From an optimization exercise on the open Yosys and OpenROAD flow, aimed at small area; shortcuts taken in it are not production practice.
Where RTL was checked, it was by simulation tests only, not by an equivalence proof against the original.
The series may have gaps, and a smaller design here may also do less where the tests do not look.
No functional check of the RTL was part of runs 1, 2 and 5 to 10.

Fig. 1: run 1, wires after detailed routing
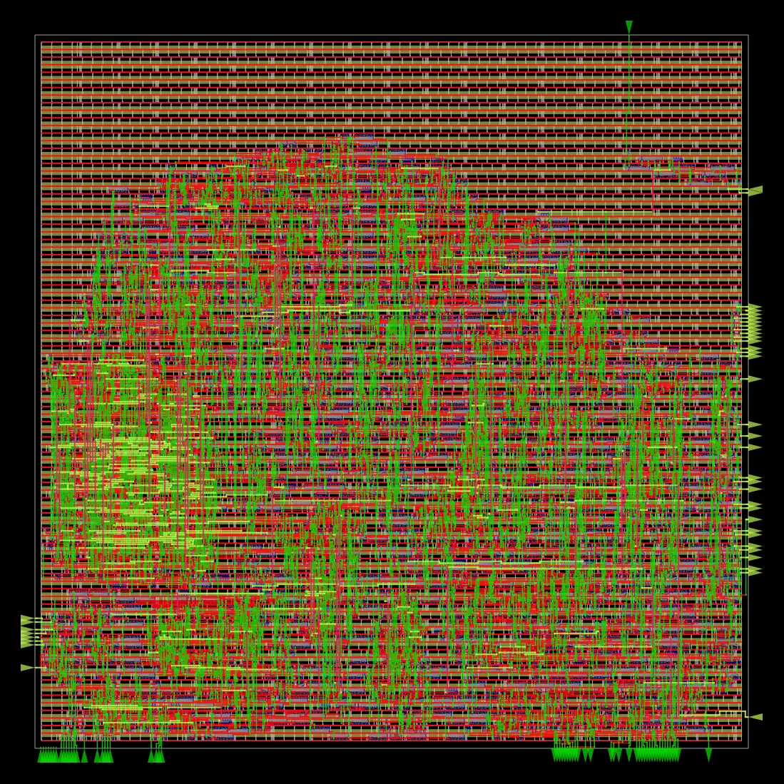
Fig. 2: run 1, signal wires by layer
Scale bar: 100 um.
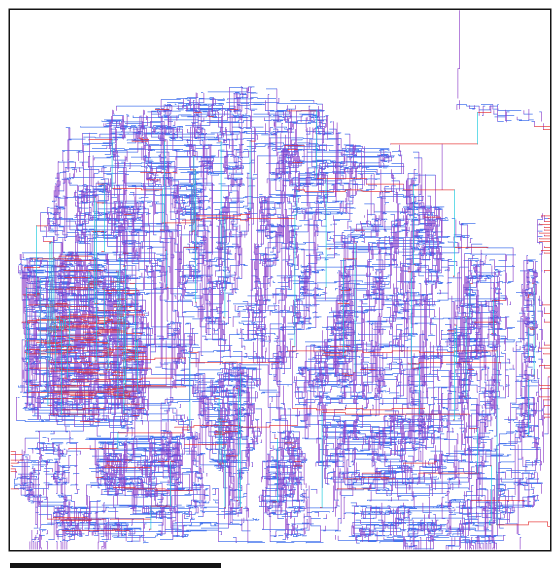
Fig. 3: run 1, cell area per tile
26 x 26 tiles, from dark purple (low) to yellow (high), 0 to 100% covered.
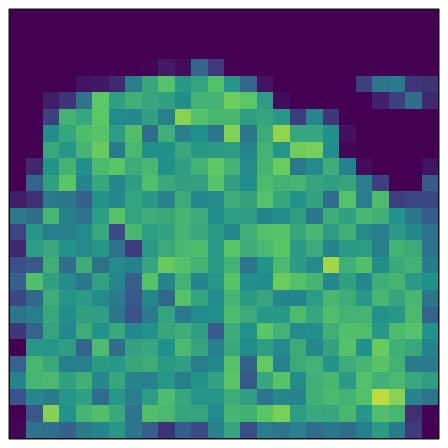
### design/flow/design.v
module cordic_sin_cos (
    input clk, input rst_n,
    input signed [31:0] angle, input pre_vaild,
    output signed [31:0] sin, output signed [31:0] cos, output post_vaild);
wire [24:0] a = angle[24:0];
wire signed [8:0] at = a[24:16];
wire site1 = (at >= -9'sd90) && (at <= 9'sd90);
wire site2 = (at > 9'sd90);
wire amin = (a == 25'd21757952);
wire nz = |a[5:0];
wire s = ~site1;
wire d0 = site1 ? ~a[24] : (site2 | amin);
wire [16:0] k1 = site1 ? (d0 ? 17'd84992 : 17'd46080) : (site2 ? 17'd7168 : (amin ? 17'd31744 : 17'd123904));
wire ci1 = s & ~nz;
wire [16:0] h1 = k1 + (a[22:6] ^ {17{s}}) + ci1;
wire d1 = ~h1_q1[16];
wire signed [20:0] hs1 = {{4{h1_q1[16]}}, h1_q1};
wire [1:0] cm2;
assign cm2[0] = hs1 >= -21'sd27203;
assign cm2[1] = hs1 >= 21'sd27203;
wire d2 = cm2[{d1}];
wire [3:0] cm3;
assign cm3[0] = hs1 >= -21'sd41576;
assign cm3[1] = hs1 >= 21'sd12830;
assign cm3[2] = hs1 >= -21'sd12830;
assign cm3[3] = hs1 >= 21'sd41576;
wire d3 = cm3[{d2,d1}];
wire [7:0] cm4;
assign cm4[0] = hs1 >= -21'sd48872;
assign cm4[1] = hs1 >= 21'sd5534;
assign cm4[2] = hs1 >= -21'sd20126;
assign cm4[3] = hs1 >= 21'sd34280;
assign cm4[4] = hs1 >= -21'sd34280;
assign cm4[5] = hs1 >= 21'sd20126;
assign cm4[6] = hs1 >= -21'sd5534;
assign cm4[7] = hs1 >= 21'sd48872;
wire d4 = cm4[{d3,d2,d1}];
wire [3:0] ts5 = {d4,d3,d2,d1};
wire [12:0] t5 = (ts5 == 4'd0) ? 13'd3382 : (ts5 == 4'd1) ? 13'd6320 : (ts5 == 4'd2) ? 13'd7404 : (ts5 == 4'd3) ? 13'd2150 : (ts5 == 4'd4) ? 13'd5174 : (ts5 == 4'd5) ? 13'd8112 : (ts5 == 4'd6) ? 13'd1004 : (ts5 == 4'd7) ? 13'd3942 : (ts5 == 4'd8) ? 13'd4250 : (ts5 == 4'd9) ? 13'd7188 : (ts5 == 4'd10) ? 13'd80 : (ts5 == 4'd11) ? 13'd3018 : (ts5 == 4'd12) ? 13'd6042 : (ts5 == 4'd13) ? 13'd788 : (ts5 == 4'd14) ? 13'd1872 : 13'd4810;
wire [12:0] h5 = h1_q1[12:0] + t5;
wire d5 = ~h5_q2[12];
wire signed [16:0] hs5 = {{4{h5_q2[12]}}, h5_q2};
wire [1:0] cm6;
assign cm6[0] = hs5 >= -17'sd1833;
assign cm6[1] = hs5 >= 17'sd1833;
wire d6 = cm6[{d5}];
wire [3:0] cm7;
assign cm7[0] = hs5 >= -17'sd2750;
assign cm7[1] = hs5 >= 17'sd916;
assign cm7[2] = hs5 >= -17'sd916;
assign cm7[3] = hs5 >= 17'sd2750;
wire d7 = cm7[{d6,d5}];
wire [7:0] cm8;
assign cm8[0] = hs5 >= -17'sd3208;
assign cm8[1] = hs5 >= 17'sd458;
assign cm8[2] = hs5 >= -17'sd1374;
assign cm8[3] = hs5 >= 17'sd2292;
assign cm8[4] = hs5 >= -17'sd2292;
assign cm8[5] = hs5 >= 17'sd1374;
assign cm8[6] = hs5 >= -17'sd458;
assign cm8[7] = hs5 >= 17'sd3208;
wire d8 = cm8[{d7,d6,d5}];
wire [3:0] ts9 = {d8,d7,d6,d5};
wire [8:0] t9 = (ts9 == 4'd0) ? 9'd365 : (ts9 == 4'd1) ? 9'd283 : (ts9 == 4'd2) ? 9'd67 : (ts9 == 4'd3) ? 9'd497 : (ts9 == 4'd4) ? 9'd473 : (ts9 == 4'd5) ? 9'd391 : (ts9 == 4'd6) ? 9'd175 : (ts9 == 4'd7) ? 9'd93 : (ts9 == 4'd8) ? 9'd419 : (ts9 == 4'd9) ? 9'd337 : (ts9 == 4'd10) ? 9'd121 : (ts9 == 4'd11) ? 9'd39 : (ts9 == 4'd12) ? 9'd15 : (ts9 == 4'd13) ? 9'd445 : (ts9 == 4'd14) ? 9'd229 : 9'd147;
wire [8:0] h9 = h5_q2[8:0] + t9;
wire d9 = ~h9_q3[8];
wire signed [12:0] hs9 = {{4{h9_q3[8]}}, h9_q3};
wire [1:0] cm10;
assign cm10[0] = hs9 >= -13'sd115;
assign cm10[1] = hs9 >= 13'sd115;
wire d10 = cm10[{d9}];
wire [3:0] cm11;
assign cm11[0] = hs9 >= -13'sd172;
assign cm11[1] = hs9 >= 13'sd58;
assign cm11[2] = hs9 >= -13'sd58;
assign cm11[3] = hs9 >= 13'sd172;
wire d11 = cm11[{d10,d9}];
wire [7:0] cm12;
assign cm12[0] = hs9 >= -13'sd201;
assign cm12[1] = hs9 >= 13'sd29;
assign cm12[2] = hs9 >= -13'sd87;
assign cm12[3] = hs9 >= 13'sd143;
assign cm12[4] = hs9 >= -13'sd143;
assign cm12[5] = hs9 >= 13'sd87;
assign cm12[6] = hs9 >= -13'sd29;
assign cm12[7] = hs9 >= 13'sd201;
wire d12 = cm12[{d11,d10,d9}];
wire [3:0] ts13 = {d12,d11,d10,d9};
wire [4:0] t13 = (ts13 == 4'd0) ? 5'd23 : (ts13 == 4'd1) ? 5'd17 : (ts13 == 4'd2) ? 5'd5 : (ts13 == 4'd3) ? 5'd31 : (ts13 == 4'd4) ? 5'd29 : (ts13 == 4'd5) ? 5'd23 : (ts13 == 4'd6) ? 5'd11 : (ts13 == 4'd7) ? 5'd5 : (ts13 == 4'd8) ? 5'd27 : (ts13 == 4'd9) ? 5'd21 : (ts13 == 4'd10) ? 5'd9 : (ts13 == 4'd11) ? 5'd3 : (ts13 == 4'd12) ? 5'd1 : (ts13 == 4'd13) ? 5'd27 : (ts13 == 4'd14) ? 5'd15 : 5'd9;
wire [4:0] h13 = h9_q3[4:0] + t13;
wire d13 = ~h13[4];
wire signed [8:0] hs13 = {{4{h13[4]}}, h13};
wire [1:0] cm14;
assign cm14[0] = hs13 >= -9'sd7;
assign cm14[1] = hs13 >= 9'sd7;
wire d14 = cm14[{d13}];
wire [3:0] cm15;
assign cm15[0] = hs13 >= -9'sd11;
assign cm15[1] = hs13 >= 9'sd3;
assign cm15[2] = hs13 >= -9'sd3;
assign cm15[3] = hs13 >= 9'sd11;
wire d15 = cm15[{d14,d13}];
wire [5:0] rs6 = {d5,d4_q2,d3_q2,d2_q2,d1_q2,d0_q2};
wire [16:0] x6 = (rs6 == 6'd0) ? 17'd121846 : (rs6 == 6'd1) ? 17'd64869 : (rs6 == 6'd2) ? 17'd46361 : (rs6 == 6'd3) ? 17'd46301 : (rs6 == 6'd4) ? 17'd22389 : (rs6 == 6'd5) ? 17'd61579 : (rs6 == 6'd6) ? 17'd62696 : (rs6 == 6'd7) ? 17'd19035 : (rs6 == 6'd8) ? 17'd7028 : (rs6 == 6'd9) ? 17'd65146 : (rs6 == 6'd10) ? 17'd56333 : (rs6 == 6'd11) ? 17'd33464 : (rs6 == 6'd12) ? 17'd36858 : (rs6 == 6'd13) ? 17'd54174 : (rs6 == 6'd14) ? 17'd65454 : (rs6 == 6'd15) ? 17'd3018 : (rs6 == 6'd16) ? 17'd129996 : (rs6 == 6'd17) ? 17'd65514 : (rs6 == 6'd18) ? 17'd51766 : (rs6 == 6'd19) ? 17'd40168 : (rs6 == 6'd20) ? 17'd29882 : (rs6 == 6'd21) ? 17'd58313 : (rs6 == 6'd22) ? 17'd64581 : (rs6 == 6'd23) ? 17'd11082 : (rs6 == 6'd24) ? 17'd15085 : (rs6 == 6'd25) ? 17'd63764 : (rs6 == 6'd26) ? 17'd60061 : (rs6 == 6'd27) ? 17'd26189 : (rs6 == 6'd28) ? 17'd43317 : (rs6 == 6'd29) ? 17'd49165 : (rs6 == 6'd30) ? 17'd65321 : (rs6 == 6'd31) ? 17'd125918 : (rs6 == 6'd32) ? 17'd125916 : (rs6 == 6'd33) ? 17'd65319 : (rs6 == 6'd34) ? 17'd49163 : (rs6 == 6'd35) ? 17'd43317 : (rs6 == 6'd36) ? 17'd26191 : (rs6 == 6'd37) ? 17'd60061 : (rs6 == 6'd38) ? 17'd63764 : (rs6 == 6'd39) ? 17'd15085 : (rs6 == 6'd40) ? 17'd11082 : (rs6 == 6'd41) ? 17'd64580 : (rs6 == 6'd42) ? 17'd58313 : (rs6 == 6'd43) ? 17'd29882 : (rs6 == 6'd44) ? 17'd40170 : (rs6 == 6'd45) ? 17'd51768 : (rs6 == 6'd46) ? 17'd65516 : (rs6 == 6'd47) ? 17'd129998 : (rs6 == 6'd48) ? 17'd3018 : (rs6 == 6'd49) ? 17'd65454 : (rs6 == 6'd50) ? 17'd54174 : (rs6 == 6'd51) ? 17'd36858 : (rs6 == 6'd52) ? 17'd33466 : (rs6 == 6'd53) ? 17'd56335 : (rs6 == 6'd54) ? 17'd65147 : (rs6 == 6'd55) ? 17'd7030 : (rs6 == 6'd56) ? 17'd19037 : (rs6 == 6'd57) ? 17'd62698 : (rs6 == 6'd58) ? 17'd61581 : (rs6 == 6'd59) ? 17'd22389 : (rs6 == 6'd60) ? 17'd46303 : (rs6 == 6'd61) ? 17'd46365 : (rs6 == 6'd62) ? 17'd64873 : 17'd121850;
wire [16:0] yt6 = (rs6 == 6'd0) ? 17'd66203 : (rs6 == 6'd1) ? 17'd121850 : (rs6 == 6'd2) ? 17'd84773 : (rs6 == 6'd3) ? 17'd46365 : (rs6 == 6'd4) ? 17'd69493 : (rs6 == 6'd5) ? 17'd22389 : (rs6 == 6'd6) ? 17'd112037 : (rs6 == 6'd7) ? 17'd62698 : (rs6 == 6'd8) ? 17'd65927 : (rs6 == 6'd9) ? 17'd7030 : (rs6 == 6'd10) ? 17'd97607 : (rs6 == 6'd11) ? 17'd56335 : (rs6 == 6'd12) ? 17'd76898 : (rs6 == 6'd13) ? 17'd36858 : (rs6 == 6'd14) ? 17'd128054 : (rs6 == 6'd15) ? 17'd65454 : (rs6 == 6'd16) ? 17'd65558 : (rs6 == 6'd17) ? 17'd129998 : (rs6 == 6'd18) ? 17'd90904 : (rs6 == 6'd19) ? 17'd51768 : (rs6 == 6'd20) ? 17'd72759 : (rs6 == 6'd21) ? 17'd29882 : (rs6 == 6'd22) ? 17'd119989 : (rs6 == 6'd23) ? 17'd64580 : (rs6 == 6'd24) ? 17'd67308 : (rs6 == 6'd25) ? 17'd15085 : (rs6 == 6'd26) ? 17'd104882 : (rs6 == 6'd27) ? 17'd60061 : (rs6 == 6'd28) ? 17'd81907 : (rs6 == 6'd29) ? 17'd43317 : (rs6 == 6'd30) ? 17'd5154 : (rs6 == 6'd31) ? 17'd65319 : (rs6 == 6'd32) ? 17'd65753 : (rs6 == 6'd33) ? 17'd125918 : (rs6 == 6'd34) ? 17'd87757 : (rs6 == 6'd35) ? 17'd49165 : (rs6 == 6'd36) ? 17'd71011 : (rs6 == 6'd37) ? 17'd26189 : (rs6 == 6'd38) ? 17'd115987 : (rs6 == 6'd39) ? 17'd63764 : (rs6 == 6'd40) ? 17'd66491 : (rs6 == 6'd41) ? 17'd11082 : (rs6 == 6'd42) ? 17'd101189 : (rs6 == 6'd43) ? 17'd58313 : (rs6 == 6'd44) ? 17'd79304 : (rs6 == 6'd45) ? 17'd40168 : (rs6 == 6'd46) ? 17'd1074 : (rs6 == 6'd47) ? 17'd65514 : (rs6 == 6'd48) ? 17'd65618 : (rs6 == 6'd49) ? 17'd3018 : (rs6 == 6'd50) ? 17'd94214 : (rs6 == 6'd51) ? 17'd54174 : (rs6 == 6'd52) ? 17'd74737 : (rs6 == 6'd53) ? 17'd33464 : (rs6 == 6'd54) ? 17'd124043 : (rs6 == 6'd55) ? 17'd65146 : (rs6 == 6'd56) ? 17'd68374 : (rs6 == 6'd57) ? 17'd19035 : (rs6 == 6'd58) ? 17'd108682 : (rs6 == 6'd59) ? 17'd61579 : (rs6 == 6'd60) ? 17'd84707 : (rs6 == 6'd61) ? 17'd46301 : (rs6 == 6'd62) ? 17'd9222 : 17'd64869;
wire [16:0] y6 = yt6 ^ {17{~d6}};
wire [17:0] x7_c;
wire [16:0] x7;
assign x7_c[0] = d6;
wire [11:0] x7_l = {1'b0, x6[10], x6[9], x6[8], x6[7], x6[6], x6[5], x6[4], x6[3], x6[2], x6[1], x6[0]} + {1'b0, ~y6[16], ~y6[15], ~y6[14], ~y6[13], ~y6[12], ~y6[11], ~y6[10], ~y6[9], ~y6[8], ~y6[7], ~y6[6]} + d6;
assign x7[10:0] = x7_l[10:0];
assign x7_c[11] = x7_l[11];
wire x7_t = ~y6[16];
assign x7[11] = x6[11] ^ x7_t ^ x7_c[11];
wire x7_lc12 = x7_t ? (x6[11] | x7_c[11]) : (x6[11] & x7_c[11]);
assign x7[12] = x6[12] ^ x7_t ^ x7_lc12;
wire x7_lc13 = x7_t ? (x6[12] | x7_lc12) : (x6[12] & x7_lc12);
assign x7[13] = x6[13] ^ x7_t ^ x7_lc13;
wire x7_lc14 = x7_t ? (x6[13] | x7_lc13) : (x6[13] & x7_lc13);
assign x7[14] = x6[14] ^ x7_t ^ x7_lc14;
assign x7_c[15] = x7_t ? ((x6[11] | x6[12] | x6[13] | x6[14]) | x7_c[11]) : ((x6[11] & x6[12] & x6[13] & x6[14]) & x7_c[11]);
assign x7[15] = x6[15] ^ x7_t ^ x7_c[15];
wire x7_lc16 = x7_t ? (x6[15] | x7_c[15]) : (x6[15] & x7_c[15]);
assign x7[16] = x6[16] ^ x7_t ^ x7_lc16;
assign x7_c[17] = x7_t ? ((x6[15] | x6[16]) | x7_c[15]) : ((x6[15] & x6[16]) & x7_c[15]);
wire [17:0] yh7_c;
wire [16:0] yh7;
assign yh7_c[0] = 1'b0;
wire [11:0] yh7_l = {1'b0, y6[10], y6[9], y6[8], y6[7], y6[6], y6[5], y6[4], y6[3], y6[2], y6[1], y6[0]} + {1'b0, x6[16], x6[15], x6[14], x6[13], x6[12], x6[11], x6[10], x6[9], x6[8], x6[7], x6[6]} + 1'b0;
assign yh7[10:0] = yh7_l[10:0];
assign yh7_c[11] = yh7_l[11];
wire yh7_t = x6[16];
assign yh7[11] = y6[11] ^ yh7_t ^ yh7_c[11];
wire yh7_lc12 = yh7_t ? (y6[11] | yh7_c[11]) : (y6[11] & yh7_c[11]);
assign yh7[12] = y6[12] ^ yh7_t ^ yh7_lc12;
wire yh7_lc13 = yh7_t ? (y6[12] | yh7_lc12) : (y6[12] & yh7_lc12);
assign yh7[13] = y6[13] ^ yh7_t ^ yh7_lc13;
wire yh7_lc14 = yh7_t ? (y6[13] | yh7_lc13) : (y6[13] & yh7_lc13);
assign yh7[14] = y6[14] ^ yh7_t ^ yh7_lc14;
assign yh7_c[15] = yh7_t ? ((y6[11] | y6[12] | y6[13] | y6[14]) | yh7_c[11]) : ((y6[11] & y6[12] & y6[13] & y6[14]) & yh7_c[11]);
assign yh7[15] = y6[15] ^ yh7_t ^ yh7_c[15];
wire yh7_lc16 = yh7_t ? (y6[15] | yh7_c[15]) : (y6[15] & yh7_c[15]);
assign yh7[16] = y6[16] ^ yh7_t ^ yh7_lc16;
assign yh7_c[17] = yh7_t ? ((y6[15] | y6[16]) | yh7_c[15]) : ((y6[15] & y6[16]) & yh7_c[15]);
wire f6 = d6 ^ d7;
wire [16:0] y7 = yh7 ^ {17{f6}};
wire [17:0] x8_c;
wire [16:0] x8;
assign x8_c[0] = d7_q3;
wire [10:0] x8_l = {1'b0, x7_q3[9], x7_q3[8], x7_q3[7], x7_q3[6], x7_q3[5], x7_q3[4], x7_q3[3], x7_q3[2], x7_q3[1], x7_q3[0]} + {1'b0, ~y7_q3[16], ~y7_q3[15], ~y7_q3[14], ~y7_q3[13], ~y7_q3[12], ~y7_q3[11], ~y7_q3[10], ~y7_q3[9], ~y7_q3[8], ~y7_q3[7]} + d7_q3;
assign x8[9:0] = x8_l[9:0];
assign x8_c[10] = x8_l[10];
wire x8_t = ~y7_q3[16];
assign x8[10] = x7_q3[10] ^ x8_t ^ x8_c[10];
wire x8_lc11 = x8_t ? (x7_q3[10] | x8_c[10]) : (x7_q3[10] & x8_c[10]);
assign x8[11] = x7_q3[11] ^ x8_t ^ x8_lc11;
wire x8_lc12 = x8_t ? (x7_q3[11] | x8_lc11) : (x7_q3[11] & x8_lc11);
assign x8[12] = x7_q3[12] ^ x8_t ^ x8_lc12;
wire x8_lc13 = x8_t ? (x7_q3[12] | x8_lc12) : (x7_q3[12] & x8_lc12);
assign x8[13] = x7_q3[13] ^ x8_t ^ x8_lc13;
assign x8_c[14] = x8_t ? ((x7_q3[10] | x7_q3[11] | x7_q3[12] | x7_q3[13]) | x8_c[10]) : ((x7_q3[10] & x7_q3[11] & x7_q3[12] & x7_q3[13]) & x8_c[10]);
assign x8[14] = x7_q3[14] ^ x8_t ^ x8_c[14];
wire x8_lc15 = x8_t ? (x7_q3[14] | x8_c[14]) : (x7_q3[14] & x8_c[14]);
assign x8[15] = x7_q3[15] ^ x8_t ^ x8_lc15;
wire x8_lc16 = x8_t ? (x7_q3[15] | x8_lc15) : (x7_q3[15] & x8_lc15);
assign x8[16] = x7_q3[16] ^ x8_t ^ x8_lc16;
assign x8_c[17] = x8_t ? ((x7_q3[14] | x7_q3[15] | x7_q3[16]) | x8_c[14]) : ((x7_q3[14] & x7_q3[15] & x7_q3[16]) & x8_c[14]);
wire [17:0] yh8_c;
wire [16:0] yh8;
assign yh8_c[0] = 1'b0;
wire [10:0] yh8_l = {1'b0, y7_q3[9], y7_q3[8], y7_q3[7], y7_q3[6], y7_q3[5], y7_q3[4], y7_q3[3], y7_q3[2], y7_q3[1], y7_q3[0]} + {1'b0, x7_q3[16], x7_q3[15], x7_q3[14], x7_q3[13], x7_q3[12], x7_q3[11], x7_q3[10], x7_q3[9], x7_q3[8], x7_q3[7]} + 1'b0;
assign yh8[9:0] = yh8_l[9:0];
assign yh8_c[10] = yh8_l[10];
wire yh8_t = x7_q3[16];
assign yh8[10] = y7_q3[10] ^ yh8_t ^ yh8_c[10];
wire yh8_lc11 = yh8_t ? (y7_q3[10] | yh8_c[10]) : (y7_q3[10] & yh8_c[10]);
assign yh8[11] = y7_q3[11] ^ yh8_t ^ yh8_lc11;
wire yh8_lc12 = yh8_t ? (y7_q3[11] | yh8_lc11) : (y7_q3[11] & yh8_lc11);
assign yh8[12] = y7_q3[12] ^ yh8_t ^ yh8_lc12;
wire yh8_lc13 = yh8_t ? (y7_q3[12] | yh8_lc12) : (y7_q3[12] & yh8_lc12);
assign yh8[13] = y7_q3[13] ^ yh8_t ^ yh8_lc13;
assign yh8_c[14] = yh8_t ? ((y7_q3[10] | y7_q3[11] | y7_q3[12] | y7_q3[13]) | yh8_c[10]) : ((y7_q3[10] & y7_q3[11] & y7_q3[12] & y7_q3[13]) & yh8_c[10]);
assign yh8[14] = y7_q3[14] ^ yh8_t ^ yh8_c[14];
wire yh8_lc15 = yh8_t ? (y7_q3[14] | yh8_c[14]) : (y7_q3[14] & yh8_c[14]);
assign yh8[15] = y7_q3[15] ^ yh8_t ^ yh8_lc15;
wire yh8_lc16 = yh8_t ? (y7_q3[15] | yh8_lc15) : (y7_q3[15] & yh8_lc15);
assign yh8[16] = y7_q3[16] ^ yh8_t ^ yh8_lc16;
assign yh8_c[17] = yh8_t ? ((y7_q3[14] | y7_q3[15] | y7_q3[16]) | yh8_c[14]) : ((y7_q3[14] & y7_q3[15] & y7_q3[16]) & yh8_c[14]);
wire f7 = d7_q3 ^ d8_q3;
wire [16:0] y8 = yh8 ^ {17{f7}};
wire [17:0] x9_c;
wire [16:0] x9;
assign x9_c[0] = d8_q3;
wire [9:0] x9_l = {1'b0, x8[8], x8[7], x8[6], x8[5], x8[4], x8[3], x8[2], x8[1], x8[0]} + {1'b0, ~y8[16], ~y8[15], ~y8[14], ~y8[13], ~y8[12], ~y8[11], ~y8[10], ~y8[9], ~y8[8]} + d8_q3;
assign x9[8:0] = x9_l[8:0];
assign x9_c[9] = x9_l[9];
wire x9_t = ~y8[16];
assign x9[9] = x8[9] ^ x9_t ^ x9_c[9];
wire x9_lc10 = x9_t ? (x8[9] | x9_c[9]) : (x8[9] & x9_c[9]);
assign x9[10] = x8[10] ^ x9_t ^ x9_lc10;
wire x9_lc11 = x9_t ? (x8[10] | x9_lc10) : (x8[10] & x9_lc10);
assign x9[11] = x8[11] ^ x9_t ^ x9_lc11;
wire x9_lc12 = x9_t ? (x8[11] | x9_lc11) : (x8[11] & x9_lc11);
assign x9[12] = x8[12] ^ x9_t ^ x9_lc12;
assign x9_c[13] = x9_t ? ((x8[9] | x8[10] | x8[11] | x8[12]) | x9_c[9]) : ((x8[9] & x8[10] & x8[11] & x8[12]) & x9_c[9]);
assign x9[13] = x8[13] ^ x9_t ^ x9_c[13];
wire x9_lc14 = x9_t ? (x8[13] | x9_c[13]) : (x8[13] & x9_c[13]);
assign x9[14] = x8[14] ^ x9_t ^ x9_lc14;
wire x9_lc15 = x9_t ? (x8[14] | x9_lc14) : (x8[14] & x9_lc14);
assign x9[15] = x8[15] ^ x9_t ^ x9_lc15;
wire x9_lc16 = x9_t ? (x8[15] | x9_lc15) : (x8[15] & x9_lc15);
assign x9[16] = x8[16] ^ x9_t ^ x9_lc16;
assign x9_c[17] = x9_t ? ((x8[13] | x8[14] | x8[15] | x8[16]) | x9_c[13]) : ((x8[13] & x8[14] & x8[15] & x8[16]) & x9_c[13]);
wire [17:0] yh9_c;
wire [16:0] yh9;
assign yh9_c[0] = 1'b0;
wire [9:0] yh9_l = {1'b0, y8[8], y8[7], y8[6], y8[5], y8[4], y8[3], y8[2], y8[1], y8[0]} + {1'b0, x8[16], x8[15], x8[14], x8[13], x8[12], x8[11], x8[10], x8[9], x8[8]} + 1'b0;
assign yh9[8:0] = yh9_l[8:0];
assign yh9_c[9] = yh9_l[9];
wire yh9_t = x8[16];
assign yh9[9] = y8[9] ^ yh9_t ^ yh9_c[9];
wire yh9_lc10 = yh9_t ? (y8[9] | yh9_c[9]) : (y8[9] & yh9_c[9]);
assign yh9[10] = y8[10] ^ yh9_t ^ yh9_lc10;
wire yh9_lc11 = yh9_t ? (y8[10] | yh9_lc10) : (y8[10] & yh9_lc10);
assign yh9[11] = y8[11] ^ yh9_t ^ yh9_lc11;
wire yh9_lc12 = yh9_t ? (y8[11] | yh9_lc11) : (y8[11] & yh9_lc11);
assign yh9[12] = y8[12] ^ yh9_t ^ yh9_lc12;
assign yh9_c[13] = yh9_t ? ((y8[9] | y8[10] | y8[11] | y8[12]) | yh9_c[9]) : ((y8[9] & y8[10] & y8[11] & y8[12]) & yh9_c[9]);
assign yh9[13] = y8[13] ^ yh9_t ^ yh9_c[13];
wire yh9_lc14 = yh9_t ? (y8[13] | yh9_c[13]) : (y8[13] & yh9_c[13]);
assign yh9[14] = y8[14] ^ yh9_t ^ yh9_lc14;
wire yh9_lc15 = yh9_t ? (y8[14] | yh9_lc14) : (y8[14] & yh9_lc14);
assign yh9[15] = y8[15] ^ yh9_t ^ yh9_lc15;
wire yh9_lc16 = yh9_t ? (y8[15] | yh9_lc15) : (y8[15] & yh9_lc15);
assign yh9[16] = y8[16] ^ yh9_t ^ yh9_lc16;
assign yh9_c[17] = yh9_t ? ((y8[13] | y8[14] | y8[15] | y8[16]) | yh9_c[13]) : ((y8[13] & y8[14] & y8[15] & y8[16]) & yh9_c[13]);
wire f8 = d8_q3 ^ d9;
wire [16:0] y9 = yh9 ^ {17{f8}};
wire [17:0] x10_c;
wire [16:0] x10;
assign x10_c[0] = d9_q4;
wire [8:0] x10_l = {1'b0, x9_q4[7], x9_q4[6], x9_q4[5], x9_q4[4], x9_q4[3], x9_q4[2], x9_q4[1], x9_q4[0]} + {1'b0, ~y9_q4[16], ~y9_q4[15], ~y9_q4[14], ~y9_q4[13], ~y9_q4[12], ~y9_q4[11], ~y9_q4[10], ~y9_q4[9]} + d9_q4;
assign x10[7:0] = x10_l[7:0];
assign x10_c[8] = x10_l[8];
wire x10_t = ~y9_q4[16];
assign x10[8] = x9_q4[8] ^ x10_t ^ x10_c[8];
wire x10_lc9 = x10_t ? (x9_q4[8] | x10_c[8]) : (x9_q4[8] & x10_c[8]);
assign x10[9] = x9_q4[9] ^ x10_t ^ x10_lc9;
wire x10_lc10 = x10_t ? (x9_q4[9] | x10_lc9) : (x9_q4[9] & x10_lc9);
assign x10[10] = x9_q4[10] ^ x10_t ^ x10_lc10;
wire x10_lc11 = x10_t ? (x9_q4[10] | x10_lc10) : (x9_q4[10] & x10_lc10);
assign x10[11] = x9_q4[11] ^ x10_t ^ x10_lc11;
assign x10_c[12] = x10_t ? ((x9_q4[8] | x9_q4[9] | x9_q4[10] | x9_q4[11]) | x10_c[8]) : ((x9_q4[8] & x9_q4[9] & x9_q4[10] & x9_q4[11]) & x10_c[8]);
assign x10[12] = x9_q4[12] ^ x10_t ^ x10_c[12];
wire x10_lc13 = x10_t ? (x9_q4[12] | x10_c[12]) : (x9_q4[12] & x10_c[12]);
assign x10[13] = x9_q4[13] ^ x10_t ^ x10_lc13;
wire x10_lc14 = x10_t ? (x9_q4[13] | x10_lc13) : (x9_q4[13] & x10_lc13);
assign x10[14] = x9_q4[14] ^ x10_t ^ x10_lc14;
wire x10_lc15 = x10_t ? (x9_q4[14] | x10_lc14) : (x9_q4[14] & x10_lc14);
assign x10[15] = x9_q4[15] ^ x10_t ^ x10_lc15;
assign x10_c[16] = x10_t ? ((x9_q4[12] | x9_q4[13] | x9_q4[14] | x9_q4[15]) | x10_c[12]) : ((x9_q4[12] & x9_q4[13] & x9_q4[14] & x9_q4[15]) & x10_c[12]);
assign x10[16] = x9_q4[16] ^ x10_t ^ x10_c[16];
assign x10_c[17] = x10_t ? ((x9_q4[16]) | x10_c[16]) : ((x9_q4[16]) & x10_c[16]);
wire [17:0] yh10_c;
wire [16:0] yh10;
assign yh10_c[0] = 1'b0;
wire [8:0] yh10_l = {1'b0, y9_q4[7], y9_q4[6], y9_q4[5], y9_q4[4], y9_q4[3], y9_q4[2], y9_q4[1], y9_q4[0]} + {1'b0, x9_q4[16], x9_q4[15], x9_q4[14], x9_q4[13], x9_q4[12], x9_q4[11], x9_q4[10], x9_q4[9]} + 1'b0;
assign yh10[7:0] = yh10_l[7:0];
assign yh10_c[8] = yh10_l[8];
wire yh10_t = x9_q4[16];
assign yh10[8] = y9_q4[8] ^ yh10_t ^ yh10_c[8];
wire yh10_lc9 = yh10_t ? (y9_q4[8] | yh10_c[8]) : (y9_q4[8] & yh10_c[8]);
assign yh10[9] = y9_q4[9] ^ yh10_t ^ yh10_lc9;
wire yh10_lc10 = yh10_t ? (y9_q4[9] | yh10_lc9) : (y9_q4[9] & yh10_lc9);
assign yh10[10] = y9_q4[10] ^ yh10_t ^ yh10_lc10;
wire yh10_lc11 = yh10_t ? (y9_q4[10] | yh10_lc10) : (y9_q4[10] & yh10_lc10);
assign yh10[11] = y9_q4[11] ^ yh10_t ^ yh10_lc11;
assign yh10_c[12] = yh10_t ? ((y9_q4[8] | y9_q4[9] | y9_q4[10] | y9_q4[11]) | yh10_c[8]) : ((y9_q4[8] & y9_q4[9] & y9_q4[10] & y9_q4[11]) & yh10_c[8]);
assign yh10[12] = y9_q4[12] ^ yh10_t ^ yh10_c[12];
wire yh10_lc13 = yh10_t ? (y9_q4[12] | yh10_c[12]) : (y9_q4[12] & yh10_c[12]);
assign yh10[13] = y9_q4[13] ^ yh10_t ^ yh10_lc13;
wire yh10_lc14 = yh10_t ? (y9_q4[13] | yh10_lc13) : (y9_q4[13] & yh10_lc13);
assign yh10[14] = y9_q4[14] ^ yh10_t ^ yh10_lc14;
wire yh10_lc15 = yh10_t ? (y9_q4[14] | yh10_lc14) : (y9_q4[14] & yh10_lc14);
assign yh10[15] = y9_q4[15] ^ yh10_t ^ yh10_lc15;
assign yh10_c[16] = yh10_t ? ((y9_q4[12] | y9_q4[13] | y9_q4[14] | y9_q4[15]) | yh10_c[12]) : ((y9_q4[12] & y9_q4[13] & y9_q4[14] & y9_q4[15]) & yh10_c[12]);
assign yh10[16] = y9_q4[16] ^ yh10_t ^ yh10_c[16];
assign yh10_c[17] = yh10_t ? ((y9_q4[16]) | yh10_c[16]) : ((y9_q4[16]) & yh10_c[16]);
wire f9 = d9_q4 ^ d10_q4;
wire [16:0] y10 = yh10 ^ {17{f9}};
wire [18:0] x11_c;
wire [17:0] x11;
assign x11_c[0] = d10_q4;
wire [7:0] x11_l = {1'b0, x10[6], x10[5], x10[4], x10[3], x10[2], x10[1], x10[0]} + {1'b0, ~y10[16], ~y10[15], ~y10[14], ~y10[13], ~y10[12], ~y10[11], ~y10[10]} + d10_q4;
assign x11[6:0] = x11_l[6:0];
assign x11_c[7] = x11_l[7];
wire x11_t = ~y10[16];
assign x11[7] = x10[7] ^ x11_t ^ x11_c[7];
wire x11_lc8 = x11_t ? (x10[7] | x11_c[7]) : (x10[7] & x11_c[7]);
assign x11[8] = x10[8] ^ x11_t ^ x11_lc8;
wire x11_lc9 = x11_t ? (x10[8] | x11_lc8) : (x10[8] & x11_lc8);
assign x11[9] = x10[9] ^ x11_t ^ x11_lc9;
wire x11_lc10 = x11_t ? (x10[9] | x11_lc9) : (x10[9] & x11_lc9);
assign x11[10] = x10[10] ^ x11_t ^ x11_lc10;
assign x11_c[11] = x11_t ? ((x10[7] | x10[8] | x10[9] | x10[10]) | x11_c[7]) : ((x10[7] & x10[8] & x10[9] & x10[10]) & x11_c[7]);
assign x11[11] = x10[11] ^ x11_t ^ x11_c[11];
wire x11_lc12 = x11_t ? (x10[11] | x11_c[11]) : (x10[11] & x11_c[11]);
assign x11[12] = x10[12] ^ x11_t ^ x11_lc12;
wire x11_lc13 = x11_t ? (x10[12] | x11_lc12) : (x10[12] & x11_lc12);
assign x11[13] = x10[13] ^ x11_t ^ x11_lc13;
wire x11_lc14 = x11_t ? (x10[13] | x11_lc13) : (x10[13] & x11_lc13);
assign x11[14] = x10[14] ^ x11_t ^ x11_lc14;
assign x11_c[15] = x11_t ? ((x10[11] | x10[12] | x10[13] | x10[14]) | x11_c[11]) : ((x10[11] & x10[12] & x10[13] & x10[14]) & x11_c[11]);
assign x11[15] = x10[15] ^ x11_t ^ x11_c[15];
wire x11_lc16 = x11_t ? (x10[15] | x11_c[15]) : (x10[15] & x11_c[15]);
assign x11[16] = x10[16] ^ x11_t ^ x11_lc16;
wire x11_lc17 = x11_t ? (x10[16] | x11_lc16) : (x10[16] & x11_lc16);
assign x11[17] = x10[16] ^ x11_t ^ x11_lc17;
assign x11_c[18] = x11_t ? ((x10[15] | x10[16] | x10[16]) | x11_c[15]) : ((x10[15] & x10[16] & x10[16]) & x11_c[15]);
wire [18:0] yh11_c;
wire [17:0] yh11;
assign yh11_c[0] = 1'b0;
wire [7:0] yh11_l = {1'b0, y10[6], y10[5], y10[4], y10[3], y10[2], y10[1], y10[0]} + {1'b0, x10[16], x10[15], x10[14], x10[13], x10[12], x10[11], x10[10]} + 1'b0;
assign yh11[6:0] = yh11_l[6:0];
assign yh11_c[7] = yh11_l[7];
wire yh11_t = x10[16];
assign yh11[7] = y10[7] ^ yh11_t ^ yh11_c[7];
wire yh11_lc8 = yh11_t ? (y10[7] | yh11_c[7]) : (y10[7] & yh11_c[7]);
assign yh11[8] = y10[8] ^ yh11_t ^ yh11_lc8;
wire yh11_lc9 = yh11_t ? (y10[8] | yh11_lc8) : (y10[8] & yh11_lc8);
assign yh11[9] = y10[9] ^ yh11_t ^ yh11_lc9;
wire yh11_lc10 = yh11_t ? (y10[9] | yh11_lc9) : (y10[9] & yh11_lc9);
assign yh11[10] = y10[10] ^ yh11_t ^ yh11_lc10;
assign yh11_c[11] = yh11_t ? ((y10[7] | y10[8] | y10[9] | y10[10]) | yh11_c[7]) : ((y10[7] & y10[8] & y10[9] & y10[10]) & yh11_c[7]);
assign yh11[11] = y10[11] ^ yh11_t ^ yh11_c[11];
wire yh11_lc12 = yh11_t ? (y10[11] | yh11_c[11]) : (y10[11] & yh11_c[11]);
assign yh11[12] = y10[12] ^ yh11_t ^ yh11_lc12;
wire yh11_lc13 = yh11_t ? (y10[12] | yh11_lc12) : (y10[12] & yh11_lc12);
assign yh11[13] = y10[13] ^ yh11_t ^ yh11_lc13;
wire yh11_lc14 = yh11_t ? (y10[13] | yh11_lc13) : (y10[13] & yh11_lc13);
assign yh11[14] = y10[14] ^ yh11_t ^ yh11_lc14;
assign yh11_c[15] = yh11_t ? ((y10[11] | y10[12] | y10[13] | y10[14]) | yh11_c[11]) : ((y10[11] & y10[12] & y10[13] & y10[14]) & yh11_c[11]);
assign yh11[15] = y10[15] ^ yh11_t ^ yh11_c[15];
wire yh11_lc16 = yh11_t ? (y10[15] | yh11_c[15]) : (y10[15] & yh11_c[15]);
assign yh11[16] = y10[16] ^ yh11_t ^ yh11_lc16;
wire yh11_lc17 = yh11_t ? (y10[16] | yh11_lc16) : (y10[16] & yh11_lc16);
assign yh11[17] = y10[16] ^ yh11_t ^ yh11_lc17;
assign yh11_c[18] = yh11_t ? ((y10[15] | y10[16] | y10[16]) | yh11_c[15]) : ((y10[15] & y10[16] & y10[16]) & yh11_c[15]);
wire f10 = d10_q4 ^ d11_q4;
wire [17:0] y11 = yh11 ^ {18{f10}};
wire [18:0] x12_c;
wire [17:0] x12;
assign x12_c[0] = d11_q5;
wire [7:0] x12_l = {1'b0, x11_q5[6], x11_q5[5], x11_q5[4], x11_q5[3], x11_q5[2], x11_q5[1], x11_q5[0]} + {1'b0, ~y11_q5[17], ~y11_q5[16], ~y11_q5[15], ~y11_q5[14], ~y11_q5[13], ~y11_q5[12], ~y11_q5[11]} + d11_q5;
assign x12[6:0] = x12_l[6:0];
assign x12_c[7] = x12_l[7];
wire x12_t = ~y11_q5[17];
assign x12[7] = x11_q5[7] ^ x12_t ^ x12_c[7];
wire x12_lc8 = x12_t ? (x11_q5[7] | x12_c[7]) : (x11_q5[7] & x12_c[7]);
assign x12[8] = x11_q5[8] ^ x12_t ^ x12_lc8;
wire x12_lc9 = x12_t ? (x11_q5[8] | x12_lc8) : (x11_q5[8] & x12_lc8);
assign x12[9] = x11_q5[9] ^ x12_t ^ x12_lc9;
wire x12_lc10 = x12_t ? (x11_q5[9] | x12_lc9) : (x11_q5[9] & x12_lc9);
assign x12[10] = x11_q5[10] ^ x12_t ^ x12_lc10;
assign x12_c[11] = x12_t ? ((x11_q5[7] | x11_q5[8] | x11_q5[9] | x11_q5[10]) | x12_c[7]) : ((x11_q5[7] & x11_q5[8] & x11_q5[9] & x11_q5[10]) & x12_c[7]);
assign x12[11] = x11_q5[11] ^ x12_t ^ x12_c[11];
wire x12_lc12 = x12_t ? (x11_q5[11] | x12_c[11]) : (x11_q5[11] & x12_c[11]);
assign x12[12] = x11_q5[12] ^ x12_t ^ x12_lc12;
wire x12_lc13 = x12_t ? (x11_q5[12] | x12_lc12) : (x11_q5[12] & x12_lc12);
assign x12[13] = x11_q5[13] ^ x12_t ^ x12_lc13;
wire x12_lc14 = x12_t ? (x11_q5[13] | x12_lc13) : (x11_q5[13] & x12_lc13);
assign x12[14] = x11_q5[14] ^ x12_t ^ x12_lc14;
assign x12_c[15] = x12_t ? ((x11_q5[11] | x11_q5[12] | x11_q5[13] | x11_q5[14]) | x12_c[11]) : ((x11_q5[11] & x11_q5[12] & x11_q5[13] & x11_q5[14]) & x12_c[11]);
assign x12[15] = x11_q5[15] ^ x12_t ^ x12_c[15];
wire x12_lc16 = x12_t ? (x11_q5[15] | x12_c[15]) : (x11_q5[15] & x12_c[15]);
assign x12[16] = x11_q5[16] ^ x12_t ^ x12_lc16;
wire x12_lc17 = x12_t ? (x11_q5[16] | x12_lc16) : (x11_q5[16] & x12_lc16);
assign x12[17] = x11_q5[17] ^ x12_t ^ x12_lc17;
assign x12_c[18] = x12_t ? ((x11_q5[15] | x11_q5[16] | x11_q5[17]) | x12_c[15]) : ((x11_q5[15] & x11_q5[16] & x11_q5[17]) & x12_c[15]);
wire [18:0] yh12_c;
wire [17:0] yh12;
assign yh12_c[0] = 1'b0;
wire [7:0] yh12_l = {1'b0, y11_q5[6], y11_q5[5], y11_q5[4], y11_q5[3], y11_q5[2], y11_q5[1], y11_q5[0]} + {1'b0, x11_q5[17], x11_q5[16], x11_q5[15], x11_q5[14], x11_q5[13], x11_q5[12], x11_q5[11]} + 1'b0;
assign yh12[6:0] = yh12_l[6:0];
assign yh12_c[7] = yh12_l[7];
wire yh12_t = x11_q5[17];
assign yh12[7] = y11_q5[7] ^ yh12_t ^ yh12_c[7];
wire yh12_lc8 = yh12_t ? (y11_q5[7] | yh12_c[7]) : (y11_q5[7] & yh12_c[7]);
assign yh12[8] = y11_q5[8] ^ yh12_t ^ yh12_lc8;
wire yh12_lc9 = yh12_t ? (y11_q5[8] | yh12_lc8) : (y11_q5[8] & yh12_lc8);
assign yh12[9] = y11_q5[9] ^ yh12_t ^ yh12_lc9;
wire yh12_lc10 = yh12_t ? (y11_q5[9] | yh12_lc9) : (y11_q5[9] & yh12_lc9);
assign yh12[10] = y11_q5[10] ^ yh12_t ^ yh12_lc10;
assign yh12_c[11] = yh12_t ? ((y11_q5[7] | y11_q5[8] | y11_q5[9] | y11_q5[10]) | yh12_c[7]) : ((y11_q5[7] & y11_q5[8] & y11_q5[9] & y11_q5[10]) & yh12_c[7]);
assign yh12[11] = y11_q5[11] ^ yh12_t ^ yh12_c[11];
wire yh12_lc12 = yh12_t ? (y11_q5[11] | yh12_c[11]) : (y11_q5[11] & yh12_c[11]);
assign yh12[12] = y11_q5[12] ^ yh12_t ^ yh12_lc12;
wire yh12_lc13 = yh12_t ? (y11_q5[12] | yh12_lc12) : (y11_q5[12] & yh12_lc12);
assign yh12[13] = y11_q5[13] ^ yh12_t ^ yh12_lc13;
wire yh12_lc14 = yh12_t ? (y11_q5[13] | yh12_lc13) : (y11_q5[13] & yh12_lc13);
assign yh12[14] = y11_q5[14] ^ yh12_t ^ yh12_lc14;
assign yh12_c[15] = yh12_t ? ((y11_q5[11] | y11_q5[12] | y11_q5[13] | y11_q5[14]) | yh12_c[11]) : ((y11_q5[11] & y11_q5[12] & y11_q5[13] & y11_q5[14]) & yh12_c[11]);
assign yh12[15] = y11_q5[15] ^ yh12_t ^ yh12_c[15];
wire yh12_lc16 = yh12_t ? (y11_q5[15] | yh12_c[15]) : (y11_q5[15] & yh12_c[15]);
assign yh12[16] = y11_q5[16] ^ yh12_t ^ yh12_lc16;
wire yh12_lc17 = yh12_t ? (y11_q5[16] | yh12_lc16) : (y11_q5[16] & yh12_lc16);
assign yh12[17] = y11_q5[17] ^ yh12_t ^ yh12_lc17;
assign yh12_c[18] = yh12_t ? ((y11_q5[15] | y11_q5[16] | y11_q5[17]) | yh12_c[15]) : ((y11_q5[15] & y11_q5[16] & y11_q5[17]) & yh12_c[15]);
wire f11 = d11_q5 ^ d12_q5;
wire [17:0] y12 = yh12 ^ {18{f11}};
wire [18:0] x13_c;
wire [17:0] x13;
assign x13_c[0] = d12_q5;
wire [6:0] x13_l = {1'b0, x12[5], x12[4], x12[3], x12[2], x12[1], x12[0]} + {1'b0, ~y12[17], ~y12[16], ~y12[15], ~y12[14], ~y12[13], ~y12[12]} + d12_q5;
assign x13[5:0] = x13_l[5:0];
assign x13_c[6] = x13_l[6];
wire x13_t = ~y12[17];
assign x13[6] = x12[6] ^ x13_t ^ x13_c[6];
wire x13_lc7 = x13_t ? (x12[6] | x13_c[6]) : (x12[6] & x13_c[6]);
assign x13[7] = x12[7] ^ x13_t ^ x13_lc7;
wire x13_lc8 = x13_t ? (x12[7] | x13_lc7) : (x12[7] & x13_lc7);
assign x13[8] = x12[8] ^ x13_t ^ x13_lc8;
wire x13_lc9 = x13_t ? (x12[8] | x13_lc8) : (x12[8] & x13_lc8);
assign x13[9] = x12[9] ^ x13_t ^ x13_lc9;
assign x13_c[10] = x13_t ? ((x12[6] | x12[7] | x12[8] | x12[9]) | x13_c[6]) : ((x12[6] & x12[7] & x12[8] & x12[9]) & x13_c[6]);
assign x13[10] = x12[10] ^ x13_t ^ x13_c[10];
wire x13_lc11 = x13_t ? (x12[10] | x13_c[10]) : (x12[10] & x13_c[10]);
assign x13[11] = x12[11] ^ x13_t ^ x13_lc11;
wire x13_lc12 = x13_t ? (x12[11] | x13_lc11) : (x12[11] & x13_lc11);
assign x13[12] = x12[12] ^ x13_t ^ x13_lc12;
wire x13_lc13 = x13_t ? (x12[12] | x13_lc12) : (x12[12] & x13_lc12);
assign x13[13] = x12[13] ^ x13_t ^ x13_lc13;
assign x13_c[14] = x13_t ? ((x12[10] | x12[11] | x12[12] | x12[13]) | x13_c[10]) : ((x12[10] & x12[11] & x12[12] & x12[13]) & x13_c[10]);
assign x13[14] = x12[14] ^ x13_t ^ x13_c[14];
wire x13_lc15 = x13_t ? (x12[14] | x13_c[14]) : (x12[14] & x13_c[14]);
assign x13[15] = x12[15] ^ x13_t ^ x13_lc15;
wire x13_lc16 = x13_t ? (x12[15] | x13_lc15) : (x12[15] & x13_lc15);
assign x13[16] = x12[16] ^ x13_t ^ x13_lc16;
wire x13_lc17 = x13_t ? (x12[16] | x13_lc16) : (x12[16] & x13_lc16);
assign x13[17] = x12[17] ^ x13_t ^ x13_lc17;
assign x13_c[18] = x13_t ? ((x12[14] | x12[15] | x12[16] | x12[17]) | x13_c[14]) : ((x12[14] & x12[15] & x12[16] & x12[17]) & x13_c[14]);
wire [18:0] yh13_c;
wire [17:0] yh13;
assign yh13_c[0] = 1'b0;
wire [6:0] yh13_l = {1'b0, y12[5], y12[4], y12[3], y12[2], y12[1], y12[0]} + {1'b0, x12[17], x12[16], x12[15], x12[14], x12[13], x12[12]} + 1'b0;
assign yh13[5:0] = yh13_l[5:0];
assign yh13_c[6] = yh13_l[6];
wire yh13_t = x12[17];
assign yh13[6] = y12[6] ^ yh13_t ^ yh13_c[6];
wire yh13_lc7 = yh13_t ? (y12[6] | yh13_c[6]) : (y12[6] & yh13_c[6]);
assign yh13[7] = y12[7] ^ yh13_t ^ yh13_lc7;
wire yh13_lc8 = yh13_t ? (y12[7] | yh13_lc7) : (y12[7] & yh13_lc7);
assign yh13[8] = y12[8] ^ yh13_t ^ yh13_lc8;
wire yh13_lc9 = yh13_t ? (y12[8] | yh13_lc8) : (y12[8] & yh13_lc8);
assign yh13[9] = y12[9] ^ yh13_t ^ yh13_lc9;
assign yh13_c[10] = yh13_t ? ((y12[6] | y12[7] | y12[8] | y12[9]) | yh13_c[6]) : ((y12[6] & y12[7] & y12[8] & y12[9]) & yh13_c[6]);
assign yh13[10] = y12[10] ^ yh13_t ^ yh13_c[10];
wire yh13_lc11 = yh13_t ? (y12[10] | yh13_c[10]) : (y12[10] & yh13_c[10]);
assign yh13[11] = y12[11] ^ yh13_t ^ yh13_lc11;
wire yh13_lc12 = yh13_t ? (y12[11] | yh13_lc11) : (y12[11] & yh13_lc11);
assign yh13[12] = y12[12] ^ yh13_t ^ yh13_lc12;
wire yh13_lc13 = yh13_t ? (y12[12] | yh13_lc12) : (y12[12] & yh13_lc12);
assign yh13[13] = y12[13] ^ yh13_t ^ yh13_lc13;
assign yh13_c[14] = yh13_t ? ((y12[10] | y12[11] | y12[12] | y12[13]) | yh13_c[10]) : ((y12[10] & y12[11] & y12[12] & y12[13]) & yh13_c[10]);
assign yh13[14] = y12[14] ^ yh13_t ^ yh13_c[14];
wire yh13_lc15 = yh13_t ? (y12[14] | yh13_c[14]) : (y12[14] & yh13_c[14]);
assign yh13[15] = y12[15] ^ yh13_t ^ yh13_lc15;
wire yh13_lc16 = yh13_t ? (y12[15] | yh13_lc15) : (y12[15] & yh13_lc15);
assign yh13[16] = y12[16] ^ yh13_t ^ yh13_lc16;
wire yh13_lc17 = yh13_t ? (y12[16] | yh13_lc16) : (y12[16] & yh13_lc16);
assign yh13[17] = y12[17] ^ yh13_t ^ yh13_lc17;
assign yh13_c[18] = yh13_t ? ((y12[14] | y12[15] | y12[16] | y12[17]) | yh13_c[14]) : ((y12[14] & y12[15] & y12[16] & y12[17]) & yh13_c[14]);
wire f12 = d12_q5 ^ d13_q5;
wire [17:0] y13 = yh13 ^ {18{f12}};
wire [18:0] x14_c;
wire [17:0] x14;
assign x14_c[0] = d13_q6;
wire [5:0] x14_l = {1'b0, x13_q6[4], x13_q6[3], x13_q6[2], x13_q6[1], x13_q6[0]} + {1'b0, ~y13_q6[17], ~y13_q6[16], ~y13_q6[15], ~y13_q6[14], ~y13_q6[13]} + d13_q6;
assign x14[4:0] = x14_l[4:0];
assign x14_c[5] = x14_l[5];
wire x14_t = ~y13_q6[17];
assign x14[5] = x13_q6[5] ^ x14_t ^ x14_c[5];
wire x14_lc6 = x14_t ? (x13_q6[5] | x14_c[5]) : (x13_q6[5] & x14_c[5]);
assign x14[6] = x13_q6[6] ^ x14_t ^ x14_lc6;
wire x14_lc7 = x14_t ? (x13_q6[6] | x14_lc6) : (x13_q6[6] & x14_lc6);
assign x14[7] = x13_q6[7] ^ x14_t ^ x14_lc7;
wire x14_lc8 = x14_t ? (x13_q6[7] | x14_lc7) : (x13_q6[7] & x14_lc7);
assign x14[8] = x13_q6[8] ^ x14_t ^ x14_lc8;
assign x14_c[9] = x14_t ? ((x13_q6[5] | x13_q6[6] | x13_q6[7] | x13_q6[8]) | x14_c[5]) : ((x13_q6[5] & x13_q6[6] & x13_q6[7] & x13_q6[8]) & x14_c[5]);
assign x14[9] = x13_q6[9] ^ x14_t ^ x14_c[9];
wire x14_lc10 = x14_t ? (x13_q6[9] | x14_c[9]) : (x13_q6[9] & x14_c[9]);
assign x14[10] = x13_q6[10] ^ x14_t ^ x14_lc10;
wire x14_lc11 = x14_t ? (x13_q6[10] | x14_lc10) : (x13_q6[10] & x14_lc10);
assign x14[11] = x13_q6[11] ^ x14_t ^ x14_lc11;
wire x14_lc12 = x14_t ? (x13_q6[11] | x14_lc11) : (x13_q6[11] & x14_lc11);
assign x14[12] = x13_q6[12] ^ x14_t ^ x14_lc12;
assign x14_c[13] = x14_t ? ((x13_q6[9] | x13_q6[10] | x13_q6[11] | x13_q6[12]) | x14_c[9]) : ((x13_q6[9] & x13_q6[10] & x13_q6[11] & x13_q6[12]) & x14_c[9]);
assign x14[13] = x13_q6[13] ^ x14_t ^ x14_c[13];
wire x14_lc14 = x14_t ? (x13_q6[13] | x14_c[13]) : (x13_q6[13] & x14_c[13]);
assign x14[14] = x13_q6[14] ^ x14_t ^ x14_lc14;
wire x14_lc15 = x14_t ? (x13_q6[14] | x14_lc14) : (x13_q6[14] & x14_lc14);
assign x14[15] = x13_q6[15] ^ x14_t ^ x14_lc15;
wire x14_lc16 = x14_t ? (x13_q6[15] | x14_lc15) : (x13_q6[15] & x14_lc15);
assign x14[16] = x13_q6[16] ^ x14_t ^ x14_lc16;
assign x14_c[17] = x14_t ? ((x13_q6[13] | x13_q6[14] | x13_q6[15] | x13_q6[16]) | x14_c[13]) : ((x13_q6[13] & x13_q6[14] & x13_q6[15] & x13_q6[16]) & x14_c[13]);
assign x14[17] = x13_q6[17] ^ x14_t ^ x14_c[17];
assign x14_c[18] = x14_t ? ((x13_q6[17]) | x14_c[17]) : ((x13_q6[17]) & x14_c[17]);
wire [18:0] yh14_c;
wire [17:0] yh14;
assign yh14_c[0] = 1'b0;
wire [5:0] yh14_l = {1'b0, y13_q6[4], y13_q6[3], y13_q6[2], y13_q6[1], y13_q6[0]} + {1'b0, x13_q6[17], x13_q6[16], x13_q6[15], x13_q6[14], x13_q6[13]} + 1'b0;
assign yh14[4:0] = yh14_l[4:0];
assign yh14_c[5] = yh14_l[5];
wire yh14_t = x13_q6[17];
assign yh14[5] = y13_q6[5] ^ yh14_t ^ yh14_c[5];
wire yh14_lc6 = yh14_t ? (y13_q6[5] | yh14_c[5]) : (y13_q6[5] & yh14_c[5]);
assign yh14[6] = y13_q6[6] ^ yh14_t ^ yh14_lc6;
wire yh14_lc7 = yh14_t ? (y13_q6[6] | yh14_lc6) : (y13_q6[6] & yh14_lc6);
assign yh14[7] = y13_q6[7] ^ yh14_t ^ yh14_lc7;
wire yh14_lc8 = yh14_t ? (y13_q6[7] | yh14_lc7) : (y13_q6[7] & yh14_lc7);
assign yh14[8] = y13_q6[8] ^ yh14_t ^ yh14_lc8;
assign yh14_c[9] = yh14_t ? ((y13_q6[5] | y13_q6[6] | y13_q6[7] | y13_q6[8]) | yh14_c[5]) : ((y13_q6[5] & y13_q6[6] & y13_q6[7] & y13_q6[8]) & yh14_c[5]);
assign yh14[9] = y13_q6[9] ^ yh14_t ^ yh14_c[9];
wire yh14_lc10 = yh14_t ? (y13_q6[9] | yh14_c[9]) : (y13_q6[9] & yh14_c[9]);
assign yh14[10] = y13_q6[10] ^ yh14_t ^ yh14_lc10;
wire yh14_lc11 = yh14_t ? (y13_q6[10] | yh14_lc10) : (y13_q6[10] & yh14_lc10);
assign yh14[11] = y13_q6[11] ^ yh14_t ^ yh14_lc11;
wire yh14_lc12 = yh14_t ? (y13_q6[11] | yh14_lc11) : (y13_q6[11] & yh14_lc11);
assign yh14[12] = y13_q6[12] ^ yh14_t ^ yh14_lc12;
assign yh14_c[13] = yh14_t ? ((y13_q6[9] | y13_q6[10] | y13_q6[11] | y13_q6[12]) | yh14_c[9]) : ((y13_q6[9] & y13_q6[10] & y13_q6[11] & y13_q6[12]) & yh14_c[9]);
assign yh14[13] = y13_q6[13] ^ yh14_t ^ yh14_c[13];
wire yh14_lc14 = yh14_t ? (y13_q6[13] | yh14_c[13]) : (y13_q6[13] & yh14_c[13]);
assign yh14[14] = y13_q6[14] ^ yh14_t ^ yh14_lc14;
wire yh14_lc15 = yh14_t ? (y13_q6[14] | yh14_lc14) : (y13_q6[14] & yh14_lc14);
assign yh14[15] = y13_q6[15] ^ yh14_t ^ yh14_lc15;
wire yh14_lc16 = yh14_t ? (y13_q6[15] | yh14_lc15) : (y13_q6[15] & yh14_lc15);
assign yh14[16] = y13_q6[16] ^ yh14_t ^ yh14_lc16;
assign yh14_c[17] = yh14_t ? ((y13_q6[13] | y13_q6[14] | y13_q6[15] | y13_q6[16]) | yh14_c[13]) : ((y13_q6[13] & y13_q6[14] & y13_q6[15] & y13_q6[16]) & yh14_c[13]);
assign yh14[17] = y13_q6[17] ^ yh14_t ^ yh14_c[17];
assign yh14_c[18] = yh14_t ? ((y13_q6[17]) | yh14_c[17]) : ((y13_q6[17]) & yh14_c[17]);
wire f13 = d13_q6 ^ d14_q6;
wire [17:0] y14 = yh14 ^ {18{f13}};
wire [18:0] x15_c;
wire [17:0] x15;
assign x15_c[0] = d14_q6;
assign x15[0] = x14[0] ^ ~y14[14] ^ x15_c[0];
assign x15_c[1] = (x14[0] & ~y14[14]) | (x14[0] & x15_c[0]) | (~y14[14] & x15_c[0]);
assign x15[1] = x14[1] ^ ~y14[15] ^ x15_c[1];
assign x15_c[2] = (x14[1] & ~y14[15]) | (x14[1] & x15_c[1]) | (~y14[15] & x15_c[1]);
assign x15[2] = x14[2] ^ ~y14[16] ^ x15_c[2];
assign x15_c[3] = (x14[2] & ~y14[16]) | (x14[2] & x15_c[2]) | (~y14[16] & x15_c[2]);
assign x15[3] = x14[3] ^ ~y14[17] ^ x15_c[3];
assign x15_c[4] = (x14[3] & ~y14[17]) | (x14[3] & x15_c[3]) | (~y14[17] & x15_c[3]);
wire x15_t = ~y14[17];
assign x15[4] = x14[4] ^ x15_t ^ x15_c[4];
wire x15_lc5 = x15_t ? (x14[4] | x15_c[4]) : (x14[4] & x15_c[4]);
assign x15[5] = x14[5] ^ x15_t ^ x15_lc5;
wire x15_lc6 = x15_t ? (x14[5] | x15_lc5) : (x14[5] & x15_lc5);
assign x15[6] = x14[6] ^ x15_t ^ x15_lc6;
wire x15_lc7 = x15_t ? (x14[6] | x15_lc6) : (x14[6] & x15_lc6);
assign x15[7] = x14[7] ^ x15_t ^ x15_lc7;
assign x15_c[8] = x15_t ? ((x14[4] | x14[5] | x14[6] | x14[7]) | x15_c[4]) : ((x14[4] & x14[5] & x14[6] & x14[7]) & x15_c[4]);
assign x15[8] = x14[8] ^ x15_t ^ x15_c[8];
wire x15_lc9 = x15_t ? (x14[8] | x15_c[8]) : (x14[8] & x15_c[8]);
assign x15[9] = x14[9] ^ x15_t ^ x15_lc9;
wire x15_lc10 = x15_t ? (x14[9] | x15_lc9) : (x14[9] & x15_lc9);
assign x15[10] = x14[10] ^ x15_t ^ x15_lc10;
wire x15_lc11 = x15_t ? (x14[10] | x15_lc10) : (x14[10] & x15_lc10);
assign x15[11] = x14[11] ^ x15_t ^ x15_lc11;
assign x15_c[12] = x15_t ? ((x14[8] | x14[9] | x14[10] | x14[11]) | x15_c[8]) : ((x14[8] & x14[9] & x14[10] & x14[11]) & x15_c[8]);
assign x15[12] = x14[12] ^ x15_t ^ x15_c[12];
wire x15_lc13 = x15_t ? (x14[12] | x15_c[12]) : (x14[12] & x15_c[12]);
assign x15[13] = x14[13] ^ x15_t ^ x15_lc13;
wire x15_lc14 = x15_t ? (x14[13] | x15_lc13) : (x14[13] & x15_lc13);
assign x15[14] = x14[14] ^ x15_t ^ x15_lc14;
wire x15_lc15 = x15_t ? (x14[14] | x15_lc14) : (x14[14] & x15_lc14);
assign x15[15] = x14[15] ^ x15_t ^ x15_lc15;
assign x15_c[16] = x15_t ? ((x14[12] | x14[13] | x14[14] | x14[15]) | x15_c[12]) : ((x14[12] & x14[13] & x14[14] & x14[15]) & x15_c[12]);
assign x15[16] = x14[16] ^ x15_t ^ x15_c[16];
wire x15_lc17 = x15_t ? (x14[16] | x15_c[16]) : (x14[16] & x15_c[16]);
assign x15[17] = x14[17] ^ x15_t ^ x15_lc17;
assign x15_c[18] = x15_t ? ((x14[16] | x14[17]) | x15_c[16]) : ((x14[16] & x14[17]) & x15_c[16]);
wire [18:0] yh15_c;
wire [17:0] yh15;
assign yh15_c[0] = 1'b0;
assign yh15[0] = y14[0] ^ x14[14] ^ yh15_c[0];
assign yh15_c[1] = (y14[0] & x14[14]) | (y14[0] & yh15_c[0]) | (x14[14] & yh15_c[0]);
assign yh15[1] = y14[1] ^ x14[15] ^ yh15_c[1];
assign yh15_c[2] = (y14[1] & x14[15]) | (y14[1] & yh15_c[1]) | (x14[15] & yh15_c[1]);
assign yh15[2] = y14[2] ^ x14[16] ^ yh15_c[2];
assign yh15_c[3] = (y14[2] & x14[16]) | (y14[2] & yh15_c[2]) | (x14[16] & yh15_c[2]);
assign yh15[3] = y14[3] ^ x14[17] ^ yh15_c[3];
assign yh15_c[4] = (y14[3] & x14[17]) | (y14[3] & yh15_c[3]) | (x14[17] & yh15_c[3]);
wire yh15_t = x14[17];
assign yh15[4] = y14[4] ^ yh15_t ^ yh15_c[4];
wire yh15_lc5 = yh15_t ? (y14[4] | yh15_c[4]) : (y14[4] & yh15_c[4]);
assign yh15[5] = y14[5] ^ yh15_t ^ yh15_lc5;
wire yh15_lc6 = yh15_t ? (y14[5] | yh15_lc5) : (y14[5] & yh15_lc5);
assign yh15[6] = y14[6] ^ yh15_t ^ yh15_lc6;
wire yh15_lc7 = yh15_t ? (y14[6] | yh15_lc6) : (y14[6] & yh15_lc6);
assign yh15[7] = y14[7] ^ yh15_t ^ yh15_lc7;
assign yh15_c[8] = yh15_t ? ((y14[4] | y14[5] | y14[6] | y14[7]) | yh15_c[4]) : ((y14[4] & y14[5] & y14[6] & y14[7]) & yh15_c[4]);
assign yh15[8] = y14[8] ^ yh15_t ^ yh15_c[8];
wire yh15_lc9 = yh15_t ? (y14[8] | yh15_c[8]) : (y14[8] & yh15_c[8]);
assign yh15[9] = y14[9] ^ yh15_t ^ yh15_lc9;
wire yh15_lc10 = yh15_t ? (y14[9] | yh15_lc9) : (y14[9] & yh15_lc9);
assign yh15[10] = y14[10] ^ yh15_t ^ yh15_lc10;
wire yh15_lc11 = yh15_t ? (y14[10] | yh15_lc10) : (y14[10] & yh15_lc10);
assign yh15[11] = y14[11] ^ yh15_t ^ yh15_lc11;
assign yh15_c[12] = yh15_t ? ((y14[8] | y14[9] | y14[10] | y14[11]) | yh15_c[8]) : ((y14[8] & y14[9] & y14[10] & y14[11]) & yh15_c[8]);
assign yh15[12] = y14[12] ^ yh15_t ^ yh15_c[12];
wire yh15_lc13 = yh15_t ? (y14[12] | yh15_c[12]) : (y14[12] & yh15_c[12]);
assign yh15[13] = y14[13] ^ yh15_t ^ yh15_lc13;
wire yh15_lc14 = yh15_t ? (y14[13] | yh15_lc13) : (y14[13] & yh15_lc13);
assign yh15[14] = y14[14] ^ yh15_t ^ yh15_lc14;
wire yh15_lc15 = yh15_t ? (y14[14] | yh15_lc14) : (y14[14] & yh15_lc14);
assign yh15[15] = y14[15] ^ yh15_t ^ yh15_lc15;
assign yh15_c[16] = yh15_t ? ((y14[12] | y14[13] | y14[14] | y14[15]) | yh15_c[12]) : ((y14[12] & y14[13] & y14[14] & y14[15]) & yh15_c[12]);
assign yh15[16] = y14[16] ^ yh15_t ^ yh15_c[16];
wire yh15_lc17 = yh15_t ? (y14[16] | yh15_c[16]) : (y14[16] & yh15_c[16]);
assign yh15[17] = y14[17] ^ yh15_t ^ yh15_lc17;
assign yh15_c[18] = yh15_t ? ((y14[16] | y14[17]) | yh15_c[16]) : ((y14[16] & y14[17]) & yh15_c[16]);
wire f14 = ~d14_q6;
wire [17:0] y15 = yh15 ^ {18{f14}};
wire [17:0] x15n = x15 ^ {18{s_q6}};
wire signed [3:0] v15 = {y15_q7[17], y15_q7[17:15]};
wire signed [3:0] e15 = d15_q7 ? v15 : -v15;
wire signed [3:0] g15 = s_q7 ? (4'sd1 + e15) : -e15;
wire [17:0] c16 = x15n_q7 + {{14{g15[3]}}, g15};
wire [2:0] xt15 = x15n_q7[17:15] ^ {3{s_q7}};
wire signed [3:0] u15 = {xt15[2], xt15};
wire signed [3:0] w15 = d15_q7 ? u15 : -u15;
wire [17:0] y16 = y15_q7 + {{14{w15[3]}}, w15};
reg [16:0] h1_q1;
always @(posedge clk) h1_q1 <= h1;
reg [12:0] h5_q2;
always @(posedge clk) h5_q2 <= h5;
reg [8:0] h9_q3;
always @(posedge clk) h9_q3 <= h9;
reg d4_q2;
always @(posedge clk) d4_q2 <= d4;
reg d3_q2;
always @(posedge clk) d3_q2 <= d3;
reg d2_q2;
always @(posedge clk) d2_q2 <= d2;
reg d1_q2;
always @(posedge clk) d1_q2 <= d1;
reg d0_q1;
always @(posedge clk) d0_q1 <= d0;
reg d0_q2;
always @(posedge clk) d0_q2 <= d0_q1;
reg [16:0] x7_q3;
always @(posedge clk) x7_q3 <= x7;
reg [16:0] y7_q3;
always @(posedge clk) y7_q3 <= y7;
reg d7_q3;
always @(posedge clk) d7_q3 <= d7;
reg d8_q3;
always @(posedge clk) d8_q3 <= d8;
reg [16:0] x9_q4;
always @(posedge clk) x9_q4 <= x9;
reg [16:0] y9_q4;
always @(posedge clk) y9_q4 <= y9;
reg d9_q4;
always @(posedge clk) d9_q4 <= d9;
reg d10_q4;
always @(posedge clk) d10_q4 <= d10;
reg d11_q4;
always @(posedge clk) d11_q4 <= d11;
reg [17:0] x11_q5;
always @(posedge clk) x11_q5 <= x11;
reg [17:0] y11_q5;
always @(posedge clk) y11_q5 <= y11;
reg d11_q5;
always @(posedge clk) d11_q5 <= d11_q4;
reg d12_q4;
always @(posedge clk) d12_q4 <= d12;
reg d12_q5;
always @(posedge clk) d12_q5 <= d12_q4;
reg d13_q4;
always @(posedge clk) d13_q4 <= d13;
reg d13_q5;
always @(posedge clk) d13_q5 <= d13_q4;
reg [17:0] x13_q6;
always @(posedge clk) x13_q6 <= x13;
reg [17:0] y13_q6;
always @(posedge clk) y13_q6 <= y13;
reg d13_q6;
always @(posedge clk) d13_q6 <= d13_q5;
reg d14_q4;
always @(posedge clk) d14_q4 <= d14;
reg d14_q5;
always @(posedge clk) d14_q5 <= d14_q4;
reg d14_q6;
always @(posedge clk) d14_q6 <= d14_q5;
reg d15_q4;
always @(posedge clk) d15_q4 <= d15;
reg d15_q5;
always @(posedge clk) d15_q5 <= d15_q4;
reg d15_q6;
always @(posedge clk) d15_q6 <= d15_q5;
reg s_q1;
always @(posedge clk) s_q1 <= s;
reg s_q2;
always @(posedge clk) s_q2 <= s_q1;
reg s_q3;
always @(posedge clk) s_q3 <= s_q2;
reg s_q4;
always @(posedge clk) s_q4 <= s_q3;
reg s_q5;
always @(posedge clk) s_q5 <= s_q4;
reg s_q6;
always @(posedge clk) s_q6 <= s_q5;
reg s_q7;
always @(posedge clk) s_q7 <= s_q6;
reg [17:0] y15_q7;
always @(posedge clk) y15_q7 <= y15;
reg d15_q7;
always @(posedge clk) d15_q7 <= d15_q6;
reg [17:0] x15n_q7;
always @(posedge clk) x15n_q7 <= x15n;
reg [6:0] vr;
always @(posedge clk or negedge rst_n)
  if (!rst_n) vr <= 7'd0;
  else vr <= {vr[5:0], pre_vaild};
assign post_vaild = vr[6];
assign sin = {{14{y16[17]}}, y16};
assign cos = {{14{c16[17]}}, c16};
endmodule
### design/flow/flow/run.sh
#!/bin/bash
set -euo pipefail
export BUFFER_PORTS_ARGS="-buffer_cell sky130_fd_sc_hd__buf_1"
export CTS_ARGS="-sink_clustering_enable -repair_clock_nets -dont_use_dummy_load -buf_list sky130_fd_sc_hd__clkbuf_8 -sink_clustering_size 20 -sink_clustering_max_diameter 50"
bash standard.sh > standard.log 2>&1
### design/flow/standard.sh
#!/bin/bash
# synth_recipe.tcl (not shown) runs the flow's synth.tcl, then flattens the netlist and writes it again
# the make line also repeats each setting of config.mk as NAME=value (left out here)
make -C /OpenROAD-flow-scripts/flow DESIGN_CONFIG=/design/flow/config.mk WORK_HOME=/design/flow/orfs CLKGATE_MAP_FILE= SYNTH_SCRIPT=/design/flow/synth_recipe.tcl "${@:-finish}"
### design/flow/config.mk
export PLATFORM = sky130hd
export DESIGN_NAME = cordic_sin_cos
export DESIGN_NICKNAME = cordic_sin_cos
export VERILOG_FILES = /design/flow/design.v
export SDC_FILE = /design/flow/constraint.sdc
export NUM_CORES = 4
export LEC_CHECK = 0
export CAP_MARGIN = 0
export CORE_MARGIN = 2
export CORE_UTILIZATION = 40
export SLEW_MARGIN = 0
### design/flow/constraint.sdc
create_clock -name core_clock -period 6.0 [get_ports {clk}]
set_input_delay 1.2000 -clock core_clock [delete_from_list [all_inputs] [get_ports {clk}]]
set_output_delay 1.2000 -clock core_clock [all_outputs]
set_load 0.01 [all_outputs]
==> run notes, run 1 <==
* CP dominant cell by count: ha_1
* FF-to-FF Start: d9_q4
* Synth Flop Type: dfxtp_1
* Finish-stage setup viols at 0
* Initial DRC Count at 1,639
* Port bufs at 92
* Unique masters post-synth at 93
* # nets final at 3,536
* Synth Warn # at 1
* Clock sinks at 253
* Syn nets at 3,488
* Largest net degree at the start of global routing at 84
* Clock Path Buffers at 3
* Via density per instance at 5.453
* Drt first pass iters at 6
* Chip Height at 255.5 um
* Number of global-route vias before repair at 20.94k
* Share of layout cells above drive strength 1 at 6.471%
* Crit Path Class: register to output port
* Sequential share of the synthesized area at 20.17%
* Pre-CTS WS at 0.2772 ns
* CTS hold repair buffers at 0
* Hpwl dp at 49,670 um
* Commonest cells post-synth: xnor2_1, nor2_1, dfxtp_1
* First-pass GRT wire length at 103,300 um
* Chip Width at 255.5 um
* Die area at 65,250 sq um
* Core ar. at 62,740 sq um
* Final hold vios at 0
* GR peak layer: met2
* Initial antenna violation count at 0
* Clock Pin Slew Worst Setup and Hold Paths at 0.09 ns
* Required @ worst endpoint at 4.80 ns
* Commonest non-fill, non-tap cells in the layout: xnor2_1, nor2_1, a21oi_1, dfxtp_1, nand2_1
* Hold_sp: h1_q1[0]
* Crit path cell chain: inv_1 > ha_1 > mux2_2 > ha_1 > inv_1 > mux2i_1 > xnor2_1 > ha_1 > a21o_1 > a21oi_2 > o21bai_1 > a21o_1 > a21oi_1 > o21ai_1 > o41ai_2 > buf_4 > o21ai_0 > a21oi_1 > xnor2_1 > clkbuf_2
* H-tree Lvls at 2
* Status: timing/DRC/antenna clean
* Worst reg2reg path endpoint: y11_q5[16]
* Top post-synthesis cells by area: dfxtp_1, xnor2_1, ha_1
* DR WL met2 at 30,060 um
* Area leader, netlist: dfxtp_1
* Worst-path fanout max at 4
* Post-synth EDFFs at 0
* CP max stage cell: dfxtp_2
* Post-layout util at 43.59%
* Most common cell after layout, fill and taps aside: xnor2_1
* Netlist Area Pre-Place at 25,290 sq um
## Picture notes: Fig. 1
GR Util All Layers: 18.70%
final wirelength: 63,090 um
M1 WL: 27,660 um
Met3 Routed Length: 2982 um

## Picture notes: Fig. 2
[purple] met2 | wire length: 30.1 mm
[cyan] met4 | wire length: 2,390 um
[red] met3 | wire length: 2,980 um
[blue] met1 | wire length: 27.7 mm

## Picture notes: Fig. 3
fullest tile: 90%
mean over tiles: 40%
tiles over 75% full: 2.5%
nearly empty tiles: 22%
emptiest ninth of the die: north-east

-- run 1: worst max-delay path: cells and delay by family, from the launching register on --
kind | cells | cell delay [ns]
DFF | 1 | 0.35
muxes | 2 | 0.37
buffers and inverters | 4 | 0.47
adders and majority gates | 3 | 0.79
AOI/OAI and AO/OA | 9 | 1.64
xor gates and xnor gates | 2 | 0.30
-- run 1: metrics by stage --
stage	cells	area (sq um)
6_report	4123	27340
5_1_grt	4122	27340
4_1_cts	4120	27250
3_5_place_dp	4083	26690
3_3_place_gp	4083	26690
2_1_floorplan	3230	25290
-- run 1: flip-flops by register name, summed over array words and instances (netlist names), 13 cells and up --
register and count:
h5_q2 13, x15n_q7 18, y13_q6 18, x13_q6 18
y9_q4 17, x11_q5 18, y15_q7 18, x9_q4 17
y11_q5 18, x7_q3 17, h1_q1 17, y7_q3 17
-- run 1: how the worst max path moves through the flow --
stage / start / to / cells after the start
after detailed placement: d9_q4 / y11_q5[16] / 24
after global placement: d9_q4 / y11_q5[16] / 24
after CTS: y15_q7[16] / cos[16] / 20
final: y15_q7[16] / cos[16] / 20
after floorplan: s_q7 / sin[18] / 14
after global routing: s_q7 / sin[28] / 18
-- run 1: what timing repair did --
item,CTS,global route
hold endpoints to repair,0,0
setup endpoints to repair,31,36
buffers inserted,0,2
gates resized for setup,8,20
cloned,1,0
pin swaps,1,4
-- run 1: cell type report --
type	instances	area share, %
flip-flops and latches	253	18.69
clock buffers	36	1.812
multi-input cells	2631	69.35
well taps	846	3.871
inverters	174	2.389
repair buffers	182	3.885
diodes	1	0.009152
-- run 1: kinds of logic (layout without fill, tap and decap cells) --
logic type,Yosys count,after routing,share of synthesized area [%]
adders and majority gates,223,223,12.13
muxes,47,47,1.885
AOI/OAI and AO/OA,866,866,22.05
xor gates and xnor gates,567,568,19.80
and+or+nand+nor,927,927,18.36
other,0,1,0
buffers and inverters,347,392,5.605
DFF,253,253,20.17
Fig. 4: run 1, port wiring
Scale bar: 100 um.
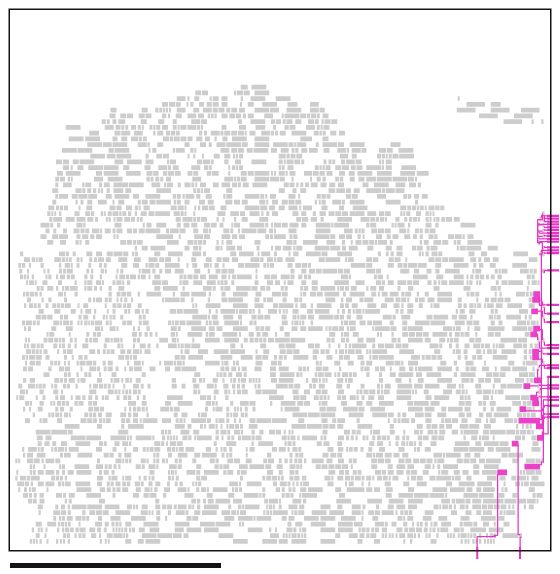

==> run 2, diff against run 1 <==
==> design/flow/flow/run.sh (replaced) <==
#!/bin/bash
set -euo pipefail
export BUFFER_PORTS_ARGS="-buffer_cell sky130_fd_sc_hd__buf_1"
export CTS_ARGS="-sink_clustering_enable -repair_clock_nets -dont_use_dummy_load -buf_list sky130_fd_sc_hd__clkbuf_8 -sink_clustering_size 20 -sink_clustering_max_diameter 80"
bash standard.sh > standard.log 2>&1
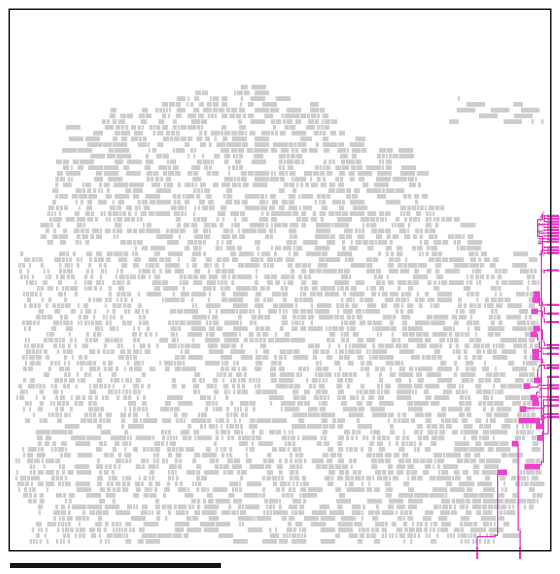
Fig. 5. Port wiring (run 2).
Scale bar: 100 um.
[magenta] `cos` | direction: output | edge: 30 east, 2 south | end cells: 18 | wire: 451 um

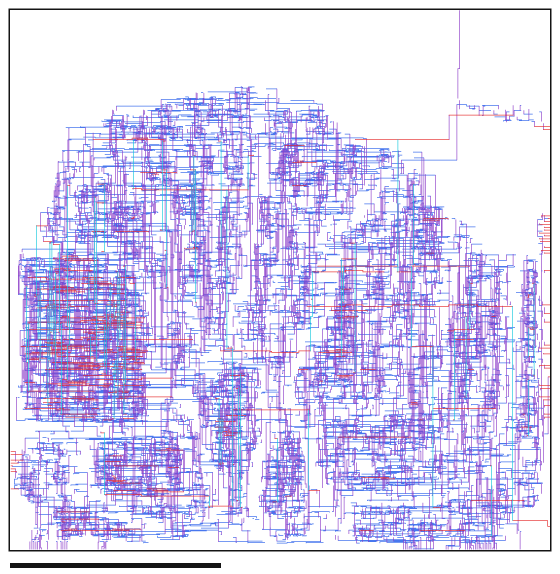
Fig. 6. Signal wires by layer (run 2).
Scale bar: 100 um.
[purple] met2 | wire length: 30.0 mm
[blue] met1 | wire length: 27.4 mm
[cyan] met4 | wire length: 2,520 um
[red] met3 | wire length: 2,790 um
vias after detailed routing: 22.45k
final wirelength: 62,770 um
GR Util All Layers: 18.52%
drt wl/cell: 15.28 um

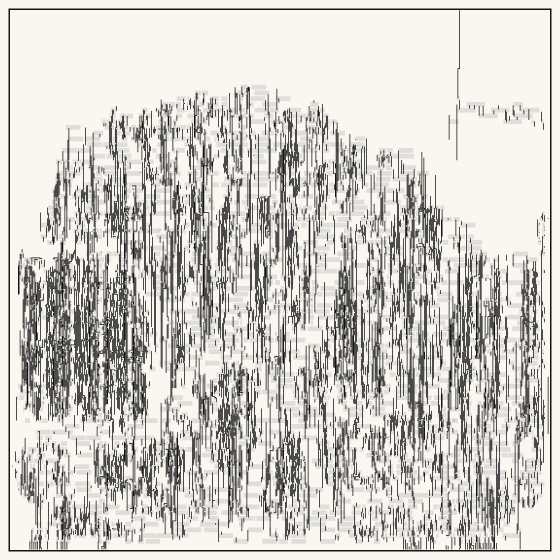
Fig. 7. The metal 2 layer (run 2).
Cells faint in the background.
share of all routed wire: 48%
nets with wire on the layer: 2,832
main direction: vertical
longest straight run: 105 um
GR Layer Usage met2: 32.32%

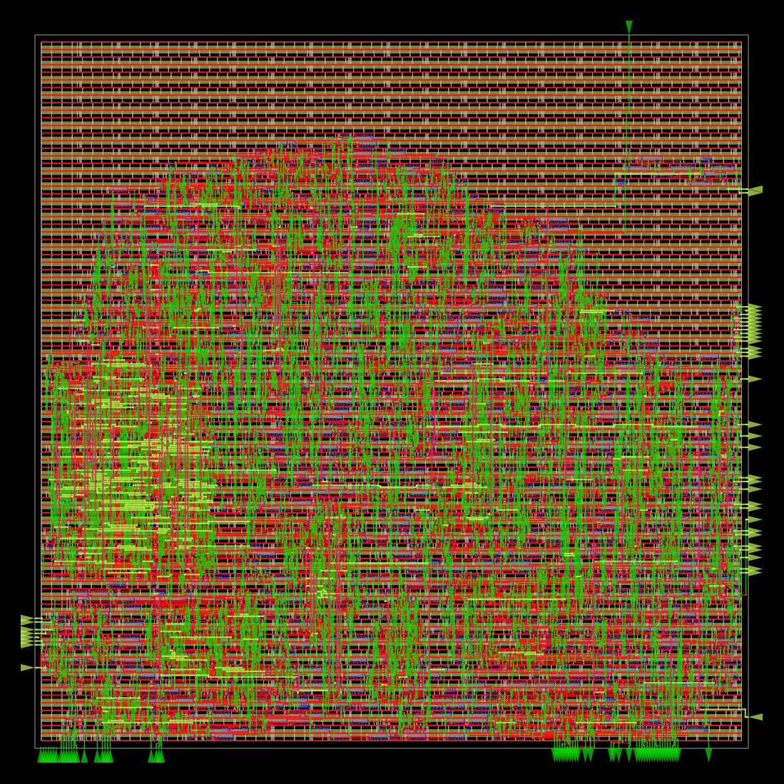
Fig. 8. Wires after detailed routing (run 2).
M1 WL: 27,430 um
Met3 Routed Length: 2791 um

==> run 2 against run 1 <==
  * Still clean
  * Critical path depth did not move
  * Routed wire length fell by 0.51%
  * Clock skew rose by 0.0059 ns
  * Area after synthesis did not move
  * Highest routed layer unchanged
==> run notes, run 2 <==
* CTS hold repair buffers at 0 (unchanged)
* Fillers at 6,386
* Post-synth top area share at 19.47%
* Clock sinks at 253 (unchanged)
* CP Capture Type: output port
* Setup ws final at 0.2935 ns
* CP max stage cell: dfxtp_2
* Row count at 92
* Cts repair resizes at 8 (unchanged)
* Netlist Area Pre-Place at 25,290 sq um (unchanged)
* Required @ worst endpoint at 4.80 ns (about the same)
* Top-count cell post-synth: xnor2_1
* Chip Height at 255.5 um (unchanged)
* Commonest cells post-synth: xnor2_1, nor2_1, dfxtp_1
* Sequential share of the synthesized area at 20.17% (unchanged)
* Synth Flop Type: dfxtp_1
* Total CTS buffers at 22
* Crit path time final at 5.706 ns
* Unique masters post-synth at 93 (unchanged)
* Status: timing/DRC/antenna clean
* Most common cell after layout, fill and taps aside: xnor2_1
* Total gr overflow at 0
* Commonest non-fill, non-tap cells in the layout: xnor2_1, nor2_1, dfxtp_1
* Core ar. at 62,740 sq um (unchanged)
* Final count of pins violating max slew at 0
* CP dominant cell by count: ha_1
* Syn nets at 3,488 (unchanged)
* ANT nets after route at 0
* Mapped Avg Cell Area at 7.830 sq um
* Worst-path fanout max at 4 (unchanged)
* Area leader, netlist: dfxtp_1
* Post-synth EDFFs at 0 (unchanged)
* Pre-CTS WS at 0.2772 ns (unchanged)
* Setup Skew at 0.07359 ns
* Remaining DRCs at 0
* Period utilisation layout at 95.11%
* Worst hold path type: register to register
* Largest stage delay on the critical path at 0.37 ns
* First-pass GRT wire length at 103,100 um (-0.20%)
* Register bit count reported by yosys at 253
* Largest net degree at the start of global routing at 84 (unchanged)
* Finish-stage setup viols at 0 (unchanged)
* Multi-input gate area at 19,000 sq um
* Root buf cell: clkbuf_8
* Critical path data arrival time at 4.51 ns
* MaxCap Viol Count at 0
* Initial antenna violation count at 1 (+1)
* H-tree Lvls at 1 (-1)
* Share of layout cells above drive strength 1 at 6.223% (-0.25 points)
* Die area at 65,250 sq um (unchanged)
* Worst-Margin Slew at 1.114 ns
* Clock Path Buffers at 3 (unchanged)
* Number of global-route vias before repair at 20.82k (-0.55%)
* Final Instance Area at 27,190 sq um (-0.55%)
* Peak Freq at 175.2 MHz
* Crit path cell chain: inv_1 > ha_1 > mux2_2 > ha_1 > inv_1 > mux2i_1 > xnor2_1 > ha_1 > a21o_1 > a21oi_2 > o21bai_1 > a21o_1 > a21oi_1 > o21ai_1 > o41ai_2 > buf_4 > o21ai_0 > a21oi_1 > xnor2_1 > buf_1
* Slew headroom at 25.69%
* Setup crit start kind: register
* Post-CTS setup buffers at 0 (unchanged)
* Hold depth at 0
* Drt first pass iters at 6 (unchanged)
* # nets final at 3,522 (-0.40%)
* Sum Neg Setup Slack at 0 ns
* I/O pin total at 100
* Hold Slack at 0.3286 ns
* Worst-Skew Late Latency at 0.61 ns
* Via density per instance at 5.463 (+0.18%)
* Initial DRC Count at 1,812 (+11%)
* Clock Pin Slew Worst Setup and Hold Paths at 0.09 ns (about the same)
* Synthesized netlist cell count at 3,230
* Asr flop ratio synth at 2.767%
* Register area at 5115 sq um
* Synth Warn # at 1 (unchanged)
* Port bufs at 92 (unchanged)
* Crit Path Class: register to output port
* Syn-to-layout area delta at 7.520%
* Final hold vios at 0 (unchanged)
* Chip Width at 255.5 um (unchanged)
* Hpwl dp at 49,670 um (unchanged)
* Area of placed instances at 26,690 sq um (unchanged)
* Top post-synthesis cells by area: dfxtp_1, xnor2_1, ha_1
* Post-layout util at 43.34% (-0.24 points)
* Cells on worst reg2reg path at 24
* Initial Util at 40.31%
* GP Congestion at 0.9561
* CTS tree: yes
## run 2: logic make-up (layout without fill, tap and decap cells)
logic type	after synthesis	after routing	synth area share, %
and+or+nand+nor	927	927	18.36
AOI/OAI and AO/OA	866	866	22.05
xor gates and xnor gates	567	568	19.80
buffers and inverters	347	378	5.605
DFF	253	253	20.17
adders and majority gates	223	223	12.13
muxes	47	47	1.885
other	0	1	0
## run 2: cell type report
cell class,instances,share of cell area (%)
Multi-Input combinational cell,2631,69.86
Sequential cell,253,18.81
Timing Repair Buffer,182,3.911
Tap cell,846,3.893
Inverter,174,2.402
Clock buffer,22,1.114
Antenna cell,1,0.009203
## run 2: through the flow
| step | instances |
|---|---|
| after detailed placement | 4083 |
| final | 4109 |
| after floorplan | 3230 |
| after CTS | 4106 |
| after global placement | 4083 |
| after global routing | 4109 |
## run 2: path summary, 6_finish.rpt
| kind | startpoint | end | slack [ns] |
|---|---|---|---|
| max in group asynchronous | rst_n | vr[6] | 5.18 |
| min in group asynchronous | rst_n | vr[2] | 0.54 |
| worst max register to register | d9_q4 | y11_q5[16] | 0.41 |
| worst min register to register | d0_q1 | d0_q2 | 0.33 |
| worst max-delay path | y15_q7[16] | cos[16] | 0.29 |
| worst min-delay path | d0_q1 | d0_q2 | 0.33 |
## run 2: layer usage
layer | vias to the layer above | part of all wire [%] | GRT usage (%)
li1 | 11460 | - | -
met1 | 10251 | 44 | 23.46
met2 | 592 | 48 | 32.32
met3 | 144 | 4.4 | 1.647
met4 | 0 | 4.0 | 7.472
met5 | - | 0 | 0
## run 2: critical path: cells and delay by family, from the launching register on
family                   cells  cell delay, ns
AO/OA/AOI/OAI                9            1.65
XOR/XNOR                     2            0.30
adder cells (fa/ha/maj)      3            0.79
buffers and inverters        4            0.48
flip-flops                   1            0.37
multiplexers                 2            0.37
Fig. 9: run 2, cell area per tile
26 x 26 tiles, from dark purple (low) to yellow (high), 0 to 100% covered.
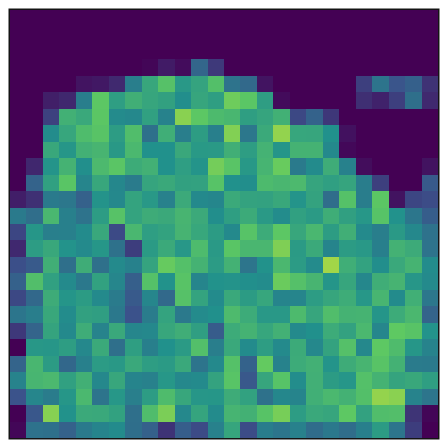

==> run 3, diff against run 2 <==
--- a/design/flow/design.v
+++ b/design/flow/design.v
@@ -627,9 +627,19 @@
 wire signed [3:0] e15 = d15_q7 ? v15 : -v15;
 wire signed [3:0] g15 = s_q7 ? (4'sd1 + e15) : -e15;
-wire [17:0] c16 = x15n_q7 + {{14{g15[3]}}, g15};
+wire [4:0] c16_l = {1'b0, x15n_q7[3:0]} + {1'b0, g15[3:0]};
+wire [13:0] c16_p = x15n_q7[17:4] + 14'd1;
+wire [13:0] c16_m = x15n_q7[17:4] - 14'd1;
+wire c16_inc = c16_l[4] & ~g15[3];
+wire c16_dec = ~c16_l[4] & g15[3];
+wire [17:0] c16 = {c16_inc ? c16_p : (c16_dec ? c16_m : x15n_q7[17:4]), c16_l[3:0]};
 wire [2:0] xt15 = x15n_q7[17:15] ^ {3{s_q7}};
 wire signed [3:0] u15 = {xt15[2], xt15};
 wire signed [3:0] w15 = d15_q7 ? u15 : -u15;
-wire [17:0] y16 = y15_q7 + {{14{w15[3]}}, w15};
+wire [4:0] y16_l = {1'b0, y15_q7[3:0]} + {1'b0, w15[3:0]};
+wire [13:0] y16_p = y15_q7[17:4] + 14'd1;
+wire [13:0] y16_m = y15_q7[17:4] - 14'd1;
+wire y16_inc = y16_l[4] & ~w15[3];
+wire y16_dec = ~y16_l[4] & w15[3];
+wire [17:0] y16 = {y16_inc ? y16_p : (y16_dec ? y16_m : y15_q7[17:4]), y16_l[3:0]};
 reg [16:0] h1_q1;
 always @(posedge clk) h1_q1 <= h1;
==> design/flow/flow/run.sh (replaced) <==
#!/bin/bash
set -euo pipefail
export BUFFER_PORTS_ARGS="-buffer_cell sky130_fd_sc_hd__buf_1"
export CTS_ARGS="-sink_clustering_enable -repair_clock_nets -dont_use_dummy_load -buf_list sky130_fd_sc_hd__clkbuf_8 -sink_clustering_size 20 -sink_clustering_max_diameter 65"
bash standard.sh > standard.log 2>&1
--- a/design/flow/config.mk
+++ b/design/flow/config.mk
@@ -6,6 +6,6 @@
 export NUM_CORES = 4
 export LEC_CHECK = 0
-export CAP_MARGIN = 0
+export CAP_MARGIN = 20
 export CORE_MARGIN = 2
-export CORE_UTILIZATION = 40
-export SLEW_MARGIN = 0
+export CORE_UTILIZATION = 60
+export SLEW_MARGIN = 20
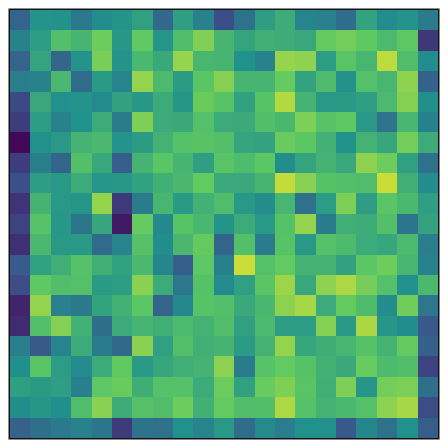
Fig. 10. Cell area per tile (run 3).
21 x 21 tiles, from dark purple (low) to yellow (high), 0 to 100% covered.
Initial Util: 60.50%
Core ar.: 41,760 sq um
post-layout util: 63.43%

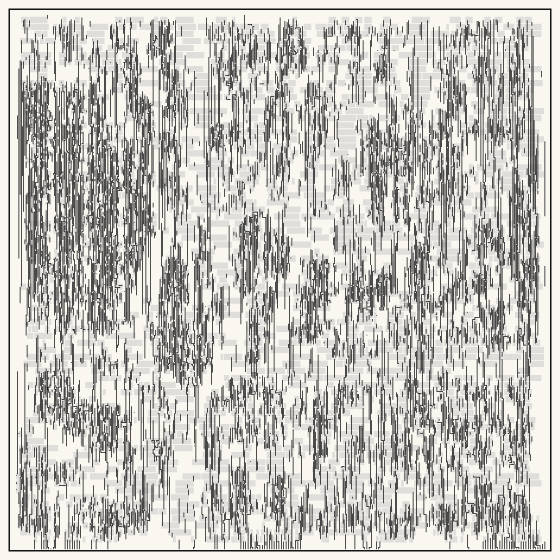
Fig. 11. The metal 2 layer (run 3).
Cells faint in the background.
share of all routed wire: 46%
longest straight run: 87.0 um
vias after detailed routing: 23.40k
GR Layer Usage met2: 49.29%
final wirelength: 66,130 um

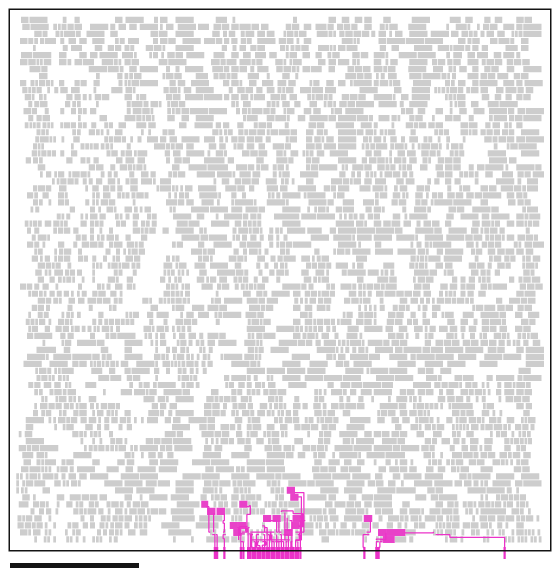
Fig. 12. Port wiring (run 3).
Scale bar: 50 um.
[magenta] `cos` | direction: output | edge: south | end cells: 18 | wire: 428 um

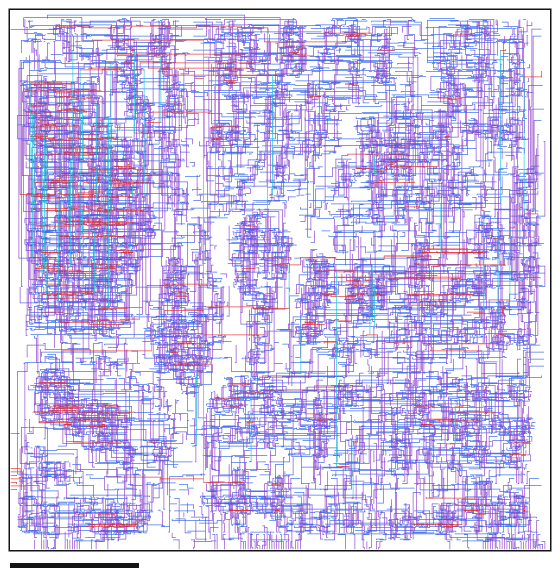
Fig. 13. Signal wires by layer (run 3).
Scale bar: 50 um.
[purple] met2 | wire length: 30.7 mm
[red] met3 | wire length: 3,910 um
[cyan] met4 | wire length: 2,480 um
[blue] met1 | wire length: 29.0 mm

==> run 3 against run 2 <==
  * Still clean
  * Via count up 4.2%
  * Synthesized cell count down 0.34%
  * Sequential share of layout area is 0.47 points higher
  * First-iteration DRC count increased by 9.5%
  * Non-clock buffer count shrank 25
  * Maximum frequency is essentially flat
  * Critical path type unchanged
  * Largest cell class unchanged
==> run notes, run 3 <==
* Status: timing/DRC/antenna clean
* Drt wl/cell at 17.59 um (+15%)
* Period utilisation layout at 95.13% (about the same)
* CTS tree: yes
* Top post-synthesis cells by area: dfxtp_1, xnor2_1, ha_1
* Register bit count reported by yosys at 253 (unchanged)
* Root buf cell: clkbuf_8
* Hold_sp: d15_q5
* Finish-stage setup viols at 0 (unchanged)
* Ant. Diodes at 0 (-1)
* Initial antenna violation count at 0 (-1)
* Clock sinks at 253 (unchanged)
* ANT nets after route at 0 (unchanged)
* Non-filler instance count after layout at 3,760 (-8.5%)
* CP max stage cell: dfxtp_2
* Dpl cells at 3,732 (-8.6%)
* Share of layout cells above drive strength 1 at 5.247% (-0.98 points)
* Commonest cells post-synth: xnor2_1, dfxtp_1, nor2_1
* Setup Skew at 0.06438 ns (-0.009208 ns)
* Critical path data arrival time at 4.51 ns (about the same)
* Required @ worst endpoint at 4.80 ns (about the same)
* Most common cell after layout, fill and taps aside: xnor2_1
* Top-count cell post-synth: xnor2_1
* Largest stage delay on the critical path at 0.44 ns (+0.07 ns)
* Via density per instance at 6.222 (+14%)
* Port bufs at 92 (unchanged)
* Family with the most delay on the worst path: simple AND/OR/NAND/NOR gates
* I/O pin total at 100 (unchanged)
* Final hold vios at 0 (unchanged)
* Initial DRC Count at 1,985 (+9.5%)
* Clock Path Buffers at 3 (unchanged)
* Remaining DRCs at 0 (unchanged)
* Worst-Skew Late Latency at 0.62 ns (about the same)
* Synthesized netlist cell count at 3,219 (-0.34%)
* H-tree Lvls at 1 (unchanged)
* Area leader, netlist: dfxtp_1
* Syn nets at 3,458 (-0.86%)
* Clock Pin Slew Worst Setup and Hold Paths at 0.10 ns (about the same)
* Row count at 75 (-18%)
* Commonest non-fill, non-tap cells in the layout: xnor2_1, dfxtp_1, nor2_1
[run 3: logic make-up after synthesis]
family                   after synthesis  share of synthesized area, %
multiplexers                          38                         1.525
AO/OA/AOI/OAI                        909                         23.72
flip-flops                           253                         20.19
adder cells (fa/ha/maj)              204                         11.20
AND/OR/NAND/NOR                      900                         17.70
buffers and inverters                342                         5.586
XOR/XNOR                             573                         20.08
[run 3: through the flow]
stage | cell area (sq um) | util [%] | worst slack [ns]
floorplan | 25270 | - | 0.7205
global placement | 26020 | 62.31 | 0.3919
detailed placement | 26020 | 62.31 | 0.2608
CTS | 26380 | 63.18 | 0.02430
global route | 26490 | 63.43 | 0.005894
finish | 26490 | 63.43 | 0.2922
[run 3: worst max-delay path by stage]
stage | start | end | slack [ns] | cells past startpoint
after global routing | y15_q7[15] | cos[13] | 0.006 | 16
final | y15_q7[15] | cos[13] | 0.29 | 16
after global placement | x9_q4[9] | x11_q5[15] | 0.39 | 19
after detailed placement | y13_q6[17] | y15_q7[16] | 0.26 | 18
after CTS | x15n_q7[15] | sin[19] | 0.02 | 13
after floorplan | y15_q7[15] | cos[18] | 0.72 | 14
[run 3: layout make-up]
| cell class | count | area, sq um |
|---|---|---|
| multi-input combinational | 2624 | 18910 |
| fill | 3725 | 15270 |
| sequential | 253 | 5106 |
| timing repair buffer | 157 | 845.8 |
| tap | 539 | 674.4 |
| inverter | 162 | 608.1 |
| clock buffer | 25 | 344.1 |
[run 3: what timing repair did]
| action | in CTS | in global routing |
|---|---|---|
| pin swaps | 0 | 1 |
| endpoints found under the hold margin | 0 | 0 |
| setup endpoints to repair | 34 | 51 |
| resized for setup | 4 | 14 |
| hold buffers | 0 | 0 |
| setup buffers | 0 | 3 |
[run 3: routing by layer]
| metal | routed length (um) | part of all wire (%) | track usage [%] |
|---|---|---|---|
| met5 | 0 | 0 | 0 |
| met4 | 2477 | 3.7 | 10.57 |
| met3 | 3907 | 5.9 | 2.765 |
| met2 | 30710 | 46 | 49.29 |
| met1 | 29030 | 44 | 39.34 |
Fig. 14: run 3, wires after detailed routing
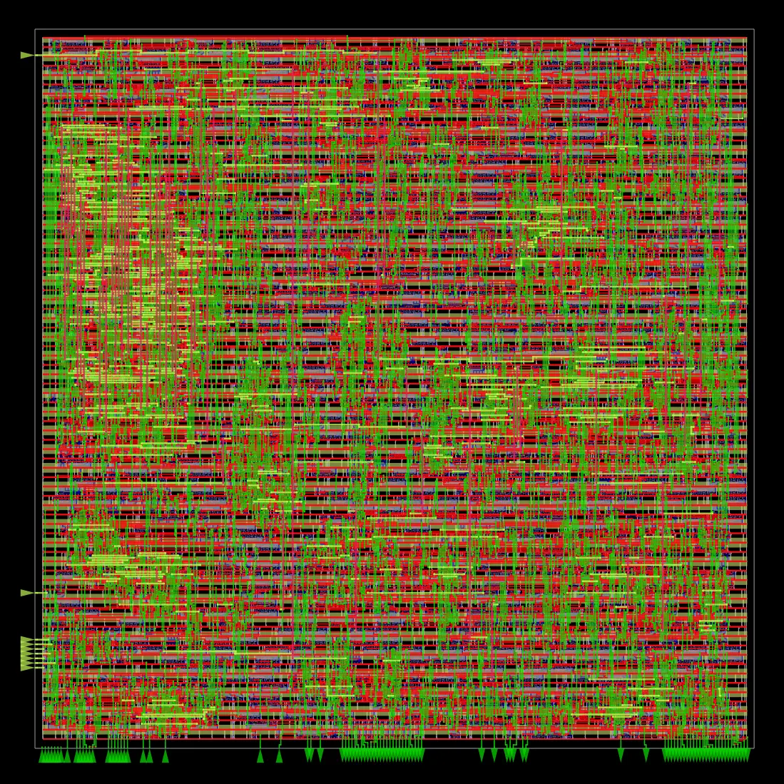

==> run 4, diff against run 3 <==
==> design/flow/flow/run.sh (replaced) <==
#!/bin/bash
set -euo pipefail
export BUFFER_PORTS_ARGS="-buffer_cell sky130_fd_sc_hd__buf_1"
export CTS_ARGS="-sink_clustering_enable -repair_clock_nets -dont_use_dummy_load -buf_list sky130_fd_sc_hd__clkbuf_8 -sink_clustering_size 20 -sink_clustering_max_diameter 50"
bash standard.sh > standard.log 2>&1
--- a/design/flow/config.mk
+++ b/design/flow/config.mk
@@ -8,4 +8,4 @@
 export CAP_MARGIN = 20
 export CORE_MARGIN = 2
-export CORE_UTILIZATION = 60
+export CORE_UTILIZATION = 40
 export SLEW_MARGIN = 20
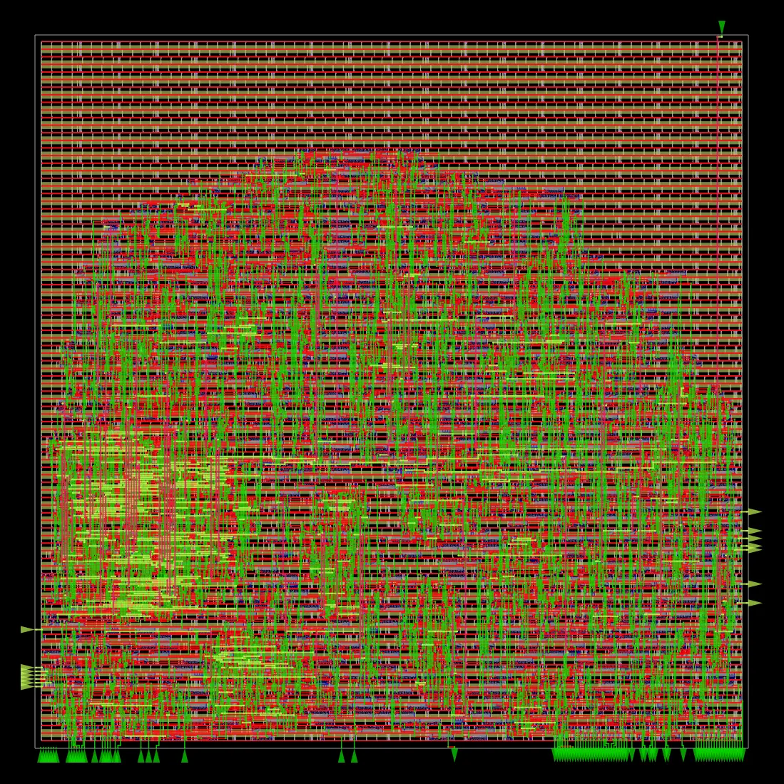
Fig. 15. Wires after detailed routing (run 4).
final wirelength: 64,620 um
vias after detailed routing: 22.71k

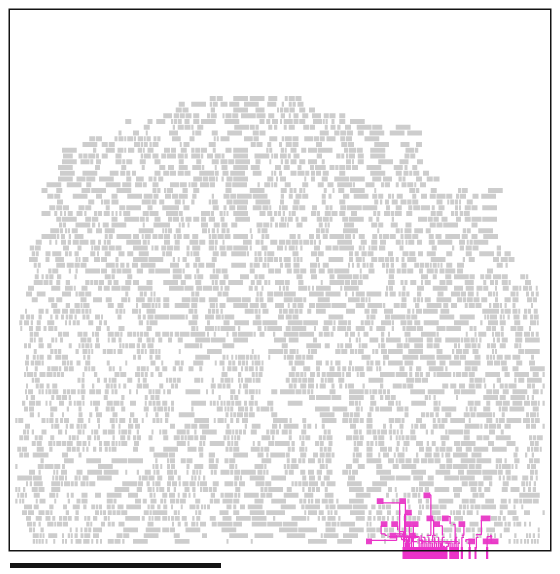
Fig. 16. Port wiring (run 4).
Scale bar: 100 um.
[magenta] `cos` | direction: output | edge: south | end cells: 18 | wire: 406 um

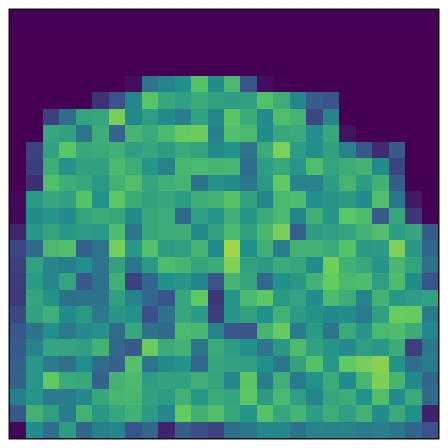
Fig. 17. Cell area per tile (run 4).
26 x 26 tiles, from dark purple (low) to yellow (high), 0 to 100% covered.
emptiest ninth of the die: north-east
fullest tile: 86%
mean over tiles: 40%
tiles over 75% full: 3.1%
nearly empty tiles: 24%
Initial Util: 40.27%
Core ar.: 62,740 sq um
post-layout util: 42.94%

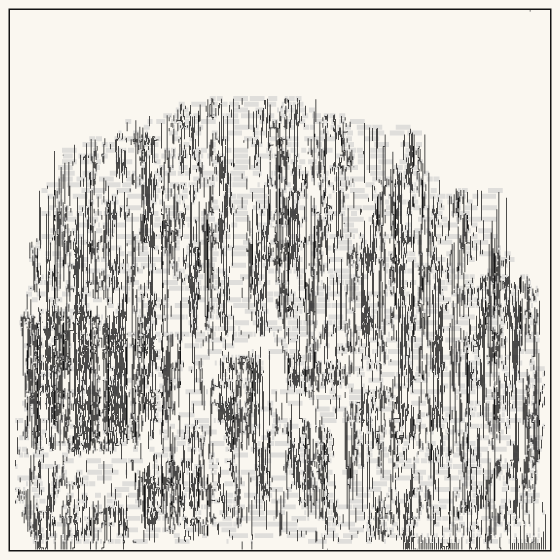
Fig. 18. The metal 2 layer (run 4).
Cells faint in the background.
share of all routed wire: 47%
longest straight run: 61.9 um
main direction: vertical

==> run 4 against run 3 <==
  * Routed wire length fell by 2.3%
  * Area after synthesis stayed put
  * Via count down 2.9%
  * Count of clock-buffer cells in the layout is 3 higher
  * Final area grew 1.7%
  * Die area is 49% higher
  * Flip-flop and latch count unchanged
  * Synthesized cell count did not move
  * Clock skew grew 0.019 ns
  * Sequential share of layout area is 0.32 points lower
==> run notes, run 4 <==
* FF-to-FF Start: x11_q5[11]
* Row count at 92 (+23%)
* Sum Neg Setup Slack at 0 ns
* Area leader, netlist: dfxtp_1
* Syn nets at 3,458 (unchanged)
* Inverters, non-clock at 162 (unchanged)
* Hold depth at 0
* Drt wl/cell at 15.83 um (-10%)
* Top-count cell post-synth: xnor2_1
* Required @ worst endpoint at 4.80 ns (about the same)
* Post-synth EDFFs at 0
* Period utilisation layout at 93.80% (-1.3 points)
* Clock sinks at 253 (unchanged)
* Netlist Area Pre-Place at 25,270 sq um
* Register bit count reported by yosys at 253 (unchanged)
* I/O pin total at 100 (unchanged)
* Register area at 5106 sq um (unchanged)
* CTS hold repair buffers at 0 (unchanged)
* Sequential share of the synthesized area at 20.19%
* Root buf cell: clkbuf_8
* Non-clock buffers at 167 (+6.4%)
* Most common cell after layout, fill and taps aside: xnor2_1
* Total CTS buffers at 28
* Remaining DRCs at 0 (unchanged)
* Setup ws final at 0.3719 ns (+0.07971 ns)
* Number of global-route vias before repair at 20.92k
* Pre-CTS WS at 0.3713 ns (+0.1105 ns)
* Commonest cells post-synth: xnor2_1, dfxtp_1, nor2_1
* Asr flop ratio synth at 2.767%
* Worst-path fanout max at 8
* Ant. Diodes at 1 (+1)
* Clock Pin Slew Worst Setup and Hold Paths at 0.10 ns (about the same)
* Multi-input logic portion of the cell area at 70.00% (-1.4 points)
* Layout clock buffer count at 28 (+12%)
* Hpwl dp at 50,300 um
* Initial DRC Count at 1,606 (-19%)
* Share of layout cells above drive strength 1 at 5.411% (+0.16 points)
* Reg2reg setup slack at 0.48 ns
* Hold_sp: s_q3
* Worst-Skew Late Latency at 0.64 ns (+0.02 ns)
* CTS tree: yes
* Via density per instance at 5.566 (-11%)
* Final-layout clock-cell area share at 1.431% (+0.13 points)
* Peak Freq at 177.7 MHz
* Port bufs at 92 (unchanged)
* Setup crit start kind: register
* Sequential cell area share at 18.95% (-0.32 points)
* Multi-input gate area at 18,860 sq um (-0.27%)
* Number of sequential cells at 253 (unchanged)
* Setup Skew at 0.08360 ns (+0.01922 ns)
* Buffering overhead at 3.418% (+0.23 points)
* Clock Path Buffers at 3 (unchanged)
* Tap cells at 846 (+57%)
* Count of multi-input gates at 2,624 (unchanged)
* Synthesized netlist cell count at 3,219 (unchanged)
* Cells on worst reg2reg path at 19
* ANT nets after route at 0 (unchanged)
* Final hold vios at 0 (unchanged)
* Mapped Avg Cell Area at 7.849 sq um
* Finish-stage setup viols at 0 (unchanged)
* Fillers at 6,462 (+73%)
* H-tree Lvls at 1 (unchanged)
* RSZ-0062 raised after global routing: no
* Critical path data arrival time at 4.43 ns (-0.08 ns)
* Status: timing/DRC/antenna clean
* Top post-synthesis cells by area: dfxtp_1, xnor2_1, ha_1
* Largest class: multi-input combinational cells
* Worst reg2reg path endpoint: x13_q6[17]
* Synth Flop Type: dfxtp_1
* Commonest non-fill, non-tap cells in the layout: xnor2_1, dfxtp_1, nor2_1
* MaxCap Viol Count at 0
* Initial antenna violation count at 1 (+1)
* Total gr overflow at 0
* Syn-to-layout area delta at 6.621%
* CP Capture Type: output port
* Cts repair resizes at 1 (-3)
* Post-CTS setup buffers at 0 (unchanged)
* Crit path time final at 5.628 ns
-- run 4: changes by cell type in the layout (fill, tap and decap cells not counted), sizes merged --
cell	previous run	this run
diode	0	1
clkbuf	25	28
buf	157	167
-- run 4: cell families after synthesis --
| kind of cell | share of synthesized area [%] |
|---|---|
| xor gates and xnor gates | 20.08 |
| adders and majority gates | 11.20 |
| buffers and inverters | 5.586 |
| muxes | 1.525 |
| and+or+nand+nor | 17.70 |
| DFF | 20.19 |
| AOI/OAI and AO/OA | 23.72 |
-- run 4: worst max-delay path by stage --
stage,startpoint,end,slack [ns],cells past startpoint
3_5_place_dp,x9_q4[9],x11_q5[15],0.37,18
6_report,y15_q7[16],cos[13],0.37,17
3_3_place_gp,x9_q4[9],x11_q5[15],0.40,18
4_1_cts,x15n_q7[15],sin[22],0.04,14
5_1_grt,x15n_q7[15],sin[23],0.003,14
2_1_floorplan,y15_q7[15],cos[18],0.72,14
-- run 4: per-stage QoR --
step / cell area, sq um / util (%) / cells
6_report: 26940 / 42.94 / 4081
5_1_grt: 26940 / 42.94 / 4081
4_1_cts: 26890 / 42.86 / 4080
3_5_place_dp: 26500 / 42.24 / 4052
3_3_place_gp: 26500 / 42.24 / 4052
2_1_floorplan: 25270 / - / 3219
-- run 4: critical path: stages, from the launching register on --
cell and delay (ns):
dfxtp_1 0.42, inv_1 0.13, ha_1 0.30, mux2_2 0.28
ha_1 0.18, nor2_1 0.08, a21oi_1 0.05, xnor2_1 0.19
ha_1 0.30, a21o_1 0.20, a21oi_2 0.30, nor2_2 0.13
buf_4 0.19, or4_1 0.52, nor3_1 0.15, a31oi_1 0.07
xnor2_1 0.15, buf_1 0.17
-- run 4: layer usage --
metal / vias to the layer above / wire length (um) / track usage (%)
met5: - / 0 / 0
met3: 150 / 3216 / 2.460
met1: 10440 / 28360 / 24.18
met4: 0 / 2662 / 7.843
met2: 624 / 30380 / 32.70
li1: 11500 / - / -
Fig. 19: run 4, signal wires by layer
Scale bar: 100 um.
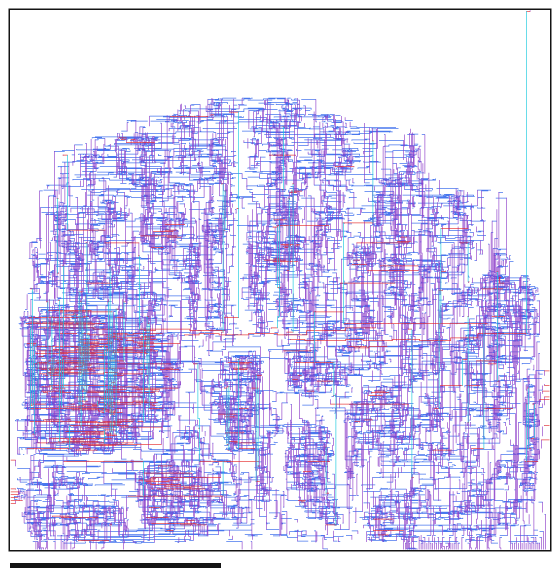

==> run 5, diff against run 4 <==
--- a/design/flow/design.v
+++ b/design/flow/design.v
@@ -412,7 +412,16 @@
 wire [17:0] x13;
 assign x13_c[0] = d12_q5;
-wire [6:0] x13_l = {1'b0, x12[5], x12[4], x12[3], x12[2], x12[1], x12[0]} + {1'b0, ~y12[17], ~y12[16], ~y12[15], ~y12[14], ~y12[13], ~y12[12]} + d12_q5;
-assign x13[5:0] = x13_l[5:0];
-assign x13_c[6] = x13_l[6];
+assign x13[0] = x12[0] ^ ~y12[12] ^ x13_c[0];
+assign x13_c[1] = (x12[0] & ~y12[12]) | (x12[0] & x13_c[0]) | (~y12[12] & x13_c[0]);
+assign x13[1] = x12[1] ^ ~y12[13] ^ x13_c[1];
+assign x13_c[2] = (x12[1] & ~y12[13]) | (x12[1] & x13_c[1]) | (~y12[13] & x13_c[1]);
+assign x13[2] = x12[2] ^ ~y12[14] ^ x13_c[2];
+assign x13_c[3] = (x12[2] & ~y12[14]) | (x12[2] & x13_c[2]) | (~y12[14] & x13_c[2]);
+assign x13[3] = x12[3] ^ ~y12[15] ^ x13_c[3];
+assign x13_c[4] = (x12[3] & ~y12[15]) | (x12[3] & x13_c[3]) | (~y12[15] & x13_c[3]);
+assign x13[4] = x12[4] ^ ~y12[16] ^ x13_c[4];
+assign x13_c[5] = (x12[4] & ~y12[16]) | (x12[4] & x13_c[4]) | (~y12[16] & x13_c[4]);
+assign x13[5] = x12[5] ^ ~y12[17] ^ x13_c[5];
+assign x13_c[6] = (x12[5] & ~y12[17]) | (x12[5] & x13_c[5]) | (~y12[17] & x13_c[5]);
 wire x13_t = ~y12[17];
 assign x13[6] = x12[6] ^ x13_t ^ x13_c[6];
@@ -443,7 +452,16 @@
 wire [17:0] yh13;
 assign yh13_c[0] = 1'b0;
-wire [6:0] yh13_l = {1'b0, y12[5], y12[4], y12[3], y12[2], y12[1], y12[0]} + {1'b0, x12[17], x12[16], x12[15], x12[14], x12[13], x12[12]} + 1'b0;
-assign yh13[5:0] = yh13_l[5:0];
-assign yh13_c[6] = yh13_l[6];
+assign yh13[0] = y12[0] ^ x12[12] ^ yh13_c[0];
+assign yh13_c[1] = (y12[0] & x12[12]) | (y12[0] & yh13_c[0]) | (x12[12] & yh13_c[0]);
+assign yh13[1] = y12[1] ^ x12[13] ^ yh13_c[1];
+assign yh13_c[2] = (y12[1] & x12[13]) | (y12[1] & yh13_c[1]) | (x12[13] & yh13_c[1]);
+assign yh13[2] = y12[2] ^ x12[14] ^ yh13_c[2];
+assign yh13_c[3] = (y12[2] & x12[14]) | (y12[2] & yh13_c[2]) | (x12[14] & yh13_c[2]);
+assign yh13[3] = y12[3] ^ x12[15] ^ yh13_c[3];
+assign yh13_c[4] = (y12[3] & x12[15]) | (y12[3] & yh13_c[3]) | (x12[15] & yh13_c[3]);
+assign yh13[4] = y12[4] ^ x12[16] ^ yh13_c[4];
+assign yh13_c[5] = (y12[4] & x12[16]) | (y12[4] & yh13_c[4]) | (x12[16] & yh13_c[4]);
+assign yh13[5] = y12[5] ^ x12[17] ^ yh13_c[5];
+assign yh13_c[6] = (y12[5] & x12[17]) | (y12[5] & yh13_c[5]) | (x12[17] & yh13_c[5]);
 wire yh13_t = x12[17];
 assign yh13[6] = y12[6] ^ yh13_t ^ yh13_c[6];
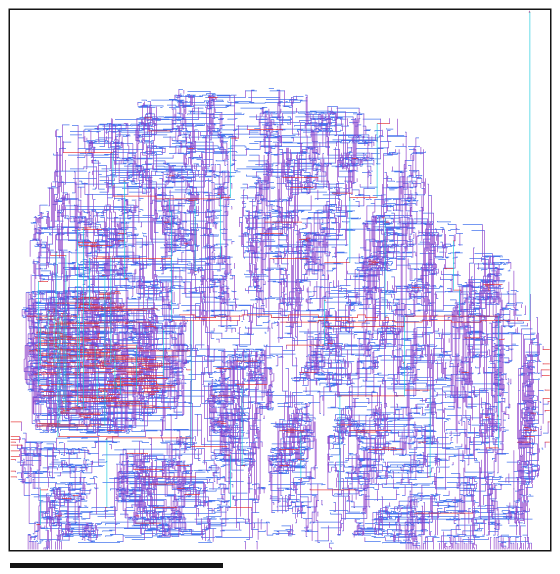
Fig. 20. Signal wires by layer (run 5).
Scale bar: 100 um.
[cyan] met4 | wire length: 1,680 um
[red] met3 | wire length: 2,800 um
[purple] met2 | wire length: 29.8 mm
[blue] met1 | wire length: 27.7 mm
vias after detailed routing: 21.75k
final wirelength: 61,970 um

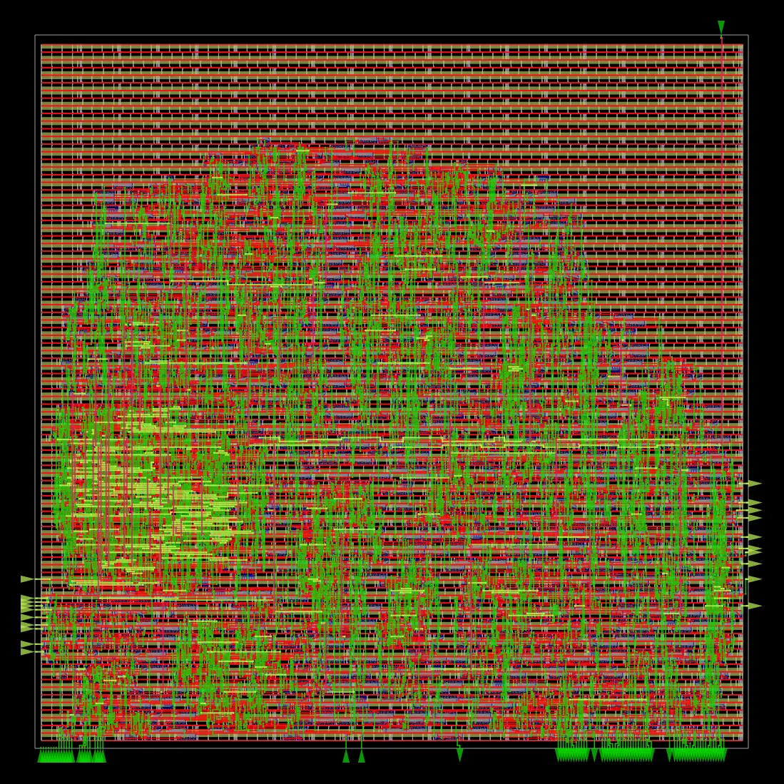
Fig. 21. Wires after detailed routing (run 5).
DR WL met2: 29,780 um
GR Util All Layers: 18.76%
M1 WL: 27,700 um
Met3 Routed Length: 2804 um
drt wl/cell: 15.40 um

==> run 5 against run 4 <==
  * Still clean on timing, DRC and antenna
  * First-iteration DRC count grew 14%
  * Worst setup slack lost 0.040 ns
  * Area after synthesis shrank 1.3%
  * Maximum frequency shrank 0.70%
  * Die area shrank 1.3%
==> run notes, run 5 <==
* Status: timing/DRC/antenna clean
* Finish-stage setup viols at 0 (unchanged)
* Row count at 91 (-1.1%)
* Remaining DRCs at 0 (unchanged)
* Initial antenna violation count at 1 (unchanged)
* Synthesized netlist cell count at 3,167 (-1.6%)
* RSZ-0062 raised after global routing: no
* Worst-path fanout max at 15 (+7)
* Worst-Skew Late Latency at 0.64 ns (about the same)
* Hpwl dp at 48,430 um (-3.7%)
* Setup crit start kind: register
* Cells on worst reg2reg path at 21 (+2)
* Worst reg2reg path endpoint: x13_q6[17]
* Initial DRC Count at 1,833 (+14%)
* Syn-to-layout area delta at 6.809%
* Hold_sp: d14_q5
* Register bit count reported by yosys at 253 (unchanged)
* Syn nets at 3,404 (-1.6%)
* Hold depth at 0 (unchanged)
* Total gr overflow at 0 (unchanged)
* Number of global-route vias before repair at 19.95k (-4.7%)
* Synth Flop Type: dfxtp_1
* Setup ws final at 0.3321 ns (-0.03979 ns)
* Most common cell after layout, fill and taps aside: xnor2_1
* Clock Pin Slew Worst Setup and Hold Paths at 0.08 ns (-0.02 ns)
* Root buf cell: clkbuf_8
* CTS tree: yes
* Post-layout util at 43.16% (+0.22 points)
* Pre-CTS WS at -0.02339 ns (-0.3947 ns)
* Crit path time final at 5.668 ns (+0.03979 ns)
* Total CTS buffers at 31 (+11%)
* Non-filler instance count after layout at 4,024 (-1.4%)
* Final hold vios at 0 (unchanged)
* Commonest cells post-synth: xnor2_1, nor2_1, dfxtp_1
* Sequential share of the synthesized area at 20.45% (+0.27 points)
* CP Capture Type: output port
* FF-to-FF Start: x11_q5[14]
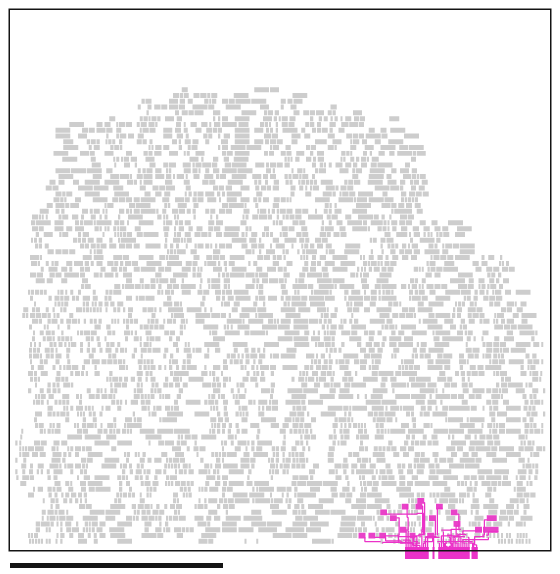
Fig. 22. Port wiring (run 5).
Scale bar: 100 um.
I/O pin total: 100
port bufs: 92

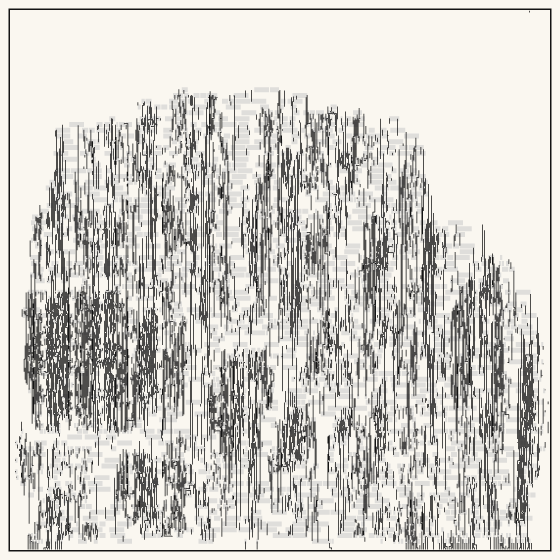
Fig. 23. The metal 2 layer (run 5).
Cells faint in the background.
nets with wire on the layer: 2,733
longest straight run: 70.7 um
GR Layer Usage met2: 32.99%

[run 5: cell count changes after synthesis, moves of 13 or more]
cell / previous run / this run
xnor2_1: 441 / 396
clkbuf_1: 128 / 99
xor2_1: 128 / 151
inv_1: 158 / 175
nand2_1: 209 / 225
o21a_1: 27 / 13
nand3_1: 72 / 59
[run 5: logic make-up (layout without fill, tap and decap cells)]
kind of cell             count (synthesis)  after routing  synth area share [%]
AO/OA/AOI/OAI                          821            821                 21.21
XOR/XNOR                               554            554                 19.76
adder cells (fa/ha/maj)                203            203                 11.53
buffers and inverters                  356            375                 6.122
flip-flops                             253            253                 20.45
multiplexers                            46             46                 1.862
other                                    0              1                     0
AND/OR/NAND/NOR                        934            934                 19.07
[run 5: worst max-delay path by stage]
stage                      from         end  cells after the start
floorplan            x11_q5[12]  x13_q6[17]                     22
global placement     x11_q5[14]  x13_q6[17]                     21
detailed placement    y11_q5[1]  x13_q6[17]                     21
CTS                  x11_q5[14]  x13_q6[17]                     21
global route         x11_q5[14]  x13_q6[17]                     23
finish              x15n_q7[15]     sin[29]                     15
[run 5: critical path: stages (launching register included)]
cell	delay [ns]
dfxtp_1	0.44
inv_1	0.16
maj3_1	0.36
o21ai_0	0.19
xor2_1	0.18
ha_1	0.28
a21o_1	0.19
a21oi_1	0.39
nor2_1	0.27
or4_1	0.47
nor2_1	0.22
nand3_1	0.10
nand2_1	0.08
xor2_1	0.14
buf_4	0.19
buf_1	0.17
[run 5: timing repair]
action                                  in CTS  in global routing
gates resized for setup                      1                 15
endpoints found under the hold margin        0                  0
endpoints found under the setup margin       1                 29
buffers inserted                             0                  2
pin swaps                                    0                  5
[run 5: stage by stage]
stage	area, sq um
2_1_floorplan	24940
3_3_place_gp	26110
3_5_place_dp	26110
4_1_cts	26540
5_1_grt	26630
6_report	26630
[run 5: layout make-up]
class | count | area, sq um
diodes | 1 | 2.502
multi-input cells | 2558 | 18450
well taps | 837 | 1047
flip-flops and latches | 253 | 5106
fillers | 6395 | 35080
clock buffers | 31 | 426.7
inverters | 180 | 675.6
repair buffers | 164 | 923.4
[run 5: per-layer routing]
metal  global-route usage (%)  wire length (um)  up-vias
met2                    32.99             29780      529
met3                    2.130              2804      105
met4                    5.076              1684        0
met1                    24.22             27700     9948
li1                         -                 -    11164
met5                        0                 0        -
Fig. 24: run 5, cell area per tile
25 x 25 tiles, from dark purple (low) to yellow (high), 0 to 100% covered.
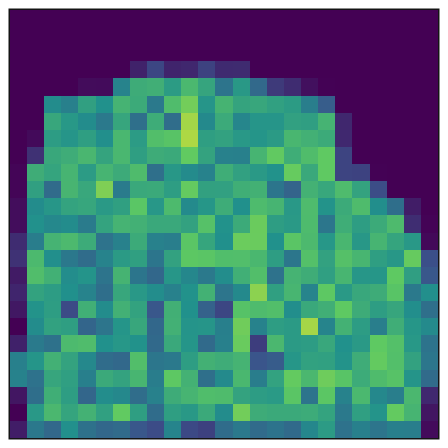

==> run 6, diff against run 5 <==
--- a/design/flow/design.v
+++ b/design/flow/design.v
@@ -45,23 +45,16 @@
 assign cm6[1] = hs5 >= 17'sd1833;
 wire d6 = cm6[{d5}];
-wire [3:0] cm7;
-assign cm7[0] = hs5 >= -17'sd2750;
-assign cm7[1] = hs5 >= 17'sd916;
-assign cm7[2] = hs5 >= -17'sd916;
-assign cm7[3] = hs5 >= 17'sd2750;
-wire d7 = cm7[{d6,d5}];
-wire [7:0] cm8;
-assign cm8[0] = hs5 >= -17'sd3208;
-assign cm8[1] = hs5 >= 17'sd458;
-assign cm8[2] = hs5 >= -17'sd1374;
-assign cm8[3] = hs5 >= 17'sd2292;
-assign cm8[4] = hs5 >= -17'sd2292;
-assign cm8[5] = hs5 >= 17'sd1374;
-assign cm8[6] = hs5 >= -17'sd458;
-assign cm8[7] = hs5 >= 17'sd3208;
-wire d8 = cm8[{d7,d6,d5}];
-wire [3:0] ts9 = {d8,d7,d6,d5};
-wire [8:0] t9 = (ts9 == 4'd0) ? 9'd365 : (ts9 == 4'd1) ? 9'd283 : (ts9 == 4'd2) ? 9'd67 : (ts9 == 4'd3) ? 9'd497 : (ts9 == 4'd4) ? 9'd473 : (ts9 == 4'd5) ? 9'd391 : (ts9 == 4'd6) ? 9'd175 : (ts9 == 4'd7) ? 9'd93 : (ts9 == 4'd8) ? 9'd419 : (ts9 == 4'd9) ? 9'd337 : (ts9 == 4'd10) ? 9'd121 : (ts9 == 4'd11) ? 9'd39 : (ts9 == 4'd12) ? 9'd15 : (ts9 == 4'd13) ? 9'd445 : (ts9 == 4'd14) ? 9'd229 : 9'd147;
-wire [8:0] h9 = h5_q2[8:0] + t9;
+wire [1:0] ts7 = {d6,d5};
+wire [10:0] t7 = (ts7 == 2'd0) ? 11'd702 : (ts7 == 2'd1) ? 11'd1132 : (ts7 == 2'd2) ? 11'd916 : 11'd1346;
+wire [10:0] h7 = h5_q2[10:0] + t7;
+wire d7 = ~h7[10];
+wire signed [14:0] hs7 = {{4{h7[10]}}, h7};
+wire [1:0] cm8;
+assign cm8[0] = hs7 >= -15'sd458;
+assign cm8[1] = hs7 >= 15'sd458;
+wire d8 = cm8[{d7}];
+wire [1:0] ts9 = {d8,d7};
+wire [8:0] t9 = (ts9 == 2'd0) ? 9'd175 : (ts9 == 2'd1) ? 9'd283 : (ts9 == 2'd2) ? 9'd229 : 9'd337;
+wire [8:0] h9 = h7[8:0] + t9;
 wire d9 = ~h9_q3[8];
 wire signed [12:0] hs9 = {{4{h9_q3[8]}}, h9_q3};
@@ -70,23 +63,16 @@
 assign cm10[1] = hs9 >= 13'sd115;
 wire d10 = cm10[{d9}];
-wire [3:0] cm11;
-assign cm11[0] = hs9 >= -13'sd172;
-assign cm11[1] = hs9 >= 13'sd58;
-assign cm11[2] = hs9 >= -13'sd58;
-assign cm11[3] = hs9 >= 13'sd172;
-wire d11 = cm11[{d10,d9}];
-wire [7:0] cm12;
-assign cm12[0] = hs9 >= -13'sd201;
-assign cm12[1] = hs9 >= 13'sd29;
-assign cm12[2] = hs9 >= -13'sd87;
-assign cm12[3] = hs9 >= 13'sd143;
-assign cm12[4] = hs9 >= -13'sd143;
-assign cm12[5] = hs9 >= 13'sd87;
-assign cm12[6] = hs9 >= -13'sd29;
-assign cm12[7] = hs9 >= 13'sd201;
-wire d12 = cm12[{d11,d10,d9}];
-wire [3:0] ts13 = {d12,d11,d10,d9};
-wire [4:0] t13 = (ts13 == 4'd0) ? 5'd23 : (ts13 == 4'd1) ? 5'd17 : (ts13 == 4'd2) ? 5'd5 : (ts13 == 4'd3) ? 5'd31 : (ts13 == 4'd4) ? 5'd29 : (ts13 == 4'd5) ? 5'd23 : (ts13 == 4'd6) ? 5'd11 : (ts13 == 4'd7) ? 5'd5 : (ts13 == 4'd8) ? 5'd27 : (ts13 == 4'd9) ? 5'd21 : (ts13 == 4'd10) ? 5'd9 : (ts13 == 4'd11) ? 5'd3 : (ts13 == 4'd12) ? 5'd1 : (ts13 == 4'd13) ? 5'd27 : (ts13 == 4'd14) ? 5'd15 : 5'd9;
-wire [4:0] h13 = h9_q3[4:0] + t13;
+wire [1:0] ts11 = {d10,d9};
+wire [6:0] t11 = (ts11 == 2'd0) ? 7'd44 : (ts11 == 2'd1) ? 7'd70 : (ts11 == 2'd2) ? 7'd58 : 7'd84;
+wire [6:0] h11 = h9_q3[6:0] + t11;
+wire d11 = ~h11[6];
+wire signed [10:0] hs11 = {{4{h11[6]}}, h11};
+wire [1:0] cm12;
+assign cm12[0] = hs11 >= -11'sd29;
+assign cm12[1] = hs11 >= 11'sd29;
+wire d12 = cm12[{d11}];
+wire [1:0] ts13 = {d12,d11};
+wire [4:0] t13 = (ts13 == 2'd0) ? 5'd11 : (ts13 == 2'd1) ? 5'd17 : (ts13 == 2'd2) ? 5'd15 : 5'd21;
+wire [4:0] h13 = h11[4:0] + t13;
 wire d13 = ~h13[4];
 wire signed [8:0] hs13 = {{4{h13[4]}}, h13};
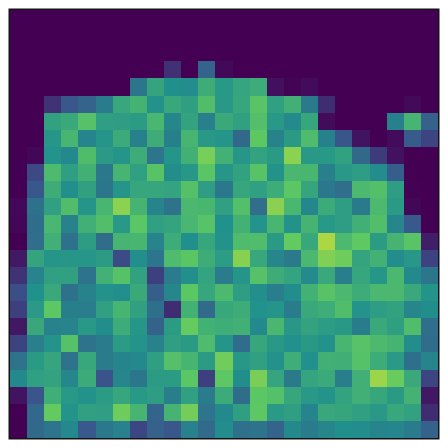
Fig. 25. Cell area per tile (run 6).
25 x 25 tiles, from dark purple (low) to yellow (high), 0 to 100% covered.
Initial Util: 40.38%
Core ar.: 61,600 sq um
post-layout util: 43.42%

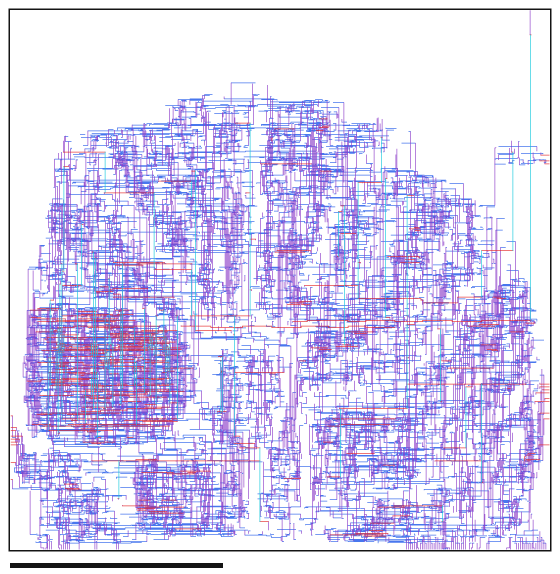
Fig. 26. Signal wires by layer (run 6).
Scale bar: 100 um.
[purple] met2 | wire length: 29.3 mm
[cyan] met4 | wire length: 2,230 um
[red] met3 | wire length: 3,420 um
[blue] met1 | wire length: 28.2 mm
final wirelength: 63,170 um
vias after detailed routing: 21.96k
drt wl/cell: 15.71 um
GR Util All Layers: 19.34%

==> run 6 against run 5 <==
  * Die area shrank 0.24%
  * Count of clock-buffer cells in the layout is the same
  * Critical path depth grew 3
  * Non-clock buffer count grew 16
  * Flip-flop and latch count is the same
  * Via count grew 0.98%
  * Maximum frequency grew 1.6%
  * Largest cell class unchanged
==> run notes, run 6 <==
* Syn nets at 3,394 (-0.29%)
* Final count of pins violating max slew at 0
* Worst-Skew Late Latency at 0.64 ns (about the same)
* Row count at 91 (unchanged)
* CP max stage cell: dfxtp_2
* Final hold vios at 0 (unchanged)
* Non-filler instance count after layout at 4,021 (-0.075%)
* Family with the most delay on the worst path: simple AND/OR/NAND/NOR gates
* Drt first pass iters at 6
* Synth Flop Type: dfxtp_1
* Hold_sp: d13_q4
* I/O pin total at 100 (unchanged)
* Slew headroom at 41.13%
* Register bit count reported by yosys at 253 (unchanged)
* Commonest cells post-synth: xnor2_1, dfxtp_1, nor2_1
* First-pass GRT wire length at 103,500 um
* RSZ-0062 raised after global routing: yes
* Worst hold path type: register to register
* CTS tree: yes
* FF-to-FF Start: x9_q4[9]
* Critical path data arrival time at 4.38 ns
* Status: timing/DRC/antenna clean
* Pre-CTS WS at 0.1412 ns (+0.1646 ns)
* Most common cell after layout, fill and taps aside: xnor2_1
* Fillers at 6,305 (-1.4%)
* Crit. Startpoint: y15_q7[15]
* Largest net degree at the start of global routing at 85
* Worst-Margin Slew at 0.8798 ns
* Sequential share of the synthesized area at 20.50% (+0.050 points)
* Buf+Inv Stages, Crit Path at 4 (+1)
* Dpl cells at 3,989
* Crit Path Class: register to output port
* Top post-synthesis cells by area: dfxtp_1, xnor2_1, ha_1
* Crit path cell chain: inv_1 > ha_1 > mux2_2 > ha_1 > inv_1 > mux2i_1 > xnor2_1 > ha_1 > a21o_1 > a21oi_1 > nor2_1 > buf_4 > nor3_1 > nor3b_1 > a31oi_1 > nor3_1 > xnor2_1 > buf_1
* Mapped Avg Cell Area at 7.924 sq um
* Worst-path fanout max at 11 (-4)
* Clock Pin Slew Worst Setup and Hold Paths at 0.09 ns (about the same)
* Unique masters post-synth at 93
* Root buf cell: clkbuf_8
* Total CTS buffers at 31 (unchanged)
* CP dominant cell by count: ha_1
* Number of global-route vias before repair at 20.52k (+2.9%)
* Syn-to-layout area delta at 7.530%
* Remaining DRCs at 0 (unchanged)
* CP Capture Type: output port
* Share of layout cells above drive strength 1 at 5.875%
* Netlist Area Pre-Place at 24,870 sq um
* Crit path time final at 5.579 ns (-0.08919 ns)
* Post-synth EDFFs at 0
* Total gr overflow at 0 (unchanged)
* CTS hold repair buffers at 0
* Asr flop ratio synth at 2.767%
* Clock sinks at 253
* Clock Path Buffers at 3
* Setup Skew at 0.05971 ns
* H-tree Lvls at 1
* Finish-stage setup viols at 0 (unchanged)
* Initial DRC Count at 1,722 (-6.1%)
* Die area at 64,200 sq um
* Setup ws final at 0.4213 ns (+0.08919 ns)
* Port bufs at 92 (unchanged)
* Hpwl dp at 49,870 um (+3.0%)
* Peak Freq at 179.3 MHz
* Largest stage delay on the critical path at 0.44 ns (-0.03 ns)
* Required @ worst endpoint at 4.80 ns
* Area leader, netlist: dfxtp_1
* Via density per instance at 5.461
* Initial antenna violation count at 1 (unchanged)
* Top-count cell post-synth: xnor2_1
* Setup crit start kind: register
* Synthesized netlist cell count at 3,139 (-0.88%)
* Chip Height at 253.4 um
* ANT nets after route at 0
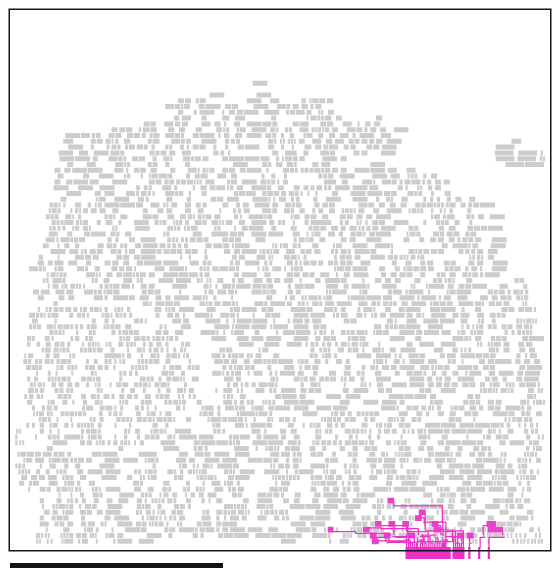
Fig. 27. Port wiring (run 6).
Scale bar: 100 um.
[magenta] `cos` | direction: output | edge: south | end cells: 18 | wire: 487 um

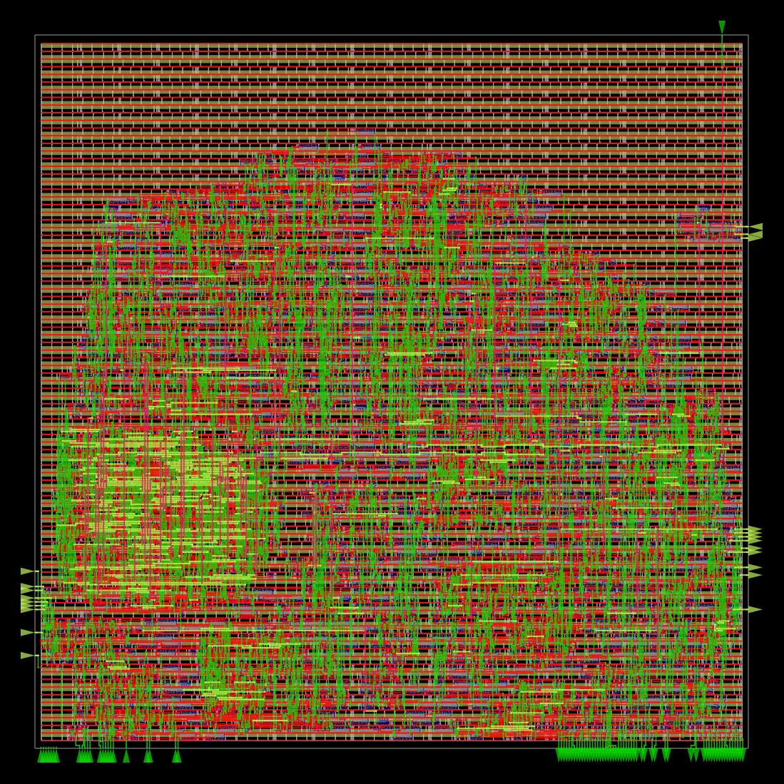
Fig. 28. Wires after detailed routing (run 6).
M1 WL: 28,180 um
max layer used: met4
Met3 Routed Length: 3423 um

[run 6: worst paths after layout]
kind	cells after the start	endpoint
max reg2reg	20	x11_q5[16]
max	18	cos[16]
min	0	d13_q5
min reg2reg	0	d13_q5
min in group asynchronous	1	vr[5]
max in group asynchronous	1	vr[6]
[run 6: through the flow]
step | area, sq um | hold WS, ns | utilization [%] | setup TNS (ns)
finish | 26750 | 0.2985 | 43.42 | 0
global route | 26750 | 0.3005 | 43.42 | -0.004667
CTS | 26670 | 0.2995 | 43.30 | 0
detailed placement | 26240 | 0.3121 | 42.60 | 0
global placement | 26240 | 0.3098 | 42.60 | 0
floorplan | 24870 | 0.3096 | - | 0
[run 6: layout make-up]
cell class	instances	area, sq um	share of cell area (%)
Multi-Input combinational cell	2532	18450	68.99
Timing Repair Buffer	180	1006	3.761
Clock buffer	31	426.7	1.595
Inverter	187	701.9	2.624
Sequential cell	253	5110	19.10
Tap cell	837	1047	3.915
Antenna cell	1	2.502	0.009356
[run 6: layer usage]
metal / track usage [%] / wire length, um / up-vias
met2: 32.64 / 29340 / 637
li1: - / - / 11175
met5: 0 / 0 / -
met4: 6.712 / 2228 / 0
met1: 25.25 / 28180 / 9999
met3: 2.508 / 3423 / 149
[run 6: timing repair]
action                     4_1_cts  5_1_grt
buffers inserted                 0        0
setup endpoints to repair        1       46
gates resized for setup          1       14
[run 6: logic make-up (layout without fill, tap and decap cells)]
family,Yosys count,after routing,synth area share [%]
DFF,253,253,20.50
other,0,1,0
xor gates and xnor gates,565,565,20.21
buffers and inverters,354,398,5.785
adders and majority gates,221,221,12.53
AOI/OAI and AO/OA,814,814,21.23
and+or+nand+nor,890,890,17.98
muxes,42,42,1.766
Fig. 29: run 6, the metal 2 layer
Cells faint in the background.
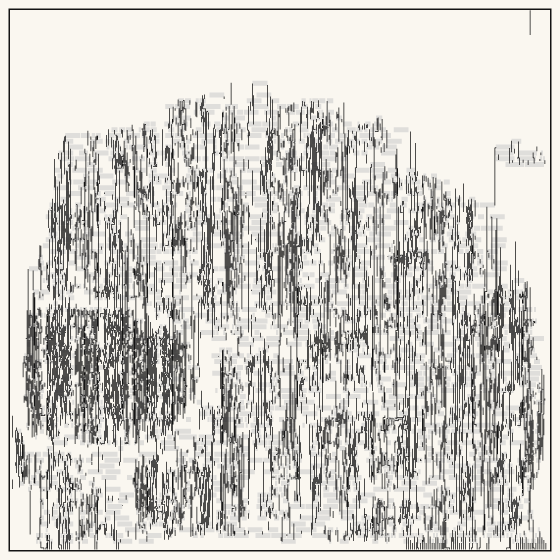

==> run 7, diff against run 6 <==
--- a/design/flow/design.v
+++ b/design/flow/design.v
@@ -398,16 +398,7 @@
 wire [17:0] x13;
 assign x13_c[0] = d12_q5;
-assign x13[0] = x12[0] ^ ~y12[12] ^ x13_c[0];
-assign x13_c[1] = (x12[0] & ~y12[12]) | (x12[0] & x13_c[0]) | (~y12[12] & x13_c[0]);
-assign x13[1] = x12[1] ^ ~y12[13] ^ x13_c[1];
-assign x13_c[2] = (x12[1] & ~y12[13]) | (x12[1] & x13_c[1]) | (~y12[13] & x13_c[1]);
-assign x13[2] = x12[2] ^ ~y12[14] ^ x13_c[2];
-assign x13_c[3] = (x12[2] & ~y12[14]) | (x12[2] & x13_c[2]) | (~y12[14] & x13_c[2]);
-assign x13[3] = x12[3] ^ ~y12[15] ^ x13_c[3];
-assign x13_c[4] = (x12[3] & ~y12[15]) | (x12[3] & x13_c[3]) | (~y12[15] & x13_c[3]);
-assign x13[4] = x12[4] ^ ~y12[16] ^ x13_c[4];
-assign x13_c[5] = (x12[4] & ~y12[16]) | (x12[4] & x13_c[4]) | (~y12[16] & x13_c[4]);
-assign x13[5] = x12[5] ^ ~y12[17] ^ x13_c[5];
-assign x13_c[6] = (x12[5] & ~y12[17]) | (x12[5] & x13_c[5]) | (~y12[17] & x13_c[5]);
+wire [6:0] x13_l = {1'b0, x12[5], x12[4], x12[3], x12[2], x12[1], x12[0]} + {1'b0, ~y12[17], ~y12[16], ~y12[15], ~y12[14], ~y12[13], ~y12[12]} + d12_q5;
+assign x13[5:0] = x13_l[5:0];
+assign x13_c[6] = x13_l[6];
 wire x13_t = ~y12[17];
 assign x13[6] = x12[6] ^ x13_t ^ x13_c[6];
@@ -438,16 +429,7 @@
 wire [17:0] yh13;
 assign yh13_c[0] = 1'b0;
-assign yh13[0] = y12[0] ^ x12[12] ^ yh13_c[0];
-assign yh13_c[1] = (y12[0] & x12[12]) | (y12[0] & yh13_c[0]) | (x12[12] & yh13_c[0]);
-assign yh13[1] = y12[1] ^ x12[13] ^ yh13_c[1];
-assign yh13_c[2] = (y12[1] & x12[13]) | (y12[1] & yh13_c[1]) | (x12[13] & yh13_c[1]);
-assign yh13[2] = y12[2] ^ x12[14] ^ yh13_c[2];
-assign yh13_c[3] = (y12[2] & x12[14]) | (y12[2] & yh13_c[2]) | (x12[14] & yh13_c[2]);
-assign yh13[3] = y12[3] ^ x12[15] ^ yh13_c[3];
-assign yh13_c[4] = (y12[3] & x12[15]) | (y12[3] & yh13_c[3]) | (x12[15] & yh13_c[3]);
-assign yh13[4] = y12[4] ^ x12[16] ^ yh13_c[4];
-assign yh13_c[5] = (y12[4] & x12[16]) | (y12[4] & yh13_c[4]) | (x12[16] & yh13_c[4]);
-assign yh13[5] = y12[5] ^ x12[17] ^ yh13_c[5];
-assign yh13_c[6] = (y12[5] & x12[17]) | (y12[5] & yh13_c[5]) | (x12[17] & yh13_c[5]);
+wire [6:0] yh13_l = {1'b0, y12[5], y12[4], y12[3], y12[2], y12[1], y12[0]} + {1'b0, x12[17], x12[16], x12[15], x12[14], x12[13], x12[12]} + 1'b0;
+assign yh13[5:0] = yh13_l[5:0];
+assign yh13_c[6] = yh13_l[6];
 wire yh13_t = x12[17];
 assign yh13[6] = y12[6] ^ yh13_t ^ yh13_c[6];
==> design/flow/flow/run.sh (replaced) <==
#!/bin/bash
set -euo pipefail
export BUFFER_PORTS_ARGS="-buffer_cell sky130_fd_sc_hd__buf_1"
export CTS_ARGS="-sink_clustering_enable -repair_clock_nets -dont_use_dummy_load -buf_list sky130_fd_sc_hd__clkbuf_8 -sink_clustering_size 20 -sink_clustering_max_diameter 65"
bash standard.sh > standard.log 2>&1
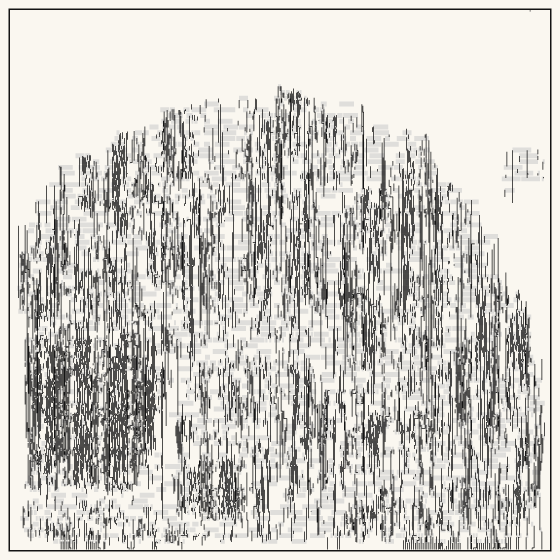
Fig. 30. The metal 2 layer (run 7).
Cells faint in the background.
main direction: vertical
wire length on this layer: 30.3 mm
share of all routed wire: 46%
longest straight run: 72.4 um

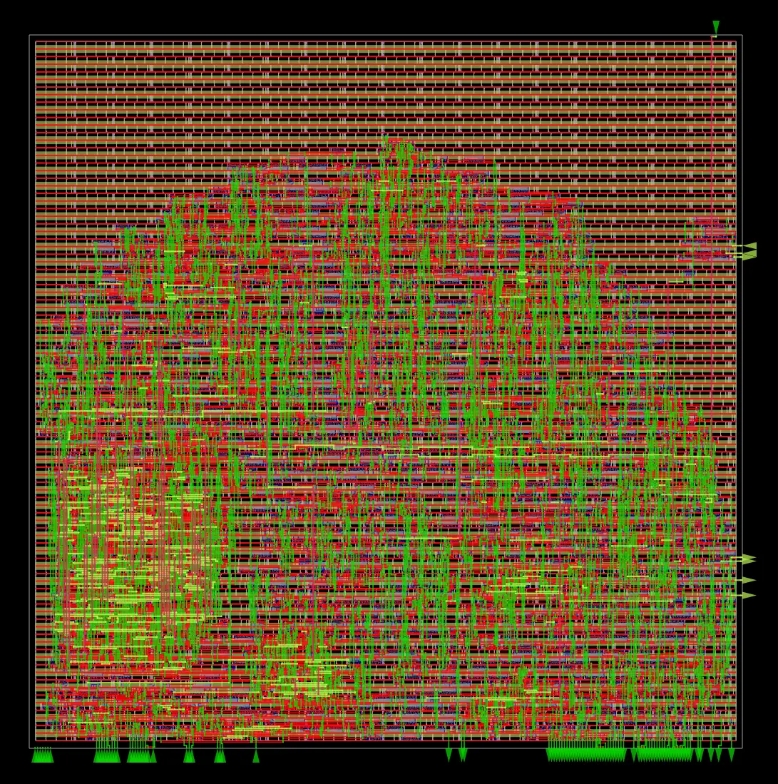
Fig. 31. Wires after detailed routing (run 7).
drt wl/cell: 15.91 um
vias after detailed routing: 22.37k

==> run 7 against run 6 <==
  * Routed wire length is 3.0% higher
  * Maximum frequency shrank 0.60%
  * Via count increased by 1.8%
  * Critical path type is now register to register
  * Highest routed layer unchanged
  * Critical endpoint is now y11_q5[16]
==> run notes, run 7 <==
* Netlist Area Pre-Place at 25,250 sq um (+1.5%)
* Setup crit start kind: register
* Crit Path Class: register to register
* Largest net degree at the start of global routing at 79 (-7.1%)
* Die area at 65,160 sq um (+1.5%)
* Synth Flop Type: dfxtp_1
* Required @ worst endpoint at 6.45 ns (+1.65 ns)
* Final hold vios at 0 (unchanged)
* Peak Freq at 178.2 MHz (-0.60%)
* Synthesized netlist cell count at 3,193 (+1.7%)
* Asr flop ratio synth at 2.767% (unchanged)
* Slew headroom at 22.42% (-19 points)
* Area leader, netlist: dfxtp_1
* Setup Skew at 0.05906 ns (-0.0006440 ns)
* Post-synth EDFFs at 0 (unchanged)
* Via density per instance at 5.468 (+0.13%)
* Hpwl dp at 51,170 um (+2.6%)
* Port bufs at 92 (unchanged)
* Critical path data arrival time at 6.06 ns (+1.68 ns)
* Hold_sp: s_q1
* Core ar. at 62,740 sq um (+1.8%)
* Clock Path Buffers at 3 (unchanged)
* GR Util All Layers at 19.66% (+0.32 points)
* Buffering overhead at 3.934% (+0.17 points)
* Met3 Use GR at 2.227% (-0.28 points)
* Met1 Usage GRT at 25.71% (+0.46 points)
* Worst-Skew Late Latency at 0.61 ns (-0.03 ns)
* Layout clock buffer count at 24 (-23%)
* Clock Pin Slew Worst Setup and Hold Paths at 0.11 ns (+0.02 ns)
* Final count of pins violating max slew at 0 (unchanged)
* Register area at 5109 sq um (about the same)
* Status: timing/DRC/antenna clean
* Finish-stage setup viols at 0 (unchanged)
* Row count at 92 (+1.1%)
* CTS tree: yes
* Crit. Startpoint: d9_q4
* Largest class: multi-input combinational cells
* GR Layer Usage met2 at 33.42% (+0.77 points)
* Unique masters post-synth at 103 (+11%)
* Initial Util at 40.26% (-0.13 points)
* Total CTS buffers at 24 (-23%)
* CTS hold repair buffers at 0 (unchanged)
* Tap cells at 846 (+1.1%)
* Number of global-route vias before repair at 20.92k (+1.9%)
* Chip Height at 255.3 um (+0.75%)
* FF-to-FF Start: d9_q4
* Setup ws final at 0.3876 ns (-0.03371 ns)
* Initial DRC Count at 1,802 (+4.6%)
* Fillers at 6,462 (+2.5%)
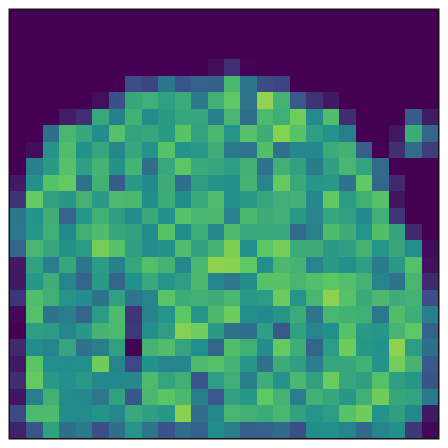
Fig. 32. Cell area per tile (run 7).
26 x 26 tiles, from dark purple (low) to yellow (high), 0 to 100% covered.
fullest tile: 83%
nearly empty tiles: 23%
emptiest ninth of the die: north-east
mean over tiles: 40%

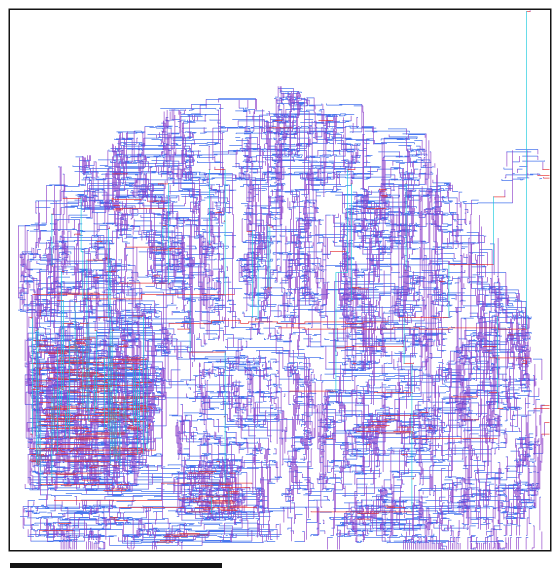
Fig. 33. Signal wires by layer (run 7).
Scale bar: 100 um.
[red] met3 | wire length: 2,890 um
[purple] met2 | wire length: 30.3 mm
[cyan] met4 | wire length: 2,400 um
[blue] met1 | wire length: 29.5 mm

run 7: how the worst min path moves through the flow:
stage,to,slack (ns),cells after the start
floorplan,d0_q2,0.31,0
global placement,d15_q6,0.31,0
detailed placement,d12_q5,0.31,0
CTS,s_q2,0.27,0
global route,s_q2,0.29,0
finish,s_q2,0.29,0
run 7: timing repair:
action                                  4_1_cts  5_1_grt
endpoints found under the setup margin        0       51
buffers inserted                              0        2
resized for setup                             0       21
run 7: worst max-delay path, stage by stage, from the launching register on:
cell and delay (ns):
dfxtp_1 0.32, inv_1 0.06, fa_1 0.17, inv_1 0.06, fa_1 0.38, a21o_1 0.18
a21oi_2 0.16, o21bai_2 0.11, a2111oi_2 0.30, buf_4 0.19, nor3_1 0.06, or3_1 0.39
nand2_1 0.10, inv_1 0.06, ha_1 0.29, a21o_1 0.15, a21o_1 0.19, a21o_1 0.20
a2111oi_2 0.36, nor3_1 0.10, buf_4 0.17, nor4bb_4 0.30, nand2_1 0.08, o2bb2ai_1 0.16
o31ai_1 0.21, a21oi_1 0.11, fa_1 0.45, xor2_1 0.17
run 7: routing by layer:
| layer | up-vias | part of all wire, % |
|---|---|---|
| li1 | 11378 | - |
| met1 | 10267 | 45 |
| met2 | 584 | 46 |
| met3 | 136 | 4.4 |
| met4 | 0 | 3.7 |
| met5 | - | 0 |
run 7: cell families after synthesis:
group | count (synthesis) | synth area share [%]
AOI/OAI and AO/OA | 865 | 22.71
xor gates and xnor gates | 583 | 20.47
adders and majority gates | 221 | 12.11
and+or+nand+nor | 893 | 17.23
buffers and inverters | 337 | 5.593
DFF | 253 | 20.19
muxes | 41 | 1.694
run 7: per-stage QoR:
step	setup TNS (ns)	util, %	instance area, sq um	hold WS, ns	cells
after global routing	-0.001802	43.20	27100	0.2870	4090
after floorplan	0	-	25250	0.3096	3193
after global placement	0	42.48	26650	0.3112	4062
after detailed placement	0	42.48	26650	0.3121	4062
final	0	43.20	27100	0.2868	4090
after CTS	0	43.01	26980	0.2725	4086
Fig. 34: run 7, port wiring
Scale bar: 100 um.
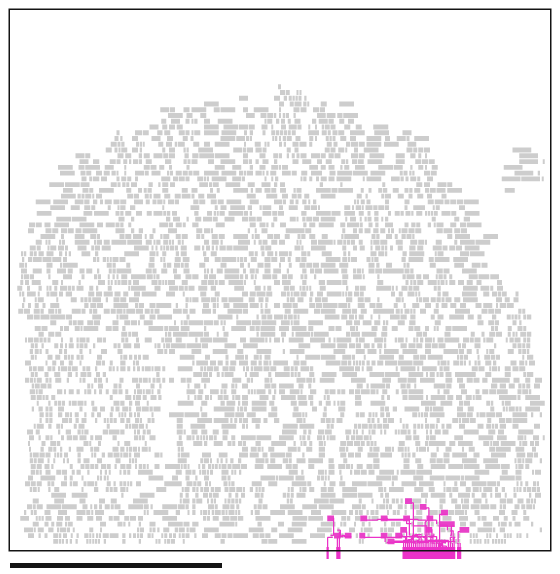

==> run 8, diff against run 7 <==
--- a/design/flow/design.v
+++ b/design/flow/design.v
@@ -26,55 +26,54 @@
 assign cm3[3] = hs1 >= 21'sd41576;
 wire d3 = cm3[{d2,d1}];
-wire [7:0] cm4;
-assign cm4[0] = hs1 >= -21'sd48872;
-assign cm4[1] = hs1 >= 21'sd5534;
-assign cm4[2] = hs1 >= -21'sd20126;
-assign cm4[3] = hs1 >= 21'sd34280;
-assign cm4[4] = hs1 >= -21'sd34280;
-assign cm4[5] = hs1 >= 21'sd20126;
-assign cm4[6] = hs1 >= -21'sd5534;
-assign cm4[7] = hs1 >= 21'sd48872;
-wire d4 = cm4[{d3,d2,d1}];
-wire [3:0] ts5 = {d4,d3,d2,d1};
-wire [12:0] t5 = (ts5 == 4'd0) ? 13'd3382 : (ts5 == 4'd1) ? 13'd6320 : (ts5 == 4'd2) ? 13'd7404 : (ts5 == 4'd3) ? 13'd2150 : (ts5 == 4'd4) ? 13'd5174 : (ts5 == 4'd5) ? 13'd8112 : (ts5 == 4'd6) ? 13'd1004 : (ts5 == 4'd7) ? 13'd3942 : (ts5 == 4'd8) ? 13'd4250 : (ts5 == 4'd9) ? 13'd7188 : (ts5 == 4'd10) ? 13'd80 : (ts5 == 4'd11) ? 13'd3018 : (ts5 == 4'd12) ? 13'd6042 : (ts5 == 4'd13) ? 13'd788 : (ts5 == 4'd14) ? 13'd1872 : 13'd4810;
-wire [12:0] h5 = h1_q1[12:0] + t5;
-wire d5 = ~h5_q2[12];
-wire signed [16:0] hs5 = {{4{h5_q2[12]}}, h5_q2};
-wire [1:0] cm6;
-assign cm6[0] = hs5 >= -17'sd1833;
-assign cm6[1] = hs5 >= 17'sd1833;
-wire d6 = cm6[{d5}];
-wire [1:0] ts7 = {d6,d5};
-wire [10:0] t7 = (ts7 == 2'd0) ? 11'd702 : (ts7 == 2'd1) ? 11'd1132 : (ts7 == 2'd2) ? 11'd916 : 11'd1346;
-wire [10:0] h7 = h5_q2[10:0] + t7;
-wire d7 = ~h7[10];
-wire signed [14:0] hs7 = {{4{h7[10]}}, h7};
+wire [2:0] ts4 = {d3,d2,d1};
+wire [13:0] t4 = (ts4 == 3'd0) ? 14'd16104 : (ts4 == 3'd1) ? 14'd10850 : (ts4 == 3'd2) ? 14'd3742 : (ts4 == 3'd3) ? 14'd14872 : (ts4 == 3'd4) ? 14'd1512 : (ts4 == 3'd5) ? 14'd12642 : (ts4 == 3'd6) ? 14'd5534 : 14'd280;
+wire [13:0] h4 = h1_q1[13:0] + t4;
+wire d4 = ~h4[13];
+wire signed [17:0] hs4 = {{4{h4[13]}}, h4};
+wire [1:0] cm5;
+assign cm5[0] = hs4 >= -18'sd3662;
+assign cm5[1] = hs4 >= 18'sd3662;
+wire d5 = cm5[{d4}];
+wire [3:0] cm6;
+assign cm6[0] = hs4 >= -18'sd5495;
+assign cm6[1] = hs4 >= 18'sd1829;
+assign cm6[2] = hs4 >= -18'sd1829;
+assign cm6[3] = hs4 >= 18'sd5495;
+wire d6 = cm6[{d5,d4}];
+wire [2:0] ts7 = {d6,d5,d4};
+wire [10:0] t7 = (ts7 == 3'd0) ? 11'd268 : (ts7 == 3'd1) ? 11'd1136 : (ts7 == 3'd2) ? 11'd698 : (ts7 == 3'd3) ? 11'd1566 : (ts7 == 3'd4) ? 11'd482 : (ts7 == 3'd5) ? 11'd1350 : (ts7 == 3'd6) ? 11'd912 : 11'd1780;
+wire [10:0] h7 = h4[10:0] + t7;
+wire d7 = ~h7_q2[10];
+wire signed [14:0] hs7 = {{4{h7_q2[10]}}, h7_q2};
 wire [1:0] cm8;
 assign cm8[0] = hs7 >= -15'sd458;
 assign cm8[1] = hs7 >= 15'sd458;
 wire d8 = cm8[{d7}];
-wire [1:0] ts9 = {d8,d7};
-wire [8:0] t9 = (ts9 == 2'd0) ? 9'd175 : (ts9 == 2'd1) ? 9'd283 : (ts9 == 2'd2) ? 9'd229 : 9'd337;
-wire [8:0] h9 = h7[8:0] + t9;
-wire d9 = ~h9_q3[8];
-wire signed [12:0] hs9 = {{4{h9_q3[8]}}, h9_q3};
-wire [1:0] cm10;
-assign cm10[0] = hs9 >= -13'sd115;
-assign cm10[1] = hs9 >= 13'sd115;
-wire d10 = cm10[{d9}];
-wire [1:0] ts11 = {d10,d9};
-wire [6:0] t11 = (ts11 == 2'd0) ? 7'd44 : (ts11 == 2'd1) ? 7'd70 : (ts11 == 2'd2) ? 7'd58 : 7'd84;
-wire [6:0] h11 = h9_q3[6:0] + t11;
-wire d11 = ~h11[6];
-wire signed [10:0] hs11 = {{4{h11[6]}}, h11};
-wire [1:0] cm12;
-assign cm12[0] = hs11 >= -11'sd29;
-assign cm12[1] = hs11 >= 11'sd29;
-wire d12 = cm12[{d11}];
-wire [1:0] ts13 = {d12,d11};
-wire [4:0] t13 = (ts13 == 2'd0) ? 5'd11 : (ts13 == 2'd1) ? 5'd17 : (ts13 == 2'd2) ? 5'd15 : 5'd21;
-wire [4:0] h13 = h11[4:0] + t13;
-wire d13 = ~h13[4];
-wire signed [8:0] hs13 = {{4{h13[4]}}, h13};
+wire [3:0] cm9;
+assign cm9[0] = hs7 >= -15'sd687;
+assign cm9[1] = hs7 >= 15'sd229;
+assign cm9[2] = hs7 >= -15'sd229;
+assign cm9[3] = hs7 >= 15'sd687;
+wire d9 = cm9[{d8,d7}];
+wire [2:0] ts10 = {d9,d8,d7};
+wire [7:0] t10 = (ts10 == 3'd0) ? 8'd34 : (ts10 == 3'd1) ? 8'd142 : (ts10 == 3'd2) ? 8'd88 : (ts10 == 3'd3) ? 8'd196 : (ts10 == 3'd4) ? 8'd60 : (ts10 == 3'd5) ? 8'd168 : (ts10 == 3'd6) ? 8'd114 : 8'd222;
+wire [7:0] h10 = h7_q2[7:0] + t10;
+wire d10 = ~h10[7];
+wire signed [11:0] hs10 = {{4{h10[7]}}, h10};
+wire [1:0] cm11;
+assign cm11[0] = hs10 >= -12'sd57;
+assign cm11[1] = hs10 >= 12'sd57;
+wire d11 = cm11[{d10}];
+wire [3:0] cm12;
+assign cm12[0] = hs10 >= -12'sd86;
+assign cm12[1] = hs10 >= 12'sd28;
+assign cm12[2] = hs10 >= -12'sd28;
+assign cm12[3] = hs10 >= 12'sd86;
+wire d12 = cm12[{d11,d10}];
+wire [2:0] ts13 = {d12,d11,d10};
+wire [4:0] t13 = (ts13 == 3'd0) ? 5'd4 : (ts13 == 3'd1) ? 5'd18 : (ts13 == 3'd2) ? 5'd10 : (ts13 == 3'd3) ? 5'd24 : (ts13 == 3'd4) ? 5'd8 : (ts13 == 3'd5) ? 5'd22 : (ts13 == 3'd6) ? 5'd14 : 5'd28;
+wire [4:0] h13 = h10[4:0] + t13;
+wire d13 = ~h13_q3[4];
+wire signed [8:0] hs13 = {{4{h13_q3[4]}}, h13_q3};
 wire [1:0] cm14;
 assign cm14[0] = hs13 >= -9'sd7;
@@ -87,12 +86,12 @@
 assign cm15[3] = hs13 >= 9'sd11;
 wire d15 = cm15[{d14,d13}];
-wire [5:0] rs6 = {d5,d4_q2,d3_q2,d2_q2,d1_q2,d0_q2};
+wire [5:0] rs6 = {d5_q2,d4_q2,d3_q2,d2_q2,d1_q2,d0_q2};
 wire [16:0] x6 = (rs6 == 6'd0) ? 17'd121846 : (rs6 == 6'd1) ? 17'd64869 : (rs6 == 6'd2) ? 17'd46361 : (rs6 == 6'd3) ? 17'd46301 : (rs6 == 6'd4) ? 17'd22389 : (rs6 == 6'd5) ? 17'd61579 : (rs6 == 6'd6) ? 17'd62696 : (rs6 == 6'd7) ? 17'd19035 : (rs6 == 6'd8) ? 17'd7028 : (rs6 == 6'd9) ? 17'd65146 : (rs6 == 6'd10) ? 17'd56333 : (rs6 == 6'd11) ? 17'd33464 : (rs6 == 6'd12) ? 17'd36858 : (rs6 == 6'd13) ? 17'd54174 : (rs6 == 6'd14) ? 17'd65454 : (rs6 == 6'd15) ? 17'd3018 : (rs6 == 6'd16) ? 17'd129996 : (rs6 == 6'd17) ? 17'd65514 : (rs6 == 6'd18) ? 17'd51766 : (rs6 == 6'd19) ? 17'd40168 : (rs6 == 6'd20) ? 17'd29882 : (rs6 == 6'd21) ? 17'd58313 : (rs6 == 6'd22) ? 17'd64581 : (rs6 == 6'd23) ? 17'd11082 : (rs6 == 6'd24) ? 17'd15085 : (rs6 == 6'd25) ? 17'd63764 : (rs6 == 6'd26) ? 17'd60061 : (rs6 == 6'd27) ? 17'd26189 : (rs6 == 6'd28) ? 17'd43317 : (rs6 == 6'd29) ? 17'd49165 : (rs6 == 6'd30) ? 17'd65321 : (rs6 == 6'd31) ? 17'd125918 : (rs6 == 6'd32) ? 17'd125916 : (rs6 == 6'd33) ? 17'd65319 : (rs6 == 6'd34) ? 17'd49163 : (rs6 == 6'd35) ? 17'd43317 : (rs6 == 6'd36) ? 17'd26191 : (rs6 == 6'd37) ? 17'd60061 : (rs6 == 6'd38) ? 17'd63764 : (rs6 == 6'd39) ? 17'd15085 : (rs6 == 6'd40) ? 17'd11082 : (rs6 == 6'd41) ? 17'd64580 : (rs6 == 6'd42) ? 17'd58313 : (rs6 == 6'd43) ? 17'd29882 : (rs6 == 6'd44) ? 17'd40170 : (rs6 == 6'd45) ? 17'd51768 : (rs6 == 6'd46) ? 17'd65516 : (rs6 == 6'd47) ? 17'd129998 : (rs6 == 6'd48) ? 17'd3018 : (rs6 == 6'd49) ? 17'd65454 : (rs6 == 6'd50) ? 17'd54174 : (rs6 == 6'd51) ? 17'd36858 : (rs6 == 6'd52) ? 17'd33466 : (rs6 == 6'd53) ? 17'd56335 : (rs6 == 6'd54) ? 17'd65147 : (rs6 == 6'd55) ? 17'd7030 : (rs6 == 6'd56) ? 17'd19037 : (rs6 == 6'd57) ? 17'd62698 : (rs6 == 6'd58) ? 17'd61581 : (rs6 == 6'd59) ? 17'd22389 : (rs6 == 6'd60) ? 17'd46303 : (rs6 == 6'd61) ? 17'd46365 : (rs6 == 6'd62) ? 17'd64873 : 17'd121850;
 wire [16:0] yt6 = (rs6 == 6'd0) ? 17'd66203 : (rs6 == 6'd1) ? 17'd121850 : (rs6 == 6'd2) ? 17'd84773 : (rs6 == 6'd3) ? 17'd46365 : (rs6 == 6'd4) ? 17'd69493 : (rs6 == 6'd5) ? 17'd22389 : (rs6 == 6'd6) ? 17'd112037 : (rs6 == 6'd7) ? 17'd62698 : (rs6 == 6'd8) ? 17'd65927 : (rs6 == 6'd9) ? 17'd7030 : (rs6 == 6'd10) ? 17'd97607 : (rs6 == 6'd11) ? 17'd56335 : (rs6 == 6'd12) ? 17'd76898 : (rs6 == 6'd13) ? 17'd36858 : (rs6 == 6'd14) ? 17'd128054 : (rs6 == 6'd15) ? 17'd65454 : (rs6 == 6'd16) ? 17'd65558 : (rs6 == 6'd17) ? 17'd129998 : (rs6 == 6'd18) ? 17'd90904 : (rs6 == 6'd19) ? 17'd51768 : (rs6 == 6'd20) ? 17'd72759 : (rs6 == 6'd21) ? 17'd29882 : (rs6 == 6'd22) ? 17'd119989 : (rs6 == 6'd23) ? 17'd64580 : (rs6 == 6'd24) ? 17'd67308 : (rs6 == 6'd25) ? 17'd15085 : (rs6 == 6'd26) ? 17'd104882 : (rs6 == 6'd27) ? 17'd60061 : (rs6 == 6'd28) ? 17'd81907 : (rs6 == 6'd29) ? 17'd43317 : (rs6 == 6'd30) ? 17'd5154 : (rs6 == 6'd31) ? 17'd65319 : (rs6 == 6'd32) ? 17'd65753 : (rs6 == 6'd33) ? 17'd125918 : (rs6 == 6'd34) ? 17'd87757 : (rs6 == 6'd35) ? 17'd49165 : (rs6 == 6'd36) ? 17'd71011 : (rs6 == 6'd37) ? 17'd26189 : (rs6 == 6'd38) ? 17'd115987 : (rs6 == 6'd39) ? 17'd63764 : (rs6 == 6'd40) ? 17'd66491 : (rs6 == 6'd41) ? 17'd11082 : (rs6 == 6'd42) ? 17'd101189 : (rs6 == 6'd43) ? 17'd58313 : (rs6 == 6'd44) ? 17'd79304 : (rs6 == 6'd45) ? 17'd40168 : (rs6 == 6'd46) ? 17'd1074 : (rs6 == 6'd47) ? 17'd65514 : (rs6 == 6'd48) ? 17'd65618 : (rs6 == 6'd49) ? 17'd3018 : (rs6 == 6'd50) ? 17'd94214 : (rs6 == 6'd51) ? 17'd54174 : (rs6 == 6'd52) ? 17'd74737 : (rs6 == 6'd53) ? 17'd33464 : (rs6 == 6'd54) ? 17'd124043 : (rs6 == 6'd55) ? 17'd65146 : (rs6 == 6'd56) ? 17'd68374 : (rs6 == 6'd57) ? 17'd19035 : (rs6 == 6'd58) ? 17'd108682 : (rs6 == 6'd59) ? 17'd61579 : (rs6 == 6'd60) ? 17'd84707 : (rs6 == 6'd61) ? 17'd46301 : (rs6 == 6'd62) ? 17'd9222 : 17'd64869;
-wire [16:0] y6 = yt6 ^ {17{~d6}};
+wire [16:0] y6 = yt6 ^ {17{~d6_q2}};
 wire [17:0] x7_c;
 wire [16:0] x7;
-assign x7_c[0] = d6;
-wire [11:0] x7_l = {1'b0, x6[10], x6[9], x6[8], x6[7], x6[6], x6[5], x6[4], x6[3], x6[2], x6[1], x6[0]} + {1'b0, ~y6[16], ~y6[15], ~y6[14], ~y6[13], ~y6[12], ~y6[11], ~y6[10], ~y6[9], ~y6[8], ~y6[7], ~y6[6]} + d6;
+assign x7_c[0] = d6_q2;
+wire [11:0] x7_l = {1'b0, x6[10], x6[9], x6[8], x6[7], x6[6], x6[5], x6[4], x6[3], x6[2], x6[1], x6[0]} + {1'b0, ~y6[16], ~y6[15], ~y6[14], ~y6[13], ~y6[12], ~y6[11], ~y6[10], ~y6[9], ~y6[8], ~y6[7], ~y6[6]} + d6_q2;
 assign x7[10:0] = x7_l[10:0];
 assign x7_c[11] = x7_l[11];
@@ -129,5 +128,5 @@
 assign yh7[16] = y6[16] ^ yh7_t ^ yh7_lc16;
 assign yh7_c[17] = yh7_t ? ((y6[15] | y6[16]) | yh7_c[15]) : ((y6[15] & y6[16]) & yh7_c[15]);
-wire f6 = d6 ^ d7;
+wire f6 = d6_q2 ^ d7;
 wire [16:0] y7 = yh7 ^ {17{f6}};
 wire [17:0] x8_c;
@@ -221,5 +220,5 @@
 assign yh9[16] = y8[16] ^ yh9_t ^ yh9_lc16;
 assign yh9_c[17] = yh9_t ? ((y8[13] | y8[14] | y8[15] | y8[16]) | yh9_c[13]) : ((y8[13] & y8[14] & y8[15] & y8[16]) & yh9_c[13]);
-wire f8 = d8_q3 ^ d9;
+wire f8 = d8_q3 ^ d9_q3;
 wire [16:0] y9 = yh9 ^ {17{f8}};
 wire [17:0] x10_c;
@@ -613,25 +612,17 @@
 wire signed [3:0] e15 = d15_q7 ? v15 : -v15;
 wire signed [3:0] g15 = s_q7 ? (4'sd1 + e15) : -e15;
-wire [4:0] c16_l = {1'b0, x15n_q7[3:0]} + {1'b0, g15[3:0]};
-wire [13:0] c16_p = x15n_q7[17:4] + 14'd1;
-wire [13:0] c16_m = x15n_q7[17:4] - 14'd1;
-wire c16_inc = c16_l[4] & ~g15[3];
-wire c16_dec = ~c16_l[4] & g15[3];
-wire [17:0] c16 = {c16_inc ? c16_p : (c16_dec ? c16_m : x15n_q7[17:4]), c16_l[3:0]};
+wire [17:0] c16 = x15n_q7 + {{14{g15[3]}}, g15};
 wire [2:0] xt15 = x15n_q7[17:15] ^ {3{s_q7}};
 wire signed [3:0] u15 = {xt15[2], xt15};
 wire signed [3:0] w15 = d15_q7 ? u15 : -u15;
-wire [4:0] y16_l = {1'b0, y15_q7[3:0]} + {1'b0, w15[3:0]};
-wire [13:0] y16_p = y15_q7[17:4] + 14'd1;
-wire [13:0] y16_m = y15_q7[17:4] - 14'd1;
-wire y16_inc = y16_l[4] & ~w15[3];
-wire y16_dec = ~y16_l[4] & w15[3];
-wire [17:0] y16 = {y16_inc ? y16_p : (y16_dec ? y16_m : y15_q7[17:4]), y16_l[3:0]};
+wire [17:0] y16 = y15_q7 + {{14{w15[3]}}, w15};
 reg [16:0] h1_q1;
 always @(posedge clk) h1_q1 <= h1;
-reg [12:0] h5_q2;
-always @(posedge clk) h5_q2 <= h5;
-reg [8:0] h9_q3;
-always @(posedge clk) h9_q3 <= h9;
+reg [10:0] h7_q2;
+always @(posedge clk) h7_q2 <= h7;
+reg [4:0] h13_q3;
+always @(posedge clk) h13_q3 <= h13;
+reg d5_q2;
+always @(posedge clk) d5_q2 <= d5;
 reg d4_q2;
 always @(posedge clk) d4_q2 <= d4;
@@ -646,4 +637,6 @@
 reg d0_q2;
 always @(posedge clk) d0_q2 <= d0_q1;
+reg d6_q2;
+always @(posedge clk) d6_q2 <= d6;
 reg [16:0] x7_q3;
 always @(posedge clk) x7_q3 <= x7;
@@ -654,4 +647,6 @@
 reg d8_q3;
 always @(posedge clk) d8_q3 <= d8;
+reg d9_q3;
+always @(posedge clk) d9_q3 <= d9;
 reg [16:0] x9_q4;
 always @(posedge clk) x9_q4 <= x9;
@@ -659,9 +654,13 @@
 always @(posedge clk) y9_q4 <= y9;
 reg d9_q4;
-always @(posedge clk) d9_q4 <= d9;
+always @(posedge clk) d9_q4 <= d9_q3;
+reg d10_q3;
+always @(posedge clk) d10_q3 <= d10;
 reg d10_q4;
-always @(posedge clk) d10_q4 <= d10;
+always @(posedge clk) d10_q4 <= d10_q3;
+reg d11_q3;
+always @(posedge clk) d11_q3 <= d11;
 reg d11_q4;
-always @(posedge clk) d11_q4 <= d11;
+always @(posedge clk) d11_q4 <= d11_q3;
 reg [17:0] x11_q5;
 always @(posedge clk) x11_q5 <= x11;
@@ -670,6 +669,8 @@
 reg d11_q5;
 always @(posedge clk) d11_q5 <= d11_q4;
+reg d12_q3;
+always @(posedge clk) d12_q3 <= d12;
 reg d12_q4;
-always @(posedge clk) d12_q4 <= d12;
+always @(posedge clk) d12_q4 <= d12_q3;
 reg d12_q5;
 always @(posedge clk) d12_q5 <= d12_q4;
==> design/flow/run.sh (new file) <==
#!/bin/bash
# synth_recipe.tcl (not shown) runs the flow's synth.tcl, then flattens the netlist and writes it again
# the make line also repeats each setting of config.mk as NAME=value (left out here)
make -C /OpenROAD-flow-scripts/flow DESIGN_CONFIG=/design/flow/config.mk WORK_HOME=/design/flow/orfs CLKGATE_MAP_FILE= SYNTH_SCRIPT=/design/flow/synth_recipe.tcl finish
--- a/design/flow/config.mk
+++ b/design/flow/config.mk
@@ -9,3 +9,6 @@
 export CORE_MARGIN = 2
 export CORE_UTILIZATION = 40
+export CTS_BUF_LIST = sky130_fd_sc_hd__clkbuf_8
+export CTS_CLUSTER_DIAMETER = 50
+export CTS_CLUSTER_SIZE = 20
 export SLEW_MARGIN = 20
removed: design/flow/flow/run.sh
removed: design/flow/standard.sh
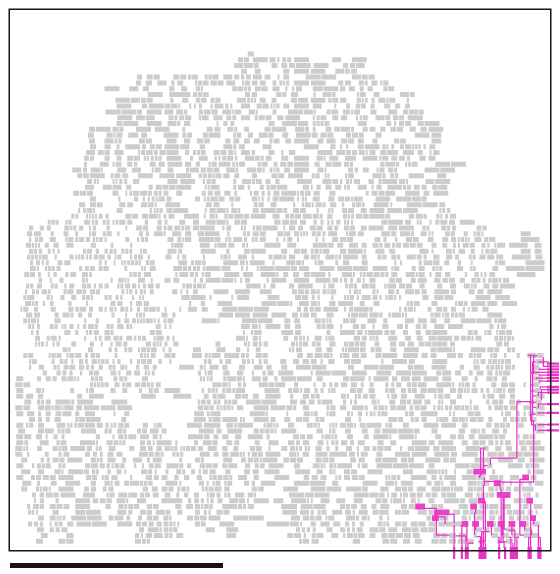
Fig. 35. Port wiring (run 8).
Scale bar: 100 um.
[magenta] `cos` | direction: output | edge: 18 south, 14 east | end cells: 18 | wire: 697 um

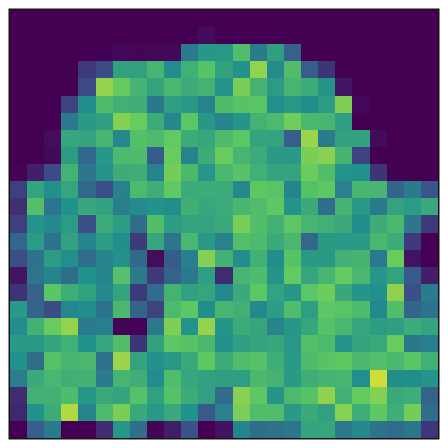
Fig. 36. Cell area per tile (run 8).
25 x 25 tiles, from dark purple (low) to yellow (high), 0 to 100% covered.
Core ar.: 61,480 sq um
post-layout util: 46.89%

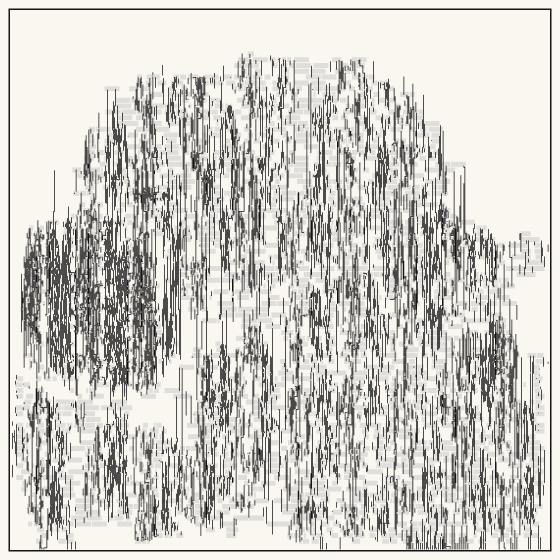
Fig. 37. The metal 2 layer (run 8).
Cells faint in the background.
nets with wire on the layer: 2,950
wire length on this layer: 30.5 mm
share of all routed wire: 48%
longest straight run: 52.4 um
GR Layer Usage met2: 33.89%
vias after detailed routing: 22.42k
final wirelength: 64,090 um

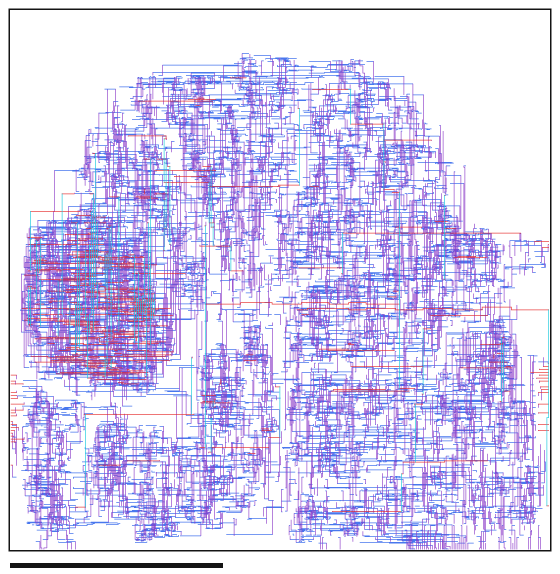
Fig. 38. Signal wires by layer (run 8).
Scale bar: 100 um.
drt wl/cell: 15.52 um
GR Util All Layers: 19.53%

==> run 8 against run 7 <==
  * Still clean
  * Area after synthesis down 1.7%
  * Count of clock-buffer cells in the layout up 15
  * Clock skew down 0.037 ns
  * Hold slack better by 0.030 ns
  * Sequential share of layout area down 1.1 points
  * Critical path depth up 4
  * Non-clock buffer count up 113
  * Via count up 0.22%
  * Maximum frequency down 2.9%
  * First-iteration DRC count down 7.5%
  * Highest routed layer unchanged
==> run notes, run 8 <==
* Status: timing/DRC/antenna clean
* Hpwl dp at 50,450 um (-1.4%)
* Worst reg2reg path endpoint: h7_q2[10]
* Sequential share of the synthesized area at 20.54%
* Largest stage delay on the critical path at 0.34 ns (-0.11 ns)
* Mapped Avg Cell Area at 7.952 sq um
* Post-synth top area share at 19.84%
* Family with the most delay on the worst path: compound AO/OA/AOI/OAI gates
* Syn nets at 3,391
* Setup crit start kind: register
* CP max stage cell: a2111oi_2
* FF-to-FF Start: h1_q1[1]
* Drt first pass iters at 10
* Required @ worst endpoint at 6.52 ns (+0.07 ns)
* RSZ-0062 raised after global routing: yes
* Total gr overflow at 0
* Initial DRC Count at 1,667 (-7.5%)
* Slew headroom at 30.07% (+7.7 points)
* Crit Path Class: register to register
* # nets final at 3,581
* Netlist Area Pre-Place at 24,830 sq um (-1.7%)
* Initial Util at 40.38% (+0.13 points)
* H-tree Lvls at 2
* Final Instance Area at 28,830 sq um (+6.4%)
* Top post-synthesis cells by area: dfxtp_1, xnor2_1, ha_1
* I/O pin total at 100
* Crit path time final at 5.779 ns
* Share of layout cells above drive strength 1 at 12.10%
* Period utilisation layout at 96.31%
* Register bit count reported by yosys at 253
* Crit. Startpoint: h1_q1[1]
* Via density per instance at 5.429 (-0.72%)
* Asr flop ratio synth at 2.767% (unchanged)
* Remaining DRCs at 0
* Total CTS buffers at 35 (+46%)
* Commonest cells post-synth: xnor2_1, dfxtp_1, nor2_1
* CP Capture Point: h7_q2[10]
* Post-synth EDFFs at 0 (unchanged)
* Finish-stage setup viols at 0 (unchanged)
* First-pass GRT wire length at 104,400 um
* Initial antenna violation count at 1
* Worst-Margin Slew at 1.034 ns
* Unique masters post-synth at 91 (-12%)
* Synth Flop Type: dfxtp_1
* Number of global-route vias before repair at 21.01k (+0.46%)
* Hold Slack at 0.3167 ns (+0.02992 ns)
* Worst-Skew Late Latency at 0.60 ns (about the same)
* CTS tree: yes
* GP Congestion at 0.9740
* Row count at 91 (-1.1%)
* Die area at 64,080 sq um (-1.7%)
* CP Capture Type: register
* Clock Path Buffers at 3 (unchanged)
* Synth Warn # at 1
* Area of placed instances at 27,640 sq um (+3.7%)
* Port bufs at 92 (unchanged)
* Top-count cell post-synth: xnor2_1
* Non-filler instance count after layout at 4,129 (+0.95%)
* Commonest non-fill, non-tap cells in the layout: xnor2_1, nor2_1, dfxtp_1
* CTS hold repair buffers at 0 (unchanged)
* Chip Height at 253.1 um (-0.83%)
* ANT nets after route at 0
* Setup Skew at 0.02222 ns (-0.03684 ns)
* Area leader, netlist: dfxtp_1
* Most common cell after layout, fill and taps aside: xnor2_1
* Hold depth at 0 (unchanged)
* Cells on worst reg2reg path at 31
* Reg2reg setup slack at 0.22 ns
* Final hold vios at 0 (unchanged)
* Critical path depth at 31 (+15%)
* Chip Width at 253.1 um
* Peak Freq at 173.1 MHz (-2.9%)
* Largest net degree at the start of global routing at 85 (+7.6%)
* Dpl cells at 4,052 (-0.25%)
* Final count of pins violating max slew at 0 (unchanged)
* Critical path data arrival time at 6.30 ns (+0.24 ns)
* Synthesized netlist cell count at 3,122 (-2.2%)
* Root buf cell: clkbuf_8
* Worst hold path type: register to register
* Buf+Inv Stages, Crit Path at 4 (-1)
* Clock Pin Slew Worst Setup and Hold Paths at 0.08 ns (-0.03 ns)
run 8: cell count changes after synthesis, sizes merged, moves of 9 or more:
cell	before	now
nand2	233	187
buf	70	48
ha	182	196
o21ai	179	165
nand3	65	52
inv	170	182
o21a	20	32
or2	23	35
xnor2	440	428
nor3	84	74
a21oi	224	233
nor2	245	236
run 8: kinds of logic after synthesis:
logic type	share of synthesized area [%]
compound gates	22.19
simple gates	16.91
xor+xnor	20.26
buf+inv	5.523
flops	20.54
fa+ha+maj	12.98
mux	1.587
run 8: area by class of cell:
type | instances | area [sq um]
antenna | 1 | 2.502
multi-input combinational | 2535 | 18720
timing repair buffer | 301 | 2526
fill | 6146 | 32660
clock buffer | 39 | 536.8
clock inverter | 24 | 236.5
sequential | 253 | 5115
inverter | 186 | 698.2
tap | 790 | 988.4
run 8: routing by layer:
layer / GRT usage (%) / wire length (um)
met5: 0 / 0
met4: 7.219 / 2032
met3: 2.375 / 3225
met2: 33.89 / 30530
met1: 24.72 / 28300
run 8: repair_timing:
action	4_1_cts	5_1_grt
resized for setup	41	70
gates cloned	1	1
buffers inserted	7	4
setup endpoints to repair	38	53
pin swaps	9	20
run 8: stage by stage:
step	setup TNS [ns]	setup slack [ns]
after CTS	0	0.008508
after global routing	-0.3112	-0.1978
after floorplan	0	0.1532
after detailed placement	-0.3182	-0.2642
after global placement	-0.2740	-0.2594
final	0	0.2215
run 8: worst min-delay path by stage:
| stage | startpoint | to | slack, ns |
|---|---|---|---|
| after floorplan | d0_q1 | d0_q2 | 0.31 |
| after global placement | d0_q1 | d0_q2 | 0.31 |
| after detailed placement | d11_q3 | d11_q4 | 0.31 |
| after CTS | s_q4 | s_q5 | 0.31 |
| after global routing | s_q4 | s_q5 | 0.33 |
| final | d15_q6 | d15_q7 | 0.32 |
Fig. 39: run 8, wires after detailed routing
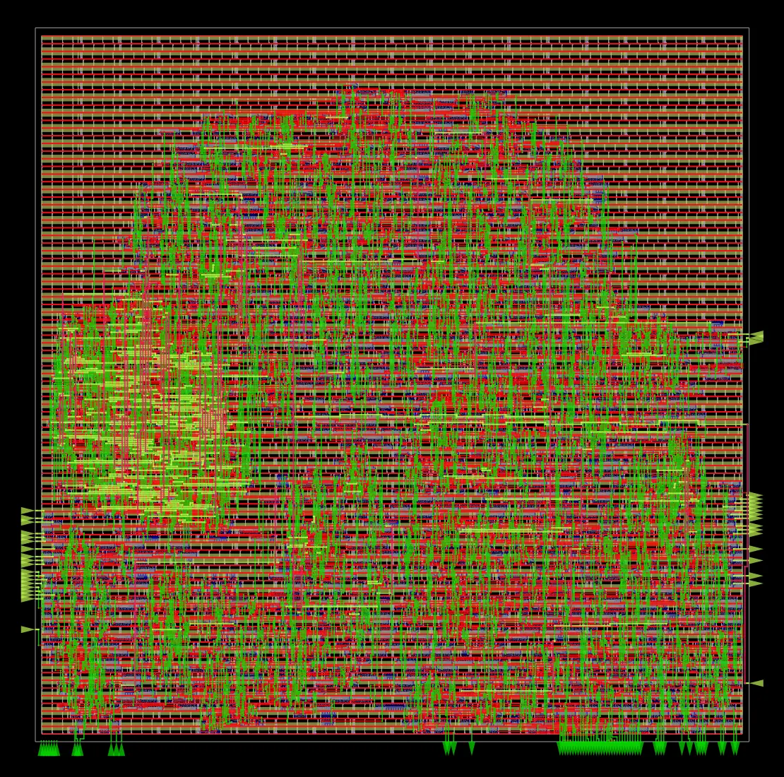

==> run 9, diff against run 8 <==
--- a/design/flow/config.mk
+++ b/design/flow/config.mk
@@ -9,6 +9,3 @@
 export CORE_MARGIN = 2
 export CORE_UTILIZATION = 40
-export CTS_BUF_LIST = sky130_fd_sc_hd__clkbuf_8
-export CTS_CLUSTER_DIAMETER = 50
-export CTS_CLUSTER_SIZE = 20
 export SLEW_MARGIN = 20
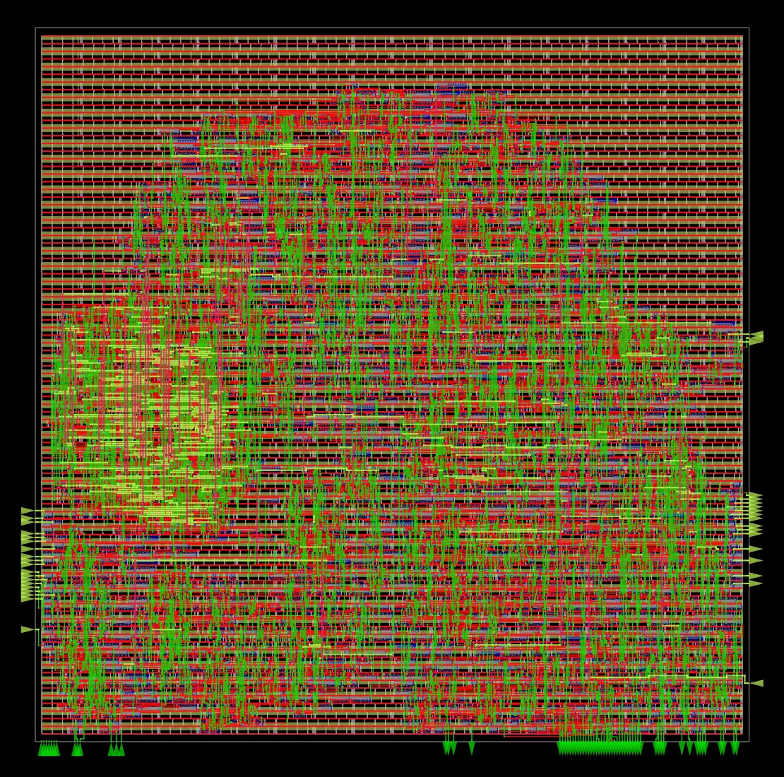
Fig. 40. Wires after detailed routing (run 9).
final wirelength: 64,400 um
GR Util All Layers: 19.49%
vias after detailed routing: 22.39k

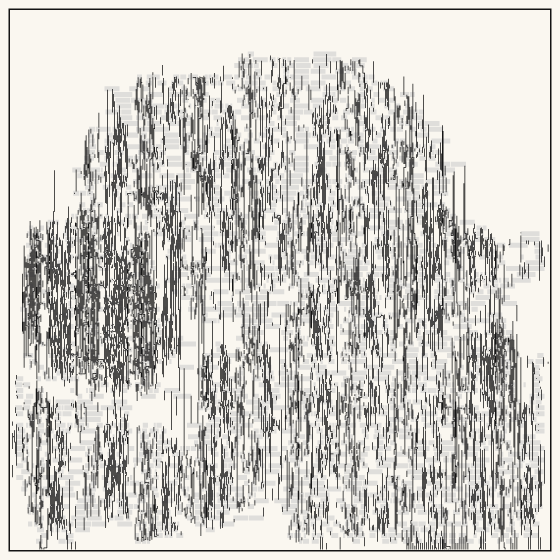
Fig. 41. The metal 2 layer (run 9).
Cells faint in the background.
nets with wire on the layer: 2,945
wire length on this layer: 30.6 mm
main direction: vertical
longest straight run: 55.8 um

==> run 9 against run 8 <==
  * Final area increased by 0.95%
  * Worst setup slack improved by 0.031 ns
  * Largest cell class unchanged
==> run notes, run 9 <==
* CTS tree: yes
* Row count at 91 (unchanged)
* Port bufs at 92 (unchanged)
* Share of layout cells above drive strength 1 at 11.64% (-0.46 points)
* Synth Flop Type: dfxtp_1
* Cells on worst reg2reg path at 31 (unchanged)
* Asr flop ratio synth at 2.767% (unchanged)
* Chip Height at 253.1 um (unchanged)
* Register bit count reported by yosys at 253 (unchanged)
* Clock Pin Slew Worst Setup and Hold Paths at 0.06 ns (-0.02 ns)
* Die area at 64,080 sq um (unchanged)
* Remaining DRCs at 0 (unchanged)
* Total gr overflow at 0 (unchanged)
* Core ar. at 61,480 sq um (unchanged)
* Hpwl dp at 50,450 um (unchanged)
* Setup Skew at 0.01304 ns (-0.009182 ns)
* Commonest cells post-synth: xnor2_1, dfxtp_1, nor2_1
* Period utilisation layout at 95.80% (-0.51 points)
* Mapped Avg Cell Area at 7.952 sq um (unchanged)
* Netlist Area Pre-Place at 24,830 sq um (unchanged)
* Top-count cell post-synth: xnor2_1
* Final hold vios at 0 (unchanged)
* Area leader, netlist: dfxtp_1
* Worst-Skew Late Latency at 0.58 ns (-0.02 ns)
* Final Instance Area at 29,100 sq um (+0.95%)
* Fillers at 6,091 (-0.89%)
* H-tree Lvls at 1 (-1)
* Slew headroom at 29.84% (-0.23 points)
* Top post-synthesis cells by area: dfxtp_1, xnor2_1, ha_1
* Initial antenna violation count at 0 (-1)
* Most common cell after layout, fill and taps aside: xnor2_1
* Largest net degree at the start of global routing at 85 (unchanged)
* Status: timing/DRC/antenna clean
* Worst-Margin Slew at 1.038 ns (+0.003465 ns)
* Worst reg2reg path endpoint: h7_q2[10]
* Number of global-route vias before repair at 21.01k (-0.038%)
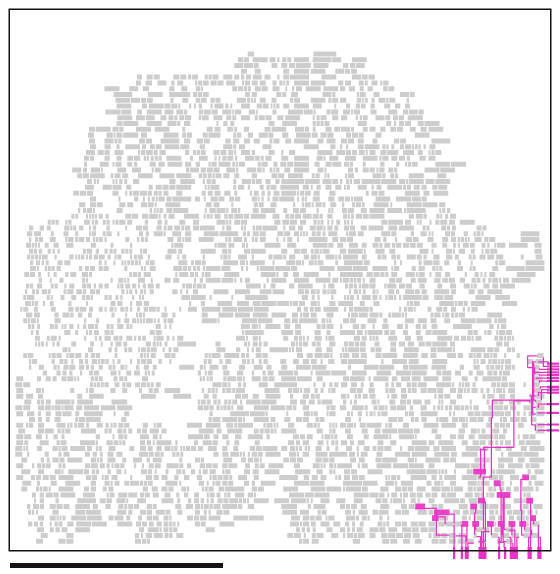
Fig. 42. Port wiring (run 9).
Scale bar: 100 um.
[magenta] `cos` | direction: output | edge: 18 south, 14 east | end cells: 18 | wire: 690 um

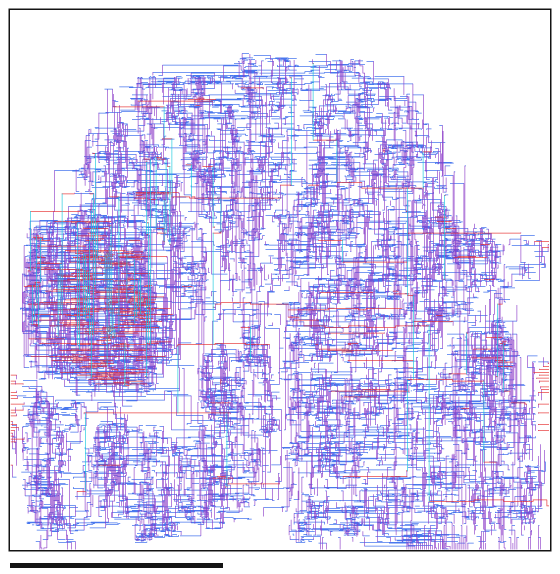
Fig. 43. Signal wires by layer (run 9).
Scale bar: 100 um.
drt wl/cell: 15.62 um

-- run 9: timing repair --
action	CTS	global route
setup endpoints to repair	37	52
buffers inserted	5	6
hold endpoints to repair	0	0
cloned	1	1
pin swaps	6	13
resized for setup	36	63
-- run 9: worst max-delay path: stages, from the launching register on --
cell and delay [ns]:
dfxtp_2 0.34, xnor2_1 0.28, ha_1 0.29, nor2_1 0.12, a21oi_2 0.06, ha_1 0.29
a21o_1 0.16, a21oi_2 0.18, o21bai_1 0.11, a21oi_2 0.21, o21ai_2 0.12, a41oi_2 0.23
a21oi_1 0.13, nor2b_1 0.16, nor3b_2 0.21, a21oi_1 0.11, xnor2_1 0.22, buf_2 0.21
clkdlybuf4s50_1 0.55
-- run 9: worst min-delay path by stage --
stage	from	end	slack, ns	cells past startpoint
global placement	d0_q1	d0_q2	0.31	0
floorplan	d0_q1	d0_q2	0.31	0
detailed placement	d11_q3	d11_q4	0.31	0
global route	d15_q6	d15_q7	0.32	0
CTS	d11_q3	d11_q4	0.33	0
finish	d15_q6	d15_q7	0.32	0
-- run 9: layout make-up --
type	count	area [sq um]	share of cell area (%)
clock buffers	38	832.0	2.859
clock inverters	19	266.5	0.9157
inverters	186	698.2	2.399
multi-input cells	2535	18690	64.20
flip-flops and latches	253	5112	17.57
well taps	790	988.4	3.396
repair buffers	301	2520	8.659
-- run 9: per-layer routing --
layer | share of wire (%) | GRT usage, %
met1 | 44 | 24.84
met2 | 47 | 34.16
met3 | 5.0 | 2.323
met4 | 3.2 | 6.069
met5 | 0 | 0
-- run 9: through the flow --
| step | setup slack (ns) | setup TNS, ns | std cells | util, % |
|---|---|---|---|---|
| global route | -0.1471 | -0.3105 | 4122 | 47.33 |
| CTS | 0.005757 | 0 | 4115 | 46.91 |
| global placement | -0.2594 | -0.2740 | 4052 | 44.95 |
| floorplan | 0.1532 | 0 | 3122 | - |
| finish | 0.2523 | 0 | 4122 | 47.33 |
| detailed placement | -0.2642 | -0.3182 | 4052 | 44.95 |
-- run 9: logic make-up after synthesis --
logic type | Yosys count | share of synthesized area, %
compound gates | 849 | 22.19
fa+ha+maj | 235 | 12.98
simple gates | 840 | 16.91
flops | 253 | 20.54
xor+xnor | 572 | 20.26
mux | 39 | 1.587
buf+inv | 334 | 5.523
Fig. 44: run 9, cell area per tile
25 x 25 tiles, from dark purple (low) to yellow (high), 0 to 100% covered.
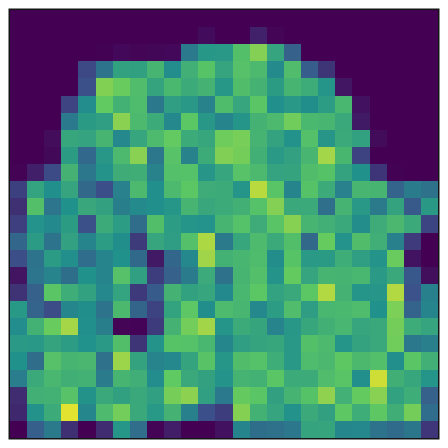

==> run 10, diff against run 9 <==
--- a/design/flow/design.v
+++ b/design/flow/design.v
@@ -35,30 +35,27 @@
 assign cm5[1] = hs4 >= 18'sd3662;
 wire d5 = cm5[{d4}];
-wire [3:0] cm6;
-assign cm6[0] = hs4 >= -18'sd5495;
-assign cm6[1] = hs4 >= 18'sd1829;
-assign cm6[2] = hs4 >= -18'sd1829;
-assign cm6[3] = hs4 >= 18'sd5495;
-wire d6 = cm6[{d5,d4}];
-wire [2:0] ts7 = {d6,d5,d4};
-wire [10:0] t7 = (ts7 == 3'd0) ? 11'd268 : (ts7 == 3'd1) ? 11'd1136 : (ts7 == 3'd2) ? 11'd698 : (ts7 == 3'd3) ? 11'd1566 : (ts7 == 3'd4) ? 11'd482 : (ts7 == 3'd5) ? 11'd1350 : (ts7 == 3'd6) ? 11'd912 : 11'd1780;
-wire [10:0] h7 = h4[10:0] + t7;
-wire d7 = ~h7_q2[10];
-wire signed [14:0] hs7 = {{4{h7_q2[10]}}, h7_q2};
-wire [1:0] cm8;
-assign cm8[0] = hs7 >= -15'sd458;
-assign cm8[1] = hs7 >= 15'sd458;
-wire d8 = cm8[{d7}];
-wire [3:0] cm9;
-assign cm9[0] = hs7 >= -15'sd687;
-assign cm9[1] = hs7 >= 15'sd229;
-assign cm9[2] = hs7 >= -15'sd229;
-assign cm9[3] = hs7 >= 15'sd687;
-wire d9 = cm9[{d8,d7}];
-wire [2:0] ts10 = {d9,d8,d7};
-wire [7:0] t10 = (ts10 == 3'd0) ? 8'd34 : (ts10 == 3'd1) ? 8'd142 : (ts10 == 3'd2) ? 8'd88 : (ts10 == 3'd3) ? 8'd196 : (ts10 == 3'd4) ? 8'd60 : (ts10 == 3'd5) ? 8'd168 : (ts10 == 3'd6) ? 8'd114 : 8'd222;
-wire [7:0] h10 = h7_q2[7:0] + t10;
-wire d10 = ~h10[7];
-wire signed [11:0] hs10 = {{4{h10[7]}}, h10};
+wire [1:0] ts6 = {d5,d4};
+wire [11:0] t6 = (ts6 == 2'd0) ? 12'd1399 : (ts6 == 2'd1) ? 12'd2267 : (ts6 == 2'd2) ? 12'd1829 : 12'd2697;
+wire [11:0] h6 = h4[11:0] + t6;
+wire d6 = ~h6_q2[11];
+wire signed [15:0] hs6 = {{4{h6_q2[11]}}, h6_q2};
+wire [1:0] cm7;
+assign cm7[0] = hs6 >= -16'sd917;
+assign cm7[1] = hs6 >= 16'sd917;
+wire d7 = cm7[{d6}];
+wire [1:0] ts8 = {d7,d6};
+wire [9:0] t8 = (ts8 == 2'd0) ? 10'd351 : (ts8 == 2'd1) ? 10'd565 : (ts8 == 2'd2) ? 10'd459 : 10'd673;
+wire [9:0] h8 = h6_q2[9:0] + t8;
+wire d8 = ~h8[9];
+wire signed [13:0] hs8 = {{4{h8[9]}}, h8};
+wire [1:0] cm9;
+assign cm9[0] = hs8 >= -14'sd229;
+assign cm9[1] = hs8 >= 14'sd229;
+wire d9 = cm9[{d8}];
+wire [1:0] ts10 = {d9,d8};
+wire [7:0] t10 = (ts10 == 2'd0) ? 8'd88 : (ts10 == 2'd1) ? 8'd142 : (ts10 == 2'd2) ? 8'd114 : 8'd168;
+wire [7:0] h10 = h8[7:0] + t10;
+wire d10 = ~h10_q3[7];
+wire signed [11:0] hs10 = {{4{h10_q3[7]}}, h10_q3};
 wire [1:0] cm11;
 assign cm11[0] = hs10 >= -12'sd57;
@@ -73,7 +70,7 @@
 wire [2:0] ts13 = {d12,d11,d10};
 wire [4:0] t13 = (ts13 == 3'd0) ? 5'd4 : (ts13 == 3'd1) ? 5'd18 : (ts13 == 3'd2) ? 5'd10 : (ts13 == 3'd3) ? 5'd24 : (ts13 == 3'd4) ? 5'd8 : (ts13 == 3'd5) ? 5'd22 : (ts13 == 3'd6) ? 5'd14 : 5'd28;
-wire [4:0] h13 = h10[4:0] + t13;
-wire d13 = ~h13_q3[4];
-wire signed [8:0] hs13 = {{4{h13_q3[4]}}, h13_q3};
+wire [4:0] h13 = h10_q3[4:0] + t13;
+wire d13 = ~h13[4];
+wire signed [8:0] hs13 = {{4{h13[4]}}, h13};
 wire [1:0] cm14;
 assign cm14[0] = hs13 >= -9'sd7;
@@ -89,9 +86,9 @@
 wire [16:0] x6 = (rs6 == 6'd0) ? 17'd121846 : (rs6 == 6'd1) ? 17'd64869 : (rs6 == 6'd2) ? 17'd46361 : (rs6 == 6'd3) ? 17'd46301 : (rs6 == 6'd4) ? 17'd22389 : (rs6 == 6'd5) ? 17'd61579 : (rs6 == 6'd6) ? 17'd62696 : (rs6 == 6'd7) ? 17'd19035 : (rs6 == 6'd8) ? 17'd7028 : (rs6 == 6'd9) ? 17'd65146 : (rs6 == 6'd10) ? 17'd56333 : (rs6 == 6'd11) ? 17'd33464 : (rs6 == 6'd12) ? 17'd36858 : (rs6 == 6'd13) ? 17'd54174 : (rs6 == 6'd14) ? 17'd65454 : (rs6 == 6'd15) ? 17'd3018 : (rs6 == 6'd16) ? 17'd129996 : (rs6 == 6'd17) ? 17'd65514 : (rs6 == 6'd18) ? 17'd51766 : (rs6 == 6'd19) ? 17'd40168 : (rs6 == 6'd20) ? 17'd29882 : (rs6 == 6'd21) ? 17'd58313 : (rs6 == 6'd22) ? 17'd64581 : (rs6 == 6'd23) ? 17'd11082 : (rs6 == 6'd24) ? 17'd15085 : (rs6 == 6'd25) ? 17'd63764 : (rs6 == 6'd26) ? 17'd60061 : (rs6 == 6'd27) ? 17'd26189 : (rs6 == 6'd28) ? 17'd43317 : (rs6 == 6'd29) ? 17'd49165 : (rs6 == 6'd30) ? 17'd65321 : (rs6 == 6'd31) ? 17'd125918 : (rs6 == 6'd32) ? 17'd125916 : (rs6 == 6'd33) ? 17'd65319 : (rs6 == 6'd34) ? 17'd49163 : (rs6 == 6'd35) ? 17'd43317 : (rs6 == 6'd36) ? 17'd26191 : (rs6 == 6'd37) ? 17'd60061 : (rs6 == 6'd38) ? 17'd63764 : (rs6 == 6'd39) ? 17'd15085 : (rs6 == 6'd40) ? 17'd11082 : (rs6 == 6'd41) ? 17'd64580 : (rs6 == 6'd42) ? 17'd58313 : (rs6 == 6'd43) ? 17'd29882 : (rs6 == 6'd44) ? 17'd40170 : (rs6 == 6'd45) ? 17'd51768 : (rs6 == 6'd46) ? 17'd65516 : (rs6 == 6'd47) ? 17'd129998 : (rs6 == 6'd48) ? 17'd3018 : (rs6 == 6'd49) ? 17'd65454 : (rs6 == 6'd50) ? 17'd54174 : (rs6 == 6'd51) ? 17'd36858 : (rs6 == 6'd52) ? 17'd33466 : (rs6 == 6'd53) ? 17'd56335 : (rs6 == 6'd54) ? 17'd65147 : (rs6 == 6'd55) ? 17'd7030 : (rs6 == 6'd56) ? 17'd19037 : (rs6 == 6'd57) ? 17'd62698 : (rs6 == 6'd58) ? 17'd61581 : (rs6 == 6'd59) ? 17'd22389 : (rs6 == 6'd60) ? 17'd46303 : (rs6 == 6'd61) ? 17'd46365 : (rs6 == 6'd62) ? 17'd64873 : 17'd121850;
 wire [16:0] yt6 = (rs6 == 6'd0) ? 17'd66203 : (rs6 == 6'd1) ? 17'd121850 : (rs6 == 6'd2) ? 17'd84773 : (rs6 == 6'd3) ? 17'd46365 : (rs6 == 6'd4) ? 17'd69493 : (rs6 == 6'd5) ? 17'd22389 : (rs6 == 6'd6) ? 17'd112037 : (rs6 == 6'd7) ? 17'd62698 : (rs6 == 6'd8) ? 17'd65927 : (rs6 == 6'd9) ? 17'd7030 : (rs6 == 6'd10) ? 17'd97607 : (rs6 == 6'd11) ? 17'd56335 : (rs6 == 6'd12) ? 17'd76898 : (rs6 == 6'd13) ? 17'd36858 : (rs6 == 6'd14) ? 17'd128054 : (rs6 == 6'd15) ? 17'd65454 : (rs6 == 6'd16) ? 17'd65558 : (rs6 == 6'd17) ? 17'd129998 : (rs6 == 6'd18) ? 17'd90904 : (rs6 == 6'd19) ? 17'd51768 : (rs6 == 6'd20) ? 17'd72759 : (rs6 == 6'd21) ? 17'd29882 : (rs6 == 6'd22) ? 17'd119989 : (rs6 == 6'd23) ? 17'd64580 : (rs6 == 6'd24) ? 17'd67308 : (rs6 == 6'd25) ? 17'd15085 : (rs6 == 6'd26) ? 17'd104882 : (rs6 == 6'd27) ? 17'd60061 : (rs6 == 6'd28) ? 17'd81907 : (rs6 == 6'd29) ? 17'd43317 : (rs6 == 6'd30) ? 17'd5154 : (rs6 == 6'd31) ? 17'd65319 : (rs6 == 6'd32) ? 17'd65753 : (rs6 == 6'd33) ? 17'd125918 : (rs6 == 6'd34) ? 17'd87757 : (rs6 == 6'd35) ? 17'd49165 : (rs6 == 6'd36) ? 17'd71011 : (rs6 == 6'd37) ? 17'd26189 : (rs6 == 6'd38) ? 17'd115987 : (rs6 == 6'd39) ? 17'd63764 : (rs6 == 6'd40) ? 17'd66491 : (rs6 == 6'd41) ? 17'd11082 : (rs6 == 6'd42) ? 17'd101189 : (rs6 == 6'd43) ? 17'd58313 : (rs6 == 6'd44) ? 17'd79304 : (rs6 == 6'd45) ? 17'd40168 : (rs6 == 6'd46) ? 17'd1074 : (rs6 == 6'd47) ? 17'd65514 : (rs6 == 6'd48) ? 17'd65618 : (rs6 == 6'd49) ? 17'd3018 : (rs6 == 6'd50) ? 17'd94214 : (rs6 == 6'd51) ? 17'd54174 : (rs6 == 6'd52) ? 17'd74737 : (rs6 == 6'd53) ? 17'd33464 : (rs6 == 6'd54) ? 17'd124043 : (rs6 == 6'd55) ? 17'd65146 : (rs6 == 6'd56) ? 17'd68374 : (rs6 == 6'd57) ? 17'd19035 : (rs6 == 6'd58) ? 17'd108682 : (rs6 == 6'd59) ? 17'd61579 : (rs6 == 6'd60) ? 17'd84707 : (rs6 == 6'd61) ? 17'd46301 : (rs6 == 6'd62) ? 17'd9222 : 17'd64869;
-wire [16:0] y6 = yt6 ^ {17{~d6_q2}};
+wire [16:0] y6 = yt6 ^ {17{~d6}};
 wire [17:0] x7_c;
 wire [16:0] x7;
-assign x7_c[0] = d6_q2;
-wire [11:0] x7_l = {1'b0, x6[10], x6[9], x6[8], x6[7], x6[6], x6[5], x6[4], x6[3], x6[2], x6[1], x6[0]} + {1'b0, ~y6[16], ~y6[15], ~y6[14], ~y6[13], ~y6[12], ~y6[11], ~y6[10], ~y6[9], ~y6[8], ~y6[7], ~y6[6]} + d6_q2;
+assign x7_c[0] = d6;
+wire [11:0] x7_l = {1'b0, x6[10], x6[9], x6[8], x6[7], x6[6], x6[5], x6[4], x6[3], x6[2], x6[1], x6[0]} + {1'b0, ~y6[16], ~y6[15], ~y6[14], ~y6[13], ~y6[12], ~y6[11], ~y6[10], ~y6[9], ~y6[8], ~y6[7], ~y6[6]} + d6;
 assign x7[10:0] = x7_l[10:0];
 assign x7_c[11] = x7_l[11];
@@ -128,5 +125,5 @@
 assign yh7[16] = y6[16] ^ yh7_t ^ yh7_lc16;
 assign yh7_c[17] = yh7_t ? ((y6[15] | y6[16]) | yh7_c[15]) : ((y6[15] & y6[16]) & yh7_c[15]);
-wire f6 = d6_q2 ^ d7;
+wire f6 = d6 ^ d7;
 wire [16:0] y7 = yh7 ^ {17{f6}};
 wire [17:0] x8_c;
@@ -397,7 +394,16 @@
 wire [17:0] x13;
 assign x13_c[0] = d12_q5;
-wire [6:0] x13_l = {1'b0, x12[5], x12[4], x12[3], x12[2], x12[1], x12[0]} + {1'b0, ~y12[17], ~y12[16], ~y12[15], ~y12[14], ~y12[13], ~y12[12]} + d12_q5;
-assign x13[5:0] = x13_l[5:0];
-assign x13_c[6] = x13_l[6];
+assign x13[0] = x12[0] ^ ~y12[12] ^ x13_c[0];
+assign x13_c[1] = (x12[0] & ~y12[12]) | (x12[0] & x13_c[0]) | (~y12[12] & x13_c[0]);
+assign x13[1] = x12[1] ^ ~y12[13] ^ x13_c[1];
+assign x13_c[2] = (x12[1] & ~y12[13]) | (x12[1] & x13_c[1]) | (~y12[13] & x13_c[1]);
+assign x13[2] = x12[2] ^ ~y12[14] ^ x13_c[2];
+assign x13_c[3] = (x12[2] & ~y12[14]) | (x12[2] & x13_c[2]) | (~y12[14] & x13_c[2]);
+assign x13[3] = x12[3] ^ ~y12[15] ^ x13_c[3];
+assign x13_c[4] = (x12[3] & ~y12[15]) | (x12[3] & x13_c[3]) | (~y12[15] & x13_c[3]);
+assign x13[4] = x12[4] ^ ~y12[16] ^ x13_c[4];
+assign x13_c[5] = (x12[4] & ~y12[16]) | (x12[4] & x13_c[4]) | (~y12[16] & x13_c[4]);
+assign x13[5] = x12[5] ^ ~y12[17] ^ x13_c[5];
+assign x13_c[6] = (x12[5] & ~y12[17]) | (x12[5] & x13_c[5]) | (~y12[17] & x13_c[5]);
 wire x13_t = ~y12[17];
 assign x13[6] = x12[6] ^ x13_t ^ x13_c[6];
@@ -428,7 +434,16 @@
 wire [17:0] yh13;
 assign yh13_c[0] = 1'b0;
-wire [6:0] yh13_l = {1'b0, y12[5], y12[4], y12[3], y12[2], y12[1], y12[0]} + {1'b0, x12[17], x12[16], x12[15], x12[14], x12[13], x12[12]} + 1'b0;
-assign yh13[5:0] = yh13_l[5:0];
-assign yh13_c[6] = yh13_l[6];
+assign yh13[0] = y12[0] ^ x12[12] ^ yh13_c[0];
+assign yh13_c[1] = (y12[0] & x12[12]) | (y12[0] & yh13_c[0]) | (x12[12] & yh13_c[0]);
+assign yh13[1] = y12[1] ^ x12[13] ^ yh13_c[1];
+assign yh13_c[2] = (y12[1] & x12[13]) | (y12[1] & yh13_c[1]) | (x12[13] & yh13_c[1]);
+assign yh13[2] = y12[2] ^ x12[14] ^ yh13_c[2];
+assign yh13_c[3] = (y12[2] & x12[14]) | (y12[2] & yh13_c[2]) | (x12[14] & yh13_c[2]);
+assign yh13[3] = y12[3] ^ x12[15] ^ yh13_c[3];
+assign yh13_c[4] = (y12[3] & x12[15]) | (y12[3] & yh13_c[3]) | (x12[15] & yh13_c[3]);
+assign yh13[4] = y12[4] ^ x12[16] ^ yh13_c[4];
+assign yh13_c[5] = (y12[4] & x12[16]) | (y12[4] & yh13_c[4]) | (x12[16] & yh13_c[4]);
+assign yh13[5] = y12[5] ^ x12[17] ^ yh13_c[5];
+assign yh13_c[6] = (y12[5] & x12[17]) | (y12[5] & yh13_c[5]) | (x12[17] & yh13_c[5]);
 wire yh13_t = x12[17];
 assign yh13[6] = y12[6] ^ yh13_t ^ yh13_c[6];
@@ -612,15 +627,25 @@
 wire signed [3:0] e15 = d15_q7 ? v15 : -v15;
 wire signed [3:0] g15 = s_q7 ? (4'sd1 + e15) : -e15;
-wire [17:0] c16 = x15n_q7 + {{14{g15[3]}}, g15};
+wire [4:0] c16_l = {1'b0, x15n_q7[3:0]} + {1'b0, g15[3:0]};
+wire [13:0] c16_p = x15n_q7[17:4] + 14'd1;
+wire [13:0] c16_m = x15n_q7[17:4] - 14'd1;
+wire c16_inc = c16_l[4] & ~g15[3];
+wire c16_dec = ~c16_l[4] & g15[3];
+wire [17:0] c16 = {c16_inc ? c16_p : (c16_dec ? c16_m : x15n_q7[17:4]), c16_l[3:0]};
 wire [2:0] xt15 = x15n_q7[17:15] ^ {3{s_q7}};
 wire signed [3:0] u15 = {xt15[2], xt15};
 wire signed [3:0] w15 = d15_q7 ? u15 : -u15;
-wire [17:0] y16 = y15_q7 + {{14{w15[3]}}, w15};
+wire [4:0] y16_l = {1'b0, y15_q7[3:0]} + {1'b0, w15[3:0]};
+wire [13:0] y16_p = y15_q7[17:4] + 14'd1;
+wire [13:0] y16_m = y15_q7[17:4] - 14'd1;
+wire y16_inc = y16_l[4] & ~w15[3];
+wire y16_dec = ~y16_l[4] & w15[3];
+wire [17:0] y16 = {y16_inc ? y16_p : (y16_dec ? y16_m : y15_q7[17:4]), y16_l[3:0]};
 reg [16:0] h1_q1;
 always @(posedge clk) h1_q1 <= h1;
-reg [10:0] h7_q2;
-always @(posedge clk) h7_q2 <= h7;
-reg [4:0] h13_q3;
-always @(posedge clk) h13_q3 <= h13;
+reg [11:0] h6_q2;
+always @(posedge clk) h6_q2 <= h6;
+reg [7:0] h10_q3;
+always @(posedge clk) h10_q3 <= h10;
 reg d5_q2;
 always @(posedge clk) d5_q2 <= d5;
@@ -637,6 +662,4 @@
 reg d0_q2;
 always @(posedge clk) d0_q2 <= d0_q1;
-reg d6_q2;
-always @(posedge clk) d6_q2 <= d6;
 reg [16:0] x7_q3;
 always @(posedge clk) x7_q3 <= x7;
@@ -655,12 +678,8 @@
 reg d9_q4;
 always @(posedge clk) d9_q4 <= d9_q3;
-reg d10_q3;
-always @(posedge clk) d10_q3 <= d10;
 reg d10_q4;
-always @(posedge clk) d10_q4 <= d10_q3;
-reg d11_q3;
-always @(posedge clk) d11_q3 <= d11;
+always @(posedge clk) d10_q4 <= d10;
 reg d11_q4;
-always @(posedge clk) d11_q4 <= d11_q3;
+always @(posedge clk) d11_q4 <= d11;
 reg [17:0] x11_q5;
 always @(posedge clk) x11_q5 <= x11;
@@ -669,8 +688,6 @@
 reg d11_q5;
 always @(posedge clk) d11_q5 <= d11_q4;
-reg d12_q3;
-always @(posedge clk) d12_q3 <= d12;
 reg d12_q4;
-always @(posedge clk) d12_q4 <= d12_q3;
+always @(posedge clk) d12_q4 <= d12;
 reg d12_q5;
 always @(posedge clk) d12_q5 <= d12_q4;
==> design/flow/flow/run.sh (new file) <==
#!/bin/bash
set -euo pipefail
export BUFFER_PORTS_ARGS="-buffer_cell sky130_fd_sc_hd__buf_1"
export CTS_ARGS="-sink_clustering_enable -repair_clock_nets -dont_use_dummy_load -buf_list sky130_fd_sc_hd__clkbuf_8 -sink_clustering_size 20 -sink_clustering_max_diameter 50"
bash standard.sh > standard.log 2>&1
==> design/flow/standard.sh (new file) <==
#!/bin/bash
# synth_recipe.tcl (not shown) runs the flow's synth.tcl, then flattens the netlist and writes it again
# the make line also repeats each setting of config.mk as NAME=value (left out here)
make -C /OpenROAD-flow-scripts/flow DESIGN_CONFIG=/design/flow/config.mk WORK_HOME=/design/flow/orfs CLKGATE_MAP_FILE= SYNTH_SCRIPT=/design/flow/synth_recipe.tcl "${@:-finish}"
removed: design/flow/run.sh
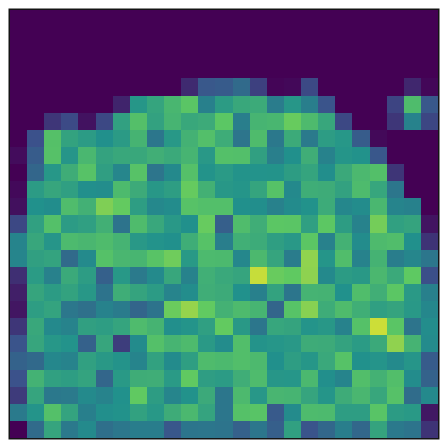
Fig. 45. Cell area per tile (run 10).
25 x 25 tiles, from dark purple (low) to yellow (high), 0 to 100% covered.
Initial Util: 40.45%
post-layout util: 44.00%
Core ar.: 60,250 sq um

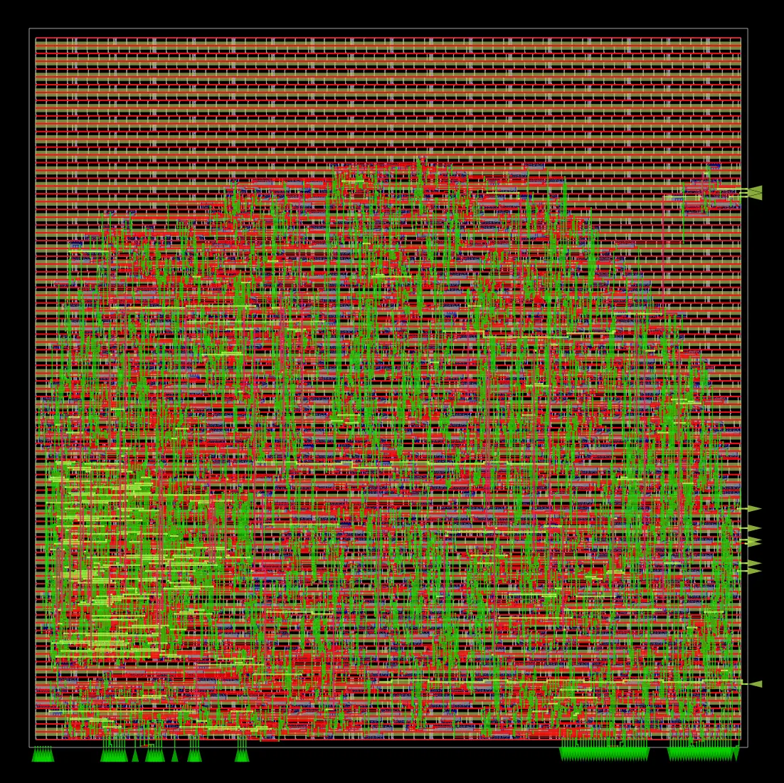
Fig. 46. Wires after detailed routing (run 10).
drt wl/cell: 15.31 um
GR Util All Layers: 18.38%

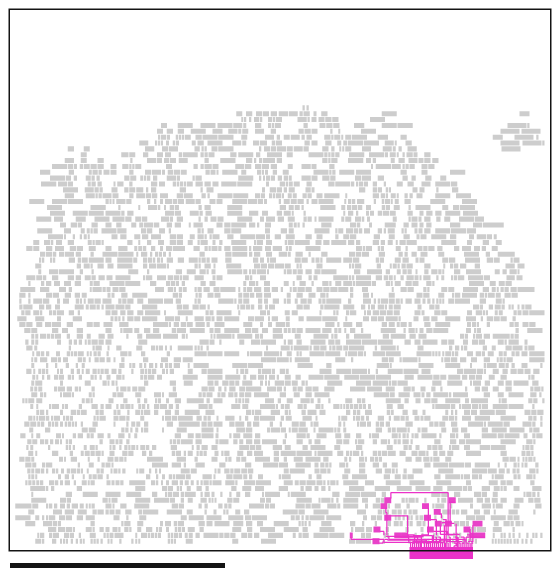
Fig. 47. Port wiring (run 10).
Scale bar: 100 um.

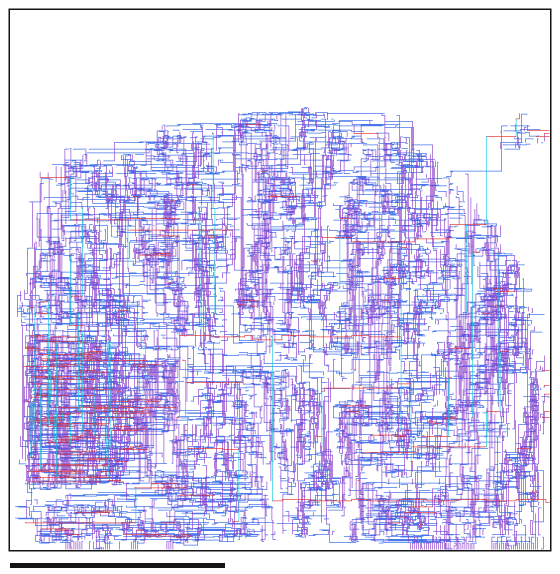
Fig. 48. Signal wires by layer (run 10).
Scale bar: 100 um.
vias after detailed routing: 21.00k
final wirelength: 59,370 um

==> run 10 against run 9 <==
  * Count of clock-buffer cells in the layout fell by 4
  * Cell count fell by 5.9%
  * Die area shrank 1.8%
  * Global-route usage shrank 1.1 points
  * Synthesized cell count decreased by 3.6%
  * Maximum frequency up 1.2%
  * Register-to-register slack better by 0.05 ns
  * Final area is 8.9% lower
  * Worst setup slack gained 0.070 ns
  * Core utilization shrank 3.3 points
  * Critical endpoint is now x11_q5[16]
==> run notes, run 10 <==
* Worst-Skew Late Latency at 0.58 ns (about the same)
* CP max stage cell: fa_1
* Netlist Area Pre-Place at 24,370 sq um (-1.8%)
* Remaining DRCs at 0 (unchanged)
* Clock Pin Slew Worst Setup and Hold Paths at 0.08 ns (+0.02 ns)
* Multi-input gate area at 18,190 sq um (-2.7%)
* Fillers at 6,087 (-0.066%)
* Largest stage delay on the critical path at 0.45 ns (-0.10 ns)
* Buf+Inv Stages, Crit Path at 2 (unchanged)
* Register bit count reported by yosys at 253 (unchanged)
* Register area at 5105 sq um (-0.15%)
* Die area at 62,910 sq um (-1.8%)
* Most common cell after layout, fill and taps aside: xnor2_1
* CP dominant cell by count: fa_1
* Port bufs at 92 (unchanged)
* Asr flop ratio synth at 2.767% (unchanged)
* Synthesized netlist cell count at 3,010
* Commonest cells post-synth: xnor2_1, dfxtp_1, a21oi_1
* Top post-synthesis cells by area: dfxtp_1, xnor2_1, ha_1
* Top-count cell post-synth: xnor2_1
* Setup Skew at 0.04758 ns (+0.03454 ns)
* Dpl cells at 3,844 (-5.1%)
* Slew headroom at 29.85% (about the same)
* Largest net degree at the start of global routing at 90 (+5.9%)
* Share of layout cells above drive strength 1 at 7.849% (-3.8 points)
* Hpwl dp at 46,440 um (-7.9%)
* Crit path cell chain: ha_1 > fa_1 > a21oi_1 > nand4b_1 > nand3_1 > and2_1 > a31oi_1 > xor2_1 > inv_1 > fa_1 > a21o_1 > a21oi_1 > nor2b_1 > o21a_1 > o41a_1 > or2_2 > nor3_1 > nand2_1 > o31a_1 > o22ai_1 > fa_1 > inv_1
* Status: timing/DRC/antenna clean
* Non-filler instance count after layout at 3,879 (-5.9%)
* Total gr overflow at 0 (unchanged)
* Worst-Margin Slew at 1.051 ns (+0.01304 ns)
* Area leader, netlist: dfxtp_1
* Initial antenna violation count at 1 (+1)
* CTS tree: yes
* Family with the most delay on the worst path: compound AO/OA/AOI/OAI gates
* Mapped Avg Cell Area at 8.096 sq um (+1.8%)
* H-tree Lvls at 2 (+1)
* Final hold vios at 0 (unchanged)
* Synth Flop Type: dfxtp_1
run 10: cell count changes after synthesis, sizes merged, moves of 9 or more:
cell / change
nor2: -36
inv: -27
a21o: -26
a21oi: -25
nand2: +22
ha: -17
o21ai: -16
nand3: +15
o21a: -12
fa: +9
o21bai: -9
run 10: through the flow:
step	cell area, sq um	TNS (ns)	setup slack [ns]	utilization, %
5_1_grt	26510	-0.03577	-0.03577	44.00
4_1_cts	26360	0	0.04896	43.75
2_1_floorplan	24370	0	0.05220	-
6_report	26510	0	0.3218	44.00
3_5_place_dp	25890	0	0.1208	42.97
3_3_place_gp	25890	0	0.1135	42.97
run 10: what timing repair did:
action | 4_1_cts | 5_1_grt
gates resized for setup | 0 | 34
endpoints found under the setup margin | 0 | 17
hold endpoints to repair | 0 | 0
buffers inserted | 0 | 0
run 10: routing by layer:
layer	up-vias	global-route usage [%]	wire length [um]
li1	10767	-	-
met1	9645	23.86	27050
met2	471	31.48	27980
met3	113	1.905	2350
met4	0	6.775	1985
met5	-	0	0
run 10: final cells by class:
cell class / instances / area share (%)
multi-input combinational: 2451 / 68.61
sequential: 253 / 19.26
timing repair buffer: 201 / 4.437
tap: 782 / 3.691
inverter: 157 / 2.223
clock buffer: 34 / 1.765
antenna: 1 / 0.009441
run 10: final timing paths:
| kind | startpoint | to | slack, ns | depth (start not counted) |
|---|---|---|---|---|
| max | x9_q4[9] | x11_q5[16] | 0.32 | 22 |
| min | s_q2 | s_q3 | 0.31 | 0 |
| max reg2reg | x9_q4[9] | x11_q5[16] | 0.32 | 22 |
| min reg2reg | s_q2 | s_q3 | 0.31 | 0 |
| max in group asynchronous | rst_n | vr[0] | 5.24 | 1 |
| min in group asynchronous | rst_n | vr[5] | 0.51 | 1 |
run 10: worst register-to-register path: cells and delay by family (launching register included):
family          cells  cell delay, ns
compound gates      8            1.81
xor+xnor            1            0.26
fa+ha+maj           4            1.48
buf+inv             2            0.15
flops               1            0.32
simple gates        7            1.61
run 10: cell families after synthesis:
group	share of synthesized area, %
compound gates	20.04
xor+xnor	21.16
flops	20.93
simple gates	17.83
mux	1.715
fa+ha+maj	13.13
buf+inv	5.186
Fig. 49: run 10, the metal 2 layer
Cells faint in the background.
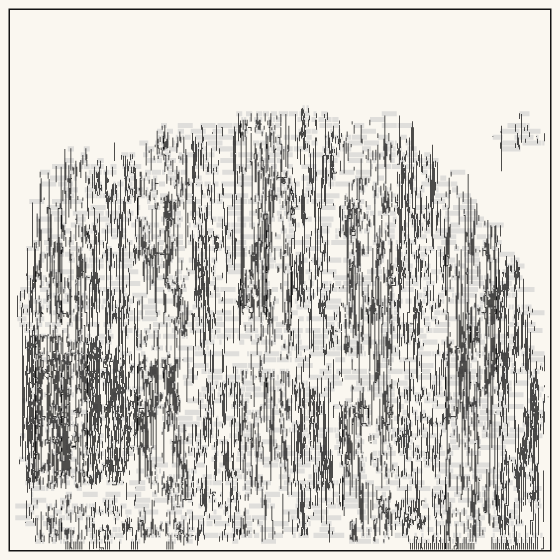

==> run 11, diff against run 10 <==
--- a/design/flow/design.v
+++ b/design/flow/design.v
@@ -62,25 +62,22 @@
 assign cm11[1] = hs10 >= 12'sd57;
 wire d11 = cm11[{d10}];
-wire [3:0] cm12;
-assign cm12[0] = hs10 >= -12'sd86;
-assign cm12[1] = hs10 >= 12'sd28;
-assign cm12[2] = hs10 >= -12'sd28;
-assign cm12[3] = hs10 >= 12'sd86;
-wire d12 = cm12[{d11,d10}];
-wire [2:0] ts13 = {d12,d11,d10};
-wire [4:0] t13 = (ts13 == 3'd0) ? 5'd4 : (ts13 == 3'd1) ? 5'd18 : (ts13 == 3'd2) ? 5'd10 : (ts13 == 3'd3) ? 5'd24 : (ts13 == 3'd4) ? 5'd8 : (ts13 == 3'd5) ? 5'd22 : (ts13 == 3'd6) ? 5'd14 : 5'd28;
-wire [4:0] h13 = h10_q3[4:0] + t13;
-wire d13 = ~h13[4];
-wire signed [8:0] hs13 = {{4{h13[4]}}, h13};
-wire [1:0] cm14;
-assign cm14[0] = hs13 >= -9'sd7;
-assign cm14[1] = hs13 >= 9'sd7;
-wire d14 = cm14[{d13}];
-wire [3:0] cm15;
-assign cm15[0] = hs13 >= -9'sd11;
-assign cm15[1] = hs13 >= 9'sd3;
-assign cm15[2] = hs13 >= -9'sd3;
-assign cm15[3] = hs13 >= 9'sd11;
-wire d15 = cm15[{d14,d13}];
+wire [1:0] ts12 = {d11,d10};
+wire [5:0] t12 = (ts12 == 2'd0) ? 6'd22 : (ts12 == 2'd1) ? 6'd36 : (ts12 == 2'd2) ? 6'd28 : 6'd42;
+wire [5:0] h12 = h10_q3[5:0] + t12;
+wire d12 = ~h12[5];
+wire signed [9:0] hs12 = {{4{h12[5]}}, h12};
+wire [1:0] cm13;
+assign cm13[0] = hs12 >= -10'sd14;
+assign cm13[1] = hs12 >= 10'sd14;
+wire d13 = cm13[{d12}];
+wire [1:0] ts14 = {d13,d12};
+wire [3:0] t14 = (ts14 == 2'd0) ? 4'd5 : (ts14 == 2'd1) ? 4'd9 : (ts14 == 2'd2) ? 4'd7 : 4'd11;
+wire [3:0] h14 = h12[3:0] + t14;
+wire d14 = ~h14[3];
+wire signed [7:0] hs14 = {{4{h14[3]}}, h14};
+wire [1:0] cm15;
+assign cm15[0] = hs14 >= -8'sd4;
+assign cm15[1] = hs14 >= 8'sd4;
+wire d15 = cm15[{d14}];
 wire [5:0] rs6 = {d5_q2,d4_q2,d3_q2,d2_q2,d1_q2,d0_q2};
 wire [16:0] x6 = (rs6 == 6'd0) ? 17'd121846 : (rs6 == 6'd1) ? 17'd64869 : (rs6 == 6'd2) ? 17'd46361 : (rs6 == 6'd3) ? 17'd46301 : (rs6 == 6'd4) ? 17'd22389 : (rs6 == 6'd5) ? 17'd61579 : (rs6 == 6'd6) ? 17'd62696 : (rs6 == 6'd7) ? 17'd19035 : (rs6 == 6'd8) ? 17'd7028 : (rs6 == 6'd9) ? 17'd65146 : (rs6 == 6'd10) ? 17'd56333 : (rs6 == 6'd11) ? 17'd33464 : (rs6 == 6'd12) ? 17'd36858 : (rs6 == 6'd13) ? 17'd54174 : (rs6 == 6'd14) ? 17'd65454 : (rs6 == 6'd15) ? 17'd3018 : (rs6 == 6'd16) ? 17'd129996 : (rs6 == 6'd17) ? 17'd65514 : (rs6 == 6'd18) ? 17'd51766 : (rs6 == 6'd19) ? 17'd40168 : (rs6 == 6'd20) ? 17'd29882 : (rs6 == 6'd21) ? 17'd58313 : (rs6 == 6'd22) ? 17'd64581 : (rs6 == 6'd23) ? 17'd11082 : (rs6 == 6'd24) ? 17'd15085 : (rs6 == 6'd25) ? 17'd63764 : (rs6 == 6'd26) ? 17'd60061 : (rs6 == 6'd27) ? 17'd26189 : (rs6 == 6'd28) ? 17'd43317 : (rs6 == 6'd29) ? 17'd49165 : (rs6 == 6'd30) ? 17'd65321 : (rs6 == 6'd31) ? 17'd125918 : (rs6 == 6'd32) ? 17'd125916 : (rs6 == 6'd33) ? 17'd65319 : (rs6 == 6'd34) ? 17'd49163 : (rs6 == 6'd35) ? 17'd43317 : (rs6 == 6'd36) ? 17'd26191 : (rs6 == 6'd37) ? 17'd60061 : (rs6 == 6'd38) ? 17'd63764 : (rs6 == 6'd39) ? 17'd15085 : (rs6 == 6'd40) ? 17'd11082 : (rs6 == 6'd41) ? 17'd64580 : (rs6 == 6'd42) ? 17'd58313 : (rs6 == 6'd43) ? 17'd29882 : (rs6 == 6'd44) ? 17'd40170 : (rs6 == 6'd45) ? 17'd51768 : (rs6 == 6'd46) ? 17'd65516 : (rs6 == 6'd47) ? 17'd129998 : (rs6 == 6'd48) ? 17'd3018 : (rs6 == 6'd49) ? 17'd65454 : (rs6 == 6'd50) ? 17'd54174 : (rs6 == 6'd51) ? 17'd36858 : (rs6 == 6'd52) ? 17'd33466 : (rs6 == 6'd53) ? 17'd56335 : (rs6 == 6'd54) ? 17'd65147 : (rs6 == 6'd55) ? 17'd7030 : (rs6 == 6'd56) ? 17'd19037 : (rs6 == 6'd57) ? 17'd62698 : (rs6 == 6'd58) ? 17'd61581 : (rs6 == 6'd59) ? 17'd22389 : (rs6 == 6'd60) ? 17'd46303 : (rs6 == 6'd61) ? 17'd46365 : (rs6 == 6'd62) ? 17'd64873 : 17'd121850;
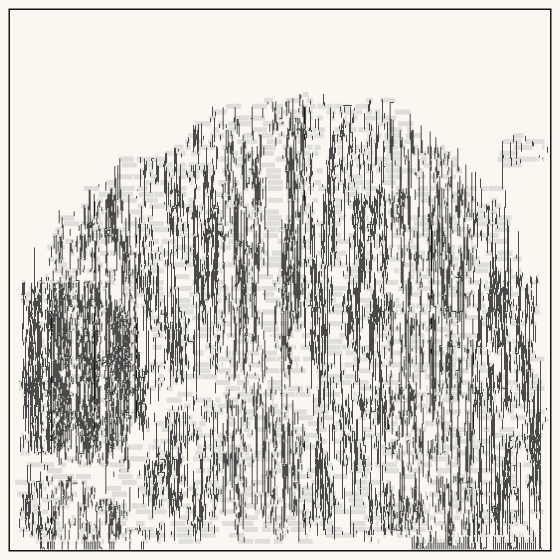
Fig. 50. The metal 2 layer (run 11).
Cells faint in the background.
vias after detailed routing: 20.74k
GR Layer Usage met2: 32.75%

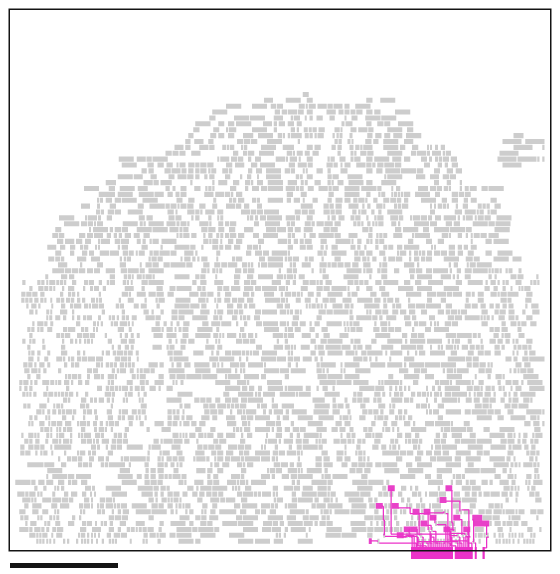
Fig. 51. Port wiring (run 11).
Scale bar: 50 um.

==> run 11 against run 10 <==
  * Still clean on timing, DRC and antenna
  * Maximum frequency is 0.60% higher
  * Non-clock buffer count is 13 higher
  * Via count shrank 1.2%
  * Hold slack worse by 0.00071 ns
  * Flip-flop and latch count unchanged
  * Global-route usage down 0.35 points
  * Die area shrank 0.76%
  * Register-to-register slack improved by 0.06 ns
  * Core utilization decreased by 0.20 points
  * Worst setup slack improved by 0.034 ns
  * Critical path type is now register to output port
  * Critical endpoint is now cos[28]
==> run notes, run 11 <==
* Status: timing/DRC/antenna clean
* MaxCap Viol Count at 0
* CTS tree: yes
* Unique masters post-synth at 95
* RSZ-0062 raised after global routing: yes
* Peak Freq at 177.2 MHz
* First-pass GRT wire length at 95,530 um
* Worst-Margin Slew at 0.9961 ns (-0.05474 ns)
* Post-synth top area share at 20.37%
* Slew headroom at 33.59% (+3.7 points)
* I/O pin total at 100
* Syn nets at 3,258
* H-tree Lvls at 1 (-1)
* Hpwl dp at 46,780 um (+0.73%)
* Pre-CTS WS at -0.02318 ns (-0.1440 ns)
* Asr flop ratio synth at 2.767% (unchanged)
* Area of placed instances at 25,740 sq um (-0.56%)
* Clock Path Buffers at 3
* ANT nets after route at 0
* Cts repair resizes at 1 (+1)
* Drt first pass iters at 8
* Worst-path fanout max at 15
* Post-synth EDFFs at 0
* Critical path data arrival time at 4.44 ns
* Non-filler instance count after layout at 3,873 (-0.15%)
* Commonest cells post-synth: xnor2_1, dfxtp_1, nor2_1
* Final count of pins violating max slew at 0
* Synthesized netlist cell count at 2,996 (-0.47%)
* Share of layout cells above drive strength 1 at 7.346% (-0.50 points)
* Largest net degree at the start of global routing at 80 (-11%)
* Register bit count reported by yosys at 253 (unchanged)
* Hold Slack at 0.3074 ns
* Syn-to-layout area delta at 8.703%
* Setup ws final at 0.3557 ns (+0.03387 ns)
* Row count at 90
* Worst hold path type: register to register
* Commonest non-fill, non-tap cells in the layout: xnor2_1, dfxtp_1, nor2_1
* Setup crit start kind: register
* Synth Flop Type: dfxtp_1
* Post-CTS setup buffers at 0 (unchanged)
* Die area at 62,440 sq um (-0.76%)
* Port bufs at 92 (unchanged)
* Chip Height at 249.9 um
* Top-count cell post-synth: xnor2_1
* Synth Warn # at 1
* Setup Skew at 0.08914 ns (+0.04156 ns)
* Clock Pin Slew Worst Setup and Hold Paths at 0.10 ns (+0.02 ns)
* Netlist Area Pre-Place at 24,180 sq um (-0.77%)
* Root buf cell: clkbuf_8
* CP Capture Type: output port
* Initial antenna violation count at 1 (unchanged)
* Period utilisation layout at 94.07%
* # nets final at 3,354
* Crit Path Class: register to output port
* Remaining DRCs at 0 (unchanged)
* Worst-Skew Late Latency at 0.64 ns (+0.06 ns)
* Finish-stage setup viols at 0
* Initial DRC Count at 1,429
* Dpl cells at 3,837 (-0.18%)
* Required @ worst endpoint at 4.80 ns
* Mapped Avg Cell Area at 8.071 sq um (-0.31%)
* GP Congestion at 0.9440
* Clock sinks at 253
* Sequential share of the synthesized area at 21.09%
* Total gr overflow at 0 (unchanged)
* Most common cell after layout, fill and taps aside: xnor2_1
* Final Instance Area at 26,290 sq um (-0.83%)
* Top post-synthesis cells by area: dfxtp_1, xnor2_1, ha_1
* Number of global-route vias before repair at 19.69k
* Total CTS buffers at 31
* Crit path time final at 5.644 ns
* Via density per instance at 5.354
* Final hold vios at 0 (unchanged)
* Area leader, netlist: dfxtp_1
* Chip Width at 249.9 um
* CTS hold repair buffers at 0
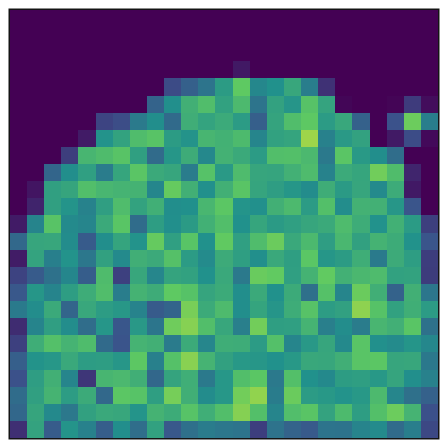
Fig. 52. Cell area per tile (run 11).
25 x 25 tiles, from dark purple (low) to yellow (high), 0 to 100% covered.
post-layout util: 43.80%
Initial Util: 40.29%
Core ar.: 60,020 sq um

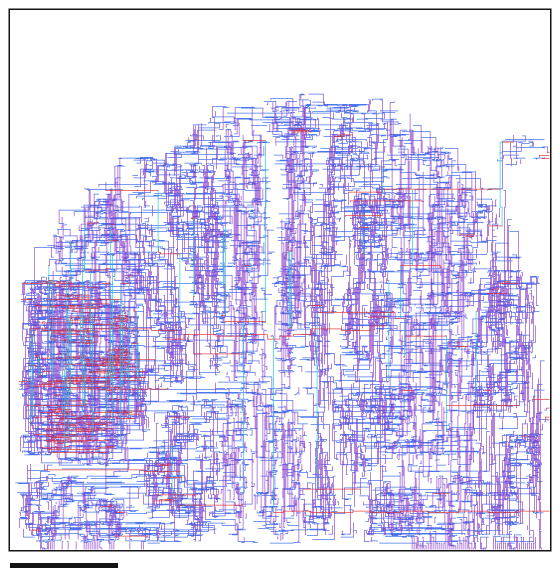
Fig. 53. Signal wires by layer (run 11).
Scale bar: 50 um.
[purple] met2 | wire length: 29.0 mm
[blue] met1 | wire length: 25.0 mm
[cyan] met4 | wire length: 1,940 um
[red] met3 | wire length: 2,470 um
drt wl/cell: 15.09 um
GR Util All Layers: 18.03%
final wirelength: 58,440 um

## run 11: changes by cell type after synthesis, moves of 10 or more
| cell | change |
|---|---|
| clkbuf_1 | -15 |
| buf_2 | +10 |
| a21o_1 | +14 |
| nand3_1 | -17 |
| and2_1 | -10 |
| o21bai_1 | +16 |
| or2_2 | -14 |
| inv_1 | +38 |
| xnor2_1 | +14 |
| o21ai_1 | +17 |
| nor2_1 | +13 |
| o21ai_0 | -42 |
## run 11: cells by family (layout without fill, tap and decap cells)
logic type               count (synthesis)  count (layout)  share of synthesized area [%]
AO/OA/AOI/OAI                          728             728                          19.82
XOR/XNOR                               584             584                          21.39
adder cells (fa/ha/maj)                227             227                          13.20
buffers and inverters                  345             439                          5.898
flip-flops                             253             253                          21.09
multiplexers                            44              44                          1.878
other                                    0               1                              0
AND/OR/NAND/NOR                        815             815                          16.72
## run 11: critical path, cell delays in order, from the launching register on
cell	delay, ns
dfxtp_1	0.52
inv_1	0.15
ha_1	0.29
mux2_2	0.29
ha_1	0.18
inv_1	0.05
mux2i_1	0.07
xnor2_1	0.15
ha_1	0.32
a21o_1	0.20
a21oi_2	0.27
nand2_1	0.26
a21boi_0	0.22
a211oi_1	0.25
xor2_1	0.21
buf_4	0.20
buf_1	0.16
## run 11: path summary, 6_finish.rpt
kind,cells past startpoint,from,endpoint,slack [ns]
max,16,y15_q7[15],cos[28],0.36
min reg2reg,0,s_q4,s_q5,0.31
min,0,s_q4,s_q5,0.31
min in group asynchronous,1,rst_n,vr[4],0.46
max in group asynchronous,1,rst_n,vr[1],5.29
max reg2reg,31,h1_q1[10],h6_q2[11],0.38
## run 11: stage by stage
step                util [%]  TNS (ns)
global route           43.80  -0.06630
detailed placement     42.89  -0.02318
floorplan                  -         0
global placement       42.89  -0.03086
finish                 43.80         0
CTS                    43.61         0
## run 11: final cells by class
class | count | area, sq um
antenna | 1 | 2.502
clock buffer | 31 | 426.7
fill | 6085 | 33730
inverter | 194 | 728.2
multi-input combinational | 2398 | 17780
sequential | 253 | 5106
tap | 782 | 978.4
timing repair buffer | 214 | 1261
## run 11: layer usage
| layer | track usage (%) | part of all wire [%] |
|---|---|---|
| met5 | 0 | 0 |
| met4 | 6.299 | 3.3 |
| met3 | 1.992 | 4.2 |
| met2 | 32.75 | 50 |
| met1 | 21.90 | 43 |
Fig. 54: run 11, wires after detailed routing
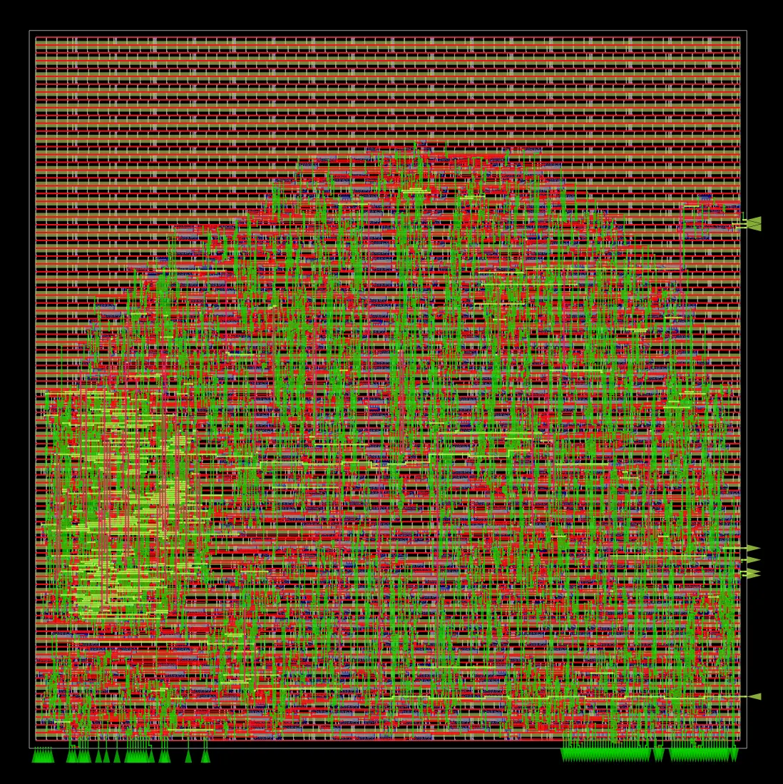

==> run 12, diff against run 11 <==
==> design/flow/flow/run.sh (replaced) <==
#!/bin/bash
set -euo pipefail
export BUFFER_PORTS_ARGS="-buffer_cell sky130_fd_sc_hd__buf_1"
export CTS_ARGS="-sink_clustering_enable -repair_clock_nets -dont_use_dummy_load -buf_list sky130_fd_sc_hd__clkbuf_8 -sink_clustering_size 20 -sink_clustering_max_diameter 65"
bash standard.sh > standard.log 2>&1
--- a/design/flow/config.mk
+++ b/design/flow/config.mk
@@ -8,4 +8,4 @@
 export CAP_MARGIN = 20
 export CORE_MARGIN = 2
-export CORE_UTILIZATION = 40
+export CORE_UTILIZATION = 70
 export SLEW_MARGIN = 20
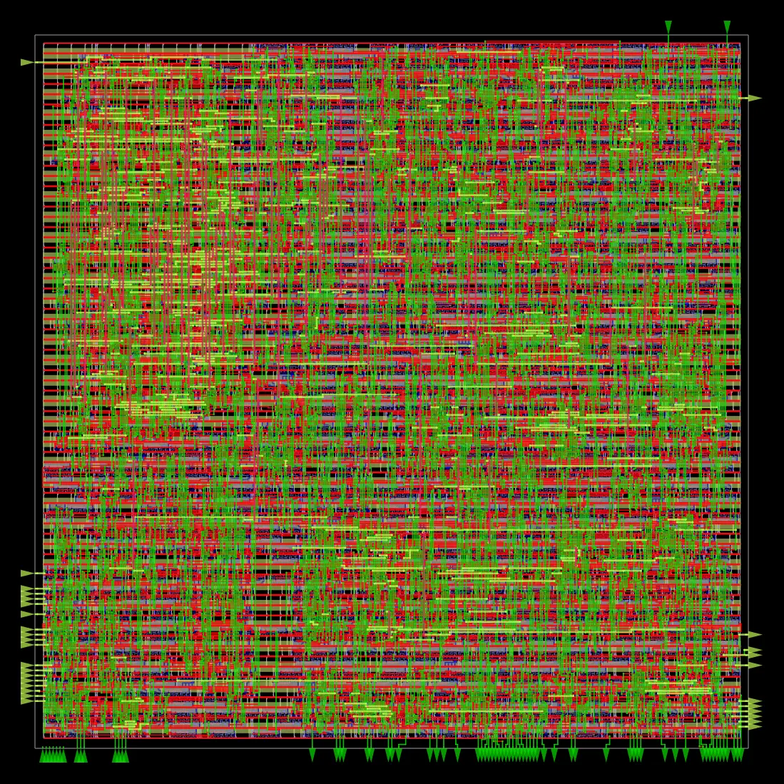
Fig. 55. Wires after detailed routing (run 12).
Met3 Routed Length: 3330 um
vias after detailed routing: 21.86k
M1 WL: 25,790 um
GR Util All Layers: 33.34%
final wirelength: 62,260 um

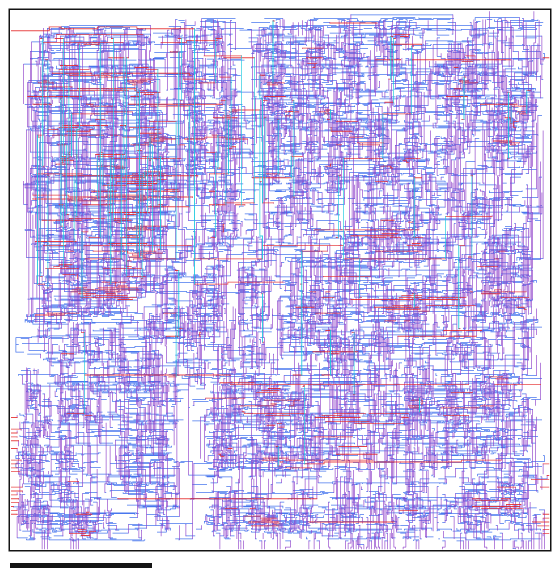
Fig. 56. Signal wires by layer (run 12).
Scale bar: 50 um.
[blue] met1 | wire length: 25.8 mm
[cyan] met4 | wire length: 2,360 um
[red] met3 | wire length: 3,330 um
[purple] met2 | wire length: 30.8 mm

==> run 12 against run 11 <==
  * Die area down 42%
  * Register-to-register slack got worse by 0.18 ns
  * Synthesized cell count unchanged
  * Hold slack better by 0.018 ns
  * Count of clock-buffer cells in the layout is 9 lower
  * Worst setup slack worse by 0.16 ns
  * Non-clock buffer count decreased by 16
==> run notes, run 12 <==
* Dpl cells at 3,495 (-8.9%)
* FF-to-FF Start: h1_q1[3]
* Setup Skew at 0.03904 ns (-0.05011 ns)
* Met3 Use GR at 3.708% (+1.7 points)
* Buf+Inv Stages, Crit Path at 0 (-4)
* CTS tree: yes
* Unique masters post-synth at 95 (unchanged)
* Number of global-route vias before repair at 21.05k (+6.9%)
* Total CTS buffers at 22 (-29%)
* Crit. Startpoint: h1_q1[3]
* Clock sinks at 253 (unchanged)
* Syn nets at 3,258 (unchanged)
* Largest stage delay on the critical path at 0.44 ns (-0.08 ns)
* Setup crit start kind: register
* CP Capture Type: register
* Hold Slack at 0.3250 ns (+0.01760 ns)
* Reg2reg setup slack at 0.20 ns (-0.18 ns)
* Die area at 36,050 sq um (-42%)
* Ant. Diodes at 0 (-1)
* Commonest cells post-synth: xnor2_1, dfxtp_1, nor2_1
* CP Capture Point: h6_q2[11]
* First-pass GRT wire length at 100,800 um (+5.6%)
* Clock Path Buffers at 3 (unchanged)
* I/O pin total at 100 (unchanged)
* Crit Path Class: register to register
* ANT nets after route at 0 (unchanged)
* Total gr overflow at 0 (unchanged)
* Post-synth top area share at 20.37% (unchanged)
* # nets final at 3,329 (-0.75%)
* Final count of pins violating max slew at 0 (unchanged)
* MaxCap Viol Count at 0 (unchanged)
* Remaining DRCs at 0 (unchanged)
* Post-synth EDFFs at 0 (unchanged)
* Largest net degree at the start of global routing at 56 (-30%)
* Netlist Area Pre-Place at 24,180 sq um (unchanged)
* Chip Height at 189.9 um (-24%)
* Hpwl dp at 48,450 um (+3.6%)
* Synth Flop Type: dfxtp_1
* Met1 Usage GRT at 40.85% (+19 points)
* Via density per instance at 6.210 (+16%)
* CP max stage cell: o41a_1
* Syn-to-layout area delta at 6.431%
* Share of layout cells above drive strength 1 at 7.308% (-0.038 points)
* CP dominant cell by count: a21oi_2
* Status: timing/DRC/antenna clean
* Period utilisation layout at 96.73% (+2.7 points)
* Non-filler instance count after layout at 3,520 (-9.1%)
* Asr flop ratio synth at 2.767% (unchanged)
* Worst-Skew Late Latency at 0.57 ns (-0.07 ns)
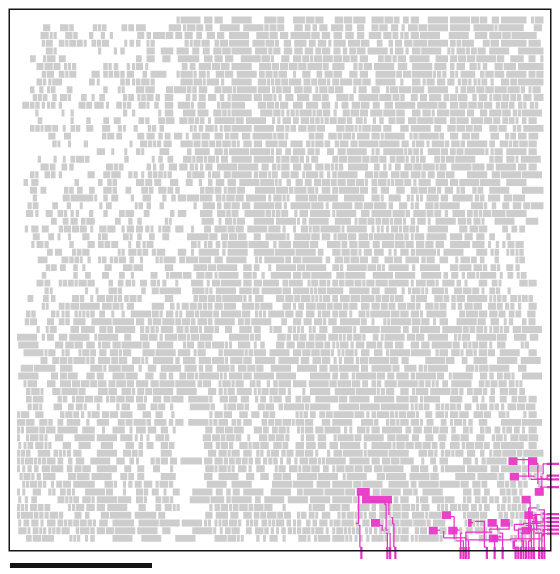
Fig. 57. Port wiring (run 12).
Scale bar: 50 um.

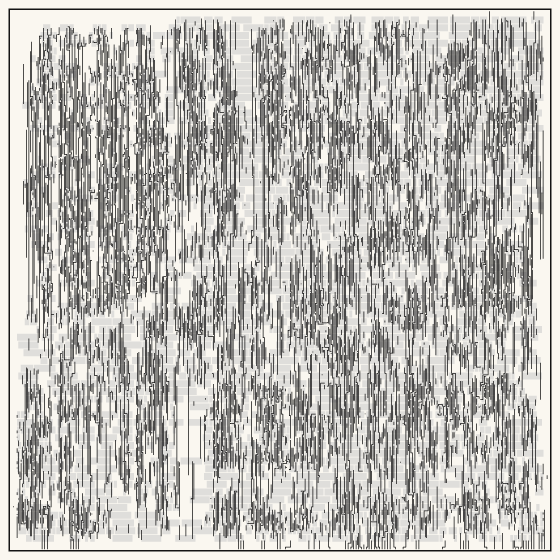
Fig. 58. The metal 2 layer (run 12).
Cells faint in the background.
GR Layer Usage met2: 60.01%

## run 12: how the worst min path moves through the flow
stage | to | from | slack (ns) | cells after the start
2_1_floorplan | d0_q2 | d0_q1 | 0.31 | 0
3_3_place_gp | d12_q5 | d12_q4 | 0.31 | 0
3_5_place_dp | d15_q7 | d15_q6 | 0.31 | 0
4_1_cts | d0_q2 | d0_q1 | 0.33 | 0
5_1_grt | d0_q2 | d0_q1 | 0.34 | 0
6_report | d0_q2 | d0_q1 | 0.33 | 0
## run 12: cell type report
| class | count | area (sq um) |
|---|---|---|
| Sequential cell | 253 | 5111 |
| Inverter | 194 | 728.2 |
| Multi-Input combinational cell | 2398 | 17880 |
| Timing Repair Buffer | 198 | 1145 |
| Fill cell | 2551 | 8551 |
| Clock buffer | 22 | 302.8 |
| Tap cell | 455 | 569.3 |
## run 12: per-stage QoR
stage                     utilization (%)  area (sq um)  setup slack, ns
after detailed placement            73.56         25220          -0.3076
after CTS                           74.51         25550         0.007717
after global routing                75.06         25740          -0.1661
after floorplan                         -         24180          0.06344
after global placement              73.56         25220          0.08222
final                               75.06         25740           0.1962
## run 12: timing repair
action,in CTS,in global routing
setup endpoints to repair,2,35
pin swaps,4,8
gates resized for setup,6,40
buffers inserted,1,1
gates cloned,0,0
## run 12: cell families (layout without fill, tap and decap cells)
kind of cell,Yosys count,in the layout,synth area share [%]
compound gates,728,728,19.82
fa+ha+maj,227,227,13.20
simple gates,815,815,16.72
buf+inv,345,414,5.898
flops,253,253,21.09
xor+xnor,584,584,21.39
mux,44,44,1.878
## run 12: per-layer routing
metal	routed length, um	part of all wire (%)	up-vias
li1	-	-	10582
met1	25790	41	10333
met2	30780	49	773
met3	3330	5.3	170
met4	2356	3.8	0
met5	0	0	-

re-timing with driven ports:
How much do the figures lean on ideal ports? The routed layouts below were timed once more, with nothing changed but the port constraints.
Step 1: set_driving_cell puts a clkbuf_16 on clk and a buf_2 on each other input, an assumption about the parent block.
Step 2 also shifts input and output timing later by t, the mid clock arrival at the registers, as if the neighbouring blocks saw the same clock.
Three values: ideal ports, drivers, drivers and shift; two values: the first two.
run | shift t [ns] | setup slack, ns | worst hold slack (ns) | clock arrival spread, ns
run 1 | 0.641 | 0.298 / 0.243 / 0.426 | 0.319 / 0.319 / 0.319 | 0.071 / 0.071
run 2 | 0.620 | 0.294 / 0.237 / 0.408 | 0.329 / 0.329 / 0.329 | 0.096 / 0.096
run 3 | 0.643 | 0.292 / 0.236 / 0.382 | 0.283 / 0.283 / 0.283 | 0.069 / 0.069
run 4 | 0.661 | 0.372 / 0.309 / 0.479 | 0.277 / 0.277 / 0.277 | 0.083 / 0.084
run 5 | 0.678 | 0.332 / 0.272 / 0.360 | 0.313 / 0.313 / 0.313 | 0.084 / 0.084
run 6 | 0.670 | 0.421 / 0.361 / 0.423 | 0.298 / 0.298 / 0.298 | 0.060 / 0.060
run 7 | 0.643 | 0.388 / 0.388 / 0.388 | 0.287 / 0.287 / 0.287 | 0.060 / 0.059
run 8 | 0.641 | 0.221 / 0.221 / 0.221 | 0.317 / 0.317 / 0.317 | 0.032 / 0.032
run 9 | 0.627 | 0.252 / 0.196 / 0.265 | 0.320 / 0.320 / 0.320 | 0.015 / 0.015
run 10 | 0.615 | 0.322 / 0.322 / 0.322 | 0.308 / 0.308 / 0.308 | 0.077 / 0.078
run 11 | 0.659 | 0.356 / 0.299 / 0.380 | 0.307 / 0.307 / 0.307 | 0.102 / 0.102
run 12 | 0.603 | 0.196 / 0.196 / 0.196 | 0.325 / 0.325 / 0.325 | 0.039 / 0.039
After both steps every run listed still meets setup and hold.
